Source: an optimization exercise on an open RTL-to-GDS flow (aim: small area). Production flows keep margins and buffers that such runs may drop.
Where RTL was checked, it was by simulation tests only, not by an equivalence proof against the original.
Not every run is shown, and edits may drop behaviour that the tests do not exercise.
The RTL of runs 1 and 3 was laid out without a check of its function.
In runs 5 to 15 the design's own scripts or RTL, not TritonCTS, make the clock network.
The clock input has no modelled driver; a real chip could not lean on it and would need a root buffer or a full tree.
Power and IR drop assume default switching activity.

==> design/flow/design.v <==
module sin_quarter (
    input  wire [5:0]  j,
    output reg  [14:0] m
);
    always @(*) begin
        case (j)
            6'd0: m = 15'h0000;
            6'd1: m = 15'h0324;
            6'd2: m = 15'h0648;
            6'd3: m = 15'h096A;
            6'd4: m = 15'h0C8C;
            6'd5: m = 15'h0FAB;
            6'd6: m = 15'h12C8;
            6'd7: m = 15'h15E2;
            6'd8: m = 15'h18F9;
            6'd9: m = 15'h1C0B;
            6'd10: m = 15'h1F1A;
            6'd11: m = 15'h2223;
            6'd12: m = 15'h2528;
            6'd13: m = 15'h2826;
            6'd14: m = 15'h2B1F;
            6'd15: m = 15'h2E11;
            6'd16: m = 15'h30FB;
            6'd17: m = 15'h33DF;
            6'd18: m = 15'h36BA;
            6'd19: m = 15'h398C;
            6'd20: m = 15'h3C56;
            6'd21: m = 15'h3F17;
            6'd22: m = 15'h41CE;
            6'd23: m = 15'h447A;
            6'd24: m = 15'h471C;
            6'd25: m = 15'h49B4;
            6'd26: m = 15'h4C3F;
            6'd27: m = 15'h4EBF;
            6'd28: m = 15'h5133;
            6'd29: m = 15'h539B;
            6'd30: m = 15'h55F5;
            6'd31: m = 15'h5842;
            6'd32: m = 15'h5A82;
            6'd33: m = 15'h5CB3;
            6'd34: m = 15'h5ED7;
            6'd35: m = 15'h60EB;
            6'd36: m = 15'h62F1;
            6'd37: m = 15'h64E8;
            6'd38: m = 15'h66CF;
            6'd39: m = 15'h68A6;
            6'd40: m = 15'h6A6D;
            6'd41: m = 15'h6C23;
            6'd42: m = 15'h6DC9;
            6'd43: m = 15'h6F5E;
            6'd44: m = 15'h70E2;
            6'd45: m = 15'h7254;
            6'd46: m = 15'h73B5;
            6'd47: m = 15'h7504;
            6'd48: m = 15'h7641;
            6'd49: m = 15'h776B;
            6'd50: m = 15'h7884;
            6'd51: m = 15'h7989;
            6'd52: m = 15'h7A7C;
            6'd53: m = 15'h7B5C;
            6'd54: m = 15'h7C29;
            6'd55: m = 15'h7CE3;
            6'd56: m = 15'h7D89;
            6'd57: m = 15'h7E1D;
            6'd58: m = 15'h7E9C;
            6'd59: m = 15'h7F09;
            6'd60: m = 15'h7F61;
            6'd61: m = 15'h7FA6;
            6'd62: m = 15'h7FD8;
            6'd63: m = 15'h7FF5;
            default: m = 15'h0000;
        endcase
    end
endmodule
module ecg_table (
    input  wire [7:0] a,
    output wire [15:0] q
);
    wire new_n25, new_n26, new_n27, new_n28, new_n29, new_n30, new_n31, new_n32;
    wire new_n33, new_n34, new_n35, new_n36, new_n37, new_n38, new_n39, new_n40;
    wire new_n41, new_n42, new_n43, new_n44, new_n45, new_n46, new_n47, new_n48;
    wire new_n49, new_n50, new_n51, new_n52, new_n53, new_n54, new_n55, new_n56;
    wire new_n57, new_n58, new_n59, new_n60, new_n61, new_n62, new_n63, new_n64;
    wire new_n65, new_n66, new_n67, new_n68, new_n69, new_n70, new_n71, new_n72;
    wire new_n73, new_n74, new_n75, new_n76, new_n77, new_n78, new_n79, new_n80;
    wire new_n81, new_n82, new_n83, new_n84, new_n85, new_n86, new_n87, new_n88;
    wire new_n89, new_n90, new_n91, new_n92, new_n93, new_n94, new_n95, new_n96;
    wire new_n97, new_n98, new_n99, new_n100, new_n101, new_n102, new_n103, new_n104;
    wire new_n105, new_n106, new_n107, new_n108, new_n109, new_n110, new_n111, new_n112;
    wire new_n113, new_n114, new_n115, new_n116, new_n117, new_n118, new_n119, new_n120;
    wire new_n121, new_n122, new_n123, new_n124, new_n125, new_n126, new_n127, new_n128;
    wire new_n129, new_n130, new_n131, new_n132, new_n134, new_n135, new_n136, new_n137;
    wire new_n138, new_n139, new_n140, new_n141, new_n142, new_n143, new_n144, new_n145;
    wire new_n146, new_n147, new_n148, new_n149, new_n150, new_n151, new_n152, new_n153;
    wire new_n154, new_n155, new_n156, new_n157, new_n158, new_n159, new_n160, new_n161;
    wire new_n162, new_n163, new_n164, new_n165, new_n166, new_n167, new_n168, new_n169;
    wire new_n170, new_n171, new_n172, new_n173, new_n174, new_n175, new_n176, new_n177;
    wire new_n178, new_n179, new_n180, new_n181, new_n182, new_n183, new_n184, new_n185;
    wire new_n186, new_n187, new_n188, new_n189, new_n190, new_n191, new_n192, new_n193;
    wire new_n194, new_n195, new_n196, new_n197, new_n198, new_n199, new_n200, new_n201;
    wire new_n202, new_n203, new_n204, new_n205, new_n206, new_n207, new_n208, new_n209;
    wire new_n210, new_n211, new_n213, new_n214, new_n215, new_n216, new_n217, new_n218;
    wire new_n219, new_n220, new_n221, new_n222, new_n223, new_n224, new_n225, new_n226;
    wire new_n227, new_n228, new_n229, new_n230, new_n231, new_n232, new_n233, new_n234;
    wire new_n235, new_n236, new_n237, new_n238, new_n239, new_n240, new_n241, new_n242;
    wire new_n243, new_n244, new_n245, new_n246, new_n247, new_n248, new_n249, new_n250;
    wire new_n251, new_n252, new_n253, new_n254, new_n255, new_n256, new_n257, new_n258;
    wire new_n259, new_n260, new_n261, new_n262, new_n263, new_n264, new_n265, new_n266;
    wire new_n267, new_n268, new_n269, new_n270, new_n271, new_n272, new_n273, new_n274;
    wire new_n275, new_n276, new_n278, new_n279, new_n280, new_n281, new_n282, new_n283;
    wire new_n284, new_n285, new_n286, new_n287, new_n288, new_n289, new_n290, new_n291;
    wire new_n292, new_n293, new_n294, new_n295, new_n296, new_n297, new_n298, new_n299;
    wire new_n300, new_n301, new_n302, new_n303, new_n304, new_n305, new_n306, new_n307;
    wire new_n308, new_n309, new_n310, new_n311, new_n312, new_n313, new_n314, new_n315;
    wire new_n316, new_n317, new_n318, new_n319, new_n320, new_n321, new_n322, new_n323;
    wire new_n325, new_n326, new_n327, new_n328, new_n329, new_n330, new_n331, new_n332;
    wire new_n333, new_n334, new_n335, new_n336, new_n337, new_n338, new_n339, new_n340;
    wire new_n341, new_n342, new_n343, new_n344, new_n345, new_n346, new_n347, new_n348;
    wire new_n349, new_n350, new_n351, new_n352, new_n353, new_n354, new_n355, new_n356;
    wire new_n357, new_n358, new_n359, new_n360, new_n361, new_n362, new_n363, new_n364;
    wire new_n365, new_n366, new_n368, new_n369, new_n370, new_n371, new_n372, new_n373;
    wire new_n374, new_n375, new_n376, new_n377, new_n378, new_n379, new_n380, new_n381;
    wire new_n382, new_n383, new_n384, new_n385, new_n386, new_n387, new_n388, new_n389;
    wire new_n390, new_n391, new_n392, new_n393, new_n394, new_n395, new_n396, new_n397;
    wire new_n398, new_n399, new_n400, new_n401, new_n402, new_n403, new_n404, new_n405;
    wire new_n406, new_n407, new_n408, new_n409, new_n410, new_n411, new_n412, new_n413;
    wire new_n414, new_n416, new_n417, new_n418, new_n419, new_n420, new_n421, new_n422;
    wire new_n423, new_n424, new_n425, new_n426, new_n427, new_n428, new_n429, new_n430;
    wire new_n431, new_n432, new_n433, new_n434, new_n435, new_n436, new_n437, new_n438;
    wire new_n439, new_n440, new_n441, new_n442, new_n443, new_n444, new_n445, new_n446;
    wire new_n447, new_n448, new_n449, new_n451, new_n452, new_n453, new_n454, new_n455;
    wire new_n456, new_n457, new_n458, new_n459, new_n460, new_n461, new_n462, new_n463;
    wire new_n464, new_n465, new_n466, new_n467, new_n468, new_n469, new_n470, new_n471;
    wire new_n472, new_n473, new_n474, new_n475, new_n476, new_n477, new_n478, new_n479;
    wire new_n480, new_n481, new_n482, new_n483, new_n484, new_n486, new_n487, new_n488;
    wire new_n489, new_n490, new_n491, new_n492, new_n493, new_n494, new_n495, new_n496;
    wire new_n497, new_n498, new_n499, new_n500, new_n501, new_n502, new_n503, new_n504;
    wire new_n505, new_n506, new_n507, new_n508, new_n509, new_n510, new_n511, new_n512;
    wire new_n513, new_n515, new_n516, new_n517, new_n518, new_n519, new_n520, new_n521;
    wire new_n522, new_n523, new_n524, new_n525, new_n526, new_n527, new_n528, new_n529;
    wire new_n530, new_n531, new_n532, new_n533, new_n534, new_n535, new_n536, new_n537;
    wire new_n538, new_n539, new_n540, new_n541, new_n542, new_n543, new_n545, new_n546;
    wire new_n547, new_n548, new_n549, new_n550, new_n551, new_n552, new_n553, new_n554;
    wire new_n555, new_n556, new_n557, new_n558, new_n559, new_n560, new_n561, new_n562;
    wire new_n563, new_n564, new_n565, new_n566, new_n567, new_n568, new_n569, new_n570;
    wire new_n571, new_n572, new_n573, new_n575, new_n576, new_n577, new_n578, new_n579;
    wire new_n580, new_n581, new_n582, new_n583, new_n584, new_n585, new_n586, new_n587;
    wire new_n588, new_n589, new_n590, new_n591, new_n593, new_n594, new_n595, new_n596;
    wire new_n597, new_n598, new_n599, new_n600, new_n601, new_n602, new_n603, new_n604;
    wire new_n605, new_n606, new_n608, new_n609, new_n610, new_n611, new_n612, new_n613;
    wire new_n614, new_n616, new_n617, new_n618, new_n619, new_n621, new_n622, new_n623;
    wire new_n624, new_n625, new_n626;
    assign new_n25 = ~a[0] & ~a[3];
    assign new_n26 = a[2] & new_n25;
    assign new_n27 = a[0] & ~a[1];
    assign new_n28 = ~a[0] & a[1];
    assign new_n29 = ~new_n27 & ~new_n28;
    assign new_n30 = a[2] & ~new_n29;
    assign new_n31 = ~new_n26 & ~new_n30;
    assign new_n32 = a[4] & a[5];
    assign new_n33 = a[1] & ~a[2];
    assign new_n34 = a[0] & a[3];
    assign new_n35 = new_n33 & new_n34;
    assign new_n36 = new_n32 & ~new_n35;
    assign new_n37 = new_n31 & new_n36;
    assign new_n38 = ~a[4] & ~new_n27;
    assign new_n39 = ~a[3] & ~a[4];
    assign new_n40 = ~new_n38 & ~new_n39;
    assign new_n41 = ~new_n26 & ~new_n40;
    assign new_n42 = ~a[4] & ~a[5];
    assign new_n43 = a[2] & a[3];
    assign new_n44 = new_n42 & ~new_n43;
    assign new_n45 = ~new_n41 & new_n44;
    assign new_n46 = a[1] & a[2];
    assign new_n47 = a[3] & ~new_n46;
    assign new_n48 = ~a[4] & a[5];
    assign new_n49 = ~a[0] & ~a[2];
    assign new_n50 = ~new_n27 & ~new_n49;
    assign new_n51 = new_n48 & new_n50;
    assign new_n52 = new_n47 & new_n51;
    assign new_n53 = a[6] & ~new_n52;
    assign new_n54 = ~new_n45 & new_n53;
    assign new_n55 = ~new_n37 & new_n54;
    assign new_n56 = a[0] & ~a[3];
    assign new_n57 = ~a[1] & new_n56;
    assign new_n58 = a[4] & ~new_n57;
    assign new_n59 = ~a[1] & ~a[2];
    assign new_n60 = ~new_n46 & ~new_n59;
    assign new_n61 = a[0] & ~new_n60;
    assign new_n62 = new_n25 & new_n60;
    assign new_n63 = ~new_n61 & ~new_n62;
    assign new_n64 = new_n58 & ~new_n63;
    assign new_n65 = a[0] & a[2];
    assign new_n66 = ~new_n49 & ~new_n65;
    assign new_n67 = ~a[3] & ~new_n66;
    assign new_n68 = new_n38 & new_n67;
    assign new_n69 = a[3] & ~a[4];
    assign new_n70 = new_n65 & new_n69;
    assign new_n71 = ~new_n68 & ~new_n70;
    assign new_n72 = ~new_n64 & new_n71;
    assign new_n73 = a[5] & ~new_n72;
    assign new_n74 = a[4] & ~a[5];
    assign new_n75 = new_n43 & new_n74;
    assign new_n76 = new_n27 & new_n75;
    assign new_n77 = ~a[6] & ~new_n76;
    assign new_n78 = ~new_n73 & new_n77;
    assign new_n79 = ~new_n55 & ~new_n78;
    assign new_n80 = ~a[7] & ~new_n79;
    assign new_n81 = ~a[0] & a[2];
    assign new_n82 = ~a[3] & ~new_n29;
    assign new_n83 = ~new_n81 & ~new_n82;
    assign new_n84 = new_n38 & new_n83;
    assign new_n85 = a[1] & ~a[3];
    assign new_n86 = a[4] & ~new_n85;
    assign new_n87 = ~new_n28 & new_n86;
    assign new_n88 = ~new_n30 & new_n87;
    assign new_n89 = ~a[5] & ~new_n88;
    assign new_n90 = ~new_n84 & new_n89;
    assign new_n91 = a[3] & new_n33;
    assign new_n92 = ~a[1] & ~a[3];
    assign new_n93 = a[2] & new_n92;
    assign new_n94 = ~new_n91 & ~new_n93;
    assign new_n95 = ~new_n25 & ~new_n34;
    assign new_n96 = ~new_n28 & new_n95;
    assign new_n97 = new_n94 & ~new_n96;
    assign new_n98 = a[2] & ~new_n97;
    assign new_n99 = a[4] & ~new_n98;
    assign new_n100 = a[3] & ~new_n59;
    assign new_n101 = new_n66 & new_n100;
    assign new_n102 = new_n46 & new_n56;
    assign new_n103 = ~a[4] & ~new_n102;
    assign new_n104 = new_n25 & ~new_n46;
    assign new_n105 = new_n103 & ~new_n104;
    assign new_n106 = ~new_n101 & new_n105;
    assign new_n107 = a[5] & ~new_n106;
    assign new_n108 = ~new_n99 & new_n107;
    assign new_n109 = ~new_n90 & ~new_n108;
    assign new_n110 = ~a[6] & ~new_n109;
    assign new_n111 = ~a[0] & ~a[1];
    assign new_n112 = ~a[2] & ~new_n111;
    assign new_n113 = ~new_n28 & new_n66;
    assign new_n114 = ~a[3] & ~new_n113;
    assign new_n115 = ~new_n112 & new_n114;
    assign new_n116 = ~new_n81 & new_n100;
    assign new_n117 = ~new_n115 & ~new_n116;
    assign new_n118 = ~a[0] & a[4];
    assign new_n119 = ~new_n117 & new_n118;
    assign new_n120 = a[0] & new_n47;
    assign new_n121 = new_n25 & ~new_n60;
    assign new_n122 = ~a[4] & ~new_n121;
    assign new_n123 = ~new_n120 & new_n122;
    assign new_n124 = ~a[5] & ~new_n123;
    assign new_n125 = ~new_n119 & new_n124;
    assign new_n126 = a[5] & new_n39;
    assign new_n127 = ~new_n61 & ~new_n81;
    assign new_n128 = new_n126 & ~new_n127;
    assign new_n129 = a[6] & ~new_n128;
    assign new_n130 = ~new_n125 & new_n129;
    assign new_n131 = ~new_n110 & ~new_n130;
    assign new_n132 = a[7] & ~new_n131;
    assign q[0] = ~new_n80 & ~new_n132;
    assign new_n134 = ~a[5] & a[6];
    assign new_n135 = ~a[4] & new_n43;
    assign new_n136 = new_n28 & new_n135;
    assign new_n137 = a[6] & ~new_n136;
    assign new_n138 = ~new_n134 & ~new_n137;
    assign new_n139 = ~a[1] & new_n49;
    assign new_n140 = ~new_n82 & ~new_n139;
    assign new_n141 = new_n42 & ~new_n140;
    assign new_n142 = ~new_n49 & ~new_n59;
    assign new_n143 = a[3] & new_n65;
    assign new_n144 = new_n142 & ~new_n143;
    assign new_n145 = new_n32 & ~new_n144;
    assign new_n146 = ~new_n141 & ~new_n145;
    assign new_n147 = ~new_n138 & new_n146;
    assign new_n148 = ~new_n33 & new_n56;
    assign new_n149 = a[4] & ~new_n148;
    assign new_n150 = ~new_n50 & new_n100;
    assign new_n151 = new_n149 & ~new_n150;
    assign new_n152 = a[3] & ~new_n81;
    assign new_n153 = ~new_n28 & ~new_n61;
    assign new_n154 = new_n152 & new_n153;
    assign new_n155 = new_n151 & ~new_n154;
    assign new_n156 = a[1] & a[3];
    assign new_n157 = a[2] & new_n156;
    assign new_n158 = ~a[4] & ~new_n157;
    assign new_n159 = ~a[2] & new_n34;
    assign new_n160 = new_n158 & ~new_n159;
    assign new_n161 = ~new_n81 & ~new_n92;
    assign new_n162 = new_n160 & new_n161;
    assign new_n163 = a[5] & ~new_n162;
    assign new_n164 = ~new_n155 & new_n163;
    assign new_n165 = new_n28 & new_n75;
    assign new_n166 = ~a[6] & ~new_n165;
    assign new_n167 = ~new_n164 & new_n166;
    assign new_n168 = ~new_n147 & ~new_n167;
    assign new_n169 = ~a[7] & ~new_n168;
    assign new_n170 = ~a[2] & a[4];
    assign new_n171 = ~new_n82 & ~new_n156;
    assign new_n172 = new_n170 & ~new_n171;
    assign new_n173 = ~new_n33 & new_n152;
    assign new_n174 = ~a[4] & ~new_n49;
    assign new_n175 = new_n173 & new_n174;
    assign new_n176 = ~a[3] & ~new_n46;
    assign new_n177 = ~a[4] & new_n176;
    assign new_n178 = ~new_n66 & new_n177;
    assign new_n179 = ~a[5] & ~new_n178;
    assign new_n180 = ~new_n175 & new_n179;
    assign new_n181 = ~new_n172 & new_n180;
    assign new_n182 = a[0] & ~a[2];
    assign new_n183 = ~new_n140 & ~new_n182;
    assign new_n184 = new_n66 & new_n156;
    assign new_n185 = ~new_n183 & ~new_n184;
    assign new_n186 = ~a[4] & ~new_n185;
    assign new_n187 = ~new_n56 & ~new_n176;
    assign new_n188 = ~new_n60 & ~new_n187;
    assign new_n189 = ~new_n104 & ~new_n159;
    assign new_n190 = ~new_n188 & new_n189;
    assign new_n191 = a[4] & new_n190;
    assign new_n192 = a[5] & ~new_n191;
    assign new_n193 = ~new_n186 & new_n192;
    assign new_n194 = ~new_n181 & ~new_n193;
    assign new_n195 = ~a[6] & ~new_n194;
    assign new_n196 = ~new_n112 & ~new_n113;
    assign new_n197 = ~a[4] & ~new_n29;
    assign new_n198 = ~new_n69 & ~new_n197;
    assign new_n199 = ~new_n196 & ~new_n198;
    assign new_n200 = ~a[3] & ~new_n65;
    assign new_n201 = ~new_n28 & new_n200;
    assign new_n202 = a[4] & ~new_n184;
    assign new_n203 = ~new_n201 & new_n202;
    assign new_n204 = ~a[5] & ~new_n203;
    assign new_n205 = ~new_n199 & new_n204;
    assign new_n206 = ~new_n46 & ~new_n182;
    assign new_n207 = new_n126 & new_n206;
    assign new_n208 = a[6] & ~new_n207;
    assign new_n209 = ~new_n205 & new_n208;
    assign new_n210 = ~new_n195 & ~new_n209;
    assign new_n211 = a[7] & ~new_n210;
    assign q[1] = ~new_n169 & ~new_n211;
    assign new_n213 = ~a[3] & new_n49;
    assign new_n214 = a[4] & ~new_n213;
    assign new_n215 = ~new_n201 & new_n214;
    assign new_n216 = ~new_n49 & new_n60;
    assign new_n217 = a[3] & ~new_n216;
    assign new_n218 = a[5] & ~new_n217;
    assign new_n219 = new_n215 & new_n218;
    assign new_n220 = a[3] & ~new_n29;
    assign new_n221 = new_n49 & new_n92;
    assign new_n222 = a[1] & new_n65;
    assign new_n223 = new_n48 & ~new_n222;
    assign new_n224 = ~new_n221 & new_n223;
    assign new_n225 = ~new_n220 & new_n224;
    assign new_n226 = a[2] & ~a[3];
    assign new_n227 = new_n74 & ~new_n226;
    assign new_n228 = ~new_n83 & new_n227;
    assign new_n229 = a[0] & a[1];
    assign new_n230 = new_n100 & ~new_n229;
    assign new_n231 = new_n42 & ~new_n182;
    assign new_n232 = ~new_n230 & new_n231;
    assign new_n233 = ~a[6] & ~new_n232;
    assign new_n234 = ~new_n228 & new_n233;
    assign new_n235 = ~new_n225 & new_n234;
    assign new_n236 = ~new_n219 & new_n235;
    assign new_n237 = new_n43 & ~new_n111;
    assign new_n238 = a[0] & new_n188;
    assign new_n239 = ~new_n237 & ~new_n238;
    assign new_n240 = new_n74 & ~new_n239;
    assign new_n241 = a[3] & ~new_n139;
    assign new_n242 = ~new_n65 & new_n241;
    assign new_n243 = ~a[5] & ~new_n221;
    assign new_n244 = ~a[4] & new_n243;
    assign new_n245 = ~new_n242 & new_n244;
    assign new_n246 = ~a[2] & ~new_n27;
    assign new_n247 = new_n126 & new_n246;
    assign new_n248 = a[6] & ~new_n247;
    assign new_n249 = ~new_n245 & new_n248;
    assign new_n250 = ~new_n240 & new_n249;
    assign new_n251 = ~new_n236 & ~new_n250;
    assign new_n252 = a[7] & ~new_n251;
    assign new_n253 = ~a[2] & ~new_n28;
    assign new_n254 = ~new_n30 & ~new_n253;
    assign new_n255 = ~a[3] & new_n254;
    assign new_n256 = a[4] & ~new_n255;
    assign new_n257 = ~new_n154 & new_n256;
    assign new_n258 = ~a[3] & new_n253;
    assign new_n259 = new_n160 & ~new_n258;
    assign new_n260 = a[5] & ~new_n259;
    assign new_n261 = ~new_n257 & new_n260;
    assign new_n262 = new_n65 & new_n156;
    assign new_n263 = a[4] & new_n262;
    assign new_n264 = ~a[5] & new_n263;
    assign new_n265 = ~a[6] & ~new_n264;
    assign new_n266 = ~new_n261 & new_n265;
    assign new_n267 = new_n52 & new_n117;
    assign new_n268 = new_n32 & ~new_n117;
    assign new_n269 = ~a[5] & new_n39;
    assign new_n270 = ~new_n30 & ~new_n229;
    assign new_n271 = new_n269 & ~new_n270;
    assign new_n272 = a[6] & ~new_n271;
    assign new_n273 = ~new_n268 & new_n272;
    assign new_n274 = ~new_n267 & new_n273;
    assign new_n275 = ~new_n266 & ~new_n274;
    assign new_n276 = ~a[7] & ~new_n275;
    assign q[2] = ~new_n252 & ~new_n276;
    assign new_n278 = new_n100 & ~new_n254;
    assign new_n279 = new_n58 & ~new_n278;
    assign new_n280 = a[1] & ~new_n66;
    assign new_n281 = new_n41 & ~new_n280;
    assign new_n282 = ~a[5] & ~new_n281;
    assign new_n283 = ~new_n279 & new_n282;
    assign new_n284 = new_n59 & new_n126;
    assign new_n285 = ~new_n283 & ~new_n284;
    assign new_n286 = a[6] & ~new_n285;
    assign new_n287 = ~a[5] & ~a[6];
    assign new_n288 = ~new_n201 & ~new_n230;
    assign new_n289 = a[4] & new_n254;
    assign new_n290 = ~new_n288 & ~new_n289;
    assign new_n291 = ~new_n28 & new_n38;
    assign new_n292 = ~new_n290 & ~new_n291;
    assign new_n293 = new_n287 & ~new_n292;
    assign new_n294 = a[5] & ~a[6];
    assign new_n295 = new_n25 & new_n33;
    assign new_n296 = new_n94 & ~new_n295;
    assign new_n297 = a[4] & ~new_n296;
    assign new_n298 = a[3] & new_n59;
    assign new_n299 = ~a[4] & ~new_n298;
    assign new_n300 = ~new_n295 & new_n299;
    assign new_n301 = ~new_n27 & ~new_n159;
    assign new_n302 = new_n300 & new_n301;
    assign new_n303 = ~new_n297 & ~new_n302;
    assign new_n304 = new_n294 & ~new_n303;
    assign new_n305 = a[7] & ~new_n304;
    assign new_n306 = ~new_n293 & new_n305;
    assign new_n307 = ~new_n286 & new_n306;
    assign new_n308 = a[3] & new_n81;
    assign new_n309 = ~a[1] & new_n308;
    assign new_n310 = ~new_n60 & ~new_n95;
    assign new_n311 = ~a[4] & ~new_n310;
    assign new_n312 = ~new_n309 & new_n311;
    assign new_n313 = ~new_n151 & ~new_n312;
    assign new_n314 = new_n294 & ~new_n313;
    assign new_n315 = new_n134 & new_n177;
    assign new_n316 = ~new_n139 & new_n315;
    assign new_n317 = ~new_n86 & ~new_n143;
    assign new_n318 = a[5] & a[6];
    assign new_n319 = ~new_n150 & new_n318;
    assign new_n320 = ~new_n317 & new_n319;
    assign new_n321 = ~a[7] & ~new_n320;
    assign new_n322 = ~new_n316 & new_n321;
    assign new_n323 = ~new_n314 & new_n322;
    assign q[3] = ~new_n307 & ~new_n323;
    assign new_n325 = ~new_n112 & ~new_n190;
    assign new_n326 = new_n100 & new_n206;
    assign new_n327 = ~new_n325 & ~new_n326;
    assign new_n328 = a[4] & ~new_n327;
    assign new_n329 = new_n111 & new_n226;
    assign new_n330 = ~new_n173 & ~new_n329;
    assign new_n331 = new_n160 & new_n330;
    assign new_n332 = new_n134 & ~new_n331;
    assign new_n333 = ~new_n328 & new_n332;
    assign new_n334 = ~new_n156 & new_n299;
    assign new_n335 = ~new_n115 & new_n334;
    assign new_n336 = a[4] & ~new_n262;
    assign new_n337 = ~new_n295 & new_n336;
    assign new_n338 = new_n287 & ~new_n337;
    assign new_n339 = ~new_n335 & new_n338;
    assign new_n340 = ~new_n67 & new_n299;
    assign new_n341 = ~new_n56 & new_n86;
    assign new_n342 = ~new_n113 & new_n341;
    assign new_n343 = new_n294 & ~new_n342;
    assign new_n344 = ~new_n340 & new_n343;
    assign new_n345 = a[7] & ~new_n344;
    assign new_n346 = ~new_n339 & new_n345;
    assign new_n347 = ~new_n333 & new_n346;
    assign new_n348 = new_n31 & new_n100;
    assign new_n349 = ~new_n121 & ~new_n348;
    assign new_n350 = a[4] & ~new_n349;
    assign new_n351 = new_n60 & new_n82;
    assign new_n352 = ~new_n237 & new_n299;
    assign new_n353 = ~new_n351 & new_n352;
    assign new_n354 = new_n294 & ~new_n353;
    assign new_n355 = ~new_n350 & new_n354;
    assign new_n356 = ~a[4] & ~new_n262;
    assign new_n357 = new_n318 & ~new_n356;
    assign new_n358 = ~new_n81 & new_n176;
    assign new_n359 = a[3] & new_n280;
    assign new_n360 = ~new_n358 & ~new_n359;
    assign new_n361 = new_n357 & ~new_n360;
    assign new_n362 = ~a[1] & new_n66;
    assign new_n363 = new_n315 & new_n362;
    assign new_n364 = ~a[7] & ~new_n363;
    assign new_n365 = ~new_n361 & new_n364;
    assign new_n366 = ~new_n355 & new_n365;
    assign q[4] = ~new_n347 & ~new_n366;
    assign new_n368 = ~new_n188 & ~new_n308;
    assign new_n369 = ~new_n156 & new_n368;
    assign new_n370 = a[4] & ~new_n369;
    assign new_n371 = new_n69 & new_n254;
    assign new_n372 = new_n82 & new_n174;
    assign new_n373 = new_n134 & ~new_n372;
    assign new_n374 = ~new_n371 & new_n373;
    assign new_n375 = ~new_n370 & new_n374;
    assign new_n376 = ~new_n114 & ~new_n173;
    assign new_n377 = a[4] & ~new_n376;
    assign new_n378 = new_n300 & ~new_n362;
    assign new_n379 = new_n294 & ~new_n378;
    assign new_n380 = ~new_n377 & new_n379;
    assign new_n381 = a[3] & ~new_n49;
    assign new_n382 = ~new_n222 & new_n381;
    assign new_n383 = new_n103 & ~new_n258;
    assign new_n384 = ~new_n382 & new_n383;
    assign new_n385 = ~new_n214 & new_n287;
    assign new_n386 = ~new_n384 & new_n385;
    assign new_n387 = a[7] & ~new_n386;
    assign new_n388 = ~new_n380 & new_n387;
    assign new_n389 = ~new_n375 & new_n388;
    assign new_n390 = new_n30 & new_n69;
    assign new_n391 = a[3] & new_n112;
    assign new_n392 = a[4] & ~new_n391;
    assign new_n393 = ~new_n43 & ~new_n112;
    assign new_n394 = a[3] & ~new_n50;
    assign new_n395 = ~new_n393 & ~new_n394;
    assign new_n396 = new_n392 & new_n395;
    assign new_n397 = ~new_n390 & ~new_n396;
    assign new_n398 = a[5] & ~new_n397;
    assign new_n399 = new_n182 & new_n269;
    assign new_n400 = ~new_n398 & ~new_n399;
    assign new_n401 = a[6] & ~new_n400;
    assign new_n402 = a[3] & new_n270;
    assign new_n403 = new_n56 & ~new_n59;
    assign new_n404 = ~a[4] & ~new_n403;
    assign new_n405 = ~new_n402 & new_n404;
    assign new_n406 = ~a[4] & new_n294;
    assign new_n407 = ~new_n43 & new_n229;
    assign new_n408 = new_n294 & ~new_n407;
    assign new_n409 = ~new_n62 & ~new_n298;
    assign new_n410 = new_n408 & new_n409;
    assign new_n411 = ~new_n406 & ~new_n410;
    assign new_n412 = ~new_n405 & ~new_n411;
    assign new_n413 = ~a[7] & ~new_n412;
    assign new_n414 = ~new_n401 & new_n413;
    assign q[5] = ~new_n389 & ~new_n414;
    assign new_n416 = ~new_n35 & ~new_n111;
    assign new_n417 = ~new_n188 & new_n416;
    assign new_n418 = a[4] & ~new_n417;
    assign new_n419 = ~a[4] & ~new_n220;
    assign new_n420 = new_n368 & new_n419;
    assign new_n421 = ~new_n418 & ~new_n420;
    assign new_n422 = new_n134 & ~new_n421;
    assign new_n423 = ~a[4] & ~new_n67;
    assign new_n424 = ~new_n359 & new_n423;
    assign new_n425 = new_n368 & new_n424;
    assign new_n426 = ~new_n67 & ~new_n156;
    assign new_n427 = a[4] & ~new_n426;
    assign new_n428 = a[5] & ~new_n427;
    assign new_n429 = ~new_n425 & new_n428;
    assign new_n430 = ~new_n68 & new_n243;
    assign new_n431 = ~a[6] & ~new_n430;
    assign new_n432 = ~new_n429 & new_n431;
    assign new_n433 = ~new_n422 & ~new_n432;
    assign new_n434 = a[7] & ~new_n433;
    assign new_n435 = a[4] & new_n294;
    assign new_n436 = ~a[2] & ~new_n241;
    assign new_n437 = new_n408 & ~new_n436;
    assign new_n438 = ~new_n435 & ~new_n437;
    assign new_n439 = ~new_n298 & ~new_n326;
    assign new_n440 = new_n256 & new_n439;
    assign new_n441 = ~new_n438 & ~new_n440;
    assign new_n442 = ~a[4] & new_n134;
    assign new_n443 = ~a[3] & ~new_n142;
    assign new_n444 = new_n442 & new_n443;
    assign new_n445 = ~new_n65 & ~new_n139;
    assign new_n446 = new_n357 & ~new_n445;
    assign new_n447 = ~new_n444 & ~new_n446;
    assign new_n448 = ~new_n441 & new_n447;
    assign new_n449 = ~a[7] & ~new_n448;
    assign q[6] = new_n434 | new_n449;
    assign new_n451 = ~a[3] & new_n190;
    assign new_n452 = ~new_n242 & ~new_n451;
    assign new_n453 = a[4] & new_n452;
    assign new_n454 = new_n197 & ~new_n452;
    assign new_n455 = a[5] & ~new_n454;
    assign new_n456 = ~new_n453 & new_n455;
    assign new_n457 = ~a[4] & ~new_n30;
    assign new_n458 = new_n241 & new_n457;
    assign new_n459 = new_n243 & ~new_n458;
    assign new_n460 = ~a[6] & ~new_n459;
    assign new_n461 = ~new_n456 & new_n460;
    assign new_n462 = new_n97 & new_n442;
    assign new_n463 = a[4] & ~new_n65;
    assign new_n464 = new_n134 & new_n463;
    assign new_n465 = ~new_n221 & new_n464;
    assign new_n466 = ~new_n101 & new_n465;
    assign new_n467 = a[7] & ~new_n466;
    assign new_n468 = ~new_n462 & new_n467;
    assign new_n469 = ~new_n461 & new_n468;
    assign new_n470 = a[1] & ~new_n65;
    assign new_n471 = new_n381 & ~new_n470;
    assign new_n472 = new_n256 & ~new_n471;
    assign new_n473 = ~new_n40 & ~new_n359;
    assign new_n474 = new_n187 & new_n473;
    assign new_n475 = ~a[6] & ~new_n474;
    assign new_n476 = ~new_n472 & new_n475;
    assign new_n477 = new_n82 & new_n170;
    assign new_n478 = new_n137 & ~new_n263;
    assign new_n479 = ~new_n477 & new_n478;
    assign new_n480 = a[5] & ~new_n479;
    assign new_n481 = ~new_n476 & new_n480;
    assign new_n482 = new_n221 & new_n442;
    assign new_n483 = ~a[7] & ~new_n482;
    assign new_n484 = ~new_n481 & new_n483;
    assign q[7] = ~new_n469 & ~new_n484;
    assign new_n486 = new_n149 & ~new_n154;
    assign new_n487 = ~a[3] & ~new_n222;
    assign new_n488 = new_n160 & ~new_n487;
    assign new_n489 = ~new_n486 & ~new_n488;
    assign new_n490 = new_n294 & ~new_n489;
    assign new_n491 = a[4] & new_n318;
    assign new_n492 = ~new_n200 & new_n491;
    assign new_n493 = ~new_n394 & new_n492;
    assign new_n494 = ~a[7] & ~new_n493;
    assign new_n495 = ~new_n490 & new_n494;
    assign new_n496 = ~a[3] & a[4];
    assign new_n497 = ~new_n59 & new_n206;
    assign new_n498 = new_n496 & ~new_n497;
    assign new_n499 = ~a[4] & ~new_n97;
    assign new_n500 = new_n153 & new_n499;
    assign new_n501 = ~new_n498 & ~new_n500;
    assign new_n502 = new_n134 & ~new_n501;
    assign new_n503 = new_n161 & new_n406;
    assign new_n504 = new_n360 & new_n503;
    assign new_n505 = a[4] & ~new_n59;
    assign new_n506 = new_n287 & ~new_n505;
    assign new_n507 = ~new_n288 & new_n506;
    assign new_n508 = ~new_n50 & new_n294;
    assign new_n509 = new_n392 & new_n508;
    assign new_n510 = a[7] & ~new_n509;
    assign new_n511 = ~new_n507 & new_n510;
    assign new_n512 = ~new_n504 & new_n511;
    assign new_n513 = ~new_n502 & new_n512;
    assign q[8] = ~new_n495 & ~new_n513;
    assign new_n515 = new_n153 & new_n496;
    assign new_n516 = ~new_n91 & new_n445;
    assign new_n517 = new_n383 & new_n516;
    assign new_n518 = ~new_n515 & ~new_n517;
    assign new_n519 = new_n134 & ~new_n518;
    assign new_n520 = ~new_n148 & ~new_n497;
    assign new_n521 = a[4] & ~new_n351;
    assign new_n522 = ~new_n520 & new_n521;
    assign new_n523 = new_n69 & new_n470;
    assign new_n524 = a[5] & ~new_n523;
    assign new_n525 = ~new_n522 & new_n524;
    assign new_n526 = ~a[4] & ~new_n81;
    assign new_n527 = ~new_n226 & new_n526;
    assign new_n528 = new_n243 & ~new_n527;
    assign new_n529 = ~a[6] & ~new_n528;
    assign new_n530 = ~new_n525 & new_n529;
    assign new_n531 = ~new_n519 & ~new_n530;
    assign new_n532 = a[7] & ~new_n531;
    assign new_n533 = ~new_n43 & new_n214;
    assign new_n534 = new_n357 & ~new_n533;
    assign new_n535 = ~new_n139 & new_n176;
    assign new_n536 = ~a[1] & ~new_n49;
    assign new_n537 = a[3] & ~new_n536;
    assign new_n538 = ~new_n535 & ~new_n537;
    assign new_n539 = a[4] & ~new_n538;
    assign new_n540 = new_n294 & ~new_n473;
    assign new_n541 = ~new_n539 & new_n540;
    assign new_n542 = ~new_n534 & ~new_n541;
    assign new_n543 = ~a[7] & ~new_n542;
    assign q[9] = new_n532 | new_n543;
    assign new_n545 = a[3] & new_n153;
    assign new_n546 = ~new_n351 & ~new_n545;
    assign new_n547 = new_n435 & ~new_n546;
    assign new_n548 = ~new_n40 & ~new_n85;
    assign new_n549 = ~new_n326 & new_n548;
    assign new_n550 = a[4] & ~new_n443;
    assign new_n551 = new_n134 & ~new_n550;
    assign new_n552 = ~new_n549 & new_n551;
    assign new_n553 = ~a[6] & new_n42;
    assign new_n554 = ~new_n226 & new_n553;
    assign new_n555 = a[3] & new_n29;
    assign new_n556 = new_n554 & ~new_n555;
    assign new_n557 = new_n135 & new_n294;
    assign new_n558 = ~new_n262 & new_n557;
    assign new_n559 = ~new_n556 & ~new_n558;
    assign new_n560 = ~new_n552 & new_n559;
    assign new_n561 = ~new_n547 & new_n560;
    assign new_n562 = a[7] & ~new_n561;
    assign new_n563 = a[2] & new_n187;
    assign new_n564 = ~new_n258 & ~new_n563;
    assign new_n565 = ~a[7] & new_n491;
    assign new_n566 = ~new_n564 & new_n565;
    assign new_n567 = new_n392 & ~new_n535;
    assign new_n568 = new_n60 & new_n381;
    assign new_n569 = ~a[4] & ~new_n568;
    assign new_n570 = ~a[7] & new_n294;
    assign new_n571 = ~new_n569 & new_n570;
    assign new_n572 = ~new_n567 & new_n571;
    assign new_n573 = ~new_n566 & ~new_n572;
    assign q[10] = new_n562 | ~new_n573;
    assign new_n575 = ~new_n216 & new_n392;
    assign new_n576 = ~new_n262 & ~new_n575;
    assign new_n577 = new_n294 & ~new_n576;
    assign new_n578 = ~new_n116 & ~new_n443;
    assign new_n579 = new_n553 & ~new_n578;
    assign new_n580 = ~new_n33 & ~new_n93;
    assign new_n581 = ~new_n159 & new_n442;
    assign new_n582 = new_n580 & new_n581;
    assign new_n583 = ~new_n579 & ~new_n582;
    assign new_n584 = ~new_n577 & new_n583;
    assign new_n585 = a[7] & ~new_n584;
    assign new_n586 = ~new_n57 & ~new_n237;
    assign new_n587 = new_n565 & ~new_n586;
    assign new_n588 = new_n241 & new_n435;
    assign new_n589 = ~new_n158 & new_n570;
    assign new_n590 = ~new_n588 & new_n589;
    assign new_n591 = ~new_n587 & ~new_n590;
    assign q[11] = new_n585 | ~new_n591;
    assign new_n593 = new_n60 & new_n200;
    assign new_n594 = ~new_n143 & ~new_n593;
    assign new_n595 = new_n565 & ~new_n594;
    assign new_n596 = ~new_n213 & new_n287;
    assign new_n597 = ~new_n278 & new_n596;
    assign new_n598 = ~a[6] & ~new_n241;
    assign new_n599 = new_n550 & new_n598;
    assign new_n600 = a[5] & ~new_n599;
    assign new_n601 = ~new_n43 & ~new_n176;
    assign new_n602 = a[6] & ~new_n601;
    assign new_n603 = a[7] & ~new_n74;
    assign new_n604 = ~new_n602 & new_n603;
    assign new_n605 = ~new_n600 & new_n604;
    assign new_n606 = ~new_n597 & new_n605;
    assign q[12] = new_n595 | new_n606;
    assign new_n608 = new_n111 & ~new_n152;
    assign new_n609 = new_n554 & new_n608;
    assign new_n610 = ~new_n315 & ~new_n588;
    assign new_n611 = ~new_n609 & new_n610;
    assign new_n612 = a[7] & ~new_n611;
    assign new_n613 = ~a[7] & new_n318;
    assign new_n614 = new_n263 & new_n613;
    assign q[13] = new_n612 | new_n614;
    assign new_n616 = new_n157 & new_n565;
    assign new_n617 = a[7] & new_n287;
    assign new_n618 = new_n39 & new_n59;
    assign new_n619 = new_n617 & new_n618;
    assign q[14] = new_n616 | new_n619;
    assign new_n621 = new_n100 & ~new_n174;
    assign new_n622 = ~a[4] & ~new_n100;
    assign new_n623 = new_n613 & ~new_n622;
    assign new_n624 = ~new_n621 & new_n623;
    assign new_n625 = ~new_n177 & new_n617;
    assign new_n626 = ~new_n215 & new_n625;
    assign q[15] = new_n624 | new_n626;
endmodule
module wave_wrapper(
 input clk,
 input rst,
 input enable,
 input [2:0] wave_in_wrapper,
 input [2:0] amp_wrapper,
 input [1:0] dc_wrapper,
 input [1:0] sel_f_wrapper,
 input [1:0] noise_sel,
 input [2:0] noise_amp,
 output [23:0] wave_out
);
 reg  [7:0] dcnt;
 reg        clk_en;
 reg  [7:0] dlast;
 wire [7:0] dinc;
 always @(*) begin
  case (sel_f_wrapper)
   2'b00: dlast = 8'd194;
   2'b01: dlast = 8'd38;
   2'b10: dlast = 8'd3;
   default: dlast = 8'd1;
  endcase
 end
 rca #(8) u_dinc (.a(dcnt), .b(8'd0), .ci(1'b1), .s(dinc), .co());
 wire dhit = (dcnt == dlast);
 always @(posedge clk) begin
  dcnt   <= (rst | dhit) ? 8'd0 : dinc;
  clk_en <= ~rst & dhit;
 end
 reg r1, r2, c1, c2;
 reg [7:0] aqq;
 always @(posedge clk) begin
  r1 <= rst;
  r2 <= r1;
  c1 <= clk_en;
  c2 <= c1;
 end
 wire [7:0] ainc;
 rca #(8) u_ainc (.a(aqq), .b(8'd0), .ci(c2), .s(ainc), .co());
 wire [7:0] aprev = r2 ? 8'd0 : ainc;           
 always @(posedge clk) aqq <= aprev;
 wire [2:0] anow_t;
 rca #(3) u_anow (.a(aprev[7:5]), .b(3'd0), .ci(c1 & (&aprev[4:0])), .s(anow_t), .co());
 wire [2:0] anow = r1 ? 3'd0 : anow_t;          
 reg level;
 reg below;
 always @(*) begin
  case (dc_wrapper)
   2'b00: below = (anow == 3'd0);
   2'b01: below = (anow[2:1] == 2'd0);
   2'b10: below = ~anow[2];
   default: below = ~(anow[2] & anow[1]);
  endcase
 end
 always @(posedge clk) level <= below;
 reg [11:0] step_up;
 reg [15:0] step_dn_neg;
 always @(*) begin
  case (sel_f_wrapper)
   2'b00: begin step_up = 12'd2048; step_dn_neg = 16'hFEDC; end   
   2'b01: begin step_up = 12'd1024; step_dn_neg = 16'hFEAB; end   
   2'b10: begin step_up = 12'd512;  step_dn_neg = 16'hFE00; end   
   default: begin step_up = 12'd341; step_dn_neg = 16'hFC00; end  
  endcase
 end
 reg  [15:0] saw_u;
 wire [15:0] saw_sum;
 rca #(16) u_saw (.a(saw_u), .b(clk_en ? {4'd0, step_up} : 16'd0), .ci(1'b0), .s(saw_sum), .co());
 always @(posedge clk)
  saw_u <= (rst | (clk_en & ~level)) ? 16'd0 : saw_sum;
 wire [15:0] saw = {~saw_u[15], saw_u[14:0]};
 reg  [15:0] trig_u;
 wire [15:0] trig_sum;
 wire        trig_co;
 wire [15:0] trig_step = ~clk_en ? 16'd0 : level ? {4'd0, step_up} : step_dn_neg;
 rca #(16) u_trig (.a(trig_u), .b(trig_step), .ci(1'b0), .s(trig_sum), .co(trig_co));
 wire trig_ovf = clk_en & (level ? trig_co : ~trig_co);
 always @(posedge clk)
  trig_u <= rst ? 16'd0 : trig_ovf ? {16{level}} : trig_sum;
 wire [15:0] trig = {~trig_u[15], trig_u[14:0]};
 wire        sgn = aqq[7];
 wire [5:0]  jneg;
 rca #(6) u_jneg (.a(~aqq[5:0]), .b(6'd0), .ci(1'b1), .s(jneg), .co());
 wire [5:0]  j = aqq[6] ? jneg : aqq[5:0];
 wire        top = aqq[6] & ~(|aqq[5:0]);
 wire [14:0] mq;
 sin_quarter u_sin (.j(j), .m(mq));
 wire [14:0] mag = mq | {15{top}};
 wire [15:0] ecg_sm;
 ecg_table u_ecg (.a(aqq), .q(ecg_sm));
 wire ws0 = (wave_in_wrapper == 3'd0);
 wire ws1 = (wave_in_wrapper == 3'd1);
 wire ws2 = (wave_in_wrapper == 3'd2);
 wire ws3 = (wave_in_wrapper == 3'd3);
 wire ws4 = (wave_in_wrapper == 3'd4);
 wire [15:0] vsel = ({16{ws0}} & {~level, {15{level}}})
                  | ({16{ws1}} & saw)
                  | ({16{ws2}} & trig)
                  | ({16{ws3}} & {1'b0, mag})
                  | ({16{ws4}} & {1'b0, ecg_sm[14:0]});
 wire neg = (ws3 & sgn) | (ws4 & ecg_sm[15]);
 wire [15:0] wave = vsel ^ {16{neg}};
 wire wfill = neg;
 wire wm2 = ~rst & (amp_wrapper == 3'd2);
 wire wm1 = ~rst & (amp_wrapper == 3'd1);
 wire wp1 = ~rst & (amp_wrapper == 3'd3);
 wire wp2 = ~rst & (amp_wrapper == 3'd4);
 wire w0  = ~rst & ~(amp_wrapper == 3'd1 | amp_wrapper == 3'd2 | amp_wrapper == 3'd3 | amp_wrapper == 3'd4);
 wire noff = rst | enable;
 wire nm2 = ~noff & (noise_amp == 3'd2);
 wire nm1 = ~noff & (noise_amp == 3'd1);
 wire np1 = ~noff & (noise_amp == 3'd3);
 wire np2 = ~noff & (noise_amp == 3'd4);
 wire n0  = ~noff & ~(noise_amp == 3'd1 | noise_amp == 3'd2 | noise_amp == 3'd3 | noise_amp == 3'd4);
 wire [17:0] wsc, nsc;
 shifter u_wsh (.x(wave), .fill(wfill), .m2(wm2), .m1(wm1), .z(w0), .p1(wp1), .p2(wp2), .y(wsc));
 reg  [15:0] lfsr;
 shifter u_nsh (.x(lfsr), .fill(1'b0), .m2(nm2), .m1(nm1), .z(n0), .p1(np1), .p2(np2), .y(nsc));
 wire cin = neg & (w0 | wp1 | wp2 | (wm1 & ~vsel[0]) | (wm2 & ~vsel[0] & ~vsel[1]));
 wire [9:0] lo;
 wire       c10;
 rca #(10) u_lo (.a(wsc[9:0]), .b(nsc[9:0]), .ci(cin), .s(lo), .co(c10));
 reg  [9:0] lo_r;
 reg        c10_r;
 reg  [7:0] wh_r, nh_r;
 always @(posedge clk) begin
  lo_r  <= lo;
  c10_r <= c10;
  wh_r  <= wsc[17:10];
  nh_r  <= nsc[17:10];
 end
 wire [8:0] hi;
 rca #(9) u_hi (.a({wh_r[7], wh_r}), .b({nh_r[7], nh_r}), .ci(c10_r), .s(hi), .co());
 assign wave_out = {{5{hi[8]}}, hi, lo_r};
 reg  [15:0] ncnt;
 reg         nen;
 reg  [15:0] nlast;
 wire [15:0] ninc;
 always @(*) begin
  case (noise_sel)
   2'b00: nlast = 16'd2499;
   2'b01: nlast = 16'd499;
   2'b10: nlast = 16'd249;
   default: nlast = 16'd124;
  endcase
 end
 rca #(16) u_ninc (.a(ncnt), .b(16'd0), .ci(1'b1), .s(ninc), .co());
 wire nhit = (ncnt == nlast);
 always @(posedge clk) begin
  ncnt <= (rst | nhit) ? 16'd0 : ninc;
  nen  <= ~rst & nhit;
 end
 always @(posedge clk) begin
  if (rst)
   lfsr <= 16'hAD38;
  else if (nen)
   lfsr <= {lfsr[15] ^ lfsr[13] ^ lfsr[12] ^ lfsr[10], lfsr[15:1]};
 end
endmodule
module rca #(parameter W = 8) (
 input  [W-1:0] a,
 input  [W-1:0] b,
 input          ci,
 output [W-1:0] s,
 output         co
);
 wire [W:0] c;
 assign c[0] = ci;
 genvar i;
 generate
  for (i = 0; i < W; i = i + 1) begin : bit_
   assign s[i]   = a[i] ^ b[i] ^ c[i];
   assign c[i+1] = (a[i] & b[i]) | (c[i] & (a[i] ^ b[i]));
  end
 endgenerate
 assign co = c[W];
endmodule
module shifter (
 input  [15:0] x,
 input         fill,
 input         m2, m1, z, p1, p2,
 output [17:0] y
);
 wire [21:0] e = {{4{x[15]}}, x, fill, fill};    
 genvar i;
 generate
  for (i = 0; i < 18; i = i + 1) begin : bit_
   assign y[i] = (m2 & e[i+4]) | (m1 & e[i+3]) | (z & e[i+2]) | (p1 & e[i+1]) | (p2 & e[i]);
  end
 endgenerate
endmodule
==> design/flow/flow/run.sh <==
#!/bin/bash
# Layout flow: the standard ORFS flow (standard.sh), with
#  - the ABC script of the synthesis replaced by flow/abc_area.script
#    (area-oriented mapping; registers are untouched, so they are the
#    standard synthesis's), and
#  - the port buffers made with the smallest buffer cell.
set -euo pipefail
here=$(pwd)
rm -rf "$here/scripts"
cp -r "$FLOW_HOME/scripts" "$here/scripts"
cp "$here/flow/abc_area.script" "$here/scripts/abc_area.script"
bash standard.sh SCRIPTS_DIR="$here/scripts" \
  "BUFFER_PORTS_ARGS=-buffer_cell sky130_fd_sc_hd__buf_1" \
  finish > "$here/flow_make.log" 2>&1
==> design/flow/flow/abc_area.script <==
strash
&get -n
&deepsyn -T 200
&put
dch
map -a
topo
stime -c
==> design/flow/standard.sh <==
#!/bin/bash
# synth_recipe.tcl (not shown) runs the flow's synth.tcl, then flattens the netlist and writes it again
# the make line also repeats each setting of config.mk as NAME=value (left out here)
make -C /OpenROAD-flow-scripts/flow DESIGN_CONFIG=/design/flow/config.mk WORK_HOME=/design/flow/orfs CLKGATE_MAP_FILE= SYNTH_SCRIPT=/design/flow/synth_recipe.tcl "${@:-finish}"
==> design/flow/config.mk <==
export PLATFORM = sky130hd
export DESIGN_NAME = wave_wrapper
export DESIGN_NICKNAME = wave_wrapper
export VERILOG_FILES = /design/flow/design.v
export SDC_FILE = /design/flow/constraint.sdc
export NUM_CORES = 8
export LEC_CHECK = 0
export ABC_AREA = 1
export CAP_MARGIN = 20
export CORE_MARGIN = 2
export CORE_UTILIZATION = 40
export SLEW_MARGIN = 20
==> design/flow/constraint.sdc <==
create_clock -name core_clock -period 10.0 [get_ports {clk}]
set_input_delay 2.0000 -clock core_clock [delete_from_list [all_inputs] [get_ports {clk}]]
set_output_delay 2.0000 -clock core_clock [all_outputs]
set_load 0.01 [all_outputs]
==> impl.org, run 1 <==
** Outcome
- The run finished with no timing, DRC or antenna violations.

** Power
- Power dissipated by switching net loads :: 0.386 mW
- Static leakage :: 4.07 nW
- Ratio of total power to cell area :: 115 nW/µm²
- Of the total power, registers draw 37.9%.
- Logic pwr share :: 12.9%
- Internal power summed over all cells :: 0.873 mW
- Relative contribution of the clock network to total power :: 49.2%

** Finish
- Ratio of cells with drive above 1 in the final layout :: 7.11%
- Summing all flip-flop and latch instances after layout gives 2280 µm².
- After routing the design area is 10,900 µm².
- Compared with the post-synthesis result, the final layout area differs by 17.0%.
- The number of antenna diodes in the final layout is 0.
- Total number of nets in the final design :: 1,548

** Floorplan
- Core Box Area :: 22,800 µm²
- Measured along the x axis, the die boundary spans 157 µm.
- Initial Utilization :: 41.0%
- Row generation in the floorplan step produced 55 rows.

** Routing
- Via/cell ratio :: 6.15
- After detailed routing, the number of remaining DRC violations is 0.
- The detail route stage leaves a number of antenna-violating nets equal to 0.
- Top Layer Used :: met5
- In the final routing, the length of wire on met1 measures 17,200 µm.
- In the final routed layout, each cell accounts on average for 24.0 µm.
- Met3 wire length :: 4740 µm
- The routed design has 42,000 µm of wire.
- Summed over all nets, wire length on met2 after detailed routing comes to 17,400 µm.
- Number of iterations in the first detailed-routing pass :: 6

** Placed design
- Setup slack at placement :: 0.418 ns
- HPWL after detailed placement :: 32,800 µm
- Placement Cell Area :: 10,300 µm²

** Worst setup path
- The slowest stage of the critical path is the fa_1 cell.
- In this design, the stage delay of the slowest critical-path cell is 0.41 ns.
- By instance count, the cell type seen most on the critical path is fa_1.
- Required time of the critical path :: 10.34 ns
- CP Data Arrival Time :: 9.55 ns
- The worst setup path is of the in2reg kind.
- STA classifies the critical path startpoint as a primary input.
- Max FO, Critical Path :: 16

** GRT
- Via count of the first global-routing pass :: 10,400
- Global routing used 35.1% of the available tracks.
- Maximum number of pins on one net before global-route repair :: 29
- The initial antenna violation count was 1.
- Remaining global-route overflow :: 0
- The first global-routing pass estimated 64,300 µm of wire.

** Synth
- Counting flops with a built-in enable in the synthesized netlist gives 0.
- Averaged over all synthesized cells, the footprint is 7.17 µm².
- Leading register cell type out of synthesis :: dfxtp_1
- Among all cell types in the netlist, the one instantiated most often is clkinv_1.
- Area contributors post-synth :: dfxtp_1 (24%), clkinv_1 (11%), ha_1 (9.0%)
- Async S/R FF share, synth :: 0%
- Library cells used by synthesis :: 42
- Total of flip-flops plus latches after synthesis :: 114
- Mapped cell area :: 9340 µm²
- Yosys printed 2 warnings.
- For this run, the register share of the synthesized area comes to 24.4%.
- Counting every instance in the synthesized netlist gives 1,302.

** Min path
- In this run the worst hold path is classified as reg2reg.

** STA
- Based on the critical path, the design can be clocked at up to 0.108 GHz.
- RSZ-0062 raised after global routing :: false
- Clock skew :: 0.0184 ns
- Smallest hold slack :: 0.389 ns
- The final-report max-slew violation count is 0.
- At the pin with the least slew margin, the transition time is 1.08 ns.
- Slew Limit Headroom :: 27.3%
- Total of endpoints with negative setup slack in the final report :: 0

** Clocking
- For the worst-skew pair, the clock arrives at the later sink with an insertion delay of 0.42 ns.
- Number of buffers inserted to repair setup after CTS :: 0
- Clk root buf :: clkbuf_16
- CTS H-Tree Depth :: 4
- After clock tree synthesis, the flow added hold-fix buffers numbering 0.
- TritonCTS built the clock tree.
- Number of CTS-inserted buffers :: 17
- Number of gates resized after CTS :: 0
==> run 1: registers in the layout, summed over array words and instances, names as in the netlist, 8 cells and up <==
signal and count:
dcnt 8, nh_r 8, lo_r 10, lfsr 16
wh_r 8, aqq 8, saw_u 16, ncnt 16
trig_u 16
==> run 1: worst max-delay path: cells and delay by family <==
kind	cells	cell delay, ns
compound gates	2	0.55
buf+inv	11	1.23
fa+ha+maj	16	5.10
simple gates	2	0.65
==> run 1: routing by layer <==
metal,up-vias,GRT usage (%)
li1,4819,-
met1,4966,47.0
met2,771,51.0
met3,200,9.53
met4,2,19.3
met5,-,0
==> run 1: cell type report <==
class                           count  share of cell area (%)
Tap cell                          313                    3.58
Multi-Input combinational cell    916                    55.1
Clock buffer                       17                    3.89
Sequential cell                   114                    20.9
Timing Repair Buffer              106                    5.87
Inverter                          267                    9.17
Clock inverter                     15                    1.48
==> run 1: kinds of logic (layout without fill, tap and decap cells) <==
group           Yosys count  after routing  synth area share, %
simple gates            397            397                 17.7
xor+xnor                 20             20                 1.88
compound gates          391            391                 27.1
flops                   114            114                 24.4
buf+inv                 272            405                 11.1
fa+ha+maj               108            108                 17.8
==> run 1: final timing paths <==
kind | startpoint | endpoint | slack, ns | depth (start not counted)
worst max register to register | aqq[0] | lo_r[9] | 1.14 | 32
worst min register to register | r1 | r2 | 0.39 | 0
worst min-delay path | r1 | r2 | 0.39 | 0
worst max-delay path | sel_f_wrapper[0] | trig_u[3] | 0.78 | 31
==> run 1: placed cells by master, fill, tap and decap left out, types with 18 or more instances in the layout <==
cell type / n
nor2_1: 212
a22oi_1: 19
buf_4: 65
o22ai_1: 52
o21ai_0: 74
dfxtp_1: 114
clkinv_1: 267
ha_1: 67
buf_1: 41
a211oi_1: 19
nand2_1: 82
nand3_1: 46
o2111ai_1: 18
nor3_1: 32
a21oi_1: 101
fa_1: 41
o211ai_1: 18
==> run 1: per-stage QoR <==
| stage | std cells | total power, mW |
|---|---|---|
| finish | 1748 | 1.26 |
| global route | 1748 | 1.31 |
| global placement | 1716 | 0.646 |
| detailed placement | 1716 | 0.644 |
| CTS | 1748 | 1.27 |
| floorplan | 1302 | 0.582 |
==> run 1: power groups by stage <==
stage / sequential [mW] / clock [mW] / combinational (mW)
6_report: 0.477 / 0.620 / 0.162
5_1_grt: 0.478 / 0.651 / 0.177
3_5_place_dp: 0.487 / 0 / 0.157
4_1_cts: 0.477 / 0.630 / 0.158
2_1_floorplan: 0.489 / 0 / 0.0936
3_3_place_gp: 0.487 / 0 / 0.159
==> run_1/port_trees.png <==
(4 px per µm)
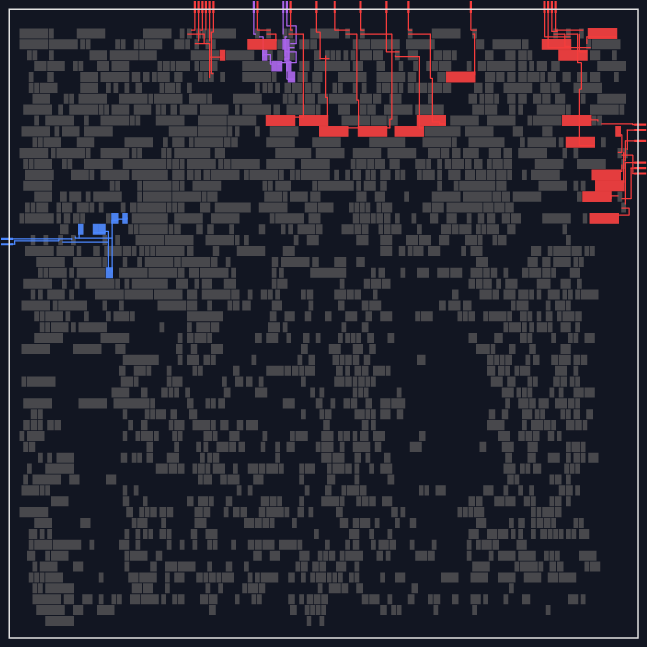
| color | port | bits | direction | edge | end cells | buffers | wire |
|---|---|---|---|---|---|---|---|
| blue | sel_f_wrapper | 2 | input | left | 6 | 2 | 81.6 µm |
| red | wave_out | 24 | output | 18 top, 6 right | 19 | 24 | 504 µm |
| purple | noise_amp | 3 | input | top | 7 | 3 | 62.3 µm |

==> run_1/class_map.png <==
(3 px per µm) Fill, decap, tap and diode cells in gray.
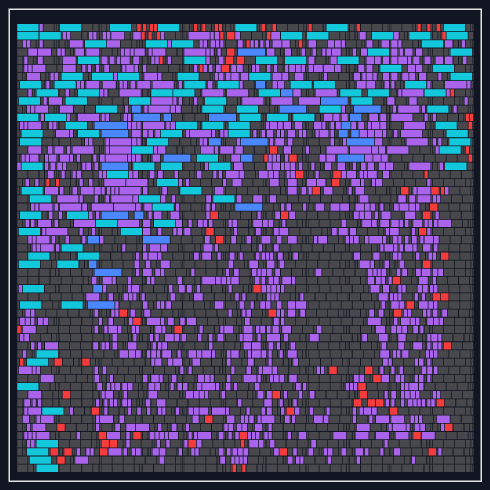
| color | class | cells |
|---|---|---|
| cyan | registers | 114 |
| blue | clock drivers and dummy loads | 32 |
| red | remaining buffers and delay cells | 106 |
| purple | remaining logic cells | 1,183 |

==> run_1/critical_path.png <==
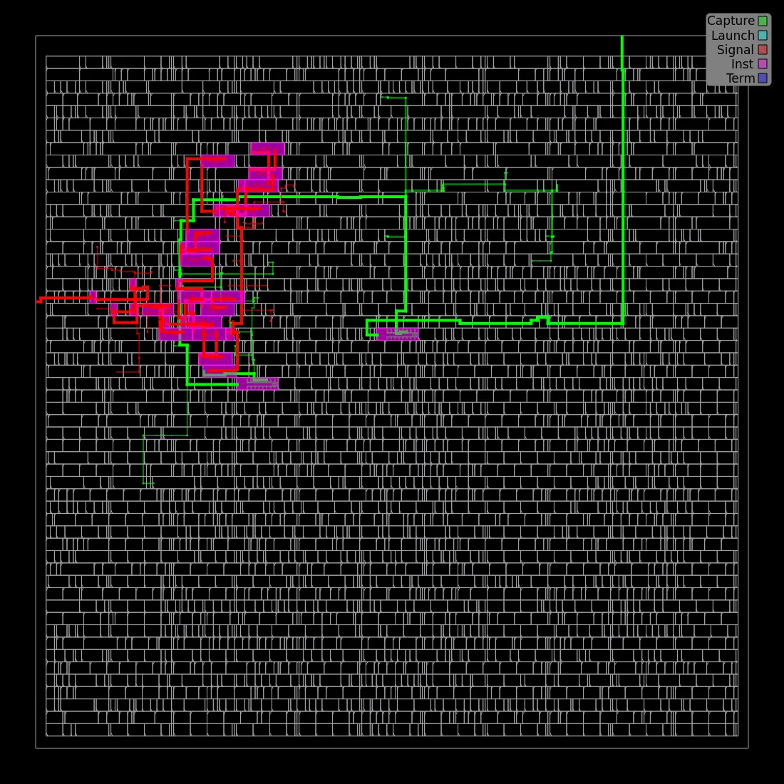
Fin Setup TNS: 0 ns
setup slack after layout: 0.782 ns
share of the core filled with cells: 48.0%

==> run_1/closeup.png <==
Window x 108 to 128, y 29 to 49 µm. Cells in gray, sequential cells in the stronger gray; small squares are vias.
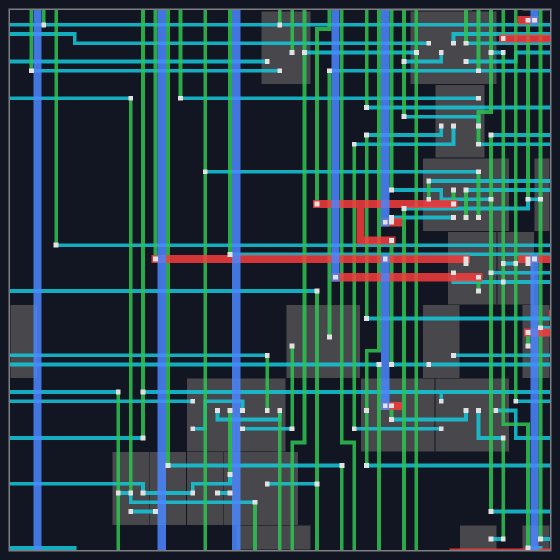

==> run 2, diff against run 1 <==
--- a/design/flow/design.v
+++ b/design/flow/design.v
@@ -769,19 +769,18 @@
  reg  [7:0] dcnt;
  reg        clk_en;
  reg  [7:0] dlast;
- wire [7:0] dinc;
  always @(*) begin
   case (sel_f_wrapper)
-   2'b00: dlast = 8'd194;
-   2'b01: dlast = 8'd38;
-   2'b10: dlast = 8'd3;
-   default: dlast = 8'd1;
+   2'b00: dlast = 8'h32;
+   2'b01: dlast = 8'h02;
+   2'b10: dlast = 8'h2A;
+   default: dlast = 8'h0A;
   endcase
  end
- rca #(8) u_dinc (.a(dcnt), .b(8'd0), .ci(1'b1), .s(dinc), .co());
+ wire dfb = dcnt[7] ^ dcnt[4] ^ dcnt[2] ^ dcnt[1] ^ ~(|dcnt[6:0]);
  wire dhit = (dcnt == dlast);
  always @(posedge clk) begin
-  dcnt   <= (rst | dhit) ? 8'd0 : dinc;
+  dcnt   <= (rst | dhit) ? 8'h85 : {dcnt[6:0], dfb};
   clk_en <= ~rst & dhit;
  end
  reg r1, r2, c1, c2;
@@ -892,19 +891,18 @@
  reg  [15:0] ncnt;
  reg         nen;
  reg  [15:0] nlast;
- wire [15:0] ninc;
  always @(*) begin
   case (noise_sel)
-   2'b00: nlast = 16'd2499;
-   2'b01: nlast = 16'd499;
-   2'b10: nlast = 16'd249;
-   default: nlast = 16'd124;
+   2'b00: nlast = 16'hF801;
+   2'b01: nlast = 16'hF809;
+   2'b10: nlast = 16'hD085;
+   default: nlast = 16'hD885;
   endcase
  end
- rca #(16) u_ninc (.a(ncnt), .b(16'd0), .ci(1'b1), .s(ninc), .co());
+ wire nfb = ncnt[15] ^ ncnt[11] ^ ncnt[8] ^ ncnt[6] ^ ~(|ncnt[14:0]);
  wire nhit = (ncnt == nlast);
  always @(posedge clk) begin
-  ncnt <= (rst | nhit) ? 16'd0 : ninc;
+  ncnt <= (rst | nhit) ? 16'h65C2 : {ncnt[14:0], nfb};
   nen  <= ~rst & nhit;
  end
  always @(posedge clk) begin
==> design/flow/flow/run.sh (replaced) <==
#!/bin/bash
# Layout flow: the standard ORFS flow (standard.sh), with
#  - the ABC script of the synthesis replaced by flow/abc_area.script
#    (area-oriented mapping; registers are untouched, so they are the
#    standard synthesis's),
#  - the port buffers made with the smallest buffer cell,
#  - clock tree synthesis with smaller clock buffers and no dummy loads.
# make's output goes to flow_make.log; each ORFS step logs to orfs/logs/.
set -euo pipefail
here=$(pwd)
rm -rf "$here/scripts"
cp -r "$FLOW_HOME/scripts" "$here/scripts"
cp "$here/flow/abc_area.script" "$here/scripts/abc_area.script"
bash standard.sh SCRIPTS_DIR="$here/scripts" \
  "BUFFER_PORTS_ARGS=-buffer_cell sky130_fd_sc_hd__buf_1" \
  "CTS_ARGS=-sink_clustering_enable -repair_clock_nets -dont_use_dummy_load -buf_list sky130_fd_sc_hd__clkbuf_8" \
  finish > "$here/flow_make.log" 2>&1
--- a/design/flow/config.mk
+++ b/design/flow/config.mk
@@ -9,4 +9,5 @@
 export CAP_MARGIN = 20
 export CORE_MARGIN = 2
 export CORE_UTILIZATION = 40
+export GPL_TIMING_DRIVEN = 0
 export SLEW_MARGIN = 20
==> run_2/closeup.png <==
Window x 106 to 126, y 29 to 49 µm. Cells in gray, sequential cells in the stronger gray; small squares are vias.
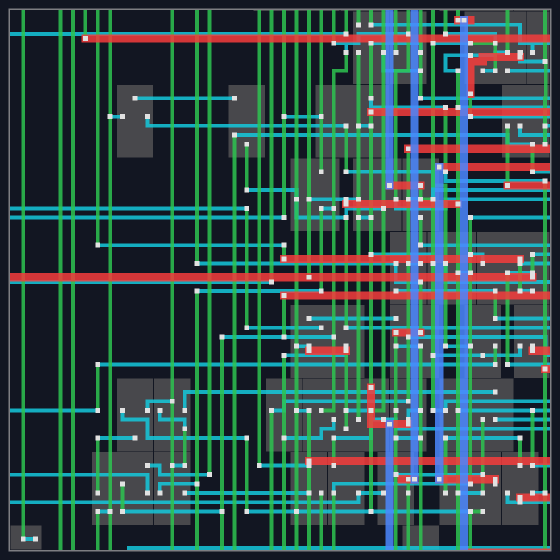
| color | layer |
|---|---|
| red | M3 |
| cyan | M1 |
| green | M2 |
| blue | M4 |
most frequent: nor2_1 (8), nand2_1 (7)
sequential cells in the window: 0
cells with their middle in the window: 31

==> run_2/critical_path.png <==
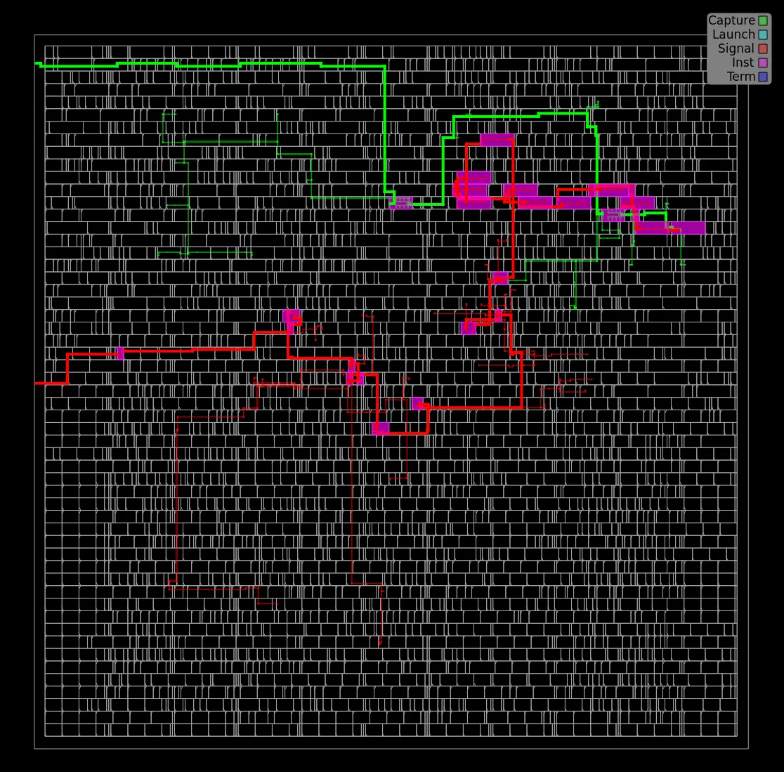
setup slack after layout: 0.272 ns
final standard cell count with taps included and fillers excluded: 1,632

==> run_2/class_map.png <==
(3 px per µm) Fill, decap, tap and diode cells in gray.
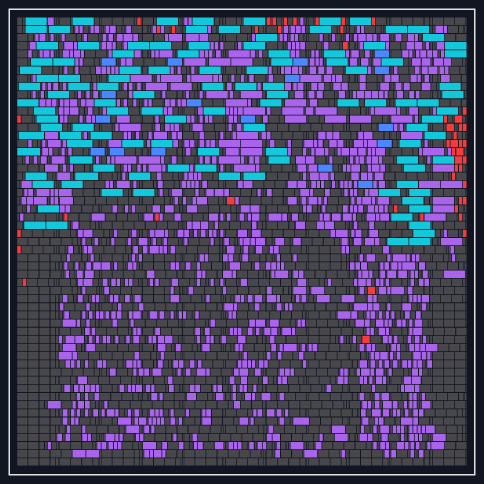
| color | class | cells |
|---|---|---|
| cyan | registers | 114 |
| red | remaining buffers and delay cells | 49 |
| blue | clock-net drivers | 17 |
| purple | remaining logic cells | 1,167 |

==> run_2/port_trees.png <==
(4 px per µm)
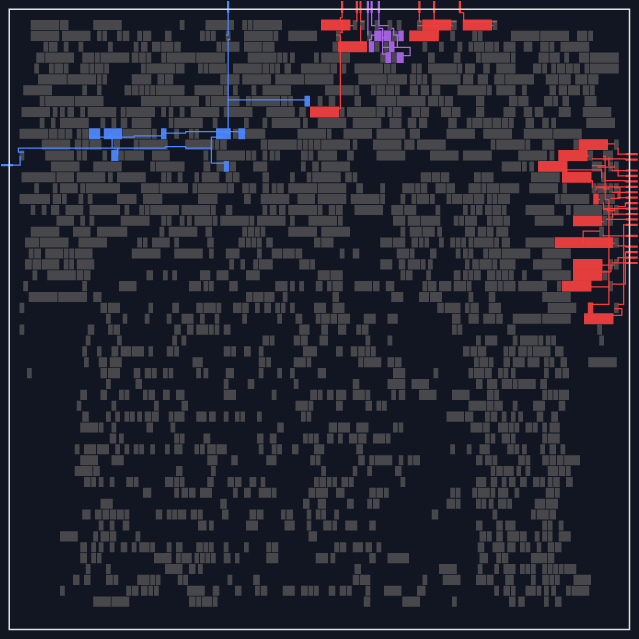
| color | port | bits | direction | edge | end cells | buffers | wire |
|---|---|---|---|---|---|---|---|
| red | wave_out | 24 | output | 18 right, 6 top | 19 | 29 | 291 µm |
| purple | noise_amp | 3 | input | top | 7 | 3 | 47.2 µm |
| blue | sel_f_wrapper | 2 | input | 1 left, 1 top | 10 | 2 | 168 µm |

==> impl.org, run 2 <==
** Floorplan
- The floorplan has 55 rows.
- Die outline width :: 155 µm
- Initial Utilization :: 40.5%
- The total area inside the core boundary comes to 22,400 µm².

** Clocking
- TritonCTS built the clock tree.
- Clock latency on the worst-skew pair :: 0.42 ns
- Number of buffers inserted to repair setup after CTS :: 0
- The H-tree was split into 4 levels.

** Placed design
- Setup slack at placement :: -0.918 ns
- Including well taps, the total number of placed cells is 1,614.
- HPWL after detailed placement :: 29,800 µm

** STA
- Slew @ Worst Pin :: 1.11 ns
- Setup repair after global routing left no endpoint under its margin.
- Headroom to the max-slew limit came out at 25.1%.
- Achievable Freq :: 0.103 GHz
- Clock skew on the completed layout was measured at 0.0245 ns.
- Count of final max-slew check failures :: 0
- Final critical-path share of the clock period :: 97.3%
- Setup violations remaining at the end of the flow were counted as 0.
- Fin Setup TNS :: 0 ns

** GRT
- Maximum number of pins on one net before global-route repair :: 27
- The total overflow left after global routing is 0.
- In the global route stage, overall resource usage came out at 32.4%.
- Wire length of the first global-routing pass :: 58,700 µm
- The number of global-route vias before repair is 9,552.

** Outcome
- The run finished with no timing, DRC or antenna violations.

** Worst setup path
- Most used cell along the critical path :: fa_1
- For flop-to-flop paths, the worst setup slack is 0.33 ns.
- Critical path's slowest cell :: a2111oi_1
- Startpoint types :: primary input
- In this design, the stage delay of the slowest critical-path cell is 0.57 ns.
- Worst R2R End :: lo_r[9]
- Crit Path Class :: in2reg
- Critical path buffers and inverters :: 8
- Worst setup startpoint :: wave_in_wrapper[2]
- In this run the critical register-to-register path is launched from aqq[5].
- CP Data Arrival Time :: 10.01 ns
- Worst reg2reg path depth :: 23
- Of all nets on the critical path, the largest fanout is 16.
- Required time of the critical path :: 10.28 ns

** Min path
- Min-Delay Startpoint :: r1
- Worst Hold Depth :: 0
- For hold timing, the worst endpoint is r2.
- Hold Crit Class :: reg2reg

** Finish
- Compared with the post-synthesis result, the final layout area differs by 9.20%.
- 0 antenna diodes ended up in the layout.
- Total number of nets in the final design :: 1,455
- Ratio of cells with drive above 1 in the final layout :: 4.83%
- The library cell used most frequently in the layout, excluding fill and tap cells, is clkinv_1.
- The top cell types in the final layout, fill and taps aside, are clkinv_1 (235), nor2_1 (191), nand2_1 (114).

** Routing
- After detailed routing, the average wire length per cell comes to 23.8 µm.
- Remaining antenna violation count :: 0
- After detailed routing, the number of vias per cell comes to 6.21.
- Remaining design rule violation count :: 0

** Power
- Ratio of total power to cell area :: 88.3 nW/µm²
- Total power for the finished layout comes to 0.876 mW.
- For this design the static power due to leakage is 3.45 nW.

** Synth
- Cell count after synthesis :: 1,285
- Of all flip-flops after synthesis, the portion carrying an async set or reset was 0%.
- Of the synthesized area, sequential elements account for 25.1%.
- Cell with the most instances after synthesis :: clkinv_1
- Area contributors post-synth :: dfxtp_1 (25%), clkinv_1 (10%), fa_1 (9.0%)
- Syn. warnings :: 2
- Total of flip-flops plus latches after synthesis :: 114
- Number of flops mapped to enable cells by yosys :: 0
## run 2: cell count changes after synthesis, sizes merged, moves of 7 or more
cell and change:
nand2 +32, o21ai +30, or2 +8, nand3 -7, nor2 -18, clkinv -25, ha -20, o22ai -9
## run 2: worst max-delay path by stage
stage	cells past startpoint	to
after floorplan	29	lo_r[9]
after global placement	29	lo_r[9]
after detailed placement	28	lo_r[9]
after CTS	31	lo_r[9]
after global routing	24	lo_r[9]
final	24	lo_r[9]
## run 2: area by class of cell
cell class              instances  area (µm²)
plain buffers                   5        37.5
clock buffers                  17         234
fillers                      2396       12500
inverters                     242         920
multi-input cells             924        5900
flip-flops and latches        114        2290
well taps                     285         357
repair buffers                 44         178
repair inverters                1        5.00
## run 2: timing repair
item | CTS | global route
cloned | 0 | 1
gates resized for setup | 9 | 13
setup endpoints to repair | 4 | 12
## run 2: worst register-to-register path: stages (launching register included)
cell	delay [ns]
dfxtp_1	0.55
clkinv_1	0.49
nor2_1	0.73
clkinv_1	0.52
nor2_1	0.84
clkinv_1	0.58
o21ai_0	0.48
o2111ai_1	0.27
nor2_1	0.21
xor2_1	0.29
a221oi_1	0.19
fa_1	0.49
fa_1	0.43
fa_1	0.46
fa_1	0.47
fa_1	0.46
fa_1	0.44
fa_1	0.43
clkinv_1	0.07
fa_1	0.17
clkinv_1	0.08
fa_1	0.42
clkinv_1	0.07
fa_1	0.37
## run 2: cell families (layout without fill, tap and decap cells)
logic type               Yosys count  count (layout)  synth area share [%]
AND/OR/NAND/NOR                  416             416                  19.2
AO/OA/AOI/OAI                    403             403                  28.2
buffers and inverters            247             309                  10.4
flip-flops                       114             114                  25.1
adder cells (fa/ha/maj)           88              88                  15.5
XOR/XNOR                          17              17                  1.64
## run 2: metrics by stage
| stage | hold WS (ns) | utilization (%) | instance area (µm²) |
|---|---|---|---|
| 3_3_place_gp | 0.343 | 42.8 | 9600 |
| 4_1_cts | 0.334 | 44.0 | 9880 |
| 6_report | 0.336 | 44.2 | 9920 |
| 2_1_floorplan | 0.331 | - | 9080 |
| 3_5_place_dp | 0.342 | 42.9 | 9630 |
| 5_1_grt | 0.348 | 44.2 | 9920 |
## run 2: power by group
part           switching, mW  total (mW)  internal (mW)
logic                 0.0654      0.0972         0.0318
clock network          0.152       0.301          0.149
registers            0.00852       0.479          0.470
## run 2: per-layer routing
metal	global-route usage (%)	up-vias	part of all wire, %
met5	0	-	0.028
met4	14.0	2	5.1
met3	7.76	140	10
met2	49.4	663	43
met1	43.9	4685	42
li1	-	4642	-
==> run_2/ff_map.png <==
(3 px per µm)
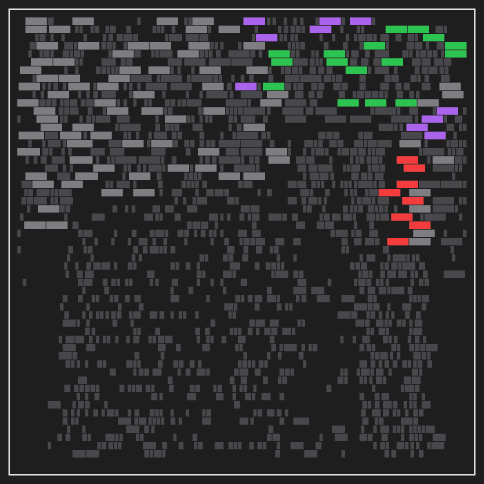

==> run 3, diff against run 2 <==
--- a/design/flow/design.v
+++ b/design/flow/design.v
@@ -1,76 +1,279 @@
 module sin_quarter (
-    input  wire [5:0]  j,
-    output reg  [14:0] m
+    input  wire [5:0] j,
+    output wire [14:0] m
 );
-    always @(*) begin
-        case (j)
-            6'd0: m = 15'h0000;
-            6'd1: m = 15'h0324;
-            6'd2: m = 15'h0648;
-            6'd3: m = 15'h096A;
-            6'd4: m = 15'h0C8C;
-            6'd5: m = 15'h0FAB;
-            6'd6: m = 15'h12C8;
-            6'd7: m = 15'h15E2;
-            6'd8: m = 15'h18F9;
-            6'd9: m = 15'h1C0B;
-            6'd10: m = 15'h1F1A;
-            6'd11: m = 15'h2223;
-            6'd12: m = 15'h2528;
-            6'd13: m = 15'h2826;
-            6'd14: m = 15'h2B1F;
-            6'd15: m = 15'h2E11;
-            6'd16: m = 15'h30FB;
-            6'd17: m = 15'h33DF;
-            6'd18: m = 15'h36BA;
-            6'd19: m = 15'h398C;
-            6'd20: m = 15'h3C56;
-            6'd21: m = 15'h3F17;
-            6'd22: m = 15'h41CE;
-            6'd23: m = 15'h447A;
-            6'd24: m = 15'h471C;
-            6'd25: m = 15'h49B4;
-            6'd26: m = 15'h4C3F;
-            6'd27: m = 15'h4EBF;
-            6'd28: m = 15'h5133;
-            6'd29: m = 15'h539B;
-            6'd30: m = 15'h55F5;
-            6'd31: m = 15'h5842;
-            6'd32: m = 15'h5A82;
-            6'd33: m = 15'h5CB3;
-            6'd34: m = 15'h5ED7;
-            6'd35: m = 15'h60EB;
-            6'd36: m = 15'h62F1;
-            6'd37: m = 15'h64E8;
-            6'd38: m = 15'h66CF;
-            6'd39: m = 15'h68A6;
-            6'd40: m = 15'h6A6D;
-            6'd41: m = 15'h6C23;
-            6'd42: m = 15'h6DC9;
-            6'd43: m = 15'h6F5E;
-            6'd44: m = 15'h70E2;
-            6'd45: m = 15'h7254;
-            6'd46: m = 15'h73B5;
-            6'd47: m = 15'h7504;
-            6'd48: m = 15'h7641;
-            6'd49: m = 15'h776B;
-            6'd50: m = 15'h7884;
-            6'd51: m = 15'h7989;
-            6'd52: m = 15'h7A7C;
-            6'd53: m = 15'h7B5C;
-            6'd54: m = 15'h7C29;
-            6'd55: m = 15'h7CE3;
-            6'd56: m = 15'h7D89;
-            6'd57: m = 15'h7E1D;
-            6'd58: m = 15'h7E9C;
-            6'd59: m = 15'h7F09;
-            6'd60: m = 15'h7F61;
-            6'd61: m = 15'h7FA6;
-            6'd62: m = 15'h7FD8;
-            6'd63: m = 15'h7FF5;
-            default: m = 15'h0000;
-        endcase
-    end
+    wire new_n22, new_n23, new_n24, new_n25, new_n26, new_n27, new_n28, new_n29;
+    wire new_n30, new_n31, new_n32, new_n33, new_n34, new_n35, new_n36, new_n37;
+    wire new_n38, new_n39, new_n40, new_n41, new_n42, new_n43, new_n44, new_n45;
+    wire new_n46, new_n47, new_n48, new_n49, new_n50, new_n51, new_n52, new_n53;
+    wire new_n54, new_n55, new_n56, new_n57, new_n58, new_n59, new_n60, new_n61;
+    wire new_n62, new_n63, new_n64, new_n66, new_n67, new_n68, new_n69, new_n70;
+    wire new_n71, new_n72, new_n73, new_n74, new_n75, new_n76, new_n77, new_n78;
+    wire new_n79, new_n80, new_n81, new_n82, new_n83, new_n84, new_n85, new_n86;
+    wire new_n87, new_n88, new_n89, new_n90, new_n91, new_n92, new_n93, new_n95;
+    wire new_n96, new_n97, new_n98, new_n99, new_n100, new_n101, new_n102, new_n103;
+    wire new_n104, new_n105, new_n106, new_n107, new_n108, new_n109, new_n110, new_n111;
+    wire new_n112, new_n113, new_n114, new_n115, new_n116, new_n117, new_n118, new_n119;
+    wire new_n120, new_n121, new_n122, new_n123, new_n124, new_n125, new_n127, new_n128;
+    wire new_n129, new_n130, new_n131, new_n132, new_n133, new_n134, new_n135, new_n136;
+    wire new_n137, new_n138, new_n139, new_n140, new_n141, new_n142, new_n143, new_n145;
+    wire new_n146, new_n147, new_n148, new_n149, new_n150, new_n151, new_n152, new_n153;
+    wire new_n155, new_n156, new_n157, new_n158, new_n159, new_n160, new_n161, new_n162;
+    wire new_n163, new_n164, new_n165, new_n166, new_n168, new_n169, new_n170, new_n171;
+    wire new_n172, new_n173, new_n174, new_n175, new_n176, new_n177, new_n178, new_n180;
+    wire new_n181, new_n182, new_n183, new_n184, new_n185, new_n186, new_n187, new_n188;
+    wire new_n189, new_n190, new_n191, new_n192, new_n193, new_n194, new_n195, new_n197;
+    wire new_n198, new_n199, new_n200, new_n201, new_n202, new_n203, new_n204, new_n205;
+    wire new_n206, new_n207, new_n208, new_n209, new_n210, new_n212, new_n213, new_n214;
+    wire new_n215, new_n216, new_n217, new_n218, new_n219, new_n220, new_n222, new_n223;
+    wire new_n224, new_n225, new_n226, new_n227, new_n228, new_n229, new_n230, new_n231;
+    wire new_n232, new_n233, new_n234, new_n236, new_n237, new_n238, new_n239, new_n240;
+    wire new_n241, new_n242, new_n243, new_n244, new_n245, new_n246, new_n248, new_n249;
+    wire new_n250, new_n251, new_n252, new_n253, new_n254, new_n255, new_n256, new_n257;
+    wire new_n258, new_n260, new_n261, new_n262;
+    assign new_n22 = ~j[1] & j[2];
+    assign new_n23 = ~j[0] & j[1];
+    assign new_n24 = j[0] & ~j[1];
+    assign new_n25 = ~new_n23 & ~new_n24;
+    assign new_n26 = j[2] & ~new_n25;
+    assign new_n27 = ~j[1] & ~j[2];
+    assign new_n28 = ~j[0] & ~new_n27;
+    assign new_n29 = ~new_n26 & new_n28;
+    assign new_n30 = ~new_n22 & ~new_n29;
+    assign new_n31 = ~j[3] & new_n30;
+    assign new_n32 = j[0] & ~j[3];
+    assign new_n33 = ~new_n30 & ~new_n32;
+    assign new_n34 = ~new_n31 & ~new_n33;
+    assign new_n35 = ~j[4] & ~new_n34;
+    assign new_n36 = j[1] & j[2];
+    assign new_n37 = j[0] & new_n36;
+    assign new_n38 = ~new_n27 & ~new_n37;
+    assign new_n39 = j[0] & j[2];
+    assign new_n40 = ~j[3] & ~new_n39;
+    assign new_n41 = ~new_n38 & ~new_n40;
+    assign new_n42 = ~new_n27 & new_n40;
+    assign new_n43 = ~new_n41 & ~new_n42;
+    assign new_n44 = j[4] & ~new_n43;
+    assign new_n45 = ~j[5] & ~new_n44;
+    assign new_n46 = ~new_n35 & new_n45;
+    assign new_n47 = j[4] & ~new_n31;
+    assign new_n48 = j[3] & new_n25;
+    assign new_n49 = ~j[0] & new_n27;
+    assign new_n50 = j[3] & ~new_n39;
+    assign new_n51 = ~new_n49 & new_n50;
+    assign new_n52 = ~new_n23 & new_n51;
+    assign new_n53 = ~new_n48 & ~new_n52;
+    assign new_n54 = new_n47 & new_n53;
+    assign new_n55 = j[3] & ~new_n22;
+    assign new_n56 = ~j[0] & j[2];
+    assign new_n57 = j[1] & ~new_n56;
+    assign new_n58 = new_n55 & ~new_n57;
+    assign new_n59 = ~j[4] & ~new_n58;
+    assign new_n60 = ~j[2] & ~new_n25;
+    assign new_n61 = ~new_n42 & ~new_n60;
+    assign new_n62 = new_n59 & new_n61;
+    assign new_n63 = j[5] & ~new_n62;
+    assign new_n64 = ~new_n54 & new_n63;
+    assign m[0] = new_n46 | new_n64;
+    assign new_n66 = ~j[1] & new_n40;
+    assign new_n67 = ~new_n36 & ~new_n66;
+    assign new_n68 = j[4] & ~new_n67;
+    assign new_n69 = ~new_n47 & ~new_n68;
+    assign new_n70 = ~new_n58 & ~new_n69;
+    assign new_n71 = j[3] & ~new_n60;
+    assign new_n72 = ~new_n36 & new_n71;
+    assign new_n73 = j[3] & ~new_n72;
+    assign new_n74 = ~j[2] & ~new_n24;
+    assign new_n75 = j[0] & new_n74;
+    assign new_n76 = ~new_n39 & ~new_n75;
+    assign new_n77 = ~new_n73 & new_n76;
+    assign new_n78 = j[3] & new_n37;
+    assign new_n79 = ~j[4] & ~new_n78;
+    assign new_n80 = ~new_n77 & new_n79;
+    assign new_n81 = ~j[5] & ~new_n80;
+    assign new_n82 = ~new_n70 & new_n81;
+    assign new_n83 = j[0] & ~new_n34;
+    assign new_n84 = new_n70 & new_n83;
+    assign new_n85 = j[0] & ~j[2];
+    assign new_n86 = new_n55 & ~new_n85;
+    assign new_n87 = ~j[4] & ~new_n86;
+    assign new_n88 = ~j[1] & new_n39;
+    assign new_n89 = ~j[3] & new_n22;
+    assign new_n90 = ~new_n88 & ~new_n89;
+    assign new_n91 = new_n87 & new_n90;
+    assign new_n92 = j[5] & ~new_n91;
+    assign new_n93 = ~new_n84 & new_n92;
+    assign m[1] = ~new_n82 & ~new_n93;
+    assign new_n95 = ~new_n39 & new_n71;
+    assign new_n96 = new_n47 & ~new_n95;
+    assign new_n97 = ~new_n74 & ~new_n88;
+    assign new_n98 = ~j[3] & ~new_n97;
+    assign new_n99 = ~new_n29 & ~new_n60;
+    assign new_n100 = ~new_n98 & ~new_n99;
+    assign new_n101 = new_n98 & new_n99;
+    assign new_n102 = ~j[4] & ~new_n101;
+    assign new_n103 = ~new_n100 & new_n102;
+    assign new_n104 = ~new_n96 & ~new_n103;
+    assign new_n105 = j[5] & ~new_n104;
+    assign new_n106 = ~j[3] & ~new_n25;
+    assign new_n107 = ~new_n48 & ~new_n106;
+    assign new_n108 = ~j[2] & ~new_n107;
+    assign new_n109 = j[3] & ~new_n26;
+    assign new_n110 = ~new_n108 & new_n109;
+    assign new_n111 = ~j[2] & ~new_n75;
+    assign new_n112 = j[3] & ~new_n111;
+    assign new_n113 = new_n99 & ~new_n112;
+    assign new_n114 = ~new_n110 & ~new_n113;
+    assign new_n115 = ~new_n74 & new_n114;
+    assign new_n116 = ~j[4] & ~new_n115;
+    assign new_n117 = ~new_n26 & ~new_n85;
+    assign new_n118 = ~j[3] & new_n117;
+    assign new_n119 = ~new_n56 & new_n118;
+    assign new_n120 = new_n30 & ~new_n39;
+    assign new_n121 = new_n71 & ~new_n120;
+    assign new_n122 = ~new_n119 & ~new_n121;
+    assign new_n123 = j[4] & ~new_n122;
+    assign new_n124 = ~j[5] & ~new_n123;
+    assign new_n125 = ~new_n116 & new_n124;
+    assign m[2] = new_n105 | new_n125;
+    assign new_n127 = ~new_n73 & ~new_n89;
+    assign new_n128 = ~new_n43 & new_n127;
+    assign new_n129 = j[4] & ~new_n128;
+    assign new_n130 = ~new_n74 & new_n129;
+    assign new_n131 = ~new_n84 & new_n130;
+    assign new_n132 = ~j[3] & ~new_n36;
+    assign new_n133 = ~new_n111 & new_n132;
+    assign new_n134 = ~new_n28 & new_n59;
+    assign new_n135 = ~new_n133 & new_n134;
+    assign new_n136 = ~j[5] & ~new_n135;
+    assign new_n137 = ~new_n131 & new_n136;
+    assign new_n138 = new_n113 & ~new_n117;
+    assign new_n139 = j[3] & new_n74;
+    assign new_n140 = ~j[4] & ~new_n139;
+    assign new_n141 = ~new_n138 & new_n140;
+    assign new_n142 = j[5] & ~new_n141;
+    assign new_n143 = ~new_n123 & new_n142;
+    assign m[3] = new_n137 | new_n143;
+    assign new_n145 = j[4] & ~new_n51;
+    assign new_n146 = ~new_n119 & new_n145;
+    assign new_n147 = j[1] & new_n146;
+    assign new_n148 = ~new_n87 & ~new_n147;
+    assign new_n149 = ~j[5] & ~new_n148;
+    assign new_n150 = ~j[4] & new_n114;
+    assign new_n151 = j[4] & ~new_n127;
+    assign new_n152 = j[5] & ~new_n151;
+    assign new_n153 = ~new_n150 & new_n152;
+    assign m[4] = ~new_n149 & ~new_n153;
+    assign new_n155 = ~j[4] & ~new_n32;
+    assign new_n156 = ~new_n72 & new_n155;
+    assign new_n157 = ~new_n146 & ~new_n156;
+    assign new_n158 = ~j[5] & ~new_n157;
+    assign new_n159 = ~j[3] & new_n97;
+    assign new_n160 = j[4] & ~new_n121;
+    assign new_n161 = ~new_n159 & new_n160;
+    assign new_n162 = ~j[0] & new_n22;
+    assign new_n163 = new_n155 & ~new_n162;
+    assign new_n164 = ~new_n58 & new_n163;
+    assign new_n165 = ~new_n161 & ~new_n164;
+    assign new_n166 = j[5] & ~new_n165;
+    assign m[5] = ~new_n158 & ~new_n166;
+    assign new_n168 = j[2] & ~new_n24;
+    assign new_n169 = j[3] & ~new_n168;
+    assign new_n170 = j[1] & new_n40;
+    assign new_n171 = ~new_n169 & ~new_n170;
+    assign new_n172 = j[4] & ~new_n171;
+    assign new_n173 = new_n30 & new_n141;
+    assign new_n174 = ~new_n172 & ~new_n173;
+    assign new_n175 = j[5] & ~new_n174;
+    assign new_n176 = ~j[4] & new_n128;
+    assign new_n177 = ~j[5] & ~new_n68;
+    assign new_n178 = ~new_n176 & new_n177;
+    assign m[6] = ~new_n175 & ~new_n178;
+    assign new_n180 = j[3] & new_n49;
+    assign new_n181 = j[2] & ~j[3];
+    assign new_n182 = ~j[5] & ~new_n181;
+    assign new_n183 = ~new_n180 & new_n182;
+    assign new_n184 = j[3] & j[5];
+    assign new_n185 = ~new_n28 & new_n184;
+    assign new_n186 = ~new_n183 & ~new_n185;
+    assign new_n187 = ~j[4] & ~new_n186;
+    assign new_n188 = ~new_n40 & new_n117;
+    assign new_n189 = ~j[5] & ~new_n89;
+    assign new_n190 = ~new_n188 & new_n189;
+    assign new_n191 = ~j[3] & ~new_n57;
+    assign new_n192 = j[5] & ~new_n191;
+    assign new_n193 = ~new_n52 & new_n192;
+    assign new_n194 = j[4] & ~new_n193;
+    assign new_n195 = ~new_n190 & new_n194;
+    assign m[7] = ~new_n187 & ~new_n195;
+    assign new_n197 = j[3] & new_n57;
+    assign new_n198 = ~new_n118 & ~new_n197;
+    assign new_n199 = j[4] & ~new_n198;
+    assign new_n200 = j[3] & new_n28;
+    assign new_n201 = new_n155 & ~new_n200;
+    assign new_n202 = ~new_n199 & ~new_n201;
+    assign new_n203 = ~j[5] & ~new_n202;
+    assign new_n204 = new_n32 & ~new_n36;
+    assign new_n205 = ~new_n71 & ~new_n204;
+    assign new_n206 = j[4] & ~new_n205;
+    assign new_n207 = j[3] & ~j[4];
+    assign new_n208 = j[1] & new_n207;
+    assign new_n209 = j[5] & ~new_n208;
+    assign new_n210 = ~new_n206 & new_n209;
+    assign m[8] = ~new_n203 & ~new_n210;
+    assign new_n212 = ~j[4] & ~new_n106;
+    assign new_n213 = ~new_n208 & new_n212;
+    assign new_n214 = j[4] & ~new_n88;
+    assign new_n215 = ~new_n108 & new_n214;
+    assign new_n216 = ~new_n213 & ~new_n215;
+    assign new_n217 = ~j[5] & ~new_n216;
+    assign new_n218 = ~new_n110 & new_n155;
+    assign new_n219 = j[5] & ~new_n218;
+    assign new_n220 = ~new_n129 & new_n219;
+    assign m[9] = ~new_n217 & ~new_n220;
+    assign new_n222 = ~new_n77 & new_n109;
+    assign new_n223 = new_n212 & ~new_n222;
+    assign new_n224 = j[4] & ~new_n27;
+    assign new_n225 = new_n132 & new_n224;
+    assign new_n226 = ~new_n223 & ~new_n225;
+    assign new_n227 = j[5] & ~new_n226;
+    assign new_n228 = j[3] & ~new_n24;
+    assign new_n229 = new_n160 & new_n228;
+    assign new_n230 = ~j[3] & ~new_n120;
+    assign new_n231 = ~j[4] & new_n110;
+    assign new_n232 = ~j[5] & ~new_n231;
+    assign new_n233 = ~new_n230 & new_n232;
+    assign new_n234 = ~new_n229 & new_n233;
+    assign m[10] = ~new_n227 & ~new_n234;
+    assign new_n236 = new_n31 & new_n129;
+    assign new_n237 = ~new_n27 & new_n140;
+    assign new_n238 = ~new_n119 & new_n237;
+    assign new_n239 = ~new_n236 & ~new_n238;
+    assign new_n240 = j[5] & ~new_n239;
+    assign new_n241 = j[4] & new_n222;
+    assign new_n242 = ~new_n162 & new_n207;
+    assign new_n243 = ~new_n75 & new_n242;
+    assign new_n244 = ~j[5] & ~new_n243;
+    assign new_n245 = ~new_n133 & new_n244;
+    assign new_n246 = ~new_n241 & new_n245;
+    assign m[11] = ~new_n240 & ~new_n246;
+    assign new_n248 = ~j[2] & j[3];
+    assign new_n249 = j[1] & new_n181;
+    assign new_n250 = ~new_n248 & ~new_n249;
+    assign new_n251 = ~j[4] & ~new_n112;
+    assign new_n252 = ~new_n250 & new_n251;
+    assign new_n253 = ~j[5] & ~new_n252;
+    assign new_n254 = ~new_n133 & new_n250;
+    assign new_n255 = j[5] & ~new_n254;
+    assign new_n256 = ~new_n253 & ~new_n255;
+    assign new_n257 = ~j[5] & ~new_n250;
+    assign new_n258 = j[4] & ~new_n257;
+    assign m[12] = new_n256 | new_n258;
+    assign new_n260 = new_n251 & ~new_n255;
+    assign new_n261 = j[4] & ~new_n132;
+    assign new_n262 = ~j[5] & new_n261;
+    assign m[13] = ~new_n260 & ~new_n262;
+    assign m[14] = j[5] | new_n261;
 endmodule
 module ecg_table (
     input  wire [7:0] a,
--- a/design/flow/flow/run.sh
+++ b/design/flow/flow/run.sh
@@ -13,5 +13,5 @@
 cp "$here/flow/abc_area.script" "$here/scripts/abc_area.script"
 bash standard.sh SCRIPTS_DIR="$here/scripts" \
   "BUFFER_PORTS_ARGS=-buffer_cell sky130_fd_sc_hd__buf_1" \
-  "CTS_ARGS=-sink_clustering_enable -repair_clock_nets -dont_use_dummy_load -buf_list sky130_fd_sc_hd__clkbuf_8" \
+  "CTS_ARGS=-sink_clustering_enable -repair_clock_nets -dont_use_dummy_load -sink_clustering_size 30 -sink_clustering_max_diameter 150 -buf_list sky130_fd_sc_hd__clkbuf_8" \
   finish > "$here/flow_make.log" 2>&1
==> run_3/ff_map.png <==
(3 px per µm)
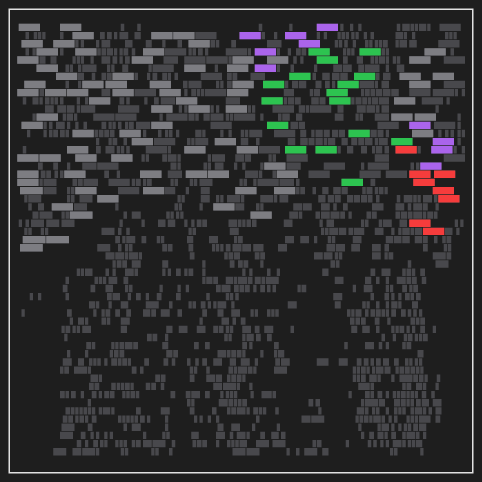
| color | netlist name | flops |
|---|---|---|
| purple | lo_r | 10 |
| red | wh_r | 8 |
| green | lfsr | 16 |
not colored: 80

==> run_3/critical_path.png <==
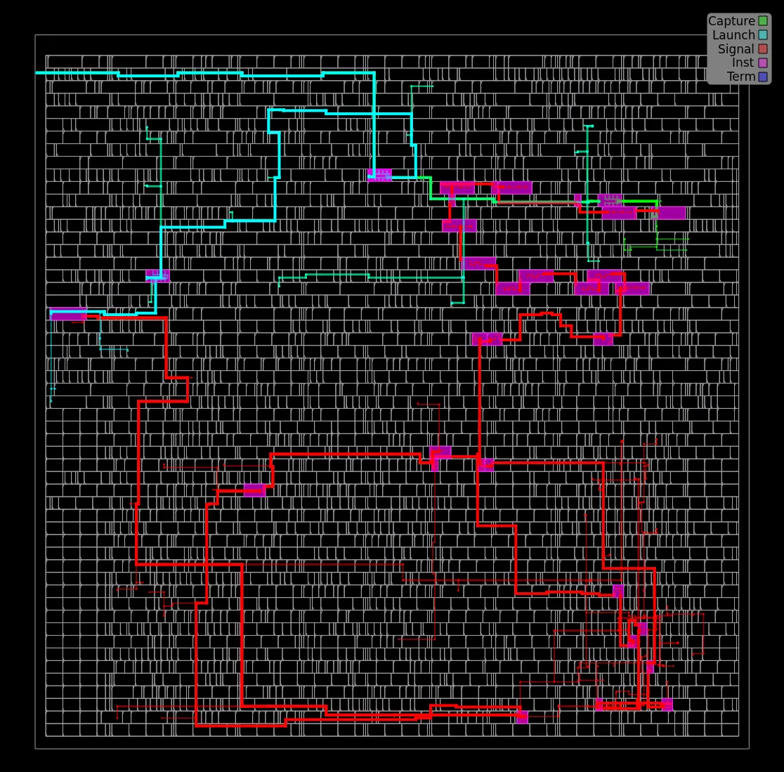
min cycle time layout: 9.63 ns
setup slack after layout: 0.366 ns

==> impl.org, run 3 <==
** Worst setup path
- STA puts the critical path data required time at 10.30 ns.
- The worst setup path is launched from a flip-flop.
- STA classifies the critical path endpoint as a flip-flop.
- Along the worst path, the maximum fanout reaches 20.
- For this design, the slowest cell found on the critical path is nor4_1.
- CP Data Arrival Time :: 9.93 ns
- Crit Path Class :: reg2reg
- On the worst path, the slowest cell contributes a delay of 0.60 ns.
- Among the stages of the critical path, the cell type that occurs most often is fa_1.

** Floorplan
- After floorplanning, the core was divided into 54 placement rows.
- Core Box Area :: 22,000 µm²
- Number of top-level design ports :: 42
- Die outline width :: 154 µm
- From bottom edge to top edge, the die measures 154 µm.
- Initial Utilization :: 41.0%
- DIE AREA :: 23,700 µm²

** Finish
- The library cell used most frequently in the layout, excluding fill and tap cells, is clkinv_1.
- Area growth from synthesis to layout :: 8.96%
- Counting the fill cells in the layout gives 2,305.
- Commonest non-fill, non-tap cells in the layout :: clkinv_1 (256), nor2_1 (221), nand2_1 (116)
- Share of the core filled with cells :: 44.7%
- Ratio of cells with drive above 1 in the final layout :: 3.92%
- Once layout is done, the placed cells without fillers occupy 9810 µm².
- In the final design database the tool counted 1,450 nets.

** Power
- In this run, flip-flops and latches consume 53.9% of the power.
- Combinational logic is responsible for 11.5% of the overall power.
- Net switching is 26.6% of the power.
- The internal portion of the total power is 0.652 mW.
- Power dissipated by switching net loads :: 0.236 mW
- Overall power :: 0.888 mW
- Ratio of total power to cell area :: 90.5 nW/µm²
- VDD sags by at most 0.0855 mV.
- For this design the static power due to leakage is 3.47 nW.
- Relative contribution of the clock network to total power :: 34.6%

** STA
- Final critical-path share of the clock period :: 96.3%
- Total of endpoints with negative setup slack in the final report :: 0
- Slew @ Worst Pin :: 1.06 ns
- Count of final max-slew check failures :: 0
- RSZ-0062 raised after global routing :: false
- The clock arrives with 0.0198 ns of skew.
- Slew Limit Headroom :: 28.5%
- Based on the critical path, the design can be clocked at up to 0.104 GHz.
- Hold violation count in the final report :: 0

** Routing
- Remaining antenna violation count :: 0
- Violation count after the first detailed-routing iteration :: 1,132
- Dividing the detail-routed wire length by the instance count gives 22.7 µm.
- In the routed design, unresolved DRC markers number 0.
- Via count :: 10,100
- Number of iterations in the first detailed-routing pass :: 8
- For this block, the routed nets add up to 37,100 µm of wire.
- Via/cell ratio :: 6.20

** Clocking
- Clock tree sinks :: 114
- In this run the number of H-tree levels came out at 4.
- Number of CTS-inserted buffers :: 17
- Buffers added to address setup during post-CTS repair amount to 0.
- The root buffer cell chosen for the clock tree is clkbuf_8.
- CTS clock-pin slew for the worst setup and hold paths :: 0.06 ns
- Clock latency on the worst-skew pair :: 0.44 ns
- TritonCTS clock tree :: done
- The clock passes through at most 2 buffers.

** Synth
- Syn. warnings :: 1
- After synthesis the netlist holds a flip-flop and latch count of 114.
- Yosys mapped the design onto 40 distinct sky130hd cell types.
- Area share of the largest cell type after synthesis :: 25.3%
- Area contributors post-synth :: dfxtp_1 (25%), clkinv_1 (11%), nor2_1 (9.3%)
- Synthesis produced 1,292 cells.
- Async S/R FF share, synth :: 0%
- After synthesis, the most frequently instantiated cells are clkinv_1 (261), nor2_1 (224), nand2_1 (116), dfxtp_1 (114), a21oi_1 (88).
- Synth Area per Inst :: 6.97 µm²
- After synthesis the cells add up to 9000 µm².
- Among all cell types in the netlist, the one instantiated most often is clkinv_1.
- Post-synthesis sequential area ratio :: 25.3%
- Summed over all instances, the cell type with the most area after synthesis is dfxtp_1.
- Net count after synthesis :: 1,389
- Leading register cell type out of synthesis :: dfxtp_1
- Number of flops mapped to enable cells by yosys :: 0

** GRT
- The number of global-route vias before repair came to 9,598.
- Overall Global Routing Usage :: 31.5%
- The initial antenna violation count is 1.
- Entering global routing, the biggest net connects 33 pins.
- Wire length of the first global-routing pass :: 57,100 µm
- For this run the aggregate overflow at the end of global routing stands at 0.

** Placed design
- Input and output buffers added on the ports amount to 41.
- The wire-length estimate of the detail-placed layout is 28,700 µm.
- Placement Cell Area :: 9530 µm²
- Final weighted congestion in routability-driven placement :: 1.03

** Min path
- The worst hold path belongs to the class reg2reg.

** Outcome
- Run status :: timing/DRC/antenna clean

** Flow run
- Reported max-cap violation count :: 0
==> run_3/class_map.png <==
(3 px per µm) Fill, decap, tap and diode cells in gray.
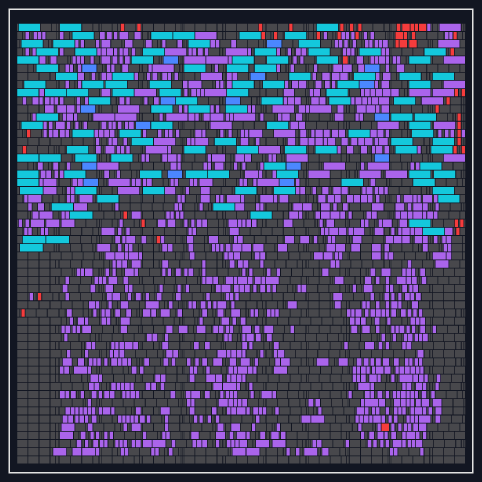
| color | class | cells |
|---|---|---|
| red | remaining buffers and delay cells | 47 |
| purple | remaining logic cells | 1,173 |
| cyan | registers | 114 |
| blue | clock-net drivers | 17 |

==> run_3/port_trees.png <==
(4 px per µm)
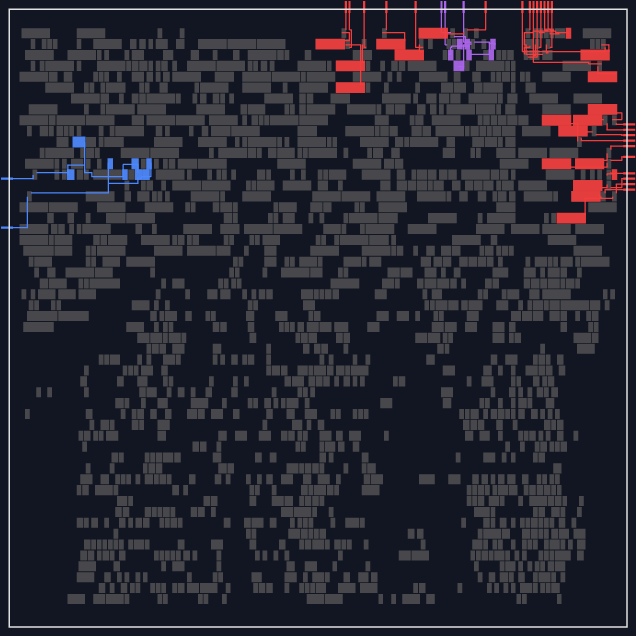
| color | port | bits | direction | edge | end cells | buffers | wire |
|---|---|---|---|---|---|---|---|
| purple | noise_amp | 3 | input | top | 8 | 3 | 61.4 µm |
| red | wave_out | 24 | output | 14 top, 10 right | 19 | 29 | 343 µm |
| blue | sel_f_wrapper | 2 | input | left | 8 | 2 | 102 µm |

run 3: final cells by class:
| cell class | instances | area (µm²) | share of cell area [%] |
|---|---|---|---|
| flip-flops and latches | 114 | 2290 | 23.3 |
| inverters | 261 | 993 | 10.1 |
| plain buffers | 5 | 37.5 | 0.383 |
| multi-input cells | 912 | 5740 | 58.5 |
| clock buffers | 17 | 234 | 2.38 |
| repair buffers | 42 | 163 | 1.66 |
| well taps | 280 | 350 | 3.57 |
| diodes | 1 | 2.50 | 0.0255 |
run 3: cells by family (layout without fill, tap and decap cells):
family | Yosys count | in the layout | synth area share, %
flip-flops | 114 | 114 | 25.3
XOR/XNOR | 21 | 21 | 2.04
buffers and inverters | 266 | 325 | 11.3
AO/OA/AOI/OAI | 372 | 372 | 26.8
adder cells (fa/ha/maj) | 79 | 79 | 14.4
AND/OR/NAND/NOR | 440 | 440 | 20.1
other | 0 | 1 | 0
run 3: per-stage QoR:
step / hold WS (ns) / setup slack (ns) / std cells / setup TNS [ns]
2_1_floorplan: 0.331 / 1.44 / 1292 / 0
3_3_place_gp: 0.347 / -1.45 / 1613 / -4.87
3_5_place_dp: 0.342 / -1.04 / 1614 / -2.88
4_1_cts: 0.365 / 0.156 / 1631 / 0
5_1_grt: 0.373 / 0.0170 / 1631 / 0
6_report: 0.363 / 0.366 / 1632 / 0
run 3: what timing repair did:
| item | 4_1_cts | 5_1_grt |
|---|---|---|
| cloned | 0 | 0 |
| hold buffers | 0 | 0 |
| gates resized for setup | 8 | 6 |
| setup endpoints to repair | 4 | 3 |
run 3: power groups by stage:
stage	clock, mW	combinational (mW)	sequential (mW)
5_1_grt	0.334	0.114	0.480
4_1_cts	0.312	0.102	0.479
6_report	0.307	0.102	0.479
2_1_floorplan	0	0.0640	0.489
3_5_place_dp	0	0.101	0.489
3_3_place_gp	0	0.101	0.489
run 3: layer usage:
| metal | share of wire [%] | global-route usage [%] | up-vias |
|---|---|---|---|
| met5 | 0 | 0 | - |
| met2 | 42 | 47.4 | 667 |
| met4 | 5.3 | 14.6 | 0 |
| li1 | - | - | 4627 |
| met1 | 42 | 42.8 | 4679 |
| met3 | 10 | 7.10 | 153 |
run 3: path summary, 6_finish.rpt:
| path | endpoint | slack, ns | startpoint | depth (start not counted) |
|---|---|---|---|---|
| worst min register to register | r2 | 0.36 | r1 | 0 |
| worst max register to register | lo_r[9] | 0.37 | aqq[0] | 28 |
| worst min-delay path | r2 | 0.36 | r1 | 0 |
| worst max-delay path | lo_r[9] | 0.37 | aqq[0] | 28 |
run 3: worst max-delay path, delay by kind of cell (launching register included):
kind,cells,cell delay (ns)
buffers and inverters,7,1.62
and+or+nand+nor,4,1.40
AOI/OAI and AO/OA,4,1.15
adders and majority gates,12,4.54
xor gates and xnor gates,1,0.24
DFF,1,0.51
==> run 4, diff against run 3 <==
--- a/design/flow/design.v
+++ b/design/flow/design.v
@@ -1079,17 +1079,18 @@
  wire [9:0] lo;
  wire       c10;
  rca #(10) u_lo (.a(wsc[9:0]), .b(nsc[9:0]), .ci(cin), .s(lo), .co(c10));
+ wire [8:0] hp;
+ rca #(9) u_hp (.a({wsc[17], wsc[17:10]}), .b({nsc[17], nsc[17:10]}), .ci(1'b0), .s(hp), .co());
  reg  [9:0] lo_r;
  reg        c10_r;
- reg  [7:0] wh_r, nh_r;
+ reg  [8:0] hp_r;
  always @(posedge clk) begin
   lo_r  <= lo;
   c10_r <= c10;
-  wh_r  <= wsc[17:10];
-  nh_r  <= nsc[17:10];
+  hp_r  <= hp;
  end
  wire [8:0] hi;
- rca #(9) u_hi (.a({wh_r[7], wh_r}), .b({nh_r[7], nh_r}), .ci(c10_r), .s(hi), .co());
+ rca #(9) u_hi (.a(hp_r), .b(9'd0), .ci(c10_r), .s(hi), .co());
  assign wave_out = {{5{hi[8]}}, hi, lo_r};
  reg  [15:0] ncnt;
  reg         nen;
==> design/flow/flow/run.sh (replaced) <==
#!/bin/bash
# Layout flow: the standard ORFS flow (standard.sh) with three changes,
# made in a copy of the ORFS scripts:
#  - synthesis uses flow/abc_area.script as its ABC script (area-oriented
#    mapping of the logic between the registers; the registers themselves
#    are the standard synthesis's, untouched);
#  - port buffers use the smallest buffer cell;
#  - the clock tree is built by flow/clock_tree.tcl (four clock buffers,
#    each driving one quarter of the flip-flops) in place of TritonCTS;
#    the rest of the CTS step (timing repair, legalisation) is ORFS's.
# make's output goes to flow_make.log; each ORFS step logs to orfs/logs/.
set -euo pipefail
here=$(pwd)
rm -rf "$here/scripts"
cp -r "$FLOW_HOME/scripts" "$here/scripts"
cp "$here/flow/abc_area.script" "$here/scripts/abc_area.script"
cp "$here/flow/clock_tree.tcl" "$here/scripts/clock_tree.tcl"
grep -q 'log_cmd clock_tree_synthesis {\*}$cts_args' "$here/scripts/cts.tcl"
sed -i 's|log_cmd clock_tree_synthesis {\*}$cts_args|source $::env(SCRIPTS_DIR)/clock_tree.tcl|' "$here/scripts/cts.tcl"
bash standard.sh SCRIPTS_DIR="$here/scripts" \
  "BUFFER_PORTS_ARGS=-buffer_cell sky130_fd_sc_hd__buf_1" \
  finish > "$here/flow_make.log" 2>&1
==> design/flow/flow/clock_tree.tcl (new file) <==
# Clock tree for a small design, in place of TritonCTS: the flip-flops are
# split into four groups by position (two halves by x, each split in two by
# y), and each group is driven by one clock buffer placed at the group's
# centre; the clock port drives the four buffers.  Sourced by cts.tcl in
# place of clock_tree_synthesis.
set ctb_cell sky130_fd_sc_hd__clkbuf_4
set ctb_block [ord::get_db_block]
set ctb_clk_port [lindex [get_property [lindex [all_clocks] 0] sources] 0]
set ctb_net [$ctb_block findNet [get_name [get_nets -of_objects $ctb_clk_port]]]
set ctb_sinks {}
foreach it [$ctb_net getITerms] {
  set inst [$it getInst]
  set bb [$inst getBBox]
  lappend ctb_sinks [list [expr {([$bb xMin] + [$bb xMax]) / 2}] \
    [expr {([$bb yMin] + [$bb yMax]) / 2}] \
    "[$inst getName]/[[$it getMTerm] getName]"]
}
puts "clock_tree: [llength $ctb_sinks] sinks on [$ctb_net getName]"
set ctb_groups {}
set ctb_byx [lsort -integer -index 0 $ctb_sinks]
set ctb_n [llength $ctb_byx]
set ctb_half [expr {$ctb_n / 2}]
foreach part [list [lrange $ctb_byx 0 [expr {$ctb_half - 1}]] [lrange $ctb_byx $ctb_half end]] {
  set byy [lsort -integer -index 1 $part]
  set m [expr {[llength $byy] / 2}]
  lappend ctb_groups [lrange $byy 0 [expr {$m - 1}]] [lrange $byy $m end]
}
set ctb_i 0
foreach grp $ctb_groups {
  if {[llength $grp] == 0} { continue }
  set sx 0; set sy 0; set pins {}
  foreach s $grp {
    set sx [expr {$sx + [lindex $s 0]}]
    set sy [expr {$sy + [lindex $s 1]}]
    lappend pins [lindex $s 2]
  }
  set dbu [$ctb_block getDbUnitsPerMicron]
  set cx [expr {double($sx) / [llength $grp] / $dbu}]
  set cy [expr {double($sy) / [llength $grp] / $dbu}]
  puts "clock_tree: buffer $ctb_i drives [llength $grp] sinks at ($cx, $cy)"
  insert_buffer -buffer_cell $ctb_cell -net [$ctb_net getName] \
    -load_pins [get_pins $pins] -location [list $cx $cy] \
    -buffer_name clkbuf_leaf_$ctb_i -net_name clknet_leaf_$ctb_i
  incr ctb_i
}
foreach n [$ctb_block getNets] {
  if {[string match clknet_leaf_* [$n getName]] || [$n getName] eq [$ctb_net getName]} {
    $n setSigType CLOCK
  }
}
==> impl.org, run 4 <==
** Outcome
- Run status :: did not finish
- The run ended at clock tree synthesis.
- The first error in the log reads "[ERROR STA-2204] get_property NULL is not an object".

** Synth
- After synthesis, the share of flip-flops with an asynchronous set or reset is 0%.
- In this run, distinct cell masters in the synthesized netlist total 39.
- After synthesis, the cell types taking the most area are dfxtp_1 (24%), clkinv_1 (11%), nor2_1 (10%).
- For this run, the number of Yosys warnings is 1.
- Summed over all instances, the cell type with the most area after synthesis is dfxtp_1.
- After synthesis the netlist holds a flip-flop and latch count of 107.
- Number of flops mapped to enable cells by yosys :: 0
- Synth Area per Inst :: 6.94 µm²
- For this run, the leading register cell type out of synthesis is dfxtp_1.
- After synthesis, the largest area contributor takes up 23.9% of total cell area.
- Net count after synthesis :: 1,395
- Mapped cell area :: 8960 µm²
- Post-synthesis sequential area ratio :: 23.9%
- Cell count after synthesis :: 1,291
- Ranking of synthesized cells by instance count :: clkinv_1 (251), nor2_1 (238), dfxtp_1 (107), a21oi_1 (100), nand2_1 (93)
- The most common cell in the synthesized netlist is clkinv_1.

** Placed design
- Detailed placement ended at an HPWL of 28,800 µm.
- Once placement finished, the instance area stood at 9550 µm².
- Routability-driven placement finished with a final weighted congestion of 1.07.
- Port Buf Inserts :: 41
- Timing analysis after detailed placement gives a worst setup slack of -0.238 ns.

** Floorplan
- The die is 154 µm tall.
- Die outline width :: 154 µm
- Cell row count :: 54
- Number of top-level design ports :: 42
- For this configuration, the core starts out at a cell density of 40.9%.
[run 4: cell types whose count changed after synthesis, sizes merged, moves of 4 or more]
cell    previous run  this run
nand4             10        15
a211oi            11        16
dfxtp            114       107
a21oi             88       100
o22ai             50        45
ha                38        47
clkinv           261       251
nor2             224       238
nand2            116        93
o32ai              4         0
a31oi             12        16
o211ai            16        10
o31ai              0         5
[run 4: cell families after synthesis]
group           synth area share [%]
compound gates                  27.1
xor+xnor                        2.15
fa+ha+maj                       15.3
buf+inv                         10.9
flops                           23.9
simple gates                    20.6
[run 4: how the worst max path moves through the flow]
stage	cells past startpoint	from	endpoint
after detailed placement	30	aqq[0]	lo_r[9]
after global placement	29	aqq[0]	lo_r[9]
after floorplan	29	aqq[0]	lo_r[9]
[run 4: power by group through the flow]
stage / registers, mW / clock network [mW] / logic, mW
after detailed placement: 0.460 / 0 / 0.0919
after global placement: 0.460 / 0 / 0.0912
after floorplan: 0.461 / 0 / 0.0591
[run 4: metrics by stage]
step | utilization [%] | instances | TNS [ns]
3_5_place_dp | 43.6 | 1617 | -0.238
2_1_floorplan | - | 1291 | 0
3_3_place_gp | 43.2 | 1612 | -14.30
==> run 5, diff against run 4 <==
==> design/flow/flow/clock_tree.tcl (replaced) <==
set ctb_leaf_cell sky130_fd_sc_hd__clkbuf_16
set ctb_root_cell sky130_fd_sc_hd__clkbuf_8
if {![info exists ctb_nx]} { set ctb_nx 2 }
if {![info exists ctb_ny]} { set ctb_ny 2 }
if {![info exists ctb_nroot]} { set ctb_nroot 2 }
set ctb_block [ord::get_db_block]
set ctb_dbu [$ctb_block getDbUnitsPerMicron]

# the clock net: the net on the flip-flops' clock pins, driven by a port
set ctb_net ""
foreach inst [$ctb_block getInsts] {
  set it [$inst findITerm CLK]
  if {$it ne "NULL" && $it ne ""} {
    set n [$it getNet]
    if {$n ne "NULL" && [llength [$n getBTerms]] > 0} { set ctb_net $n; break }
  }
}
if {$ctb_net eq ""} { error "clock_tree: no clock net found" }
set ctb_clk [$ctb_net getName]

set ctb_sinks {}
foreach it [$ctb_net getITerms] {
  set inst [$it getInst]
  set bb [$inst getBBox]
  lappend ctb_sinks [list [expr {([$bb xMin] + [$bb xMax]) / 2}] \
    [expr {([$bb yMin] + [$bb yMax]) / 2}] \
    "[$inst getName]/[[$it getMTerm] getName]"]
}
puts "clock_tree: [llength $ctb_sinks] sinks on $ctb_clk"

# split a list of {x y ...} into k parts of equal size, sorted by index idx
proc ctb_split {items k idx} {
  set s [lsort -integer -index $idx $items]
  set n [llength $s]
  set parts {}
  for {set i 0} {$i < $k} {incr i} {
    lappend parts [lrange $s [expr {$i * $n / $k}] [expr {($i + 1) * $n / $k - 1}]]
  }
  return $parts
}
proc ctb_centre {items dbu} {
  set sx 0; set sy 0
  foreach s $items { set sx [expr {$sx + [lindex $s 0]}]; set sy [expr {$sy + [lindex $s 1]}] }
  return [list [expr {double($sx) / [llength $items] / $dbu}] [expr {double($sy) / [llength $items] / $dbu}]]
}

set ctb_groups {}
foreach col [ctb_split $ctb_sinks $ctb_nx 0] {
  foreach grp [ctb_split $col $ctb_ny 1] { if {[llength $grp] > 0} { lappend ctb_groups $grp } }
}
set ctb_leaves {}
set ctb_i 0
foreach grp $ctb_groups {
  set pins {}
  foreach s $grp { lappend pins [sta::find_pin [lindex $s 2]] }
  set pins [lsearch -all -inline -not -exact $pins NULL]
  if {[llength $pins] != [llength $grp]} {
    error "clock_tree: found [llength $pins] of [llength $grp] clock pins"
  }
  set c [ctb_centre $grp $ctb_dbu]
  puts "clock_tree: leaf $ctb_i drives [llength $grp] sinks at $c"
  insert_buffer -buffer_cell $ctb_leaf_cell -net $ctb_clk -load_pins $pins \
    -location $c -buffer_name ctb_leaf_$ctb_i -net_name ctb_leafnet_$ctb_i
  set li [$ctb_block findInst ctb_leaf_$ctb_i]
  if {$li eq "NULL"} {
    foreach inst [$ctb_block getInsts] {
      if {[string match ctb_leaf_${ctb_i}* [$inst getName]]} { set li $inst }
    }
  }
  set x [expr {round([lindex $c 0] * $ctb_dbu)}]
  set y [expr {round([lindex $c 1] * $ctb_dbu)}]
  lappend ctb_leaves [list $x $y "[$li getName]/A"]
  incr ctb_i
}
if {[llength $ctb_leaves] > 4} {
  set ctb_j 0
  foreach part [ctb_split $ctb_leaves $ctb_nroot 0] {
    set pins {}
    foreach s $part { lappend pins [sta::find_pin [lindex $s 2]] }
    set c [ctb_centre $part $ctb_dbu]
    puts "clock_tree: root $ctb_j drives [llength $part] leaf buffers at $c"
    insert_buffer -buffer_cell $ctb_root_cell -net $ctb_clk -load_pins $pins \
      -location $c -buffer_name ctb_root_$ctb_j -net_name ctb_rootnet_$ctb_j
    incr ctb_j
  }
}
foreach n [$ctb_block getNets] {
  if {[string match ctb_* [$n getName]] || [$n getName] eq $ctb_clk} { $n setSigType CLOCK }
}
set ctb_left [llength [$ctb_net getITerms]]
puts "clock_tree: the clock port now drives $ctb_left cell pins"
if {$ctb_left > 4} { error "clock_tree: the clock port still drives $ctb_left pins" }
==> run_5/ff_map.png <==
(3 px per µm)
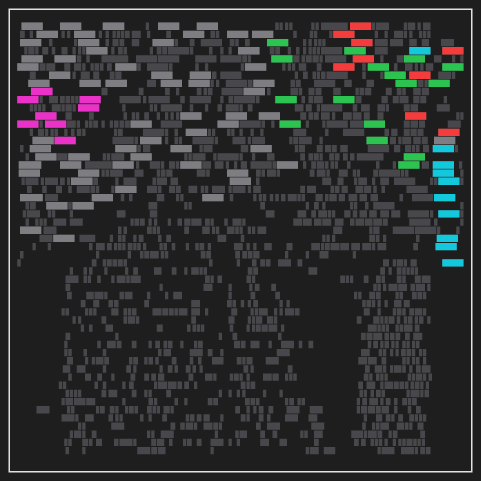
| color | netlist name | flops | where |
|---|---|---|---|
| magenta | dcnt | 8 | top left |
| cyan | lo_r | 10 | right middle |
| red | hp_r | 9 | top right |
| green | lfsr | 16 | top right |
not colored: 64

==> run_5/class_map.png <==
(3 px per µm) Fill, decap, tap and diode cells in gray.
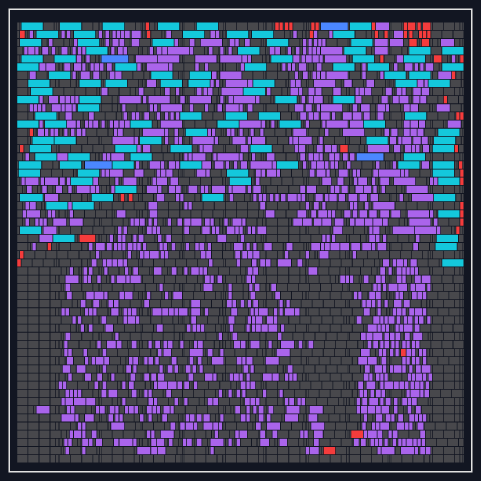
| color | class | cells |
|---|---|---|
| red | remaining buffers and delay cells | 51 |
| purple | remaining logic cells | 1,180 |
| cyan | registers | 107 |
| blue | clock-net drivers | 4 |

==> impl.org, run 5 <==
** Outcome
- Run status :: timing/DRC/antenna clean

** GRT
- The number of global-route vias before repair is 9,558.
- Wire length of the first global-routing pass :: 56,600 µm
- The initial antenna violation count was 0.
- Remaining global-route overflow :: 0
- Entering global routing, the biggest net connects 28 pins.
- In the global route stage, overall resource usage came out at 30.4%.

** STA
- The final-report max-slew violation count came to 0.
- Setup repair after global routing left no endpoint under its margin.
- Setup violations remaining at the end of the flow were counted as 0.
- After layout, the worst path uses 95.8% of the clock period.
- Slew @ Worst Pin :: 1.20 ns
- Clock skew :: 0.0124 ns
- Smallest hold slack :: 0.362 ns
- Headroom to the max-slew limit came out at 19.8%.
- Achievable Freq :: 0.104 GHz
- The count of endpoints failing hold in the final timing report is 0.

** Placed design
- At the end of routability-driven placement, the weighted congestion stood at 1.07.
- The placed instances occupy a cell area of 9550 µm².
- HPWL after detailed placement :: 28,800 µm
- The number of placed instances, taps included, is 1,617.
- The count of buffers added on input and output ports is 41.

** Synth
- Of the post-synthesis cell area, the dominant cell type holds 23.9%.
- Cell count after synthesis :: 1,291
- The netlist uses 39 different library cells.
- After synthesis, the share of flip-flops with an asynchronous set or reset is 0%.
- Number of flops mapped to enable cells by yosys :: 0
- Total of flip-flops plus latches after synthesis :: 107
- Summed over all instances, the cell type with the most area after synthesis is dfxtp_1.
- Sequential elements use 23.9% of the synthesized area.
- Mapped cell area :: 8960 µm²
- Dividing the synthesized area by the synthesized cell count gives 6.94 µm².
- Area contributors post-synth :: dfxtp_1 (24%), clkinv_1 (11%), nor2_1 (10%)
- Cell with the most instances after synthesis :: clkinv_1
- Net count after synthesis :: 1,395
- Ranking of synthesized cells by instance count :: clkinv_1 (251), nor2_1 (238), dfxtp_1 (107), a21oi_1 (100), nand2_1 (93)
- Leading register cell type out of synthesis :: dfxtp_1
- For this run, the number of Yosys warnings is 1.

** Worst setup path
- The most critical setup path has its startpoint at aqq[4].
- The worst setup path is launched from a flip-flop.
- Worst reg2reg path depth :: 26
- The critical path in this run is classified as reg2reg.
- Required time of the critical path :: 10.05 ns
- Crit end category :: flip-flop
- CP Data Arrival Time :: 9.63 ns
- Startpoint of the lowest-slack register-to-register path :: aqq[4]
- Max FO, Critical Path :: 23

** Floorplan
- Initial Utilization :: 40.9%
- 42 I/O pins were placed.
- Measured along the y axis, the die boundary spans 154 µm.
- The die covers 23,600 µm².
- The floorplan step defined a core boundary enclosing 21,900 µm².
- Die outline width :: 154 µm
- The floorplan has 54 rows.

** Power
- The analysis attributes to cell leakage a power of 3.38 nW.
- Across the VDD grid, the largest voltage drop is 0.0948 mV.
- Dividing total power by cell area gives a power density of 74.9 nW/µm².

** Min path
- The worst hold path begins at r1.
- Hold Crit Class :: reg2reg
- Worst Hold Depth :: 0

** Routing
- For this run, the detailed router's first-pass iteration total came to 7.
- Final wirelength :: 36,700 µm
- After detailed routing, the average wire length per cell comes to 22.6 µm.
- Via/cell ratio :: 6.21
- For this block, the initial DRC count from the detailed router was 1,051.
- Remaining design rule violation count :: 0
- For this block, the via count after detailed routing is 10,100.
- Remaining antenna violation count :: 0

** Clocking
- In this run, post-CTS hold repair placed 0 buffers.
- The clock reaches the later pin of the worst-skew pair after 0.17 ns.
- Clock-pin slew was measured on the worst setup and hold paths at 0.10 ns.

** Flow run
- Reported max-cap violation count :: 0

** Finish
- Filler cells :: 2,377
- The library cells used most frequently in the layout, excluding fill and tap cells, are clkinv_1 (247), nor2_1 (238), dfxtp_1 (105).
- Ratio of cells with drive above 1 in the final layout :: 3.06%
- Post-route cell area :: 9670 µm²
- Area growth from synthesis to layout :: 7.97%
- The repair_antennas step left the layout with diodes totalling 0.
- Leading cell type in the layout, fill and taps excluded :: clkinv_1
- In the final design database the tool counted 1,448 nets.
==> run_5/closeup.png <==
Window x 105 to 125, y 28 to 48 µm. Cells in gray, sequential cells in the stronger gray; small squares are vias.
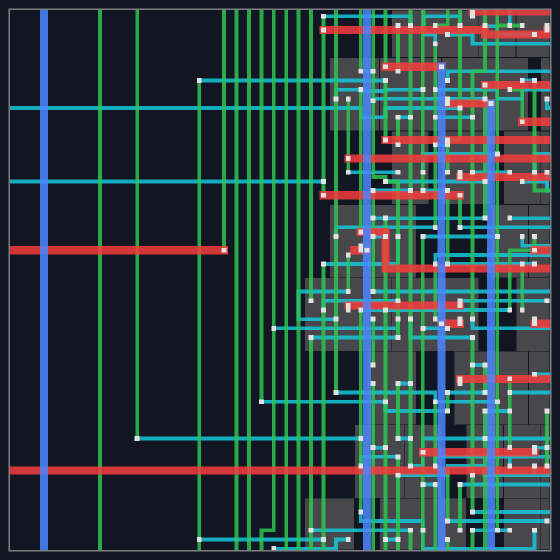
| color | layer |
|---|---|
| blue | M4 |
| cyan | M1 |
| green | M2 |
| red | M3 |
cells with their middle in the window: 25
sequential cells in the window: 0
most frequent: nor2_1 (7), o21ai_0 (3), nor3_1 (3)

==> run_5/critical_path.png <==
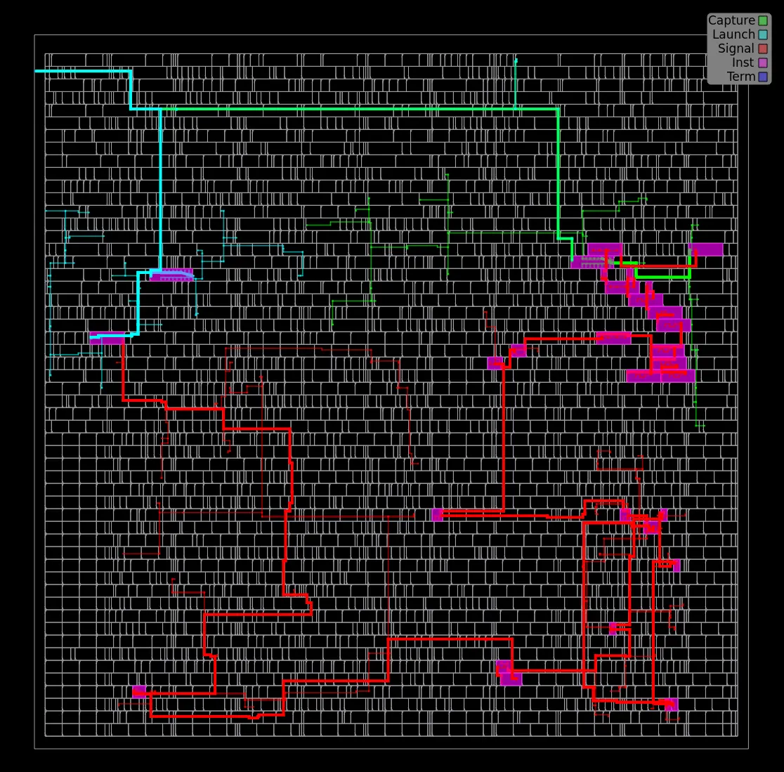
setup slack after layout: 0.415 ns
final standard cell count with taps included and fillers excluded: 1,622
min cycle time layout: 9.58 ns
share of the core filled with cells: 44.2%

run 5: per-layer routing:
layer | global-route usage, % | part of all wire, % | up-vias
met5 | 0 | 0 | -
met4 | 11.3 | 5.2 | 0
met1 | 41.2 | 41 | 4618
met2 | 48.5 | 44 | 653
met3 | 5.44 | 10 | 169
li1 | - | - | 4634
run 5: cell families (layout without fill, tap and decap cells):
group                      count (synthesis)  in the layout  synth area share [%]
AOI/OAI and AO/OA                        379            379                  27.1
xor gates and xnor gates                  22             22                  2.15
adders and majority gates                 86             86                  15.3
buffers and inverters                    256            307                  10.9
DFF                                      107            107                  23.9
and+or+nand+nor                          441            441                  20.6
run 5: per-stage QoR:
stage,TNS (ns),power [mW],util [%],setup WS [ns]
after floorplan,0,0.520,-,1.25
after global placement,-14.30,0.551,43.2,-1.96
after detailed placement,-0.238,0.552,43.6,-0.238
after CTS,0,0.690,44.1,0.190
after global routing,0,0.760,44.2,0.0641
final,0,0.724,44.2,0.415
run 5: area by class of cell, without the clock buffers:
class                           count  area [µm²]  share of cell area, %
Multi-Input combinational cell    928        5880                   60.7
Sequential cell                   107        2140                   22.2
Inverter                          251         955                   9.87
Tap cell                          280         350                   3.62
Timing Repair Buffer               46         205                   2.12
Buffer                              5        37.5                  0.388
Timing Repair inverter              1        5.00                 0.0517
run 5: worst max-delay path, stage by stage, from the launching register on:
cell        delay (ns)
dfxtp_1           1.13
clkinvlp_4        0.75
ha_1              0.48
a21oi_2           0.60
clkinv_1          0.50
nor2_1            0.30
clkinv_1          0.20
nor2_1            0.17
clkinv_1          0.23
a41oi_1           0.25
nand4_1           0.17
nand4_1           0.21
xor2_1            0.26
a221oi_1          0.16
fa_1              0.52
fa_1              0.40
fa_1              0.39
fa_1              0.39
fa_1              0.39
fa_1              0.39
fa_1              0.37
clkinv_1          0.06
fa_1              0.16
clkinv_1          0.08
fa_1              0.42
clkinv_1          0.07
fa_1              0.40
run 5: timing repair:
action                                 CTS  global route
gates cloned                             0             1
setup endpoints to repair                1             3
buffers inserted                         0             0
endpoints found under the hold margin    0             0
gates resized for setup                  1             4
run 5: worst paths after layout:
kind	to	slack, ns
setup / recovery	lo_r[9]	0.42
hold / removal	r2	0.36
setup reg to reg	lo_r[9]	0.42
hold reg to reg	r2	0.36
run 5: power by group:
part,switching (mW),internal [mW]
Clock,0.107,0.0739
Sequential,0.00784,0.443
Combinational,0.0622,0.0305
Total,0.177,0.547
==> run_5/port_trees.png <==
(4 px per µm)
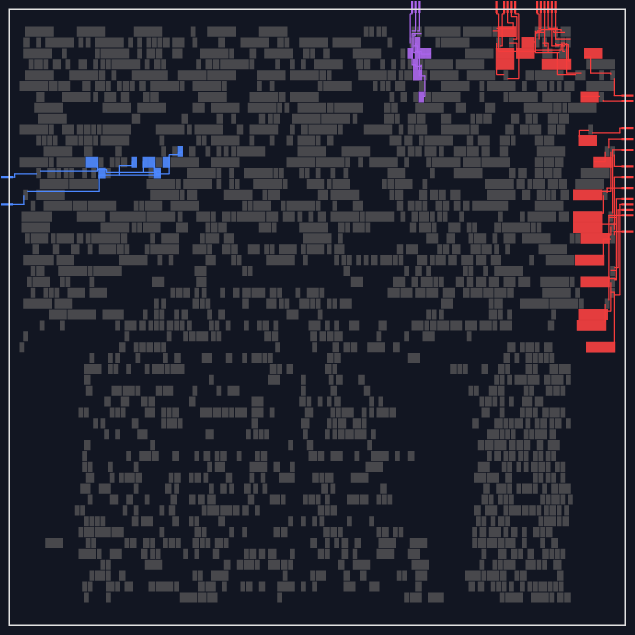

==> run 6, diff against run 5 <==
==> design/flow/flow/abc_area.script (replaced) <==
strash
&get -n
&deepsyn -T 200
&dch
&nf -p -R 1000 -F 8 -C 32
&put
topo
==> run_6/port_trees.png <==
(4 px per µm)
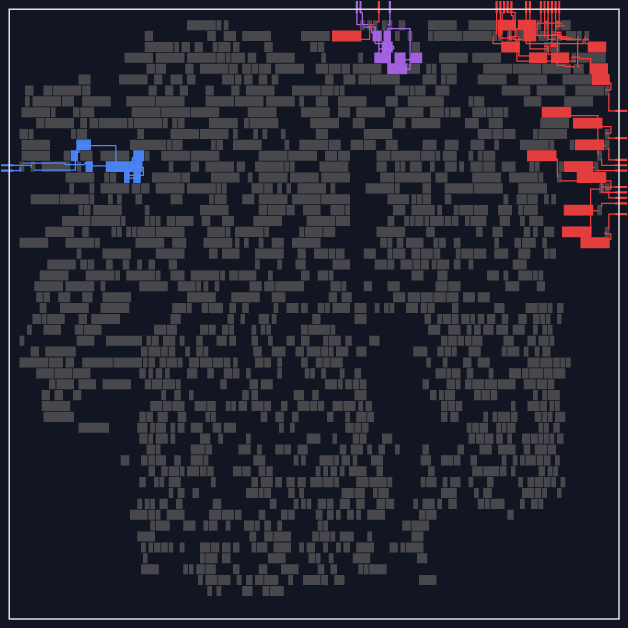
| color | port | bits | direction | edge | end cells | buffers | wire |
|---|---|---|---|---|---|---|---|
| blue | sel_f_wrapper | 2 | input | left | 12 | 2 | 96.3 µm |
| red | wave_out | 24 | output | 14 top, 10 right | 19 | 29 | 353 µm |
| purple | noise_amp | 3 | input | top | 11 | 3 | 72.2 µm |

==> run_6/critical_path.png <==
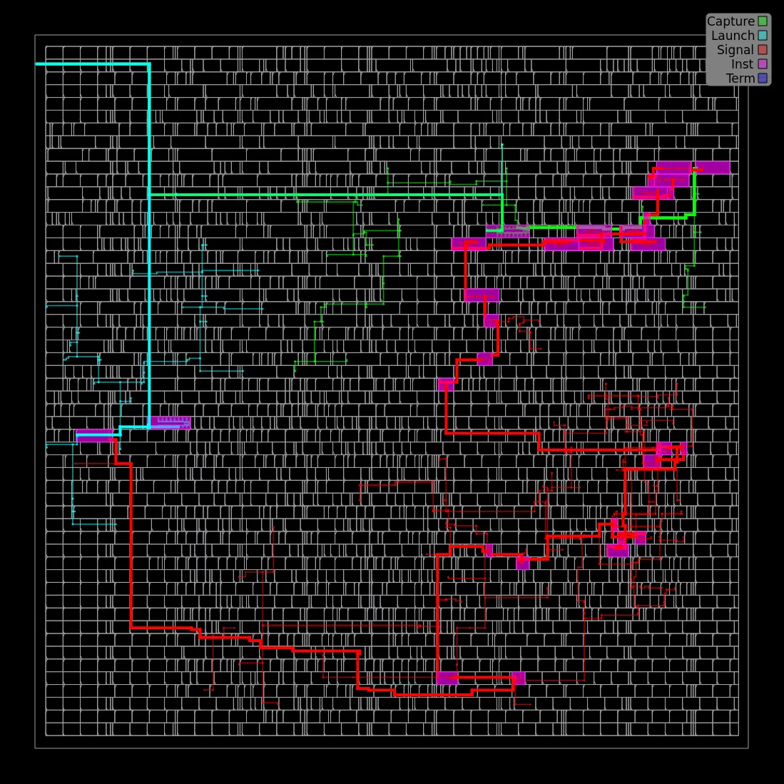
setup slack after layout: 0.414 ns
final standard cell count with taps included and fillers excluded: 1,433
share of the core filled with cells: 44.0%
min cycle time layout: 9.59 ns

==> impl.org, run 6 <==
** Outcome
- Run status :: timing/DRC/antenna clean

** STA
- Setup violations remaining at the end of the flow were counted as 0.
- Slew Limit Headroom :: 24.2%
- For this run, the top clock speed supported by timing is 0.104 GHz.
- Hold violation count in the final report :: 0
- Final critical-path share of the clock period :: 95.9%
- Count of final max-slew check failures :: 0
- Fin Setup TNS :: 0 ns
- For the pin with the worst max-slew slack, the measured transition is 1.14 ns.
- On the final layout, the worst clock skew is 0.0162 ns.
- RSZ-0062 raised after global routing :: false

** Worst setup path
- Worst setup startpoint :: aqq[0]
- Required time of the critical path :: 10.06 ns
- The setup path with the least slack is of type reg2reg.
- Startpoint of the lowest-slack register-to-register path :: aqq[0]
- Max FO, Critical Path :: 34
- Crit end category :: flip-flop
- STA classifies the critical path startpoint as a flip-flop.
- Delay contributed by the slowest stage of the critical path :: 0.86 ns
- Critical path's slowest cell :: dfxtp_2
- The most numerous cell type found on the critical path is fa_1.
- CP Data Arrival Time :: 9.64 ns
- Register-to-register setup slack :: 0.41 ns

** Floorplan
- The initial utilization of the core area, before any placement, comes to 40.4%.
- In this run the count of I/O pins placed on the die edge is 42.
- Cell row count :: 54
- Floorplan die height :: 152 µm
- Die outline width :: 152 µm
- The floorplan step defined a die boundary enclosing 23,100 µm².
- After floorplanning, the core was sized to cover 21,700 µm².

** Power
- Summed over all cells, the static leakage comes to 3.22 nW.
- Ratio of total power to cell area :: 75.8 nW/µm²
- Worst vdd rail ir drop :: 0.0714 mV

** Finish
- Post-route cell area :: 9540 µm²
- Total number of nets in the final design :: 1,259
- Leaving out fill and tap cells, the most frequent cells in the layout are nor2_1 (118), nand2_1 (117), dfxtp_1 (103).
- Leaving out fill and tap cells, the most frequent cell in the layout is nor2_1.
- The multi-input combinational cells in the finished layout cover a total of 6380 µm².
- Cells with a size suffix above 1 make up 3.21% of the layout.
- Counting the fill cells in the layout gives 2,261.
- Area growth from synthesis to layout :: 8.78%
- In the final layout, flip-flops and latches occupy 2150 µm².
- Final antenna diode count :: 0

** Synth
- Sequential elements use 24.4% of the synthesized area.
- Cell accounting for the most synthesized area :: dfxtp_1
- Synth Area per Inst :: 7.98 µm²
- Mapped cell area :: 8770 µm²
- Cell with the most instances after synthesis :: nor2_1
- Library cells used by synthesis :: 62
- In this run, synthesis inferred 0 flip-flops with an integrated enable.
- Total of flip-flops plus latches after synthesis :: 107
- The share of synthesized area in the top cell type comes to 24.4%.
- The cell count after synthesis came out at 1,099.
- In the synthesized netlist the async set-or-reset flop fraction comes to 0%.
- Syn. warnings :: 1
- The number of nets in the synthesized netlist is 1,203.
- After synthesis, the most frequently instantiated cells are nor2_1 (118), nand2_1 (117), dfxtp_1 (107), a21oi_1 (85), clkinv_1 (71).
- Area contributors post-synth :: dfxtp_1 (24%), fa_1 (8.9%), ha_1 (6.7%)
- In the synthesized netlist the dominant register cell turns out to be dfxtp_1.

** Placed design
- Placed cell count :: 1,429
- Final weighted congestion in routability-driven placement :: 0.978
- Port Buf Inserts :: 41
- The HPWL after detailed placement is 23,700 µm.
- Placement Cell Area :: 9420 µm²

** Routing
- Final wirelength :: 32,400 µm
- Detailed routing inserted a total of 9,592 vias.
- Remaining antenna violation count :: 0
- The first detailed-routing pass took 8 iterations.
- Via/cell ratio :: 6.69
- For this block, the initial DRC count from the detailed router was 1,295.
- After detailed routing, the number of remaining DRC violations is 0.
- Final routed wire length divided by cell count :: 22.6 µm

** GRT
- Maximum number of pins on one net before global-route repair :: 42
- Antenna violations before repair :: 0
- Global routing used 26.6% of the available tracks.
- Remaining global-route overflow :: 0
- The first global-routing pass estimated 50,700 µm of wire.
- The number of global-route vias before repair was 8,837.

** Clocking
- Clock-pin slew was measured on the worst setup and hold paths at 0.11 ns.
- Number of hold-repair buffers added at the cts stage :: 0
- The later pin in the worst-skew pair is clocked with a latency of 0.17 ns.

** Min path
- The worst hold path begins at r1.
- The worst hold path belongs to the class reg2reg.

** Flow run
- Reported max-cap violation count :: 0
==> run_6/ff_map.png <==
(3 px per µm)
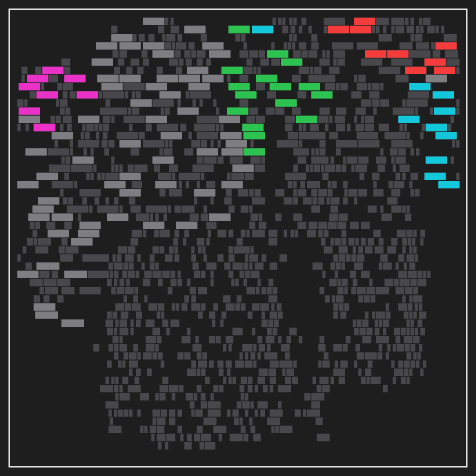
| color | netlist name | flops | where |
|---|---|---|---|
| magenta | dcnt | 8 | top left |
| cyan | lo_r | 10 | top right |
| green | lfsr | 16 | top middle |
| red | hp_r | 9 | top right |

==> run_6/closeup.png <==
Window x 104 to 124, y 28 to 48 µm. Cells in gray, sequential cells in the stronger gray; small squares are vias.
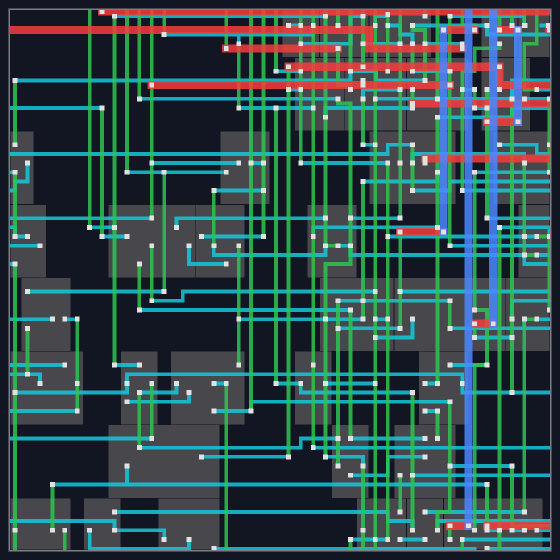
| color | layer |
|---|---|
| green | M2 |
| blue | M4 |
| red | M3 |
| cyan | M1 |
cells with their middle in the window: 33
most frequent: nor2_1 (6), o21ai_0 (5)
sequential cells in the window: 0

## run 6: what timing repair did
| item | 4_1_cts | 5_1_grt |
|---|---|---|
| hold endpoints to repair | 0 | 0 |
| buffers inserted | 0 | 0 |
| gates resized for setup | 0 | 2 |
| setup endpoints to repair | 0 | 3 |
## run 6: cell families after synthesis
family,Yosys count,share of synthesized area (%)
AND/OR/NAND/NOR,414,22.5
buffers and inverters,76,3.47
AO/OA/AOI/OAI,388,31.1
XOR/XNOR,26,2.60
flip-flops,107,24.4
multiplexers,2,0.243
adder cells (fa/ha/maj),86,15.6
## run 6: cell type report, without the clock buffers
class                      count  area share (%)
inverter                      71            2.83
buffer                         5           0.394
timing repair buffer          50            2.60
sequential                   107            22.5
multi-input combinational    916            66.9
tap                          280            3.67
## run 6: per-layer routing
layer	global-route usage (%)	vias to the layer above	wire length, µm
met4	9.08	0	1280
li1	-	4328	-
met1	38.7	4559	14200
met5	0	-	0
met2	39.9	594	13800
met3	4.39	111	3150
## run 6: path summary, 6_finish.rpt
check	cells after the start	to
worst max-delay path	27	lo_r[9]
worst min-delay path	0	r2
worst max register to register	27	lo_r[9]
worst min register to register	0	r2
## run 6: report_power, final
part / switching (mW) / internal (mW) / total (mW)
clock: 0.108 / 0.0740 / 0.182
sequential: 0.00852 / 0.442 / 0.451
combinational: 0.0562 / 0.0330 / 0.0892
## run 6: critical path: cells and delay by family, from the launching register on
kind	cells	cell delay (ns)
and+or+nand+nor	4	1.01
AOI/OAI and AO/OA	5	1.57
buffers and inverters	5	0.85
adders and majority gates	12	4.90
DFF	1	0.86
xor gates and xnor gates	1	0.26
## run 6: per-stage QoR
stage               power, mW  hold slack (ns)  worst slack (ns)
floorplan               0.518            0.325             0.530
global placement        0.546            0.357             -2.89
detailed placement      0.549            0.354             0.373
CTS                     0.687            0.354             0.340
global route            0.757            0.375           0.00438
finish                  0.723            0.366             0.414
==> run 7, diff against run 6 <==
--- a/design/flow/flow/run.sh
+++ b/design/flow/flow/run.sh
@@ -6,8 +6,8 @@
 #    are the standard synthesis's, untouched);
 #  - port buffers use the smallest buffer cell;
 #  - the clock tree is built by flow/clock_tree.tcl (four clock buffers,
-#    each driving one quarter of the flip-flops) in place of TritonCTS;
-#    the rest of the CTS step (timing repair, legalisation) is ORFS's.
+#    each driving one quarter of the flip-flops) in place of TritonCTS; the
+#    rest of the CTS step (timing repair, legalisation) is ORFS's.
 # make's output goes to flow_make.log; each ORFS step logs to orfs/logs/.
 set -euo pipefail
 here=$(pwd)
==> design/flow/flow/abc_area.script (replaced) <==
strash
&get -n
&deepsyn -T 200
&put
dch
map -a
topo
stime -c
==> impl.org, run 7 <==
** Synth
- Net count after synthesis :: 1,395
- The share of synthesized area in the top cell type comes to 23.9%.
- For this run, the number of Yosys warnings is 1.
- Ranking of synthesized cells by instance count :: clkinv_1 (251), nor2_1 (238), dfxtp_1 (107), a21oi_1 (100), nand2_1 (93)
- Cell count after synthesis :: 1,291
- After synthesis, the cell types taking the most area are dfxtp_1 (24%), clkinv_1 (11%), nor2_1 (10%).
- Number of flops mapped to enable cells by yosys :: 0
- Yosys instantiated no cell more often than clkinv_1.
- The share of the Yosys chip area taken by registers is 23.9%.
- For this run, the leading register cell type out of synthesis is dfxtp_1.
- After synthesis the cells add up to 8960 µm².
- A synthesized cell averages 6.94 µm².
- In this run, synthesis produced a sequential element count of 107.
- The synthesized design spends more area on one cell type than any other, namely dfxtp_1.
- The synthesized netlist contains 39 unique library cells.
- Async S/R FF share, synth :: 0%

** GRT
- The first global-routing pass estimated 56,600 µm of wire.
- Antenna violations before repair :: 0
- The total overflow left after global routing is 0.
- Maximum number of pins on one net before global-route repair :: 28
- Via count of the first global-routing pass :: 9,558
- Overall Global Routing Usage :: 30.4%

** Floorplan
- Initial Utilization :: 40.9%
- The core region is 21,900 µm².
- Die outline width :: 154 µm
- Cell row count :: 54
- DIE AREA :: 23,600 µm²
- Floorplan die height :: 154 µm
- Number of top-level design ports :: 42

** Worst setup path
- STA classifies the critical path startpoint as a flip-flop.
- Kind of cell with the highest combined delay on the critical path :: adder cells
- Critical path's slowest cell :: dfxtp_1
- Of all nets on the critical path, the largest fanout is 23.
- Delay contributed by the slowest stage of the critical path :: 1.13 ns
- Critical path buffers and inverters :: 7
- Crit Path Class :: reg2reg
- STA classifies the critical path endpoint as a flip-flop.
- Most used cell along the critical path :: fa_1
- CP Data Arrival Time :: 9.63 ns
- Required time of the critical path :: 10.05 ns

** Finish
- Total number of nets in the final design :: 1,448
- Commonest non-fill, non-tap cells in the layout :: clkinv_1 (247), nor2_1 (238), dfxtp_1 (105)
- Leaving out filler cells and counting taps, the final layout contains 1,622.
- Final antenna diode count :: 0
- Post-route cell area :: 9670 µm²
- In the final layout, the share of cells above drive strength 1 is 3.06%.
- The library cell used most frequently in the layout, excluding fill and tap cells, is clkinv_1.
- Area growth from synthesis to layout :: 7.97%

** STA
- Hold violation count in the final report :: 0
- For the pin with the worst max-slew slack, the measured transition is 1.20 ns.
- Clock skew :: 0.0124 ns
- The routed design could run at a clock period as short as 9.58 ns.
- Setup slack after layout :: 0.415 ns
- Setup violations remaining at the end of the flow were counted as 0.
- Achievable Freq :: 0.104 GHz
- Final critical-path share of the clock period :: 95.8%
- Adding up every negative setup slack in the final design gives 0 ns.
- The final-report max-slew violation count came to 0.
- The worst pin sits at a relative slew slack of 19.8%.
- Setup repair after global routing left no endpoint under its margin.

** Routing
- In the final routed layout, each cell accounts on average for 22.6 µm.
- Via count :: 10,100
- Once detail routing completed, the nets flagged for antenna violations numbered 0.
- For this block, the routed nets add up to 36,700 µm of wire.
- Number of iterations in the first detailed-routing pass :: 7
- The detailed router finished its first iteration with 1,051 violations.
- After detailed routing, the number of remaining DRC violations is 0.
- Via/cell ratio :: 6.21

** Flow run
- Reported max-cap violation count :: 0

** Placed design
- At the end of routability-driven placement, the weighted congestion stood at 1.07.
- Port Buf Inserts :: 41
- Setup slack at placement :: -0.238 ns
- The number of placed instances, taps included, is 1,617.
- HPWL after detailed placement :: 28,800 µm
- Placement Cell Area :: 9550 µm²

** Outcome
- The run finished with no timing, DRC or antenna violations.

** Power
- Overall power :: 0.724 mW
- Worst vdd rail ir drop :: 0.0948 mV
- Static leakage :: 3.38 nW
- Ratio of total power to cell area :: 74.9 nW/µm²

** Min path
- Hold Crit Class :: reg2reg

** Clocking
- CTS clock-pin slew for the worst setup and hold paths :: 0.10 ns
- Clock latency on the worst-skew pair :: 0.17 ns
run 7: changes by cell type after synthesis, moves of 15 or more:
cell	change
o22ai_1	+30
a222oi_1	-26
clkinv_1	+180
nand2_1	-24
nor2b_1	-24
and2_0	-24
a21oi_1	+15
nor2_1	+120
run 7: area by class of cell, without the clock buffers:
class / instances / area (µm²)
Fill cell: 2377 / 12200
Multi-Input combinational cell: 928 / 5880
Sequential cell: 107 / 2140
Inverter: 251 / 955
Tap cell: 280 / 350
Timing Repair Buffer: 46 / 205
Buffer: 5 / 37.5
Timing Repair inverter: 1 / 5.00
run 7: logic make-up (layout without fill, tap and decap cells):
family                     count (synthesis)  in the layout  synth area share [%]
AOI/OAI and AO/OA                        379            379                  27.1
adders and majority gates                 86             86                  15.3
buffers and inverters                    256            307                  10.9
DFF                                      107            107                  23.9
xor gates and xnor gates                  22             22                  2.15
and+or+nand+nor                          441            441                  20.6
run 7: metrics by stage:
| stage | hold slack (ns) | util (%) |
|---|---|---|
| final | 0.362 | 44.2 |
| after floorplan | 0.332 | - |
| after detailed placement | 0.340 | 43.6 |
| after global placement | 0.337 | 43.2 |
| after CTS | 0.340 | 44.1 |
| after global routing | 0.369 | 44.2 |
run 7: repair_timing:
item | in CTS | in global routing
setup buffers | 0 | 0
gates cloned | 0 | 1
endpoints found under the setup margin | 1 | 3
hold buffers | 0 | 0
resized for setup | 1 | 4
run 7: worst paths after layout:
kind         cells past startpoint  slack [ns]      end    from
max                             26        0.42  lo_r[9]  aqq[4]
max reg2reg                     26        0.42  lo_r[9]  aqq[4]
min reg2reg                      0        0.36       r2      r1
min                              0        0.36       r2      r1
run 7: power by group:
part,total (mW),leakage [nW],switching (mW),internal (mW)
Combinational,0.0926,2.45,0.0622,0.0305
Clock,0.181,0.0493,0.107,0.0739
Sequential,0.450,0.875,0.00784,0.443
Total,0.724,3.38,0.177,0.547
run 7: layer usage:
| layer | part of all wire [%] | track usage [%] | vias up |
|---|---|---|---|
| met5 | 0 | 0 | - |
| met3 | 10 | 5.44 | 169 |
| li1 | - | - | 4634 |
| met1 | 41 | 41.2 | 4618 |
| met2 | 44 | 48.5 | 653 |
| met4 | 5.2 | 11.3 | 0 |
==> run 8: too many edits to list; what changed since run 7 <==
design/flow/design.v: 1150 -> 1172 lines; modules unchanged: 3
  ecg_table: edited, 682 -> 704 lines
  wave_wrapper: edited, 159 -> 159 lines
==> module wave_wrapper as of run 8 <==
module wave_wrapper(
 input clk,
 input rst,
 input enable,
 input [2:0] wave_in_wrapper,
 input [2:0] amp_wrapper,
 input [1:0] dc_wrapper,
 input [1:0] sel_f_wrapper,
 input [1:0] noise_sel,
 input [2:0] noise_amp,
 output [23:0] wave_out
);
 reg  [7:0] dcnt;
 reg        clk_en;
 reg  [7:0] dlast;
 always @(*) begin
  case (sel_f_wrapper)
   2'b00: dlast = 8'h32;
   2'b01: dlast = 8'h02;
   2'b10: dlast = 8'h2A;
   default: dlast = 8'h0A;
  endcase
 end
 wire dfb = dcnt[7] ^ dcnt[4] ^ dcnt[2] ^ dcnt[1] ^ ~(|dcnt[6:0]);
 wire dhit = (dcnt == dlast);
 always @(posedge clk) begin
  dcnt   <= (rst | dhit) ? 8'h85 : {dcnt[6:0], dfb};
  clk_en <= ~rst & dhit;
 end
 reg r1, r2, c1, c2;
 reg [7:0] aqq;
 always @(posedge clk) begin
  r1 <= rst;
  r2 <= r1;
  c1 <= clk_en;
  c2 <= c1;
 end
 wire [7:0] ainc;
 rca #(8) u_ainc (.a(aqq), .b(8'd0), .ci(c2), .s(ainc), .co());
 wire [7:0] aprev = r2 ? 8'd0 : ainc;           
 always @(posedge clk) aqq <= aprev;
 wire [2:0] anow_t;
 rca #(3) u_anow (.a(aprev[7:5]), .b(3'd0), .ci(c1 & (&aprev[4:0])), .s(anow_t), .co());
 wire [2:0] anow = r1 ? 3'd0 : anow_t;          
 reg level;
 reg below;
 always @(*) begin
  case (dc_wrapper)
   2'b00: below = (anow == 3'd0);
   2'b01: below = (anow[2:1] == 2'd0);
   2'b10: below = ~anow[2];
   default: below = ~(anow[2] & anow[1]);
  endcase
 end
 always @(posedge clk) level <= below;
 reg [11:0] step_up;
 reg [15:0] step_dn_neg;
 always @(*) begin
  case (sel_f_wrapper)
   2'b00: begin step_up = 12'd2048; step_dn_neg = 16'hFEDC; end   
   2'b01: begin step_up = 12'd1024; step_dn_neg = 16'hFEAB; end   
   2'b10: begin step_up = 12'd512;  step_dn_neg = 16'hFE00; end   
   default: begin step_up = 12'd341; step_dn_neg = 16'hFC00; end  
  endcase
 end
 reg  [15:0] saw_u;
 wire [15:0] saw_sum;
 rca #(16) u_saw (.a(saw_u), .b(clk_en ? {4'd0, step_up} : 16'd0), .ci(1'b0), .s(saw_sum), .co());
 always @(posedge clk)
  saw_u <= (rst | (clk_en & ~level)) ? 16'd0 : saw_sum;
 wire [15:0] saw = {~saw_u[15], saw_u[14:0]};
 reg  [15:0] trig_u;
 wire [15:0] trig_sum;
 wire        trig_co;
 wire [15:0] trig_step = ~clk_en ? 16'd0 : level ? {4'd0, step_up} : step_dn_neg;
 rca #(16) u_trig (.a(trig_u), .b(trig_step), .ci(1'b0), .s(trig_sum), .co(trig_co));
 wire trig_ovf = clk_en & (level ? trig_co : ~trig_co);
 always @(posedge clk)
  trig_u <= rst ? 16'd0 : trig_ovf ? {16{level}} : trig_sum;
 wire [15:0] trig = {~trig_u[15], trig_u[14:0]};
 wire        sgn = aqq[7];
 wire [5:0]  jneg;
 rca #(6) u_jneg (.a(~aqq[5:0]), .b(6'd0), .ci(1'b1), .s(jneg), .co());
 wire [5:0]  j = aqq[6] ? jneg : aqq[5:0];
 wire        top = aqq[6] & ~(|aqq[5:0]);
 wire [14:0] mq;
 sin_quarter u_sin (.j(j), .m(mq));
 wire [14:0] mag = mq | {15{top}};
 wire [15:0] ecg_sm;
 ecg_table u_ecg (.a(aqq), .q(ecg_sm));
 wire ws0 = (wave_in_wrapper == 3'd0);
 wire ws1 = (wave_in_wrapper == 3'd1);
 wire ws2 = (wave_in_wrapper == 3'd2);
 wire ws3 = (wave_in_wrapper == 3'd3);
 wire ws4 = (wave_in_wrapper == 3'd4);
 wire [15:0] vsel = ({16{ws0}} & {~level, {15{level}}})
                  | ({16{ws1}} & saw)
                  | ({16{ws2}} & trig)
                  | ({16{ws3}} & {1'b0, mag})
                  | ({16{ws4}} & {1'b0, ecg_sm[14:0]});
 wire neg = (ws3 & sgn) | (ws4 & ecg_sm[15]);
 wire [15:0] wave = vsel ^ {16{neg}};
 wire wfill = neg;
 wire wm2 = ~rst & (amp_wrapper == 3'd2);
 wire wm1 = ~rst & (amp_wrapper == 3'd1);
 wire wp1 = ~rst & (amp_wrapper == 3'd3);
 wire wp2 = ~rst & (amp_wrapper == 3'd4);
 wire w0  = ~rst & ~(amp_wrapper == 3'd1 | amp_wrapper == 3'd2 | amp_wrapper == 3'd3 | amp_wrapper == 3'd4);
 wire noff = rst | enable;
 wire nm2 = ~noff & (noise_amp == 3'd2);
 wire nm1 = ~noff & (noise_amp == 3'd1);
 wire np1 = ~noff & (noise_amp == 3'd3);
 wire np2 = ~noff & (noise_amp == 3'd4);
 wire n0  = ~noff & ~(noise_amp == 3'd1 | noise_amp == 3'd2 | noise_amp == 3'd3 | noise_amp == 3'd4);
 wire [17:0] wsc, nsc;
 shifter u_wsh (.x(wave), .fill(wfill), .m2(wm2), .m1(wm1), .z(w0), .p1(wp1), .p2(wp2), .y(wsc));
 reg  [15:0] lfsr;
 shifter u_nsh (.x(lfsr), .fill(1'b0), .m2(nm2), .m1(nm1), .z(n0), .p1(np1), .p2(np2), .y(nsc));
 wire cin = neg & (w0 | wp1 | wp2 | (wm1 & ~vsel[0]) | (wm2 & ~vsel[0] & ~vsel[1]));
 wire [8:0] lo;
 wire       c9;
 rca #(9) u_lo (.a(wsc[8:0]), .b(nsc[8:0]), .ci(cin), .s(lo), .co(c9));
 wire [9:0] hp;
 rca #(10) u_hp (.a({wsc[17], wsc[17:9]}), .b({nsc[17], nsc[17:9]}), .ci(1'b0), .s(hp), .co());
 reg  [8:0] lo_r;
 reg        c9_r;
 reg  [9:0] hp_r;
 always @(posedge clk) begin
  lo_r <= lo;
  c9_r <= c9;
  hp_r <= hp;
 end
 wire [9:0] hi;
 rca #(10) u_hi (.a(hp_r), .b(10'd0), .ci(c9_r), .s(hi), .co());
 assign wave_out = {{5{hi[9]}}, hi, lo_r};
 reg  [15:0] ncnt;
 reg         nen;
 reg  [15:0] nlast;
 always @(*) begin
  case (noise_sel)
   2'b00: nlast = 16'hF801;
   2'b01: nlast = 16'hF809;
   2'b10: nlast = 16'hD085;
   default: nlast = 16'hD885;
  endcase
 end
 wire nfb = ncnt[15] ^ ncnt[11] ^ ncnt[8] ^ ncnt[6] ^ ~(|ncnt[14:0]);
 wire nhit = (ncnt == nlast);
 always @(posedge clk) begin
  ncnt <= (rst | nhit) ? 16'h65C2 : {ncnt[14:0], nfb};
  nen  <= ~rst & nhit;
 end
 always @(posedge clk) begin
  if (rst)
   lfsr <= 16'hAD38;
  else if (nen)
   lfsr <= {lfsr[15] ^ lfsr[13] ^ lfsr[12] ^ lfsr[10], lfsr[15:1]};
 end
endmodule
==> design/flow/flow/abc_area.script (replaced) <==
strash
&get -n
&deepsyn -T 200
&dch
&nf -p -R 1000 -F 8 -C 32
&put
topo
==> run_8/port_trees.png <==
(4 px per µm)
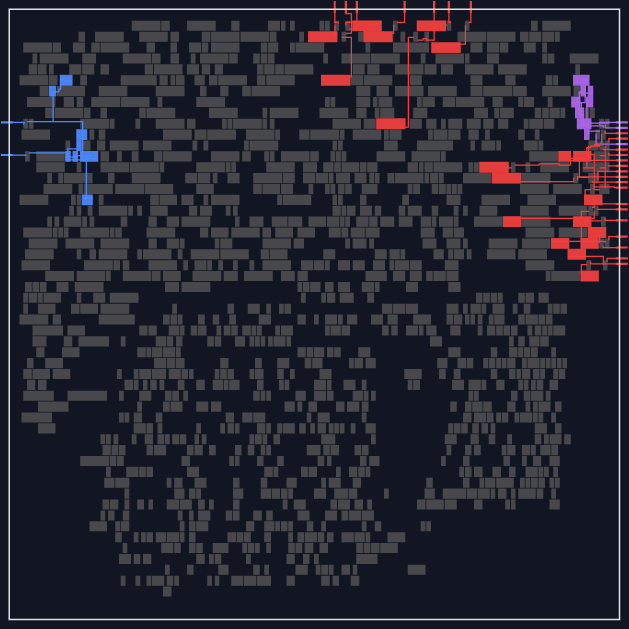
| color | port | bits | direction | edge | end cells | buffers | wire |
|---|---|---|---|---|---|---|---|
| red | wave_out | 24 | output | 17 right, 7 top | 19 | 29 | 354 µm |
| purple | noise_amp | 3 | input | right | 10 | 3 | 78.3 µm |
| blue | sel_f_wrapper | 2 | input | left | 10 | 2 | 89.5 µm |

==> run_8/ff_map.png <==
(3 px per µm)
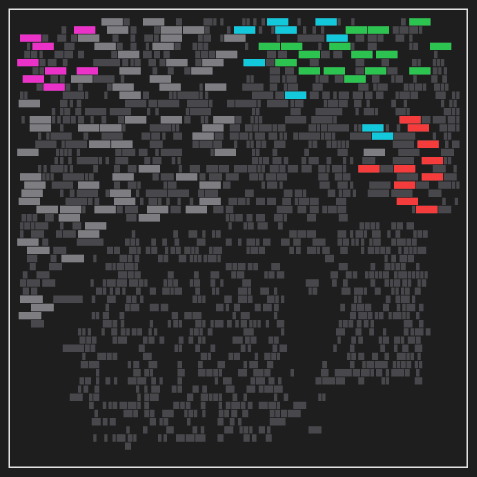
| color | netlist name | flops |
|---|---|---|
| cyan | lo_r | 9 |
| magenta | dcnt | 8 |
| red | hp_r | 10 |
| green | lfsr | 16 |

==> run_8/critical_path.png <==
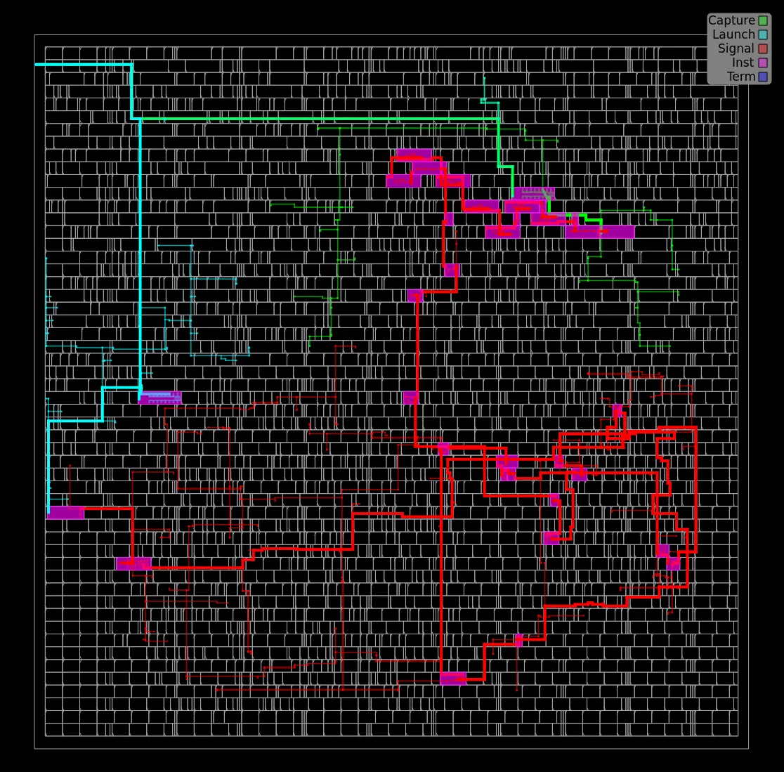
share of the core filled with cells: 44.1%
setup slack after layout: 0.402 ns

==> run_8/closeup.png <==
Window x 104 to 124, y 28 to 48 µm. Cells in gray, sequential cells in the stronger gray; small squares are vias.
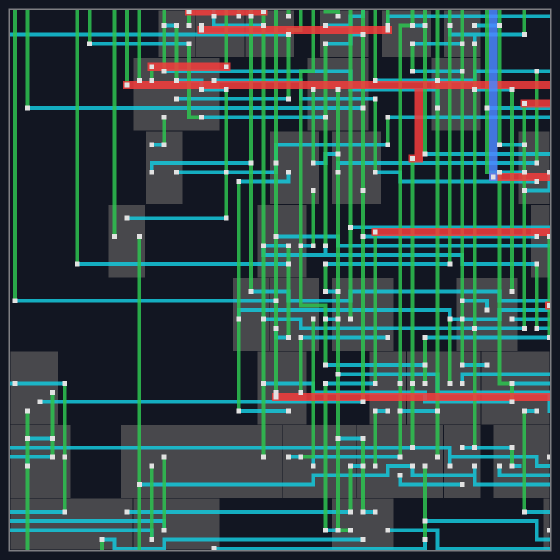
| color | layer |
|---|---|
| green | M2 |
| red | M3 |
| cyan | M1 |
| blue | M4 |
sequential cells in the window: 0
cells with their middle in the window: 33
most frequent: o21ai_0 (5)

==> impl.org, run 8 <==
** Outcome
- Run status :: timing/DRC/antenna clean

** Synth
- Leading register cell type out of synthesis :: dfxtp_1
- Yosys attributes the largest share of cell area to dfxtp_1 (24%), fa_1 (8.9%), nand2_1 (6.0%).
- Cell count after synthesis :: 1,130
- Synth Area per Inst :: 7.77 µm²
- Area share of the largest cell type after synthesis :: 24.4%
- Mapped cell area :: 8780 µm²
- Async S/R FF share, synth :: 0%
- The most common cell in the synthesized netlist is nand2_1.
- In this run, synthesis inferred 0 flip-flops with an integrated enable.
- Cell accounting for the most synthesized area :: dfxtp_1
- Counting every net in the synthesized netlist gives 1,225.
- In the synthesized netlist, the cells that appear most often are nand2_1 (140), nor2_1 (136), dfxtp_1 (107), a21oi_1 (85), o21ai_0 (82).
- Post-synthesis sequential area ratio :: 24.4%
- Syn. warnings :: 1
- Total of flip-flops plus latches after synthesis :: 107
- Library cells used by synthesis :: 58

** Flow run
- Max-cap violations in this run came to 0.

** STA
- Setup repair after global routing left no endpoint under its margin.
- Total of endpoints with negative setup slack in the final report :: 0
- Smallest hold slack :: 0.369 ns
- Timing would allow up to 0.104 GHz.
- Final critical-path share of the clock period :: 96.0%
- Count of final max-slew check failures :: 0
- Clock skew :: 0.0113 ns
- Slew Limit Headroom :: 18.6%
- Slew @ Worst Pin :: 1.19 ns
- The count of endpoints failing hold in the final timing report came to 0.
- Min cycle time layout :: 9.60 ns

** Floorplan
- DIE AREA :: 23,200 µm²
- Cell row count :: 54
- Number of top-level design ports :: 42
- After floorplanning, the core was sized to cover 21,700 µm².
- Initial Utilization :: 40.5%
- Measured along the x axis, the die boundary spans 152 µm.

** Routing
- Number of iterations in the first detailed-routing pass :: 8
- Using the TritonRoute via totals, the vias-per-cell ratio works out to 6.70.
- The final route contains 9,810 vias.
- Remaining design rule violation count :: 0
- Final wirelength :: 33,600 µm
- Once detail routing completed, the nets flagged for antenna violations numbered 0.
- Final routed wire length divided by cell count :: 22.9 µm
- After the first detailed-routing iteration, the DRC count stood at 1,458.

** Power
- Dividing total power by cell area gives a power density of 75.7 nW/µm².
- Internal power summed over all cells :: 0.549 mW
- The clock network accounts for 25.3% of the total power.
- The worst-case IR drop observed on VDD is 0.0838 mV.
- Of the total power, the share spent switching nets is 24.3%.
- Total power for the finished layout comes to 0.725 mW.
- Of the total power, combinational logic draws 12.5%.
- Static leakage :: 3.44 nW
- Power dissipated by switching net loads :: 0.176 mW
- Of the total power, registers draw 62.2%.

** GRT
- Antenna violations before repair :: 0
- Maximum number of pins on one net before global-route repair :: 40
- Remaining global-route overflow :: 0
- For this run, the total global-route usage over all layers was measured as 28.0%.
- Via count of the first global-routing pass :: 9,305
- The first global-routing pass estimated 53,400 µm of wire.

** Worst setup path
- Register-to-register setup slack :: 0.40 ns
- The worst setup path is of the reg2reg kind.
- Max FO, Critical Path :: 28
- Worst R2R End :: lo_r[8]
- The most critical setup path has its startpoint at aqq[0].
- The most numerous cell type found on the critical path is fa_1.
- In this run the critical register-to-register path is launched from aqq[0].
- The number of cells on the worst reg-to-reg path is 30.
- For the worst setup path, the data required time is 10.06 ns.
- The worst setup path is launched from a flip-flop.
- Delay contributed by the slowest stage of the critical path :: 0.59 ns
- On the critical path, the stage with the largest delay is an instance of o41ai_1.
- For the worst setup path, the data arrival time is 9.66 ns.
- The worst setup path is captured at a flip-flop.

** Finish
- Leaving out fill and tap cells, the most frequent cells in the layout are nand2_1 (140), nor2_1 (136), dfxtp_1 (102).
- Counting the fill cells in the layout gives 2,235.
- Once layout is done, the placed cells without fillers occupy 9570 µm².
- Leading cell type in the layout, fill and taps excluded :: nand2_1
- Area used by sequential logic in the layout :: 2150 µm²
- After the flow finishes, the layout carries non-filler instances totaling 1,465.
- Ratio of cells with drive above 1 in the final layout :: 3.12%
- Area growth from synthesis to layout :: 8.96%
- The number of antenna diodes in the final layout is 0.
- For this run, the post-layout net count is 1,282.
- The multi-input combinational cells in the finished layout cover a total of 6420 µm².

** Clocking
- CTS clock-pin slew for the worst setup and hold paths :: 0.11 ns
- Number of hold-repair buffers added at the cts stage :: 0
- For the worst-skew pair, the clock arrives at the later sink with an insertion delay of 0.17 ns.

** Placed design
- Buffers placed on the I/O ports in this run total 41.
- Summing all placed instances gives a cell area of 9440 µm².
- Counting tap cells, the placed design contains a total of 1,458 instances.
- HPWL after detailed placement :: 24,800 µm
- The congestion estimate from routability-driven global placement came to 1.03.

** Min path
- The path with the worst hold slack has its endpoint at r2.
- Worst Hold Depth :: 0
- In this run the worst hold path is classified as reg2reg.
- The worst hold path begins at r1.
[run 8: area by class of cell, without the clock buffers]
| cell class | instances | area share [%] |
|---|---|---|
| plain buffers | 5 | 0.392 |
| inverters | 63 | 2.51 |
| multi-input cells | 955 | 67.1 |
| flip-flops and latches | 107 | 22.4 |
| well taps | 280 | 3.66 |
| repair buffers | 51 | 2.86 |
[run 8: routing by layer]
layer | up-vias | global-route usage [%] | share of wire (%)
met3 | 127 | 4.52 | 10
met5 | - | 0 | 0
met2 | 656 | 41.9 | 42
met1 | 4612 | 40.7 | 43
met4 | 0 | 9.97 | 4.4
li1 | 4415 | - | -
[run 8: worst max path at each step]
stage	to	slack, ns
after floorplan	lo_r[8]	1.38
after global placement	lo_r[8]	-2.04
after detailed placement	lo_r[8]	-0.1
after CTS	lo_r[8]	0.09
after global routing	lo_r[8]	0.06
final	lo_r[8]	0.40
[run 8: cell families after synthesis]
group,after synthesis,share of synthesized area (%)
AO/OA/AOI/OAI,394,31.2
buffers and inverters,68,3.12
XOR/XNOR,29,2.89
AND/OR/NAND/NOR,454,24.0
flip-flops,107,24.4
multiplexers,1,0.114
adder cells (fa/ha/maj),77,14.3
[run 8: worst max-delay path: cells and delay by family, from the launching register on]
| family | cells | cell delay, ns |
|---|---|---|
| AOI/OAI and AO/OA | 9 | 2.80 |
| buffers and inverters | 7 | 1.35 |
| xor gates and xnor gates | 1 | 0.22 |
| adders and majority gates | 11 | 4.24 |
| and+or+nand+nor | 2 | 0.27 |
| DFF | 1 | 0.57 |
[run 8: power groups by stage]
stage                     clock, mW  sequential [mW]  combinational (mW)
after detailed placement          0            0.460              0.0907
after floorplan                   0            0.460              0.0569
after global routing          0.205            0.453               0.102
final                         0.183            0.451              0.0908
after global placement            0            0.460              0.0869
after CTS                     0.137            0.461              0.0913
[run 8: timing repair]
action,CTS,global route
buffers inserted,0,3
resized for setup,1,3
gates cloned,0,0
setup endpoints to repair,1,5
[run 8: per-stage QoR]
| stage | setup slack, ns | TNS (ns) |
|---|---|---|
| final | 0.402 | 0 |
| after CTS | 0.0922 | 0 |
| after detailed placement | -0.0989 | -0.0989 |
| after global placement | -2.04 | -13.86 |
| after floorplan | 1.38 | 0 |
| after global routing | 0.0557 | 0 |
==> run_8/class_map.png <==
(3 px per µm) Fill, decap, tap and diode cells in gray.
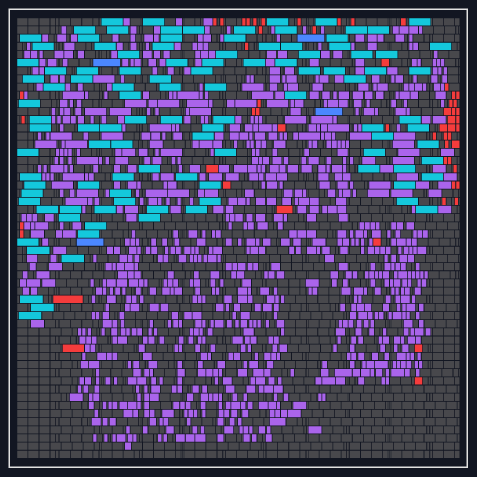

==> run 9, diff against run 8 <==
==> design/flow/flow/abc_area.script (replaced) <==
strash
&get -n
&deepsyn -T 200
&dc2
&dch
&nf -p -R 1000 -F 8 -C 32
&put
topo
==> run_9/class_map.png <==
(3 px per µm) Fill, decap, tap and diode cells in gray.
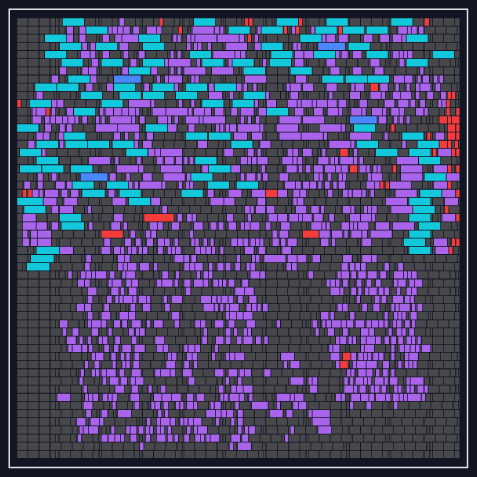
| color | class | cells |
|---|---|---|
| red | remaining buffers and delay cells | 55 |
| blue | clock-net drivers | 4 |
| purple | remaining logic cells | 1,032 |
| cyan | registers | 107 |

==> run_9/closeup.png <==
Window x 104 to 124, y 28 to 48 µm. Cells in gray, sequential cells in the stronger gray; small squares are vias.
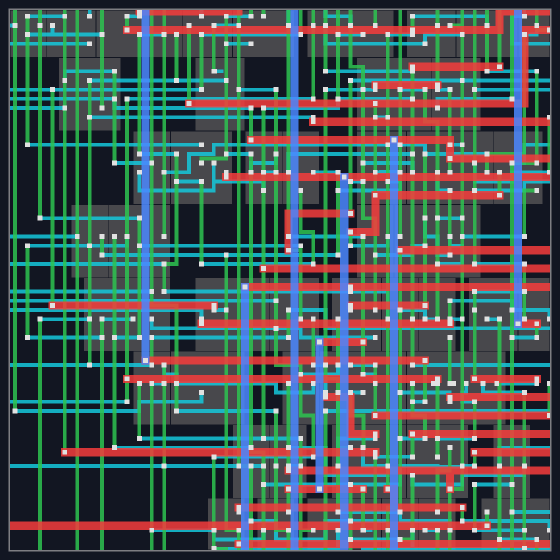
| color | layer |
|---|---|
| cyan | M1 |
| red | M3 |
| blue | M4 |
| green | M2 |
most frequent: nand2_1 (14), o21ai_0 (6), a21oi_1 (4)
cells with their middle in the window: 48
sequential cells in the window: 0

==> impl.org, run 9 <==
** Outcome
- Run status :: timing/DRC/antenna clean

** Flow run
- Across the run, the number of max-cap violations was 0.

** Routing
- Remaining design rule violation count :: 0
- Final routed wire length divided by cell count :: 22.6 µm
- The routed layout has 9,847 vias.
- Final wirelength :: 33,400 µm
- The pre-antenna-repair detailed-routing pass consisted of 8 iterations.
- Once detail routing completed, the nets flagged for antenna violations numbered 0.
- Dividing the detail-routed via count by the number of cells gives 6.66.
- Violation count after the first detailed-routing iteration :: 1,503

** Clocking
- Clock latency on the worst-skew pair :: 0.16 ns
- Number of gates resized after CTS :: 0
- CTS clock-pin slew for the worst setup and hold paths :: 0.10 ns
- Hold repair after CTS inserted 0 buffers.
- Once the clock tree was built, the setup fixing pass inserted 0 buffers.

** Worst setup path
- Most used cell along the critical path :: fa_1
- For this design, the slowest cell found on the critical path is dfxtp_4.
- On the critical path the largest part of the delay comes from adder cells.
- Max FO, Critical Path :: 31
- For this run, the slowest stage of the critical path takes 0.62 ns.
- CP Data Arrival Time :: 9.51 ns
- STA puts the critical path data required time at 10.05 ns.
- STA classifies the critical path endpoint as a flip-flop.
- Startpoint types :: flip-flop
- The worst setup path is of the reg2reg kind.
- The critical path contains buffers and inverters numbering 6 combined.

** STA
- Achievable Freq :: 0.106 GHz
- Setup violations remaining at the end of the flow were counted as 0.
- Final critical-path share of the clock period :: 94.6%
- Clock skew :: 0.00834 ns
- At the pin with the least slew margin, the transition time is 1.09 ns.
- Min cycle time layout :: 9.46 ns
- The final-report max-slew violation count came to 0.
- In the post-route analysis, the smallest setup slack over all paths is 0.537 ns.
- Slew Limit Headroom :: 25.2%
- Setup repair after global routing left no endpoint under its margin.
- The count of endpoints failing hold in the final timing report is 0.
- Fin Setup TNS :: 0 ns

** Finish
- The number of antenna diodes in the final layout is 0.
- Ratio of cells with drive above 1 in the final layout :: 3.17%
- Total number of nets in the final design :: 1,295
- In the layout the commonest cells are nand2_1 (161), nor2_1 (128), dfxtp_1 (101).
- Leading cell type in the layout, fill and taps excluded :: nand2_1
- At the end of the flow the core is filled with cells to 44.2%.
- Area growth from synthesis to layout :: 9.11%

** Floorplan
- Row generation in the floorplan step produced 54 rows.
- DIE AREA :: 23,200 µm²
- Floorplan die height :: 152 µm
- Core Box Area :: 21,700 µm²
- Initial Utilization :: 40.5%
- Die outline width :: 152 µm
- Number of top-level design ports :: 42

** GRT
- Maximum number of pins on one net before global-route repair :: 39
- The initial antenna violation count is 0.
- Overall Global Routing Usage :: 27.7%
- Via count of the first global-routing pass :: 9,007
- Remaining global-route overflow :: 0
- The first global-routing pass estimated 52,500 µm of wire.

** Synth
- Ranking of synthesized cells by instance count :: nand2_1 (161), nor2_1 (128), dfxtp_1 (107), a21oi_1 (92), o21ai_0 (78)
- Yosys attributes the largest share of cell area to dfxtp_1 (24%), fa_1 (8.9%), nand2_1 (6.9%).
- Async S/R FF share, synth :: 0%
- By instance count, the leading cell after synthesis is nand2_1.
- Cell count after synthesis :: 1,144
- Post-synthesis sequential area ratio :: 24.4%
- Library cells used by synthesis :: 60
- Synth Area per Inst :: 7.68 µm²
- Leading register cell type out of synthesis :: dfxtp_1
- Syn. warnings :: 1
- Net count after synthesis :: 1,239
- Total of flip-flops plus latches after synthesis :: 107
- Area share of the largest cell type after synthesis :: 24.4%
- Summed over all instances, the cell type with the most area after synthesis is dfxtp_1.
- In this run, synthesis inferred 0 flip-flops with an integrated enable.
- Mapped cell area :: 8790 µm²

** Power
- Worst vdd rail ir drop :: 0.0812 mV
- Power dissipated by switching net loads :: 0.172 mW
- Total power for the finished layout comes to 0.720 mW.
- Power spread over the standard cell area amounts to 75.1 nW/µm².
- Combinational logic burns 12.5% of the power.
- Power share of the sequential group :: 62.5%
- Internal power summed over all cells :: 0.548 mW
- Net switching is 23.9% of the power.
- Per report_power, the clock group accounts for 25.0% of the total.
- Summed over all cells, the static leakage comes to 3.37 nW.

** Min path
- The worst hold path belongs to the class reg2reg.

** Placed design
- Final weighted congestion in routability-driven placement :: 1.05
- Port Buf Inserts :: 41
- After legalization and detailed placement, the total HPWL measured 24,900 µm.
- Setup slack at placement :: 0.267 ns
==> run_9/port_trees.png <==
(4 px per µm)
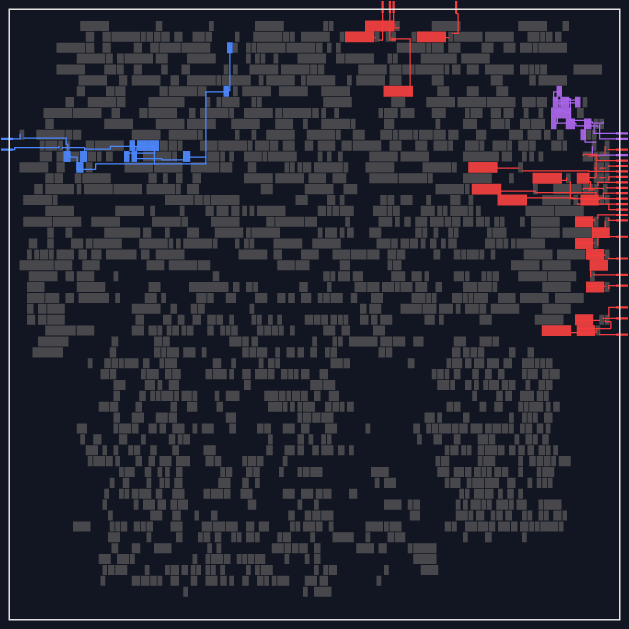
| color | port | bits | direction | edge | end cells | buffers | wire |
|---|---|---|---|---|---|---|---|
| blue | sel_f_wrapper | 2 | input | left | 11 | 2 | 166 µm |
| purple | noise_amp | 3 | input | right | 10 | 3 | 86.6 µm |
| red | wave_out | 24 | output | 20 right, 4 top | 19 | 29 | 305 µm |

==> run_9/ff_map.png <==
(3 px per µm)
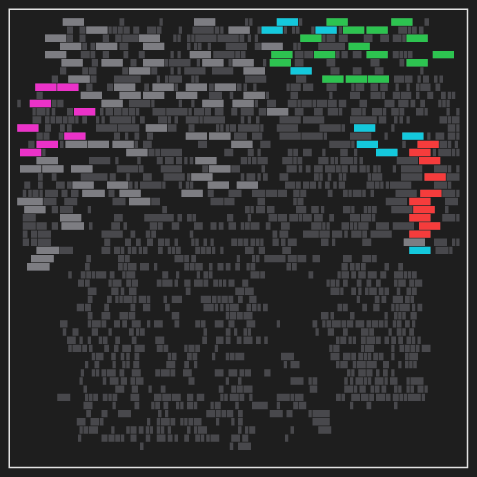
| color | netlist name | flops |
|---|---|---|
| green | lfsr | 16 |
| magenta | dcnt | 8 |
| red | hp_r | 10 |
| cyan | lo_r | 9 |

[run 9: final cells by class, without the clock buffers]
| class | count | area, µm² |
|---|---|---|
| multi-input combinational | 969 | 6450 |
| fill | 2266 | 12100 |
| buffer | 5 | 37.5 |
| timing repair buffer | 50 | 267 |
| inverter | 63 | 236 |
| tap | 280 | 350 |
| sequential | 107 | 2150 |
[run 9: logic make-up (layout without fill, tap and decap cells)]
kind of cell	count (synthesis)	after routing	synth area share [%]
adder cells (fa/ha/maj)	77	77	14.3
AND/OR/NAND/NOR	478	478	25.1
flip-flops	107	107	24.4
buffers and inverters	68	122	3.12
XOR/XNOR	29	29	2.89
AO/OA/AOI/OAI	385	385	30.2
[run 9: worst reg2reg max path: cells and delay by family (launching register included)]
family | cells | cell delay (ns)
adder cells (fa/ha/maj) | 11 | 4.23
AO/OA/AOI/OAI | 5 | 1.38
AND/OR/NAND/NOR | 7 | 1.26
buffers and inverters | 6 | 1.42
XOR/XNOR | 1 | 0.42
flip-flops | 1 | 0.62
[run 9: final timing paths]
| check | start | endpoint | slack, ns | cells past startpoint |
|---|---|---|---|---|
| worst max-delay path | aqq[0] | lo_r[8] | 0.54 | 30 |
| worst min-delay path | r1 | r2 | 0.36 | 0 |
| worst max register to register | aqq[0] | lo_r[8] | 0.54 | 30 |
| worst min register to register | r1 | r2 | 0.36 | 0 |
[run 9: routing by layer]
metal	up-vias	share of wire, %	track usage, %
met3	134	10	4.41
met2	646	43	42.2
met1	4621	42	39.8
met4	0	4.5	9.84
met5	-	0	0
li1	4446	-	-
[run 9: power groups by stage]
| stage | registers, mW | clock network, mW | logic, mW |
|---|---|---|---|
| 5_1_grt | 0.452 | 0.199 | 0.102 |
| 3_3_place_gp | 0.460 | 0 | 0.0871 |
| 6_report | 0.450 | 0.180 | 0.0901 |
| 4_1_cts | 0.460 | 0.137 | 0.0904 |
| 3_5_place_dp | 0.460 | 0 | 0.0894 |
| 2_1_floorplan | 0.460 | 0 | 0.0565 |
[run 9: through the flow]
stage / hold WS (ns) / std cells / cell area (µm²)
finish: 0.356 / 1478 / 9590
global route: 0.366 / 1478 / 9590
CTS: 0.340 / 1478 / 9580
detailed placement: 0.338 / 1474 / 9480
global placement: 0.337 / 1465 / 9290
floorplan: 0.325 / 1144 / 8790
==> run_9/critical_path.png <==
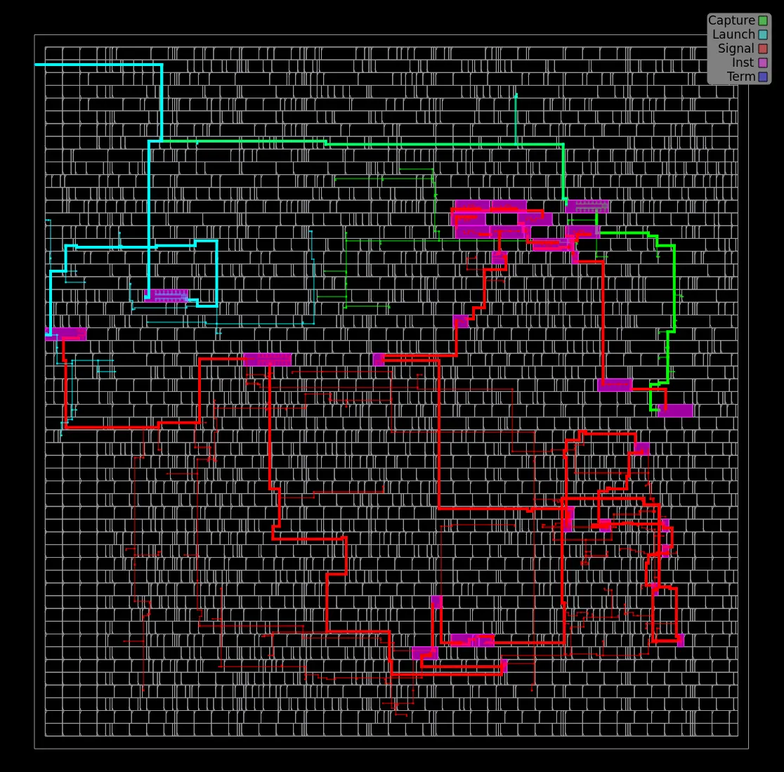

==> run 10, diff against run 9 <==
==> design/flow/flow/abc_area.script (replaced) <==
strash
&get -n
&deepsyn -T 200
&dch
&nf -p -R 1000 -F 8 -C 32
&put
topo
--- a/design/flow/config.mk
+++ b/design/flow/config.mk
@@ -6,8 +6,8 @@
 export NUM_CORES = 8
 export LEC_CHECK = 0
 export ABC_AREA = 1
-export CAP_MARGIN = 20
+export CAP_MARGIN = 0
 export CORE_MARGIN = 2
 export CORE_UTILIZATION = 40
 export GPL_TIMING_DRIVEN = 0
-export SLEW_MARGIN = 20
+export SLEW_MARGIN = 0
==> run_10/critical_path.png <==
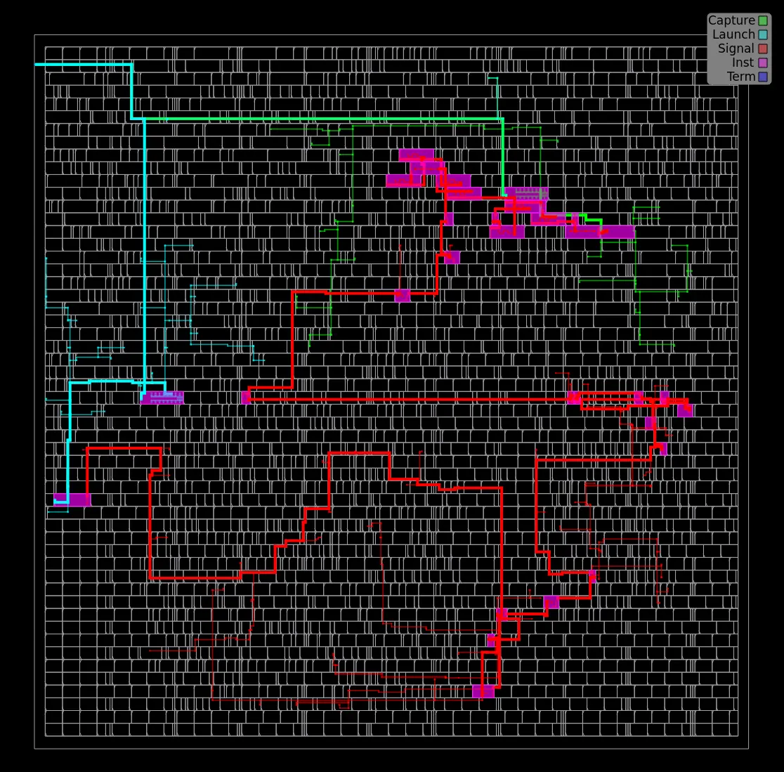
final standard cell count with taps included and fillers excluded: 1,459
min cycle time layout: 9.73 ns

==> run_10/ff_map.png <==
(3 px per µm)
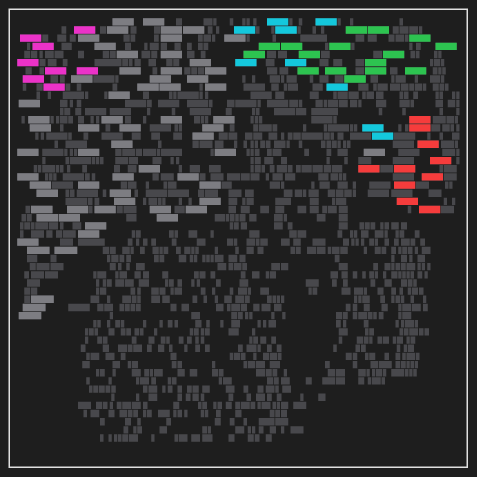
| color | netlist name | flops |
|---|---|---|
| cyan | lo_r | 9 |
| red | hp_r | 10 |
| green | lfsr | 16 |
| magenta | dcnt | 8 |
not colored: 64

==> run_10/class_map.png <==
(3 px per µm) Fill, decap, tap and diode cells in gray.
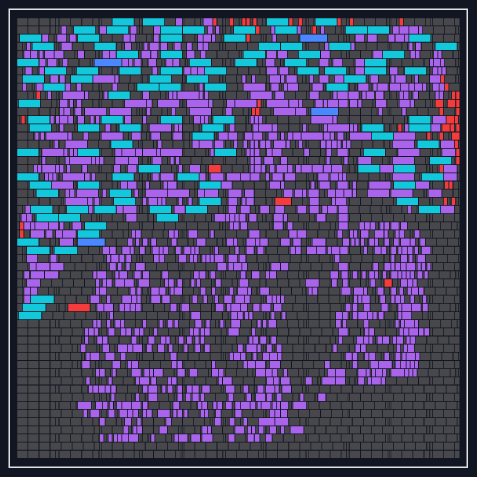
| color | class | cells |
|---|---|---|
| red | remaining buffers and delay cells | 50 |
| blue | clock-net drivers | 4 |
| cyan | registers | 107 |
| purple | remaining logic cells | 1,018 |

==> run_10/port_trees.png <==
(4 px per µm)
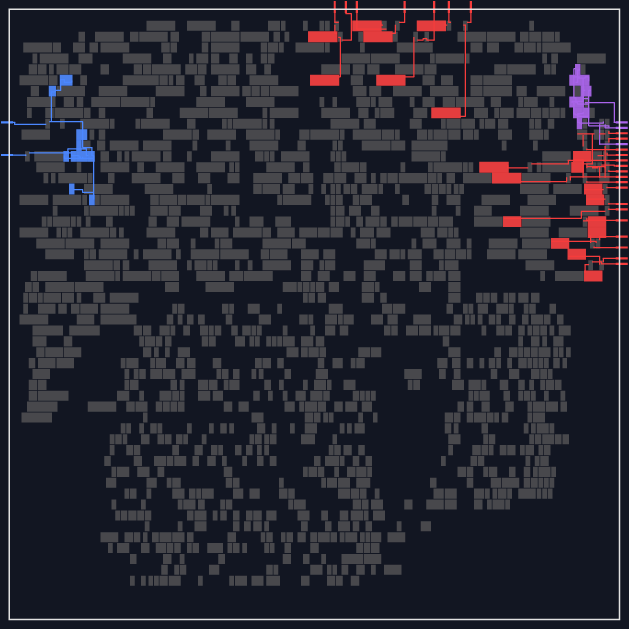
| color | port | bits | direction | edge | end cells | buffers | wire |
|---|---|---|---|---|---|---|---|
| red | wave_out | 24 | output | 17 right, 7 top | 19 | 29 | 334 µm |
| purple | noise_amp | 3 | input | right | 10 | 3 | 93.1 µm |
| blue | sel_f_wrapper | 2 | input | left | 10 | 2 | 95.5 µm |

==> impl.org, run 10 <==
** Power
- Per report_power, the sequential group accounts for 62.2% of the total.
- Power dissipated by switching net loads :: 0.176 mW
- Of the total power, the share spent switching nets is 24.3%.
- The internal power of the cells totals 0.548 mW.
- In this run, the combinational gates consume 12.3% of the power.
- IR analysis of the VDD net gives a maximum drop of 0.0849 mV.
- Power spread over the standard cell area amounts to 76.4 nW/µm².
- Relative contribution of the clock network to total power :: 25.5%
- Static leakage :: 3.39 nW

** STA
- Of the available clock period, the critical path in the final layout requires 97.3%.
- Count of final max-slew check failures :: 0
- Slew Limit Headroom :: 6.23%
- RSZ-0062 raised after global routing :: false
- Static timing analysis puts the maximum clock frequency at 0.103 GHz.
- Hold timing on the final database bottoms out at a slack of 0.368 ns.
- Slew @ Worst Pin :: 1.37 ns
- Total of endpoints with negative setup slack in the final report :: 0
- Clock skew :: 0.0128 ns
- Hold violation count in the final report :: 0

** Worst setup path
- Among cell families on the critical path, the largest total delay comes from adder cells.
- Most used cell along the critical path :: fa_1
- Of all nets on the critical path, the largest fanout is 24.
- Delay contributed by the slowest stage of the critical path :: 1.09 ns
- Startpoint types :: flip-flop
- At the worst endpoint, the arrival time is 9.79 ns.
- STA puts the critical path data required time at 10.06 ns.
- For this design, the slowest cell found on the critical path is xor2_1.
- Startpoint of the lowest-slack register-to-register path :: aqq[1]
- The endpoint identified for the worst register-to-register timing path is lo_r[8].
- Together, buffers and inverters on the worst path number 4.
- The critical path crosses 28 cells after its start point.
- Crit end category :: flip-flop
- The worst setup path is of the reg2reg kind.
- The number of cells on the worst reg-to-reg path is 28.
- The worst register-to-register path has a setup slack of 0.27 ns.

** GRT
- Remaining global-route overflow :: 0
- The first global-routing pass estimated 52,800 µm of wire.
- For this run, the total global-route usage over all layers was measured as 27.8%.
- Maximum number of pins on one net before global-route repair :: 42
- Via count of the first global-routing pass :: 9,103
- Antenna violations before repair :: 0

** Synth
- Async S/R FF share, synth :: 0%
- Area contributors post-synth :: dfxtp_1 (24%), fa_1 (8.9%), nand2_1 (6.0%)
- Synth Area per Inst :: 7.77 µm²
- The biggest area contributor in the post-synthesis netlist is dfxtp_1.
- Cell count after synthesis :: 1,130
- Ranked by instance count, the synthesized netlist is headed by nand2_1 (140), nor2_1 (136), dfxtp_1 (107), a21oi_1 (85), o21ai_0 (82).
- Cell with the most instances after synthesis :: nand2_1
- Net count after synthesis :: 1,225
- Area share of the largest cell type after synthesis :: 24.4%
- Syn. warnings :: 1
- Number of flops mapped to enable cells by yosys :: 0
- Leading register cell type out of synthesis :: dfxtp_1
- Library cells used by synthesis :: 58
- Mapped cell area :: 8780 µm²
- Total of flip-flops plus latches after synthesis :: 107
- Post-synthesis sequential area ratio :: 24.4%

** Outcome
- Run status :: timing/DRC/antenna clean

** Min path
- Min-Delay Endpoint :: r2
- Hold Crit Class :: reg2reg
- Counting instances, the worst hold path has a depth of 0.
- The worst hold path begins at r1.

** Finish
- Area growth from synthesis to layout :: 7.90%
- The post-route netlist has 2.21% of its cells at a drive strength greater than 1.
- Leading cell type in the layout, fill and taps excluded :: nand2_1
- Total number of nets in the final design :: 1,276
- Fill cells in the final layout number 2,214.
- Commonest non-fill, non-tap cells in the layout :: nand2_1 (140), nor2_1 (136), dfxtp_1 (102)
- The number of antenna diodes in the final layout is 0.

** Routing
- Final routed wire length divided by cell count :: 22.9 µm
- Summing over every cut layer, the via total after detailed routing is 9,804.
- Violation count after the first detailed-routing iteration :: 1,471
- After detailed routing, the number of vias per cell comes to 6.72.
- In the routed design, unresolved DRC markers number 0.
- Remaining antenna violation count :: 0
- Final wirelength :: 33,500 µm
- Number of iterations in the first detailed-routing pass :: 12

** Placed design
- HPWL after detailed placement :: 24,500 µm
- Placed cell count :: 1,455
- In this run the tool buffered the top-level ports with 41 buffer cells.
- Final weighted congestion in routability-driven placement :: 1.03

** Floorplan
- From bottom edge to top edge, the die measures 152 µm.
- During I/O placement, the number of pins put on the boundary was 42.
- The floorplan has 54 rows.
- The die covers 23,200 µm².
- Once the floorplan was initialized, standard cells occupied 40.5% of the core.
- Core Box Area :: 21,700 µm²
- From left edge to right edge, the die measures 152 µm.

** Clocking
- Clock-pin slew was measured on the worst setup and hold paths at 0.11 ns.
- For this design, the CTS-stage hold fixing added 0 buffers.
- Clock latency on the worst-skew pair :: 0.17 ns

** Flow run
- Across the run, the number of max-cap violations was 0.
## run 10: metal layers
layer  vias up  global-route usage, %  share of wire [%]
met2       671                   41.5                 42
met3       116                   4.92                 11
met4         0                   8.54                3.9
met5         -                      0                  0
met1      4612                   40.8                 43
li1       4405                      -                  -
## run 10: worst max path at each step
stage,from,to
6_report,aqq[1],lo_r[8]
5_1_grt,aqq[1],lo_r[8]
4_1_cts,aqq[0],lo_r[8]
3_5_place_dp,aqq[1],lo_r[8]
3_3_place_gp,aqq[0],lo_r[8]
2_1_floorplan,aqq[0],lo_r[8]
## run 10: final cells by class, without the clock buffers
| cell class | instances | area [µm²] | area share, % |
|---|---|---|---|
| multi-input combinational | 955 | 6390 | 67.5 |
| sequential | 107 | 2150 | 22.7 |
| tap | 280 | 350 | 3.70 |
| inverter | 63 | 240 | 2.53 |
| timing repair buffer | 45 | 208 | 2.19 |
| buffer | 5 | 37.5 | 0.396 |
## run 10: power groups by stage
stage	clock network, mW	logic, mW	registers (mW)
floorplan	0	0.0569	0.460
global placement	0	0.0869	0.460
detailed placement	0	0.0890	0.460
CTS	0.137	0.0895	0.461
global route	0.207	0.100	0.453
finish	0.185	0.0890	0.451
## run 10: cells by family (layout without fill, tap and decap cells)
logic type                 count (synthesis)  after routing  share of synthesized area [%]
DFF                                      107            107                           24.4
and+or+nand+nor                          454            454                           24.0
xor gates and xnor gates                  29             29                           2.89
AOI/OAI and AO/OA                        394            394                           31.2
muxes                                      1              1                          0.114
buffers and inverters                     68            117                           3.12
adders and majority gates                 77             77                           14.3
## run 10: repair_timing
| item | 4_1_cts | 5_1_grt |
|---|---|---|
| pin swaps | 0 | 0 |
| setup buffers | 0 | 0 |
| endpoints found under the hold margin | 0 | 0 |
| gates cloned | 0 | 0 |
| endpoints found under the setup margin | 3 | 5 |
| resized for setup | 1 | 3 |
## run 10: worst register-to-register path, delay by kind of cell (launching register included)
family	cells	cell delay, ns
and+or+nand+nor	6	1.51
buffers and inverters	4	0.74
DFF	1	0.72
AOI/OAI and AO/OA	6	1.43
xor gates and xnor gates	2	1.35
adders and majority gates	10	3.86
## run 10: through the flow
step | setup slack (ns) | setup TNS, ns | cell area, µm² | utilization, % | power [mW]
5_1_grt | 0.00724 | 0 | 9480 | 43.7 | 0.760
4_1_cts | 0.0701 | 0 | 9470 | 43.6 | 0.687
6_report | 0.273 | 0 | 9480 | 43.7 | 0.725
3_3_place_gp | -2.04 | -13.86 | 9290 | 42.8 | 0.547
3_5_place_dp | -0.360 | -0.509 | 9360 | 43.2 | 0.549
2_1_floorplan | 1.38 | 0 | 8780 | - | 0.517
==> run_10/closeup.png <==
Window x 104 to 124, y 28 to 48 µm. Cells in gray, sequential cells in the stronger gray; small squares are vias.
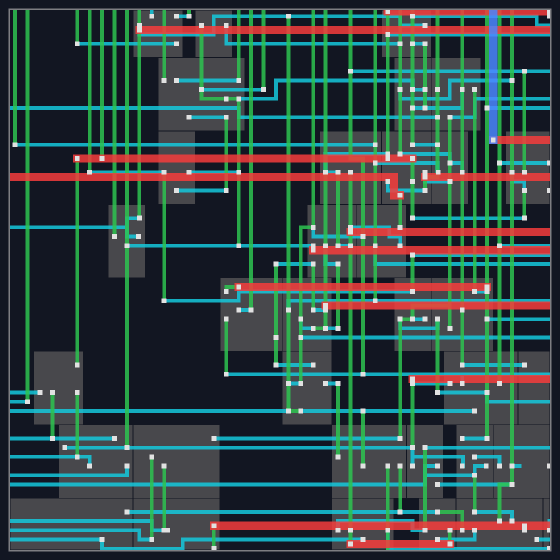

==> run 11, diff against run 10 <==
--- a/design/flow/config.mk
+++ b/design/flow/config.mk
@@ -8,6 +8,6 @@
 export ABC_AREA = 1
 export CAP_MARGIN = 0
 export CORE_MARGIN = 2
-export CORE_UTILIZATION = 40
+export CORE_UTILIZATION = 60
 export GPL_TIMING_DRIVEN = 0
 export SLEW_MARGIN = 0
==> run_11/closeup.png <==
Window x 84 to 104, y 21 to 41 µm. Cells in gray, sequential cells in the stronger gray; small squares are vias.
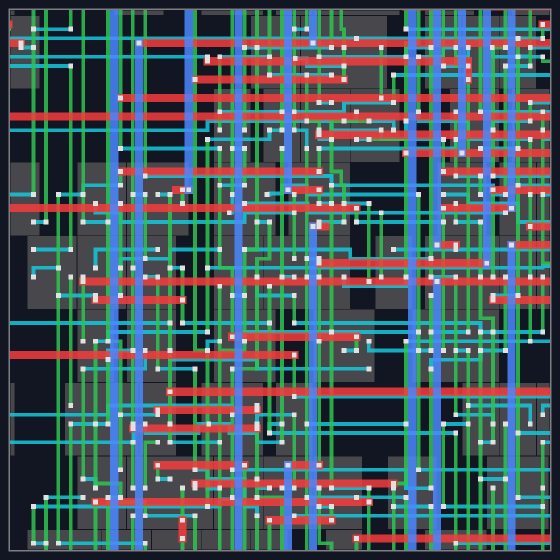
| color | layer |
|---|---|
| blue | M4 |
| red | M3 |
| cyan | M1 |
| green | M2 |
sequential cells in the window: 0
most frequent: nor2_1 (8), o21ai_0 (8)
cells with their middle in the window: 43

==> run_11/critical_path.png <==
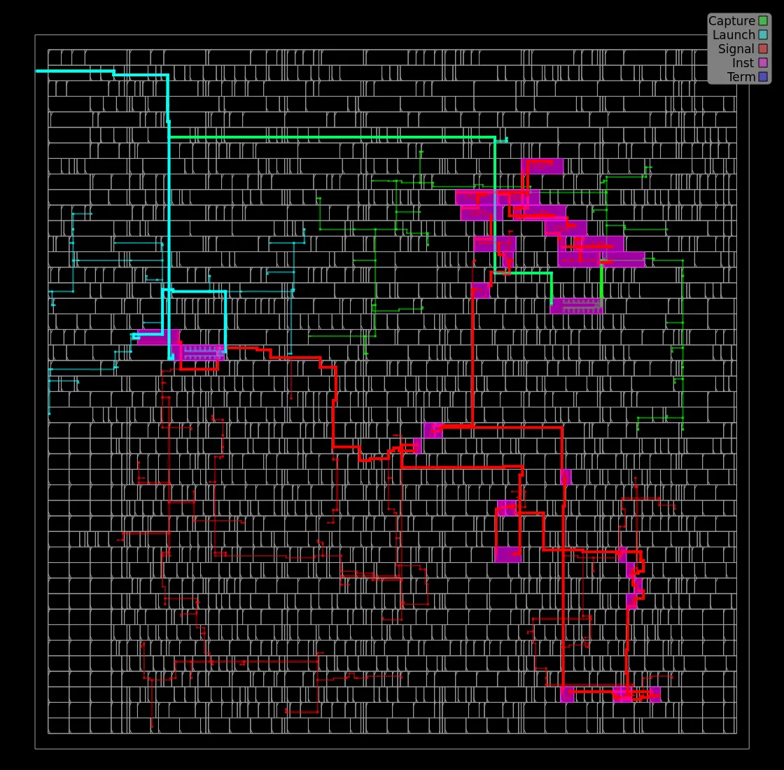
setup slack after layout: 0.489 ns
min cycle time layout: 9.51 ns
final standard cell count with taps included and fillers excluded: 1,361

==> run_11/ff_map.png <==
(4 px per µm)
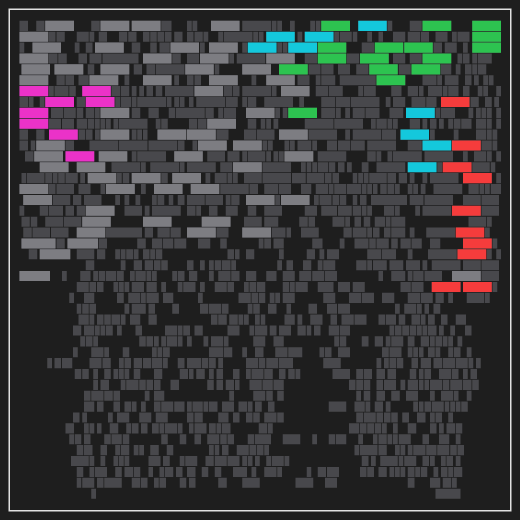
| color | netlist name | flops |
|---|---|---|
| green | lfsr | 16 |
| magenta | dcnt | 8 |
| red | hp_r | 10 |
| cyan | lo_r | 9 |
not colored: 64

==> run_11/class_map.png <==
(4 px per µm) Fill, decap, tap and diode cells in gray.
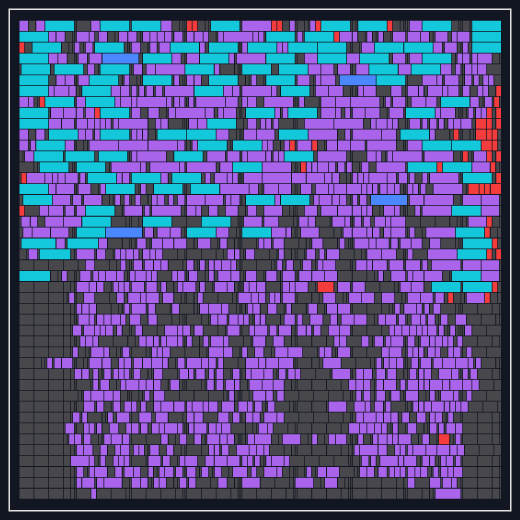
| color | class | cells |
|---|---|---|
| cyan | registers | 107 |
| red | remaining buffers and delay cells | 48 |
| purple | remaining logic cells | 1,018 |
| blue | clock-net drivers | 4 |

==> impl.org, run 11 <==
** Outcome
- The flow ran to the end, but the layout failed its checks.
- In this run the layout check failures are max-capacitance violations, max-slew violations.

** Clocking
- For this design, the CTS-stage hold fixing added 0 buffers.
- Clock latency on the worst-skew pair :: 0.17 ns
- Clock-pin slew was measured on the worst setup and hold paths at 0.11 ns.
- In this run the post-CTS setup repair buffer count came out at 0.

** Finish
- Total number of nets in the final design :: 1,274
- Of the cells placed in the final design, the portion with a size suffix greater than 1 is 1.87%.
- The number of antenna diodes in the final layout is 0.
- Post-route cell area :: 9330 µm²
- Multi-input gate area :: 6390 µm²
- The library cells used most frequently in the layout, excluding fill and tap cells, are nand2_1 (140), nor2_1 (136), dfxtp_1 (103).
- Share of the core filled with cells :: 64.7%
- The layout has 1,255 filler cells.
- Compared with the post-synthesis result, the final layout area differs by 6.25%.
- Registers take 2150 µm².
- Leaving out fill and tap cells, the most frequent cell in the layout is nand2_1.

** Worst setup path
- The most critical setup path has its endpoint at lo_r[8].
- The worst setup path is captured at a flip-flop.
- Worst R2R End :: lo_r[8]
- For the worst flop-to-flop path, the logic depth is 29.
- At the worst endpoint, the required time is 10.06 ns.
- For flop-to-flop paths, the worst setup slack is 0.49 ns.
- In this run the worst setup path begins at aqq[4].
- The slowest stage of the critical path belongs to the cell dfxtp_1.
- Max FO, Critical Path :: 38
- The largest single stage delay on the critical path is 1.34 ns.
- The startpoint identified for the worst register-to-register timing path is aqq[4].
- The critical path in this run is classified as reg2reg.
- Among the stages of the critical path, the cell type that occurs most often is fa_1.
- CP Data Arrival Time :: 9.57 ns
- Startpoint types :: flip-flop

** Synth
- Async S/R FF share, synth :: 0%
- Among all flip-flop cells after synthesis, the most frequent one is dfxtp_1.
- The commonest cells after synthesis are nand2_1 (140), nor2_1 (136), dfxtp_1 (107), a21oi_1 (85), o21ai_0 (82).
- Library cells used by synthesis :: 58
- Syn. warnings :: 1
- When the netlist entered floorplanning its net count stood at 1,225.
- Cell with the most instances after synthesis :: nand2_1
- In this run the mean area of a mapped cell was 7.77 µm².
- The cell count after synthesis came out at 1,130.
- The synthesized design contains 0 enable-type register cells.
- The synthesized design spends more area on one cell type than any other, namely dfxtp_1.
- Summing the sequential cell areas from Yosys gives 24.4% of the chip area.
- Synthesis inferred 107 register bits.
- In the post-synthesis netlist, the biggest area contributors are dfxtp_1 (24%), fa_1 (8.9%), nand2_1 (6.0%).
- Summed over its instances, the top area cell type makes up 24.4% of the synthesized netlist area.
- The synthesized netlist occupies a cell area of 8780 µm².

** Floorplan
- Cell row count :: 44
- DIE AREA :: 15,600 µm²
- Core Box Area :: 14,400 µm²
- Die outline width :: 125 µm
- Initial Utilization :: 60.9%
- From bottom edge to top edge, the die measures 125 µm.
- Number of top-level design ports :: 42

** Routing
- Number of iterations in the first detailed-routing pass :: 12
- Final wirelength :: 31,600 µm
- Final routed wire length divided by cell count :: 23.2 µm
- Via count :: 10,200
- Violation count after the first detailed-routing iteration :: 2,630
- In the routed layout, each cell is associated on average with a via count of 7.48.
- In the routed design, unresolved DRC markers number 0.
- Remaining antenna violation count :: 0

** GRT
- Antenna violations before repair :: 0
- Remaining global-route overflow :: 0
- Via count of the first global-routing pass :: 9,501
- Entering global routing, the biggest net connects 43 pins.
- Wire length of the first global-routing pass :: 50,500 µm
- Global routing consumed, over all layers together, 39.0% of the routing resources.

** Min path
- In this run the worst hold path is classified as reg2reg.

** STA
- Dividing the final minimum period by the clock period gives 95.1%.
- Slew @ Worst Pin :: 1.50 ns
- The clock arrives with 0.0165 ns of skew.
- Total of endpoints with negative setup slack in the final report :: 0
- Slew Limit Headroom :: -0.401%
- Hold violation count in the final report :: 0
- The final-report max-slew violation count is 39.
- RSZ-0062 raised after global routing :: false
- Achievable Freq :: 0.105 GHz

** Placed design
- The placed instances occupy a cell area of 9200 µm².
- In this run, placement finished with an instance count of 1,356.
- At the placement stage, the worst setup path has a slack of -0.417 ns.
- HPWL after detailed placement :: 22,800 µm
- During placement, the flow inserted port buffers numbering 41.
- Final weighted congestion in routability-driven placement :: 1.10

** Power
- Overall power :: 0.719 mW
- The analysis attributes to cell leakage a power of 3.39 nW.
- IR analysis of the VDD net gives a maximum drop of 0.120 mV.
- For this design the ratio of total power to cell area is 77.1 nW/µm².

** Flow run
- Reported max-cap violation count :: 1
-- run 11: area by class of cell, without the clock buffers --
type                            count  area share [%]
Sequential cell                   107            23.0
Inverter                           63            2.69
Buffer                              5           0.402
Timing Repair Buffer               43            1.85
Tap cell                          184            2.47
Multi-Input combinational cell    955            68.5
-- run 11: kinds of logic after synthesis --
group,count (synthesis),share of synthesized area [%]
AND/OR/NAND/NOR,454,24.0
AO/OA/AOI/OAI,394,31.2
flip-flops,107,24.4
adder cells (fa/ha/maj),77,14.3
buffers and inverters,68,3.12
XOR/XNOR,29,2.89
multiplexers,1,0.114
-- run 11: repair_timing --
item                                    CTS  global route
resized for setup                         2             3
gates cloned                              0             0
hold endpoints to repair                  0             0
endpoints found under the setup margin    3             5
-- run 11: layer usage --
| metal | vias up | GRT usage (%) | routed length, µm |
|---|---|---|---|
| li1 | 4418 | - | - |
| met1 | 4551 | 52.7 | 11900 |
| met2 | 933 | 59.3 | 12900 |
| met3 | 275 | 9.54 | 4410 |
| met4 | 0 | 17.7 | 2380 |
| met5 | - | 0 | 0 |
-- run 11: worst max-delay path, delay by kind of cell (launching register included) --
kind / cells / cell delay (ns)
fa+ha+maj: 10 / 3.91
simple gates: 8 / 1.46
flops: 1 / 1.34
compound gates: 6 / 1.27
buf+inv: 4 / 1.12
xor+xnor: 1 / 0.29
-- run 11: metrics by stage --
step                      hold slack, ns  setup TNS [ns]
after floorplan                    0.325               0
after global placement             0.336          -10.89
after detailed placement           0.343          -0.727
after CTS                          0.341               0
after global routing               0.363               0
final                              0.356               0
-- run 11: power by group --
part	internal, mW	total (mW)	switching (mW)
clock	0.0738	0.179	0.105
combinational	0.0318	0.0898	0.0580
sequential	0.442	0.451	0.00907
total	0.547	0.719	0.172
-- run 11: worst min-delay path by stage --
| stage | slack [ns] | from | cells after the start | endpoint |
|---|---|---|---|---|
| floorplan | 0.32 | c1 | 0 | c2 |
| global placement | 0.34 | r1 | 0 | r2 |
| detailed placement | 0.34 | r1 | 0 | r2 |
| CTS | 0.34 | r1 | 0 | r2 |
| global route | 0.36 | r1 | 0 | r2 |
| finish | 0.36 | r1 | 0 | r2 |
==> run_11/port_trees.png <==
(6 px per µm)
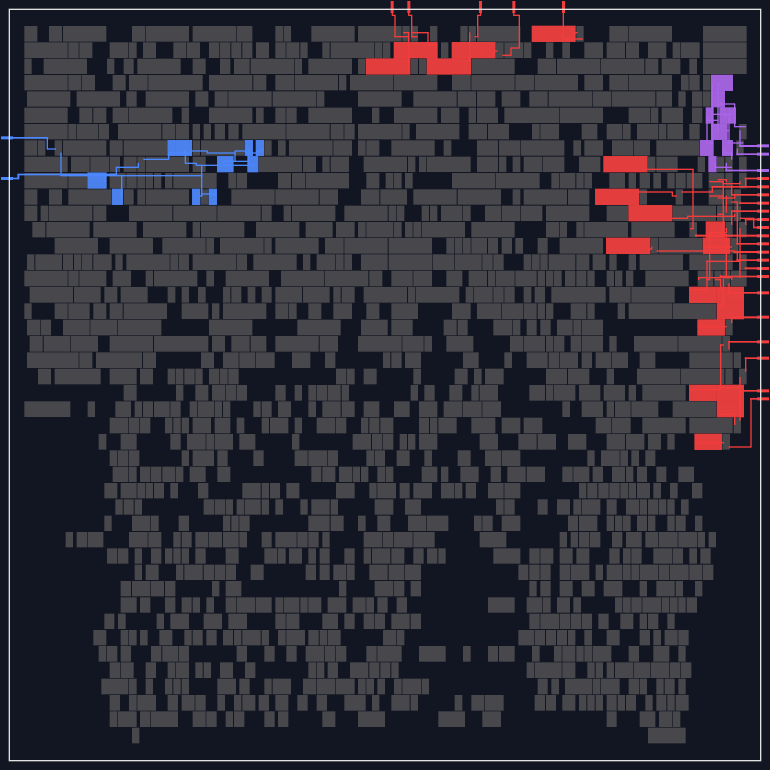

==> run 12, diff against run 11 <==
==> design/flow/flow/run.sh (replaced) <==
#!/bin/bash
# Layout flow: the standard ORFS flow (standard.sh) with these changes,
# made in copies of the ORFS scripts:
#  - synthesis uses flow/abc_area.script as its ABC script (ABC's &deepsyn
#    and area-oriented mapping of the logic between the registers; the
#    registers are the standard synthesis's, untouched).  &deepsyn is
#    randomised: synthesis runs once per seed (NSYN seeds, in parallel, each
#    in its own work folder syn_<seed>/) and the smallest netlist is kept;
#  - port buffers use the smallest buffer cell;
#  - the clock tree is built by flow/clock_tree.tcl (four clock buffers,
#    each driving one quarter of the flip-flops) in place of TritonCTS; the
#    rest of the CTS step (timing repair, legalisation) is ORFS's.
# Each make's output goes to a log in this folder (synth_<seed>.log,
# flow_make.log); each ORFS step logs to <work folder>/logs/.
set -euo pipefail
here=$(pwd)
NSYN=4
prep_scripts() {
  rm -rf "$1"
  cp -r "$FLOW_HOME/scripts" "$1"
  sed "s/@SEED@/$2/" "$here/flow/abc_area.script" > "$1/abc_area.script"
  cp "$here/flow/clock_tree.tcl" "$1/clock_tree.tcl"
  grep -q 'log_cmd clock_tree_synthesis {\*}$cts_args' "$1/cts.tcl"
  sed -i 's|log_cmd clock_tree_synthesis {\*}$cts_args|source $::env(SCRIPTS_DIR)/clock_tree.tcl|' "$1/cts.tcl"
}
pids=()
for s in $(seq 1 $NSYN); do
  prep_scripts "$here/scripts_$s" "$s"
  bash standard.sh WORK_HOME="$here/syn_$s" SCRIPTS_DIR="$here/scripts_$s" synth \
    > "$here/synth_$s.log" 2>&1 &
  pids+=($!)
done
for p in "${pids[@]}"; do wait "$p" || true; done
best=""; best_area=""
for s in $(seq 1 $NSYN); do
  rpt="$here/syn_$s/reports/$FLOW_PLATFORM/wave_wrapper/base/synth_stat.txt"
  [[ -f "$here/syn_$s/results/$FLOW_PLATFORM/wave_wrapper/base/1_synth.odb" && -f "$rpt" ]] || continue
  a=$(sed -n "s/.*Chip area for module.*: \([0-9.]*\).*/\1/p" "$rpt" | tail -1)
  echo "seed $s: synthesis area $a" | tee -a "$here/synth_choice.log"
  if [[ -z "$best" ]] || awk -v a="$a" -v b="$best_area" 'BEGIN{exit !(a < b)}'; then
    best=$s; best_area=$a
  fi
done
[[ -n "$best" ]]
echo "kept seed $best ($best_area)" | tee -a "$here/synth_choice.log"
mkdir -p "$here/orfs"
cp -a "$here/syn_$best/." "$here/orfs/"
bash standard.sh SCRIPTS_DIR="$here/scripts_$best" \
  "BUFFER_PORTS_ARGS=-buffer_cell sky130_fd_sc_hd__buf_1" \
  finish > "$here/flow_make.log" 2>&1
==> design/flow/flow/abc_area.script (replaced) <==
strash
&get -n
&deepsyn -T 200 -S @SEED@
&dch
&nf -p -R 1000 -F 8 -C 32
&put
topo
--- a/design/flow/config.mk
+++ b/design/flow/config.mk
@@ -6,8 +6,8 @@
 export NUM_CORES = 8
 export LEC_CHECK = 0
 export ABC_AREA = 1
-export CAP_MARGIN = 0
+export CAP_MARGIN = 20
 export CORE_MARGIN = 2
 export CORE_UTILIZATION = 60
 export GPL_TIMING_DRIVEN = 0
-export SLEW_MARGIN = 0
+export SLEW_MARGIN = 20
==> run_12/port_trees.png <==
(6 px per µm)
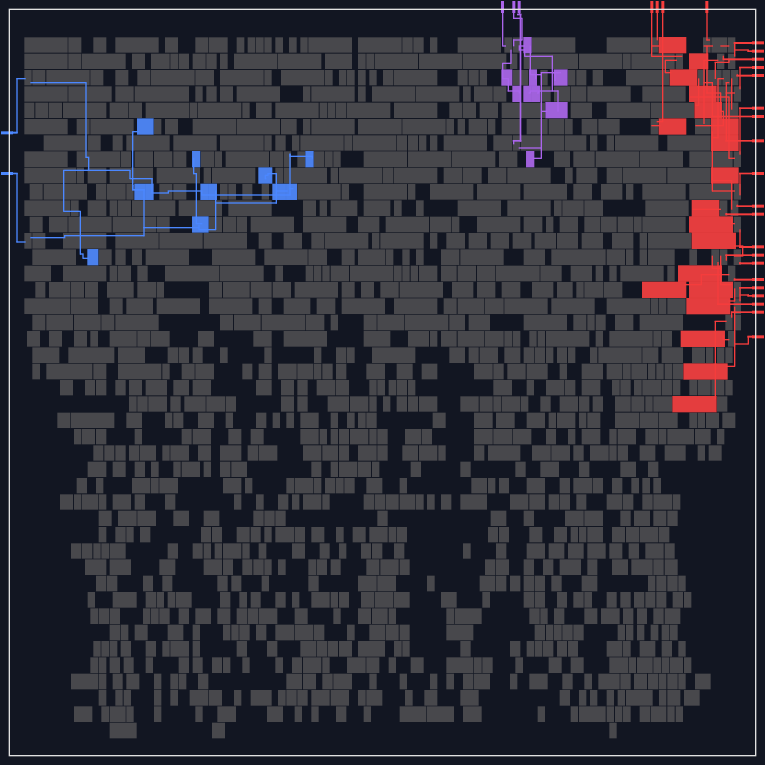
| color | port | bits | direction | edge | end cells | buffers | wire |
|---|---|---|---|---|---|---|---|
| purple | noise_amp | 3 | input | top | 9 | 3 | 105 µm |
| red | wave_out | 24 | output | 20 right, 4 top | 19 | 29 | 329 µm |
| blue | sel_f_wrapper | 2 | input | left | 12 | 2 | 212 µm |

==> run_12/critical_path.png <==
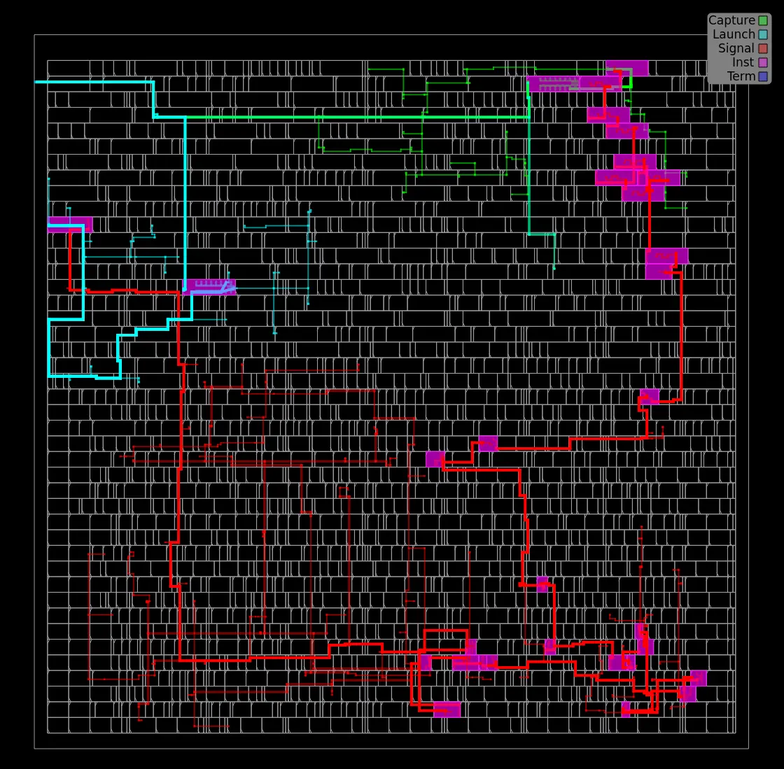
share of the core filled with cells: 66.4%
final standard cell count with taps included and fillers excluded: 1,336
min cycle time layout: 9.40 ns
setup slack after layout: 0.604 ns

==> impl.org, run 12 <==
** Outcome
- The flow ran to the end and the layout has no timing, DRC or antenna violations.

** Worst setup path
- STA puts the critical path data arrival time at 9.44 ns.
- The startpoint identified for the worst register-to-register timing path is aqq[1].
- Most used cell along the critical path :: fa_1
- The critical path is of the reg2reg type.
- The slowest stage of the critical path is the dfxtp_2 cell.
- Delay contributed by the slowest stage of the critical path :: 0.77 ns
- STA puts the critical path data required time at 10.05 ns.
- The critical path starts at aqq[1].
- Max FO, Critical Path :: 28
- Counting both buffers and inverters, the worst setup path holds a total of 3.
- The worst setup path is launched from a flip-flop.
- Crit end category :: flip-flop
- Broken down by cell family, the worst path's largest delay share belongs to adder cells.

** Routing
- Via/cell ratio :: 7.52
- Remaining antenna violation count :: 0
- The detailed router placed 10,100 vias in this run.
- Dividing the detail-routed wire length by the instance count gives 23.5 µm.
- Final wirelength :: 31,400 µm
- Remaining design rule violation count :: 0
- The pre-antenna-repair detailed-routing pass consisted of 11 iterations.
- The first routing iteration left 2,490 violations.

** STA
- For the final database, setup skew stands at 0.0115 ns.
- Final critical-path share of the clock period :: 94.0%
- Setup repair after global routing left no endpoint under its margin.
- Slew @ Worst Pin :: 1.21 ns
- Achievable Freq :: 0.106 GHz
- Hold violation count in the final report :: 0
- The final-report max-slew violation count is 0.
- Total of endpoints with negative setup slack in the final report :: 0
- In this run the tightest slew margin relative to its limit is 19.4%.

** Finish
- Area growth from synthesis to layout :: 7.27%
- Leaving out fill and tap cells, the most frequent cell in the layout is nand2_1.
- In the final layout, the multi-input gates occupy 6280 µm².
- Total number of nets in the final design :: 1,252
- Ratio of cells with drive above 1 in the final layout :: 3.03%
- Post-route cell area :: 9290 µm²
- Commonest non-fill, non-tap cells in the layout :: nand2_1 (149), dfxtp_1 (102), nor2_1 (97)
- Across the whole layout, storage elements account for 2150 µm².
- Filler cells :: 1,218

** GRT
- Remaining global-route overflow :: 0
- Global routing consumed, over all layers together, 39.9% of the routing resources.
- The number of global-route vias before repair came to 9,211.
- Antenna violations before repair :: 1
- The first global-routing pass estimated 48,500 µm of wire.
- Maximum number of pins on one net before global-route repair :: 40

** Floorplan
- After floorplanning, the core was sized to cover 14,000 µm².
- Cell row count :: 43
- For this configuration, the core starts out at a cell density of 61.9%.
- Die outline width :: 124 µm
- Floorplan die height :: 124 µm
- For this design the top-level I/O count stands at 42.
- The die covers 15,400 µm².

** Synth
- Of all flip-flops after synthesis, the portion carrying an async set or reset was 0%.
- Ranking of synthesized cells by instance count :: nand2_1 (149), dfxtp_1 (107), nor2_1 (99), o21ai_0 (87), a21oi_1 (81)
- Yosys mapped a number of flops with a built-in enable equal to 0.
- Area share of the largest cell type after synthesis :: 24.7%
- Cell count after synthesis :: 1,100
- In the synthesized netlist the dominant register cell turns out to be dfxtp_1.
- Syn. warnings :: 1
- Library cells used by synthesis :: 63
- The number of nets handed over by synthesis was 1,195.
- Cell accounting for the most synthesized area :: dfxtp_1
- Averaged over all synthesized cells, the footprint is 7.87 µm².
- Mapped cell area :: 8660 µm²
- Total of flip-flops plus latches after synthesis :: 107
- Area contributors post-synth :: dfxtp_1 (25%), fa_1 (9.0%), nand2_1 (6.5%)
- Sequential elements use 24.7% of the synthesized area.
- nand2_1 is the most common cell in the netlist.

** Power
- Static leakage :: 3.33 nW
- Worst vdd rail ir drop :: 0.138 mV
- Overall power :: 0.722 mW
- In this run the power density over the cells is 77.8 nW/µm².

** Placed design
- Setup slack at placement :: -0.341 ns
- In this run the tool buffered the top-level ports with 41 buffer cells.
- Once placement completed, the tool counted placed cells totaling 1,328.
- Once detailed placement completed, the half-perimeter wirelength came to 22,500 µm.
- Once placement finished, the instance area stood at 9160 µm².
- Final weighted congestion in routability-driven placement :: 1.10

** Clocking
- Clock latency on the worst-skew pair, taken at its later pin, is 0.17 ns.
- CTS clock-pin slew for the worst setup and hold paths :: 0.10 ns
- Number of hold-repair buffers added at the cts stage :: 0

** Min path
- The startpoint identified for the worst hold timing path is r1.
- In this run the worst hold path is classified as reg2reg.

** Flow run
- Reported max-cap violation count :: 0
==> run_12/class_map.png <==
(4 px per µm) Fill, decap, tap and diode cells in gray.
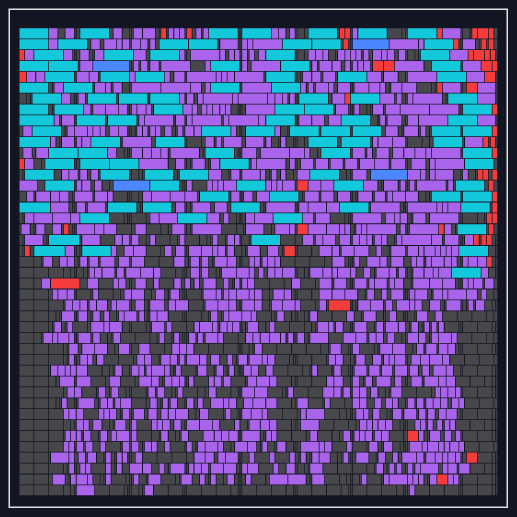
| color | class | cells |
|---|---|---|
| purple | remaining logic cells | 988 |
| red | remaining buffers and delay cells | 56 |
| cyan | registers | 107 |
| blue | clock-net drivers | 4 |

==> run_12/closeup.png <==
Window x 83 to 103, y 21 to 41 µm. Cells in gray, sequential cells in the stronger gray; small squares are vias.
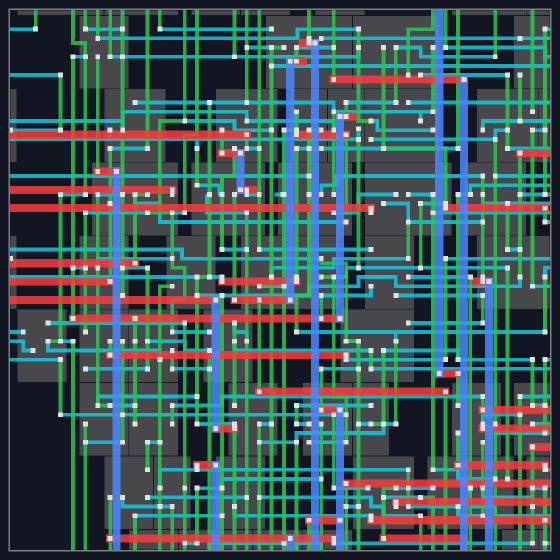
| color | layer |
|---|---|
| green | M2 |
| red | M3 |
| blue | M4 |
| cyan | M1 |
most frequent: a21oi_1 (9), o21ai_0 (5), nor3_1 (3)
cells with their middle in the window: 37
sequential cells in the window: 0

[run 12: changes by cell type after synthesis, sizes merged, moves of 9 or more]
cell	before	now
nand2b	12	22
a222oi	29	19
nor2	136	99
and3	16	3
nand2	140	149
or2	13	4
[run 12: power breakdown]
part	switching, mW	internal [mW]	leakage [nW]
sequential	0.00944	0.442	0.877
clock	0.105	0.0738	0.0493
combinational	0.0593	0.0330	2.40
total	0.174	0.549	3.33
[run 12: logic make-up after synthesis]
group / synth area share (%)
flip-flops: 24.7
adder cells (fa/ha/maj): 14.5
AO/OA/AOI/OAI: 31.6
AND/OR/NAND/NOR: 23.1
XOR/XNOR: 2.83
buffers and inverters: 3.16
[run 12: worst paths after layout]
kind / endpoint / slack (ns) / depth (start not counted)
hold reg to reg: r2 / 0.36 / 0
hold / removal: r2 / 0.36 / 0
setup / recovery: hp_r[8] / 0.60 / 27
setup reg to reg: hp_r[8] / 0.60 / 27
[run 12: repair_timing]
action	in CTS	in global routing
hold endpoints to repair	0	0
setup buffers	0	3
resized for setup	1	2
gates cloned	0	0
setup endpoints to repair	5	6
[run 12: final cells by class, without the clock buffers]
type | count | share of cell area (%)
multi-input combinational | 925 | 67.6
sequential | 107 | 23.1
timing repair buffer | 51 | 2.69
inverter | 63 | 2.60
tap | 180 | 2.42
buffer | 5 | 0.404
antenna | 1 | 0.0269
[run 12: routing by layer]
metal	vias up	share of wire (%)	global-route usage, %
li1	4317	-	-
met1	4566	37	52.3
met2	906	42	60.7
met3	262	13	12.3
met4	0	6.9	16.9
met5	-	0	0
[run 12: stage by stage]
| stage | TNS (ns) | hold slack, ns |
|---|---|---|
| floorplan | 0 | 0.325 |
| global placement | -3.16 | 0.338 |
| detailed placement | -0.869 | 0.346 |
| CTS | 0 | 0.344 |
| global route | 0 | 0.364 |
| finish | 0 | 0.360 |
==> run_12/ff_map.png <==
(4 px per µm)
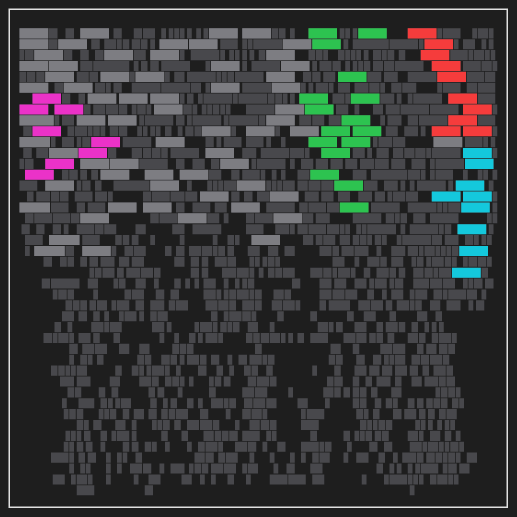

==> run 13, diff against run 12 <==
--- a/design/flow/config.mk
+++ b/design/flow/config.mk
@@ -8,6 +8,6 @@
 export ABC_AREA = 1
 export CAP_MARGIN = 20
 export CORE_MARGIN = 2
-export CORE_UTILIZATION = 60
+export CORE_UTILIZATION = 50
 export GPL_TIMING_DRIVEN = 0
-export SLEW_MARGIN = 20
+export SLEW_MARGIN = 10
==> run_13/ff_map.png <==
(3 px per µm)
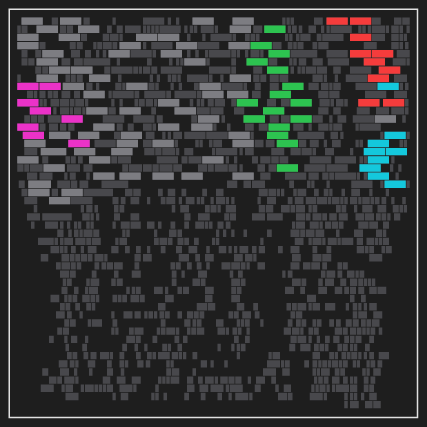
| color | netlist name | flops |
|---|---|---|
| green | lfsr | 16 |
| red | hp_r | 10 |
| magenta | dcnt | 8 |
| cyan | lo_r | 9 |

==> run_13/port_trees.png <==
(4 px per µm)
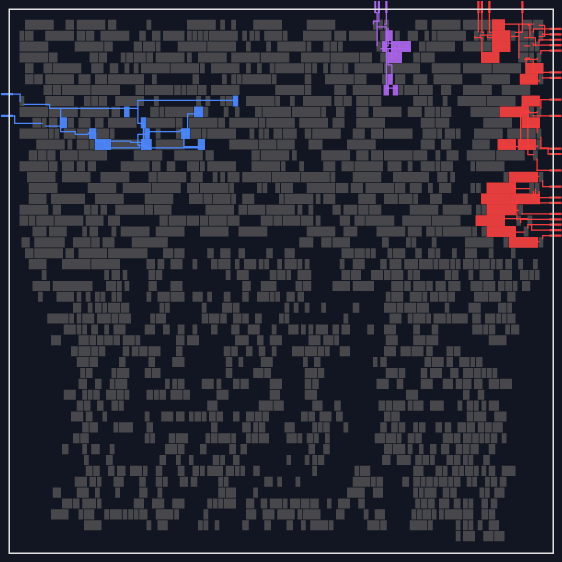
| color | port | bits | direction | edge | end cells | buffers | wire |
|---|---|---|---|---|---|---|---|
| purple | noise_amp | 3 | input | top | 9 | 3 | 72.6 µm |
| red | wave_out | 24 | output | 20 right, 4 top | 19 | 29 | 252 µm |
| blue | sel_f_wrapper | 2 | input | left | 12 | 2 | 175 µm |

==> run_13/critical_path.png <==
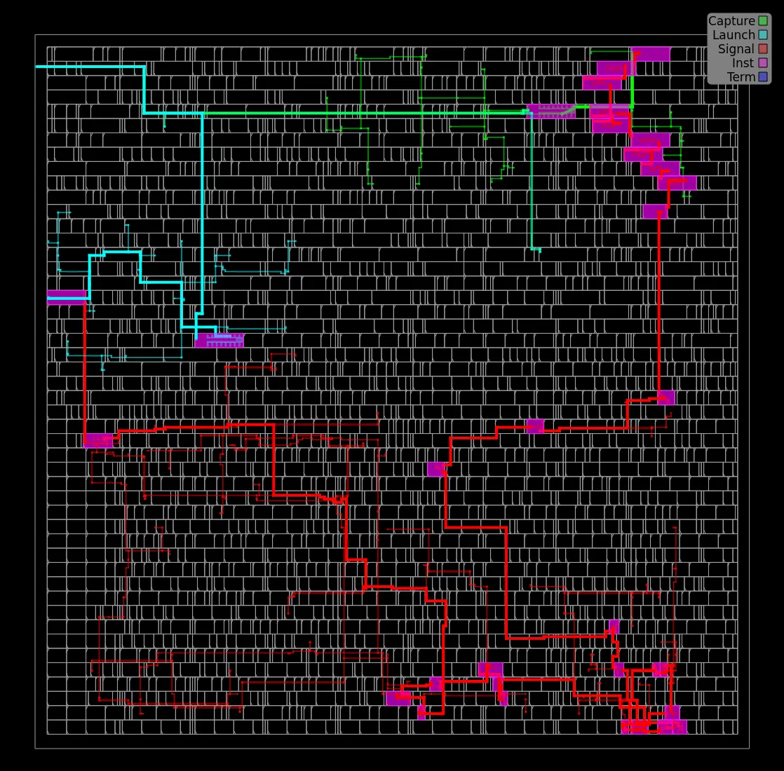
share of the core filled with cells: 55.1%
setup slack after layout: 0.278 ns
min cycle time layout: 9.72 ns
final standard cell count with taps included and fillers excluded: 1,386

==> run_13/closeup.png <==
Window x 92 to 112, y 24 to 44 µm. Cells in gray, sequential cells in the stronger gray; small squares are vias.
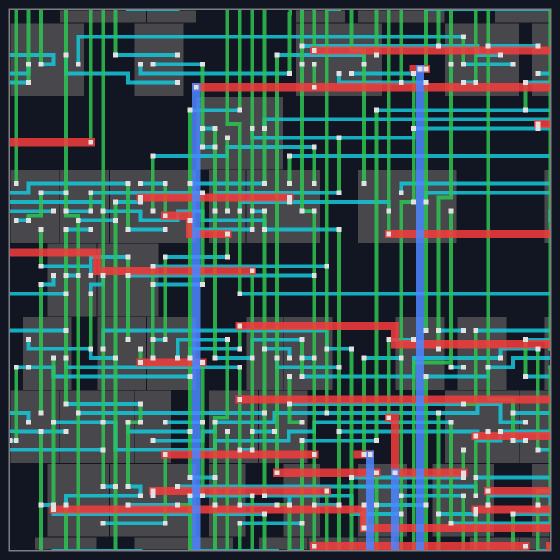
| color | layer |
|---|---|
| red | M3 |
| green | M2 |
| blue | M4 |
| cyan | M1 |
most frequent: a21oi_1 (7), nor2_1 (4), o21ai_0 (4)
cells with their middle in the window: 33
sequential cells in the window: 0

==> impl.org, run 13 <==
** STA
- The final-report max-slew violation count is 0.
- In this run the tightest slew margin relative to its limit is 19.4%.
- Slew @ Worst Pin :: 1.21 ns
- Setup repair after global routing left no endpoint under its margin.
- Timing would allow up to 0.103 GHz.
- Fin Setup TNS :: 0 ns
- Final critical-path share of the clock period :: 97.2%
- Hold violation count in the final report :: 0
- Between clock sinks in the finished design, the worst skew comes to 0.0119 ns.
- Across all hold checks on the routed design, the worst slack comes to 0.364 ns.
- Total of endpoints with negative setup slack in the final report :: 0

** Synth
- After synthesis, flip-flops and latches occupy 24.7% of the total area.
- Averaged over all synthesized cells, the footprint is 7.87 µm².
- Counting flops with an async set or reset pin after synthesis yields a share of 0%.
- In this run the biggest area consumer among cell types represents 24.7% of the synthesized area.
- Ranked by total cell area, the synthesized netlist is headed by dfxtp_1 (25%), fa_1 (9.0%), nand2_1 (6.5%).
- For this run, the number of Yosys warnings is 1.
- Counting flops with a built-in enable in the synthesized netlist gives 0.
- nand2_1 is the most common cell in the netlist.
- Cell accounting for the most synthesized area :: dfxtp_1
- In the synthesized netlist the dominant register cell turns out to be dfxtp_1.
- Ranking of synthesized cells by instance count :: nand2_1 (149), dfxtp_1 (107), nor2_1 (99), o21ai_0 (87), a21oi_1 (81)
- The synthesized netlist contains 63 unique library cells.
- Synthesis produced 1,100 cells.
- Mapped cell area :: 8660 µm²
- Total of flip-flops plus latches after synthesis :: 107
- Net count after synthesis :: 1,195

** GRT
- Antenna violations before repair :: 0
- The number of global-route vias before repair came to 8,653.
- Remaining global-route overflow :: 0
- Global routing used 33.5% of the available tracks.
- Maximum number of pins on one net before global-route repair :: 39
- Wire length of the first global-routing pass :: 49,100 µm

** Power
- Relative contribution of the clock network to total power :: 25.0%
- Registers are responsible for 62.5% of the overall power.
- Switching fraction of total power :: 23.9%
- The analysis attributes to net switching a power of 0.172 mW.
- Static leakage :: 3.37 nW
- Overall power :: 0.722 mW
- Internal power summed over all cells :: 0.549 mW
- In this run the power density over the cells is 76.5 nW/µm².
- Worst vdd rail ir drop :: 0.104 mV
- Logic pwr share :: 12.5%

** Floorplan
- The core region is 17,100 µm².
- Cell row count :: 48
- Measured along the y axis, the die boundary spans 136 µm.
- During I/O placement, the number of pins put on the boundary was 42.
- DIE AREA :: 18,400 µm²
- Initial Utilization :: 50.6%
- From left edge to right edge, the die measures 136 µm.

** Worst setup path
- Crit Path Class :: reg2reg
- Max FO, Critical Path :: 17
- Delay contributed by the slowest stage of the critical path :: 0.71 ns
- STA classifies the critical path endpoint as a flip-flop.
- Startpoint types :: flip-flop
- Required time of the critical path :: 10.05 ns
- STA puts the critical path data arrival time at 9.77 ns.
- The slowest stage of the critical path belongs to the cell ha_1.
- Most used cell along the critical path :: fa_1

** Finish
- Post-route cell area :: 9440 µm²
- Total number of nets in the final design :: 1,258
- Final antenna diode count :: 0
- In the final layout, the multi-input gates occupy 6280 µm².
- The top cell types in the final layout, fill and taps aside, are nand2_1 (149), dfxtp_1 (105), nor2_1 (99).
- The post-route netlist has 2.93% of its cells at a drive strength greater than 1.
- Filler cells :: 1,672
- Leading cell type in the layout, fill and taps excluded :: nand2_1
- Area growth from synthesis to layout :: 8.96%
- Registers take 2150 µm².

** Routing
- The routed design has 31,700 µm of wire.
- Via/cell ratio :: 7.02
- The final route contains 9,734 vias.
- Number of iterations in the first detailed-routing pass :: 10
- After the first detailed-routing iteration, the DRC count stood at 1,599.
- Remaining antenna violation count :: 0
- In the routed design, unresolved DRC markers number 0.
- Dividing the detail-routed wire length by the instance count gives 22.9 µm.

** Min path
- The worst hold path belongs to the class reg2reg.

** Clocking
- Clock latency on the worst-skew pair :: 0.17 ns
- The number of hold buffers added after CTS was 0.
- CTS clock-pin slew for the worst setup and hold paths :: 0.10 ns

** Outcome
- Run status :: timing/DRC/antenna clean

** Placed design
- Placement Cell Area :: 9280 µm²
- The congestion estimate from routability-driven global placement came to 1.05.
- Port Buf Inserts :: 41
- Detailed placement finished with a half-perimeter wire length of 23,400 µm.

** Flow run
- Max-cap violations in this run came to 0.
## run 13: cell types whose count changed in the layout (fill, tap and decap cells not counted), sizes merged
cell,before,now
diode,1,0
buf,56,62
## run 13: cell type report, without the clock buffers
class,count,area share [%]
Inverter,63,2.55
Sequential cell,107,22.7
Tap cell,225,2.98
Timing Repair Buffer,57,3.74
Buffer,5,0.398
Multi-Input combinational cell,925,66.5
## run 13: through the flow
step / setup WS [ns] / util [%] / cells
after floorplan: 1.51 / - / 1100
after global placement: -1.16 / 53.2 / 1366
after detailed placement: 0.0782 / 54.2 / 1378
after CTS: 0.0634 / 54.8 / 1382
after global routing: 0.00968 / 55.1 / 1386
final: 0.278 / 55.1 / 1386
## run 13: power by group through the flow
| stage | sequential [mW] | combinational [mW] | clock [mW] |
|---|---|---|---|
| finish | 0.451 | 0.0900 | 0.181 |
| global route | 0.453 | 0.101 | 0.198 |
| CTS | 0.461 | 0.0899 | 0.137 |
| detailed placement | 0.461 | 0.0894 | 0 |
| global placement | 0.461 | 0.0854 | 0 |
| floorplan | 0.461 | 0.0574 | 0 |
## run 13: worst paths after layout
kind,from,endpoint,slack [ns],cells past startpoint
setup / recovery,aqq[1],hp_r[8],0.28,28
hold / removal,r1,r2,0.36,0
setup reg to reg,aqq[1],hp_r[8],0.28,28
hold reg to reg,r1,r2,0.36,0
## run 13: kinds of logic (layout without fill, tap and decap cells)
family / after synthesis / after routing / share of synthesized area, %
AO/OA/AOI/OAI: 395 / 395 / 31.6
flip-flops: 107 / 107 / 24.7
buffers and inverters: 68 / 129 / 3.16
XOR/XNOR: 28 / 28 / 2.83
AND/OR/NAND/NOR: 425 / 425 / 23.1
adder cells (fa/ha/maj): 77 / 77 / 14.5
## run 13: what timing repair did
item / in CTS / in global routing
setup endpoints to repair: 0 / 6
setup buffers: 0 / 3
endpoints found under the hold margin: 0 / 0
gates resized for setup: 0 / 2
## run 13: per-layer routing
layer / up-vias / share of wire (%) / global-route usage (%)
met5: - / 0 / 0
met4: 0 / 4.4 / 10.1
met3: 150 / 12 / 7.52
met2: 749 / 43 / 50.8
met1: 4495 / 41 / 47.5
li1: 4340 / - / -
## run 13: critical path: cells and delay by family, from the launching register on
family / cells / cell delay (ns)
xor+xnor: 1 / 0.47
simple gates: 5 / 0.89
flops: 1 / 0.69
fa+ha+maj: 11 / 4.42
buf+inv: 4 / 1.22
compound gates: 7 / 1.88
==> run_13/class_map.png <==
(3 px per µm) Fill, decap, tap and diode cells in gray.
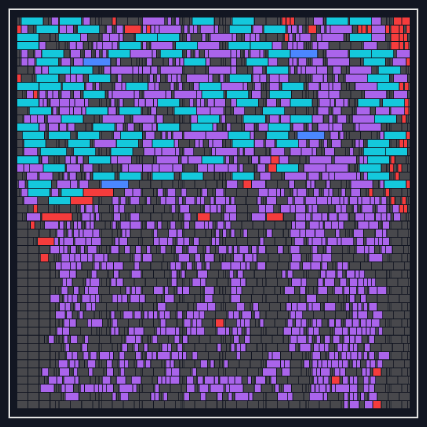

==> run 14, diff against run 13 <==
--- a/design/flow/flow/run.sh
+++ b/design/flow/flow/run.sh
@@ -7,6 +7,9 @@
 #    randomised: synthesis runs once per seed (NSYN seeds, in parallel, each
 #    in its own work folder syn_<seed>/) and the smallest netlist is kept;
 #  - port buffers use the smallest buffer cell;
+#  - the repairs of max slew and capacitance aim at the limits themselves
+#    (no margin) up to clock tree synthesis, and 15% below them after
+#    global routing, whose parasitics are closer to the final ones;
 #  - the clock tree is built by flow/clock_tree.tcl (four clock buffers,
 #    each driving one quarter of the flip-flops) in place of TritonCTS; the
 #    rest of the CTS step (timing repair, legalisation) is ORFS's.
@@ -47,4 +50,7 @@
 cp -a "$here/syn_$best/." "$here/orfs/"
 bash standard.sh SCRIPTS_DIR="$here/scripts_$best" \
   "BUFFER_PORTS_ARGS=-buffer_cell sky130_fd_sc_hd__buf_1" \
-  finish > "$here/flow_make.log" 2>&1
+  CAP_MARGIN=0 SLEW_MARGIN=0 cts > "$here/flow_make.log" 2>&1
+bash standard.sh SCRIPTS_DIR="$here/scripts_$best" \
+  "BUFFER_PORTS_ARGS=-buffer_cell sky130_fd_sc_hd__buf_1" \
+  CAP_MARGIN=15 SLEW_MARGIN=15 finish >> "$here/flow_make.log" 2>&1
--- a/design/flow/config.mk
+++ b/design/flow/config.mk
@@ -8,6 +8,6 @@
 export ABC_AREA = 1
 export CAP_MARGIN = 20
 export CORE_MARGIN = 2
-export CORE_UTILIZATION = 50
+export CORE_UTILIZATION = 40
 export GPL_TIMING_DRIVEN = 0
-export SLEW_MARGIN = 10
+export SLEW_MARGIN = 20
==> run_14/class_map.png <==
(3 px per µm) Fill, decap, tap and diode cells in gray.
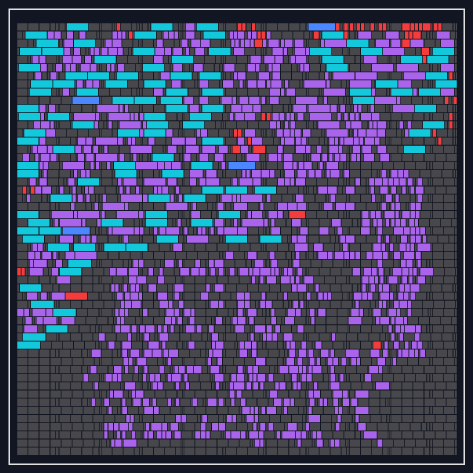
| color | class | cells |
|---|---|---|
| blue | clock-net drivers | 4 |
| purple | remaining logic cells | 988 |
| red | remaining buffers and delay cells | 52 |
| cyan | registers | 107 |

==> run_14/ff_map.png <==
(3 px per µm)
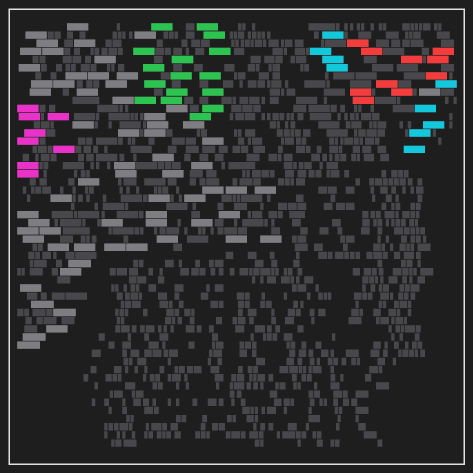
| color | netlist name | flops |
|---|---|---|
| cyan | lo_r | 9 |
| magenta | dcnt | 8 |
| red | hp_r | 10 |
| green | lfsr | 16 |

==> run_14/critical_path.png <==
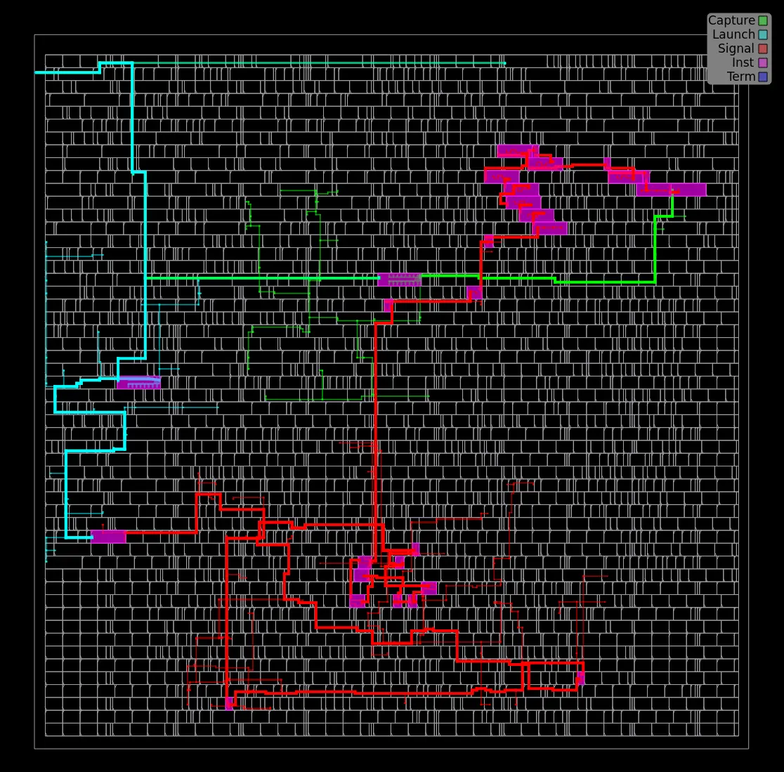
min cycle time layout: 9.61 ns
share of the core filled with cells: 44.3%
setup slack after layout: 0.393 ns

==> run_14/closeup.png <==
Window x 103 to 123, y 28 to 48 µm. Cells in gray, sequential cells in the stronger gray; small squares are vias.
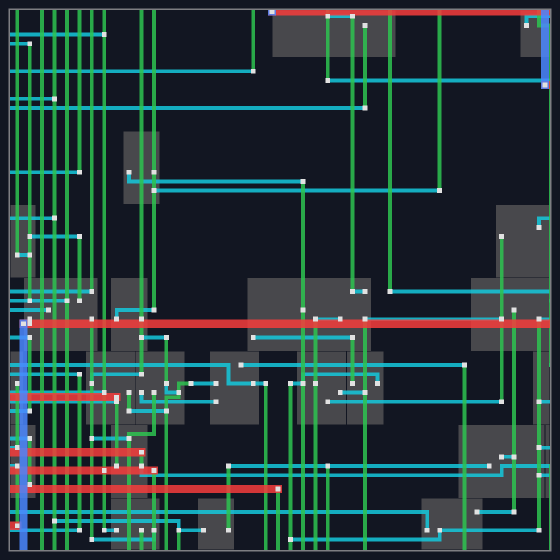
| color | layer |
|---|---|
| red | M3 |
| blue | M4 |
| cyan | M1 |
| green | M2 |
sequential cells in the window: 0
cells with their middle in the window: 18
most frequent: nand2_1 (5)

==> impl.org, run 14 <==
** Worst setup path
- Along the worst path, the maximum fanout reaches 29.
- Delay contributed by the slowest stage of the critical path :: 1.19 ns
- The critical path in this run is classified as reg2reg.
- STA classifies the critical path endpoint as a flip-flop.
- The setup check on the worst reg-to-reg path leaves a slack of 0.39 ns.
- Required time of the critical path :: 10.06 ns
- Startpoint types :: flip-flop
- The slowest stage of the critical path belongs to the cell dfxtp_1.
- CP Data Arrival Time :: 9.67 ns
- Counting stages on the worst path, the most repeated cell is fa_1.

** GRT
- Wire length of the first global-routing pass :: 50,900 µm
- The number of global-route vias before repair is 8,610.
- Remaining global-route overflow :: 0
- The initial antenna violation count is 0.
- Overall Global Routing Usage :: 28.4%
- Entering global routing, the biggest net connects 47 pins.

** Synth
- Synth Area per Inst :: 7.87 µm²
- Yosys instantiated no cell more often than nand2_1.
- By area the synthesized netlist is led by dfxtp_1 (25%), fa_1 (9.0%), nand2_1 (6.5%).
- Async S/R FF share, synth :: 0%
- Syn. warnings :: 1
- Post-synthesis sequential area ratio :: 24.7%
- Ranking of synthesized cells by instance count :: nand2_1 (149), dfxtp_1 (107), nor2_1 (99), o21ai_0 (87), a21oi_1 (81)
- Mapped cell area :: 8660 µm²
- In this run, synthesis produced a sequential element count of 107.
- Area share of the largest cell type after synthesis :: 24.7%
- Synthesis produced a netlist with a net count of 1,195.
- Cell accounting for the most synthesized area :: dfxtp_1
- In this run, distinct cell masters in the synthesized netlist total 63.
- Leading register cell type out of synthesis :: dfxtp_1
- Counting every instance in the synthesized netlist gives 1,100.
- Number of flops mapped to enable cells by yosys :: 0

** STA
- Total of endpoints with negative setup slack in the final report :: 0
- Hold violation count in the final report :: 0
- The clock arrives with 0.0186 ns of skew.
- Slew Limit Headroom :: 13.5%
- After routing, the total negative slack on setup checks comes to 0 ns.
- For the pin with the worst max-slew slack, the measured transition is 1.29 ns.
- Count of final max-slew check failures :: 0
- Based on the critical path, the design can be clocked at up to 0.104 GHz.
- Final critical-path share of the clock period :: 96.1%
- Setup repair after global routing left no endpoint under its margin.

** Routing
- Via/cell ratio :: 6.73
- In the final routed layout, each cell accounts on average for 23.2 µm.
- Final wirelength :: 33,100 µm
- The routed layout has 9,590 vias.
- For this block, the initial DRC count from the detailed router was 1,703.
- Remaining design rule violation count :: 0
- Once detail routing completed, the nets flagged for antenna violations numbered 0.
- Number of iterations in the first detailed-routing pass :: 9

** Power
- Power dissipated by switching net loads :: 0.176 mW
- Static leakage :: 3.31 nW
- Power share of the sequential group :: 62.2%
- Overall power :: 0.725 mW
- Logic pwr share :: 12.4%
- Ratio of total power to cell area :: 77.4 nW/µm²
- Per report_power, the clock group accounts for 25.4% of the total.
- Internal power summed over all cells :: 0.549 mW
- Switching fraction of total power :: 24.3%
- Worst vdd rail ir drop :: 0.136 mV

** Finish
- Leading cell type in the layout, fill and taps excluded :: nand2_1
- Leaving out filler cells and counting taps, the final layout contains 1,426.
- Area used by sequential logic in the layout :: 2150 µm²
- At the end of the flow, the number of nets in the layout was 1,248.
- Cells with a size suffix above 1 make up 2.69% of the layout.
- Filler cells :: 2,203
- In the layout the commonest cells are nand2_1 (149), dfxtp_1 (102), nor2_1 (98).
- Multi-input gate area :: 6280 µm²
- Post-route cell area :: 9380 µm²
- Area growth from synthesis to layout :: 8.26%
- Final antenna diode count :: 0

** Placed design
- Routability-driven placement finished with a final weighted congestion of 1.01.
- HPWL after detailed placement :: 24,200 µm
- The placed instances occupy a cell area of 9250 µm².
- Port Buf Inserts :: 41
- In this run, placement finished with an instance count of 1,421.

** Floorplan
- DIE AREA :: 22,800 µm²
- Cell row count :: 53
- Number of top-level design ports :: 42
- Core Box Area :: 21,200 µm²
- In this run the horizontal extent of the chip is 151 µm.
- Floorplan die height :: 151 µm
- For this configuration, the core starts out at a cell density of 40.9%.

** Flow run
- Reported max-cap violation count :: 0

** Outcome
- The flow ran to the end and the layout has no timing, DRC or antenna violations.

** Clocking
- CTS clock-pin slew for the worst setup and hold paths :: 0.11 ns
- Number of hold-repair buffers added at the cts stage :: 0
- Clock latency on the worst-skew pair :: 0.17 ns

** Min path
- Hold Crit Class :: reg2reg
[run 14: area by class of cell, without the clock buffers]
type | instances | share of cell area (%)
Sequential cell | 107 | 22.9
Buffer | 5 | 0.400
Timing Repair Buffer | 47 | 2.39
Tap cell | 275 | 3.67
Multi-Input combinational cell | 925 | 67.0
Inverter | 63 | 2.59
[run 14: layer usage]
metal | wire length, µm | GRT usage [%] | up-vias | part of all wire [%]
li1 | - | - | 4321 | -
met1 | 15000 | 43.4 | 4493 | 45
met2 | 13300 | 41.2 | 651 | 40
met3 | 3590 | 4.88 | 125 | 11
met4 | 1280 | 6.92 | 0 | 3.9
met5 | 0 | 0 | - | 0
[run 14: critical path, delay by kind of cell, from the launching register on]
kind / cells / cell delay [ns]
XOR/XNOR: 1 / 0.22
AO/OA/AOI/OAI: 7 / 1.56
AND/OR/NAND/NOR: 4 / 2.07
adder cells (fa/ha/maj): 9 / 3.36
flip-flops: 1 / 1.19
buffers and inverters: 4 / 1.06
[run 14: stage by stage]
stage,setup WS (ns),util [%],hold WS [ns]
6_report,0.393,44.3,0.356
5_1_grt,0.111,44.3,0.375
4_1_cts,0.00665,44.2,0.344
3_5_place_dp,-0.973,43.7,0.340
3_3_place_gp,-1.54,43.3,0.347
2_1_floorplan,1.51,-,0.325
[run 14: worst paths after layout]
| path | startpoint | endpoint | cells past startpoint |
|---|---|---|---|
| hold reg to reg | r1 | r2 | 0 |
| hold / removal | r1 | r2 | 0 |
| setup reg to reg | aqq[2] | lo_r[8] | 25 |
| setup / recovery | aqq[2] | lo_r[8] | 25 |
[run 14: cells by family after synthesis]
| family | count (synthesis) | share of synthesized area, % |
|---|---|---|
| buffers and inverters | 68 | 3.16 |
| and+or+nand+nor | 425 | 23.1 |
| DFF | 107 | 24.7 |
| adders and majority gates | 77 | 14.5 |
| AOI/OAI and AO/OA | 395 | 31.6 |
| xor gates and xnor gates | 28 | 2.83 |
[run 14: what timing repair did]
| item | 4_1_cts | 5_1_grt |
|---|---|---|
| setup endpoints to repair | 9 | 1 |
| gates cloned | 0 | 0 |
| gates resized for setup | 3 | 1 |
| pin swaps | 0 | 0 |
| buffers inserted | 0 | 0 |
[run 14: power by group through the flow]
stage	logic [mW]	clock network (mW)	registers, mW
after floorplan	0.0574	0	0.461
after global placement	0.0872	0	0.461
after detailed placement	0.0893	0	0.461
after CTS	0.0896	0.137	0.461
after global routing	0.102	0.206	0.454
final	0.0899	0.184	0.451
==> run_14/port_trees.png <==
(4 px per µm)
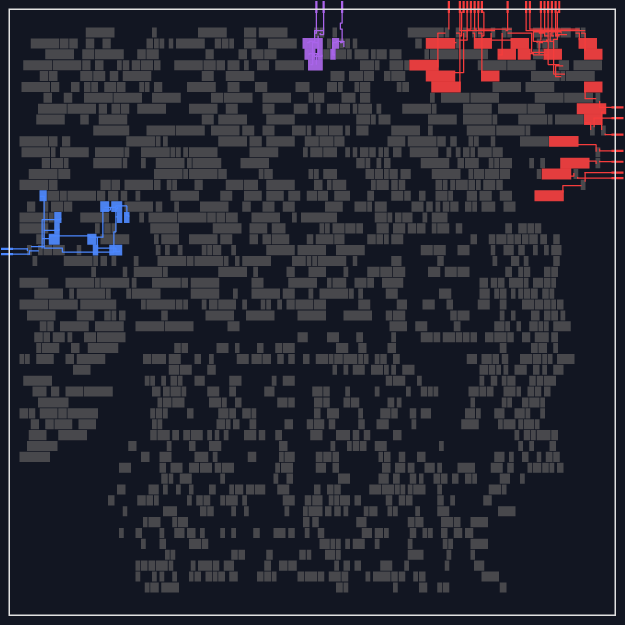

==> run 15, diff against run 14 <==
--- a/design/flow/config.mk
+++ b/design/flow/config.mk
@@ -8,6 +8,6 @@
 export ABC_AREA = 1
 export CAP_MARGIN = 20
 export CORE_MARGIN = 2
-export CORE_UTILIZATION = 40
+export CORE_UTILIZATION = 55
 export GPL_TIMING_DRIVEN = 0
 export SLEW_MARGIN = 20
==> run_15/port_trees.png <==
(4 px per µm)
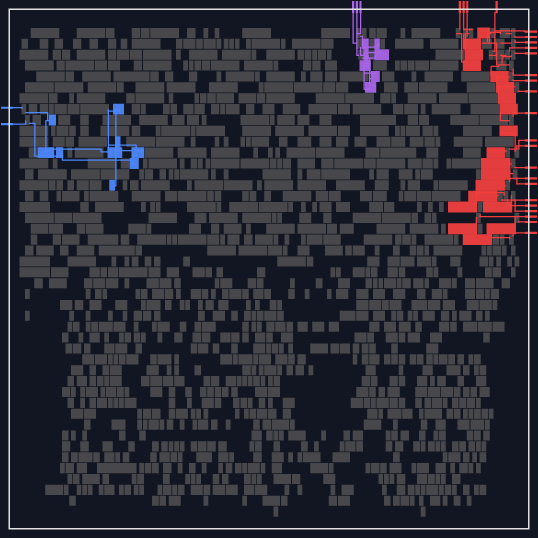
| color | port | bits | direction | edge | end cells | buffers | wire |
|---|---|---|---|---|---|---|---|
| red | wave_out | 24 | output | 20 right, 4 top | 19 | 29 | 235 µm |
| purple | noise_amp | 3 | input | top | 9 | 3 | 75.3 µm |
| blue | sel_f_wrapper | 2 | input | left | 12 | 2 | 127 µm |

==> run_15/class_map.png <==
(4 px per µm) Fill, decap, tap and diode cells in gray.
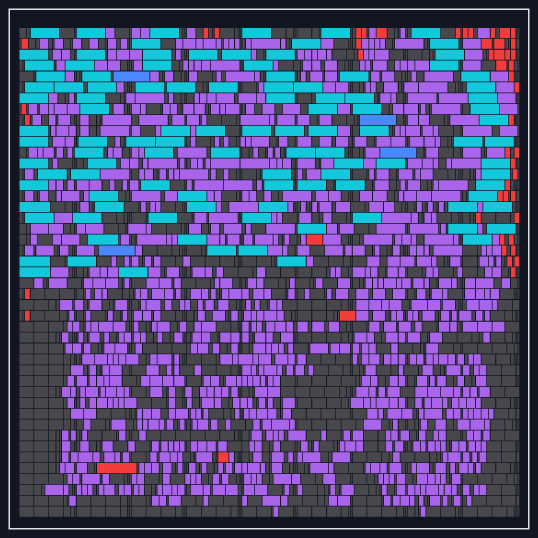
| color | class | cells |
|---|---|---|
| purple | remaining logic cells | 988 |
| red | remaining buffers and delay cells | 51 |
| blue | clock-net drivers | 4 |
| cyan | registers | 107 |

==> run_15/closeup.png <==
Window x 87 to 107, y 22 to 42 µm. Cells in gray, sequential cells in the stronger gray; small squares are vias.
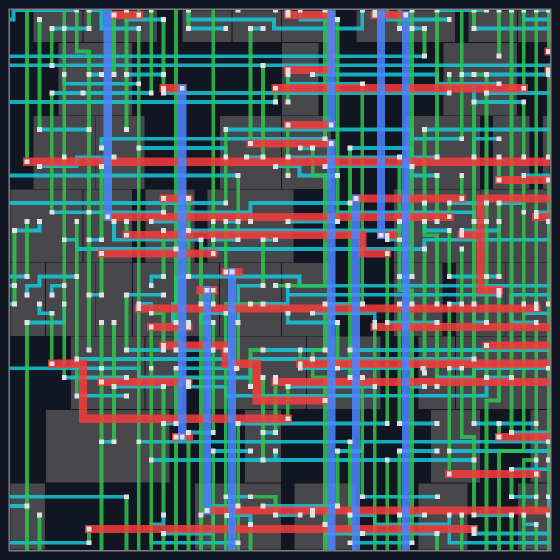
| color | layer |
|---|---|
| blue | M4 |
| red | M3 |
| cyan | M1 |
| green | M2 |
cells with their middle in the window: 37
sequential cells in the window: 0
most frequent: nor2_1 (5), a21oi_1 (4), nor3_1 (4)

==> run_15/critical_path.png <==
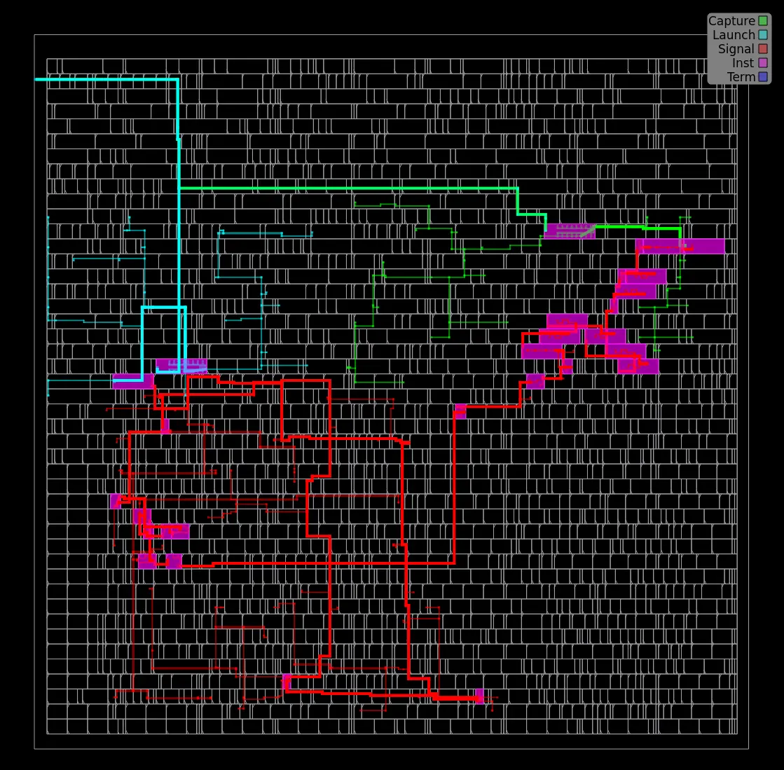
share of the core filled with cells: 60.7%
final standard cell count with taps included and fillers excluded: 1,361
setup slack after layout: 0.546 ns

==> impl.org, run 15 <==
** Power
- In this run, the combinational gates consume 12.4% of the power.
- Power share of the sequential group :: 62.9%
- For this design the total switching power over the nets is 0.169 mW.

** Synth
- Area contributors post-synth :: dfxtp_1 (25%), fa_1 (9.0%), nand2_1 (6.5%)
- Cell with the most instances after synthesis :: nand2_1
- Area share of the largest cell type after synthesis :: 24.7%
- Synth Area per Inst :: 7.87 µm²
- Number of flops mapped to enable cells by yosys :: 0
- The synthesized netlist contains 63 unique library cells.

** STA
- Headroom to the max-slew limit came out at 15.8%.
- Min cycle time layout :: 9.45 ns
- Static timing analysis puts the maximum clock frequency at 0.106 GHz.
- For the pin with the worst max-slew slack, the measured transition is 1.26 ns.
- Clock skew :: 0.00979 ns

** Floorplan
- During I/O placement, the number of pins put on the boundary was 42.

** Worst setup path
- Among the stages of the critical path, the cell type that occurs most often is fa_1.
- Kind of cell with the highest combined delay on the critical path :: adder cells
- Setup slack on the worst reg-to-reg path comes out at 0.55 ns.

** GRT
- The initial antenna violation count was 0.
- The first global-routing pass estimated 47,300 µm of wire.
- Routing layer with the top usage in global route :: met2
- Met1 usage in global routing :: 50.0%
- M3 GR Usage :: 7.51%

** Flow run
- Max-cap violations in this run came to 0.

** Routing
- In this run the remaining antenna-violating nets after routing total 0.
- For this block, the initial DRC count from the detailed router was 2,077.
- Via/cell ratio :: 7.18
- In the routed design, unresolved DRC markers number 0.

** Finish
- The multi-input combinational cells in the finished layout cover a total of 6290 µm².
- Counting the fill cells in the layout gives 1,431.
- Of the cells placed in the final design, the portion with a size suffix greater than 1 is 2.52%.
- The library cell used most frequently in the layout, excluding fill and tap cells, is nand2_1.

** Min path
- Along the worst hold path, the cell count comes to 0.
- In this run the worst hold path is classified as reg2reg.

** Placed design
- HPWL after detailed placement :: 21,700 µm

** Clocking
- Number of hold-repair buffers added at the cts stage :: 0

** Outcome
- Run status :: timing/DRC/antenna clean
run 15: cell count changes in the layout (fill, tap and decap cells not counted), sizes merged:
cell	delta
clkinvlp	-1
buf	-1
clkinv	+1
run 15: kinds of logic (layout without fill, tap and decap cells):
| family | Yosys count | after routing | share of synthesized area (%) |
|---|---|---|---|
| adders and majority gates | 77 | 77 | 14.5 |
| xor gates and xnor gates | 28 | 28 | 2.83 |
| and+or+nand+nor | 425 | 425 | 23.1 |
| DFF | 107 | 107 | 24.7 |
| AOI/OAI and AO/OA | 395 | 395 | 31.6 |
| buffers and inverters | 68 | 118 | 3.16 |
run 15: per-stage QoR:
| step | std cells | power, mW | hold slack, ns | utilization, % | area, µm² |
|---|---|---|---|---|---|
| detailed placement | 1356 | 0.549 | 0.338 | 59.8 | 9170 |
| floorplan | 1100 | 0.518 | 0.325 | - | 8660 |
| finish | 1361 | 0.718 | 0.355 | 60.7 | 9300 |
| global route | 1361 | 0.749 | 0.360 | 60.7 | 9300 |
| CTS | 1360 | 0.687 | 0.338 | 60.5 | 9270 |
| global placement | 1352 | 0.546 | 0.335 | 59.3 | 9080 |
run 15: what timing repair did:
action	CTS	global route
resized for setup	2	3
setup endpoints to repair	7	6
pin swaps	0	0
run 15: power by group through the flow:
| stage | clock (mW) | sequential, mW | combinational [mW] |
|---|---|---|---|
| after floorplan | 0 | 0.461 | 0.0574 |
| after global placement | 0 | 0.461 | 0.0851 |
| after detailed placement | 0 | 0.461 | 0.0886 |
| after CTS | 0.137 | 0.461 | 0.0889 |
| after global routing | 0.196 | 0.453 | 0.0999 |
| final | 0.177 | 0.451 | 0.0891 |
run 15: worst max path at each step:
stage,startpoint,end,cells after the start
2_1_floorplan,aqq[0],lo_r[8],27
3_3_place_gp,aqq[0],lo_r[8],30
3_5_place_dp,aqq[1],lo_r[8],30
4_1_cts,aqq[1],lo_r[8],30
5_1_grt,aqq[2],lo_r[8],25
6_report,aqq[2],lo_r[8],25
run 15: metal layers:
| layer | wire length (µm) | part of all wire, % |
|---|---|---|
| met1 | 12100 | 40 |
| met3 | 4020 | 13 |
| met5 | 0 | 0 |
| met2 | 12200 | 41 |
| met4 | 1750 | 5.8 |
run 15: layout make-up, without the clock buffers:
class | count | area share [%]
inverters | 63 | 2.57
repair buffers | 46 | 2.37
plain buffers | 5 | 0.404
well taps | 211 | 2.84
flip-flops and latches | 107 | 23.1
multi-input cells | 925 | 67.6

==> separate check: timing with driven ports <==
The flow's constraints put no driver on any port. The routed layouts listed below were extracted and timed again, unchanged, in two steps.
Step 1 sets driving cells, clkbuf_16 on the clock port and buf_2 on the other inputs (assumed; they add their load-dependent delay and slew).
Step 2 also shifts input and output timing later by t, the mid clock arrival at the registers, as if the neighbouring blocks saw the same clock.
Three values: ideal, step 1, step 2; two values: the first two.
| run | shift t [ns] | setup WS [ns] | hold slack, ns | worst register clock-pin slew, ns | worst slew at a driven data input, ns |
|---|---|---|---|---|---|
| run 1 | 0.460 | 0.782 / 0.801 / 0.341 | 0.389 / 0.389 / 0.389 | 0.07 / 0.07 | 0.05 |
| run 2 | 0.452 | 0.272 / 0.274 / -0.178 | 0.336 / 0.336 / 0.336 | 0.08 / 0.08 | 0.07 |
| run 3 | 0.464 | 0.366 / 0.366 / 0.314 | 0.363 / 0.363 / 0.363 | 0.08 / 0.08 | 0.07 |
| run 5 | 0.243 | 0.415 / 0.415 / 0.389 | 0.362 / 0.362 / 0.362 | 0.10 / 0.10 | 0.07 |
| run 6 | 0.242 | 0.414 / 0.414 / 0.414 | 0.366 / 0.366 / 0.366 | 0.11 / 0.11 | 0.09 |
| run 7 | 0.243 | 0.415 / 0.415 / 0.389 | 0.362 / 0.362 / 0.362 | 0.10 / 0.10 | 0.07 |
| run 8 | 0.244 | 0.402 / 0.402 / 0.402 | 0.369 / 0.369 / 0.369 | 0.11 / 0.11 | 0.04 |
| run 9 | 0.240 | 0.537 / 0.537 / 0.537 | 0.356 / 0.356 / 0.356 | 0.10 / 0.10 | 0.04 |
| run 10 | 0.246 | 0.273 / 0.273 / 0.273 | 0.368 / 0.368 / 0.368 | 0.11 / 0.11 | 0.04 |
| run 11 | 0.243 | 0.489 / 0.489 / 0.489 | 0.356 / 0.356 / 0.356 | 0.11 / 0.11 | 0.05 |
| run 12 | 0.238 | 0.604 / 0.604 / 0.604 | 0.360 / 0.360 / 0.360 | 0.10 / 0.10 | 0.05 |
| run 13 | 0.239 | 0.278 / 0.278 / 0.278 | 0.364 / 0.364 / 0.364 | 0.11 / 0.11 | 0.04 |
| run 14 | 0.247 | 0.393 / 0.393 / 0.393 | 0.356 / 0.356 / 0.356 | 0.11 / 0.11 | 0.06 |
| run 15 | 0.235 | 0.546 / 0.546 / 0.546 | 0.355 / 0.355 / 0.355 | 0.10 / 0.10 | 0.03 |
With both steps, setup timing fails in run 2, where it was met with ideal ports. The setup slack of run 2, which loses most, moves by +0.002 ns with the drivers and by -0.450 ns with both steps.
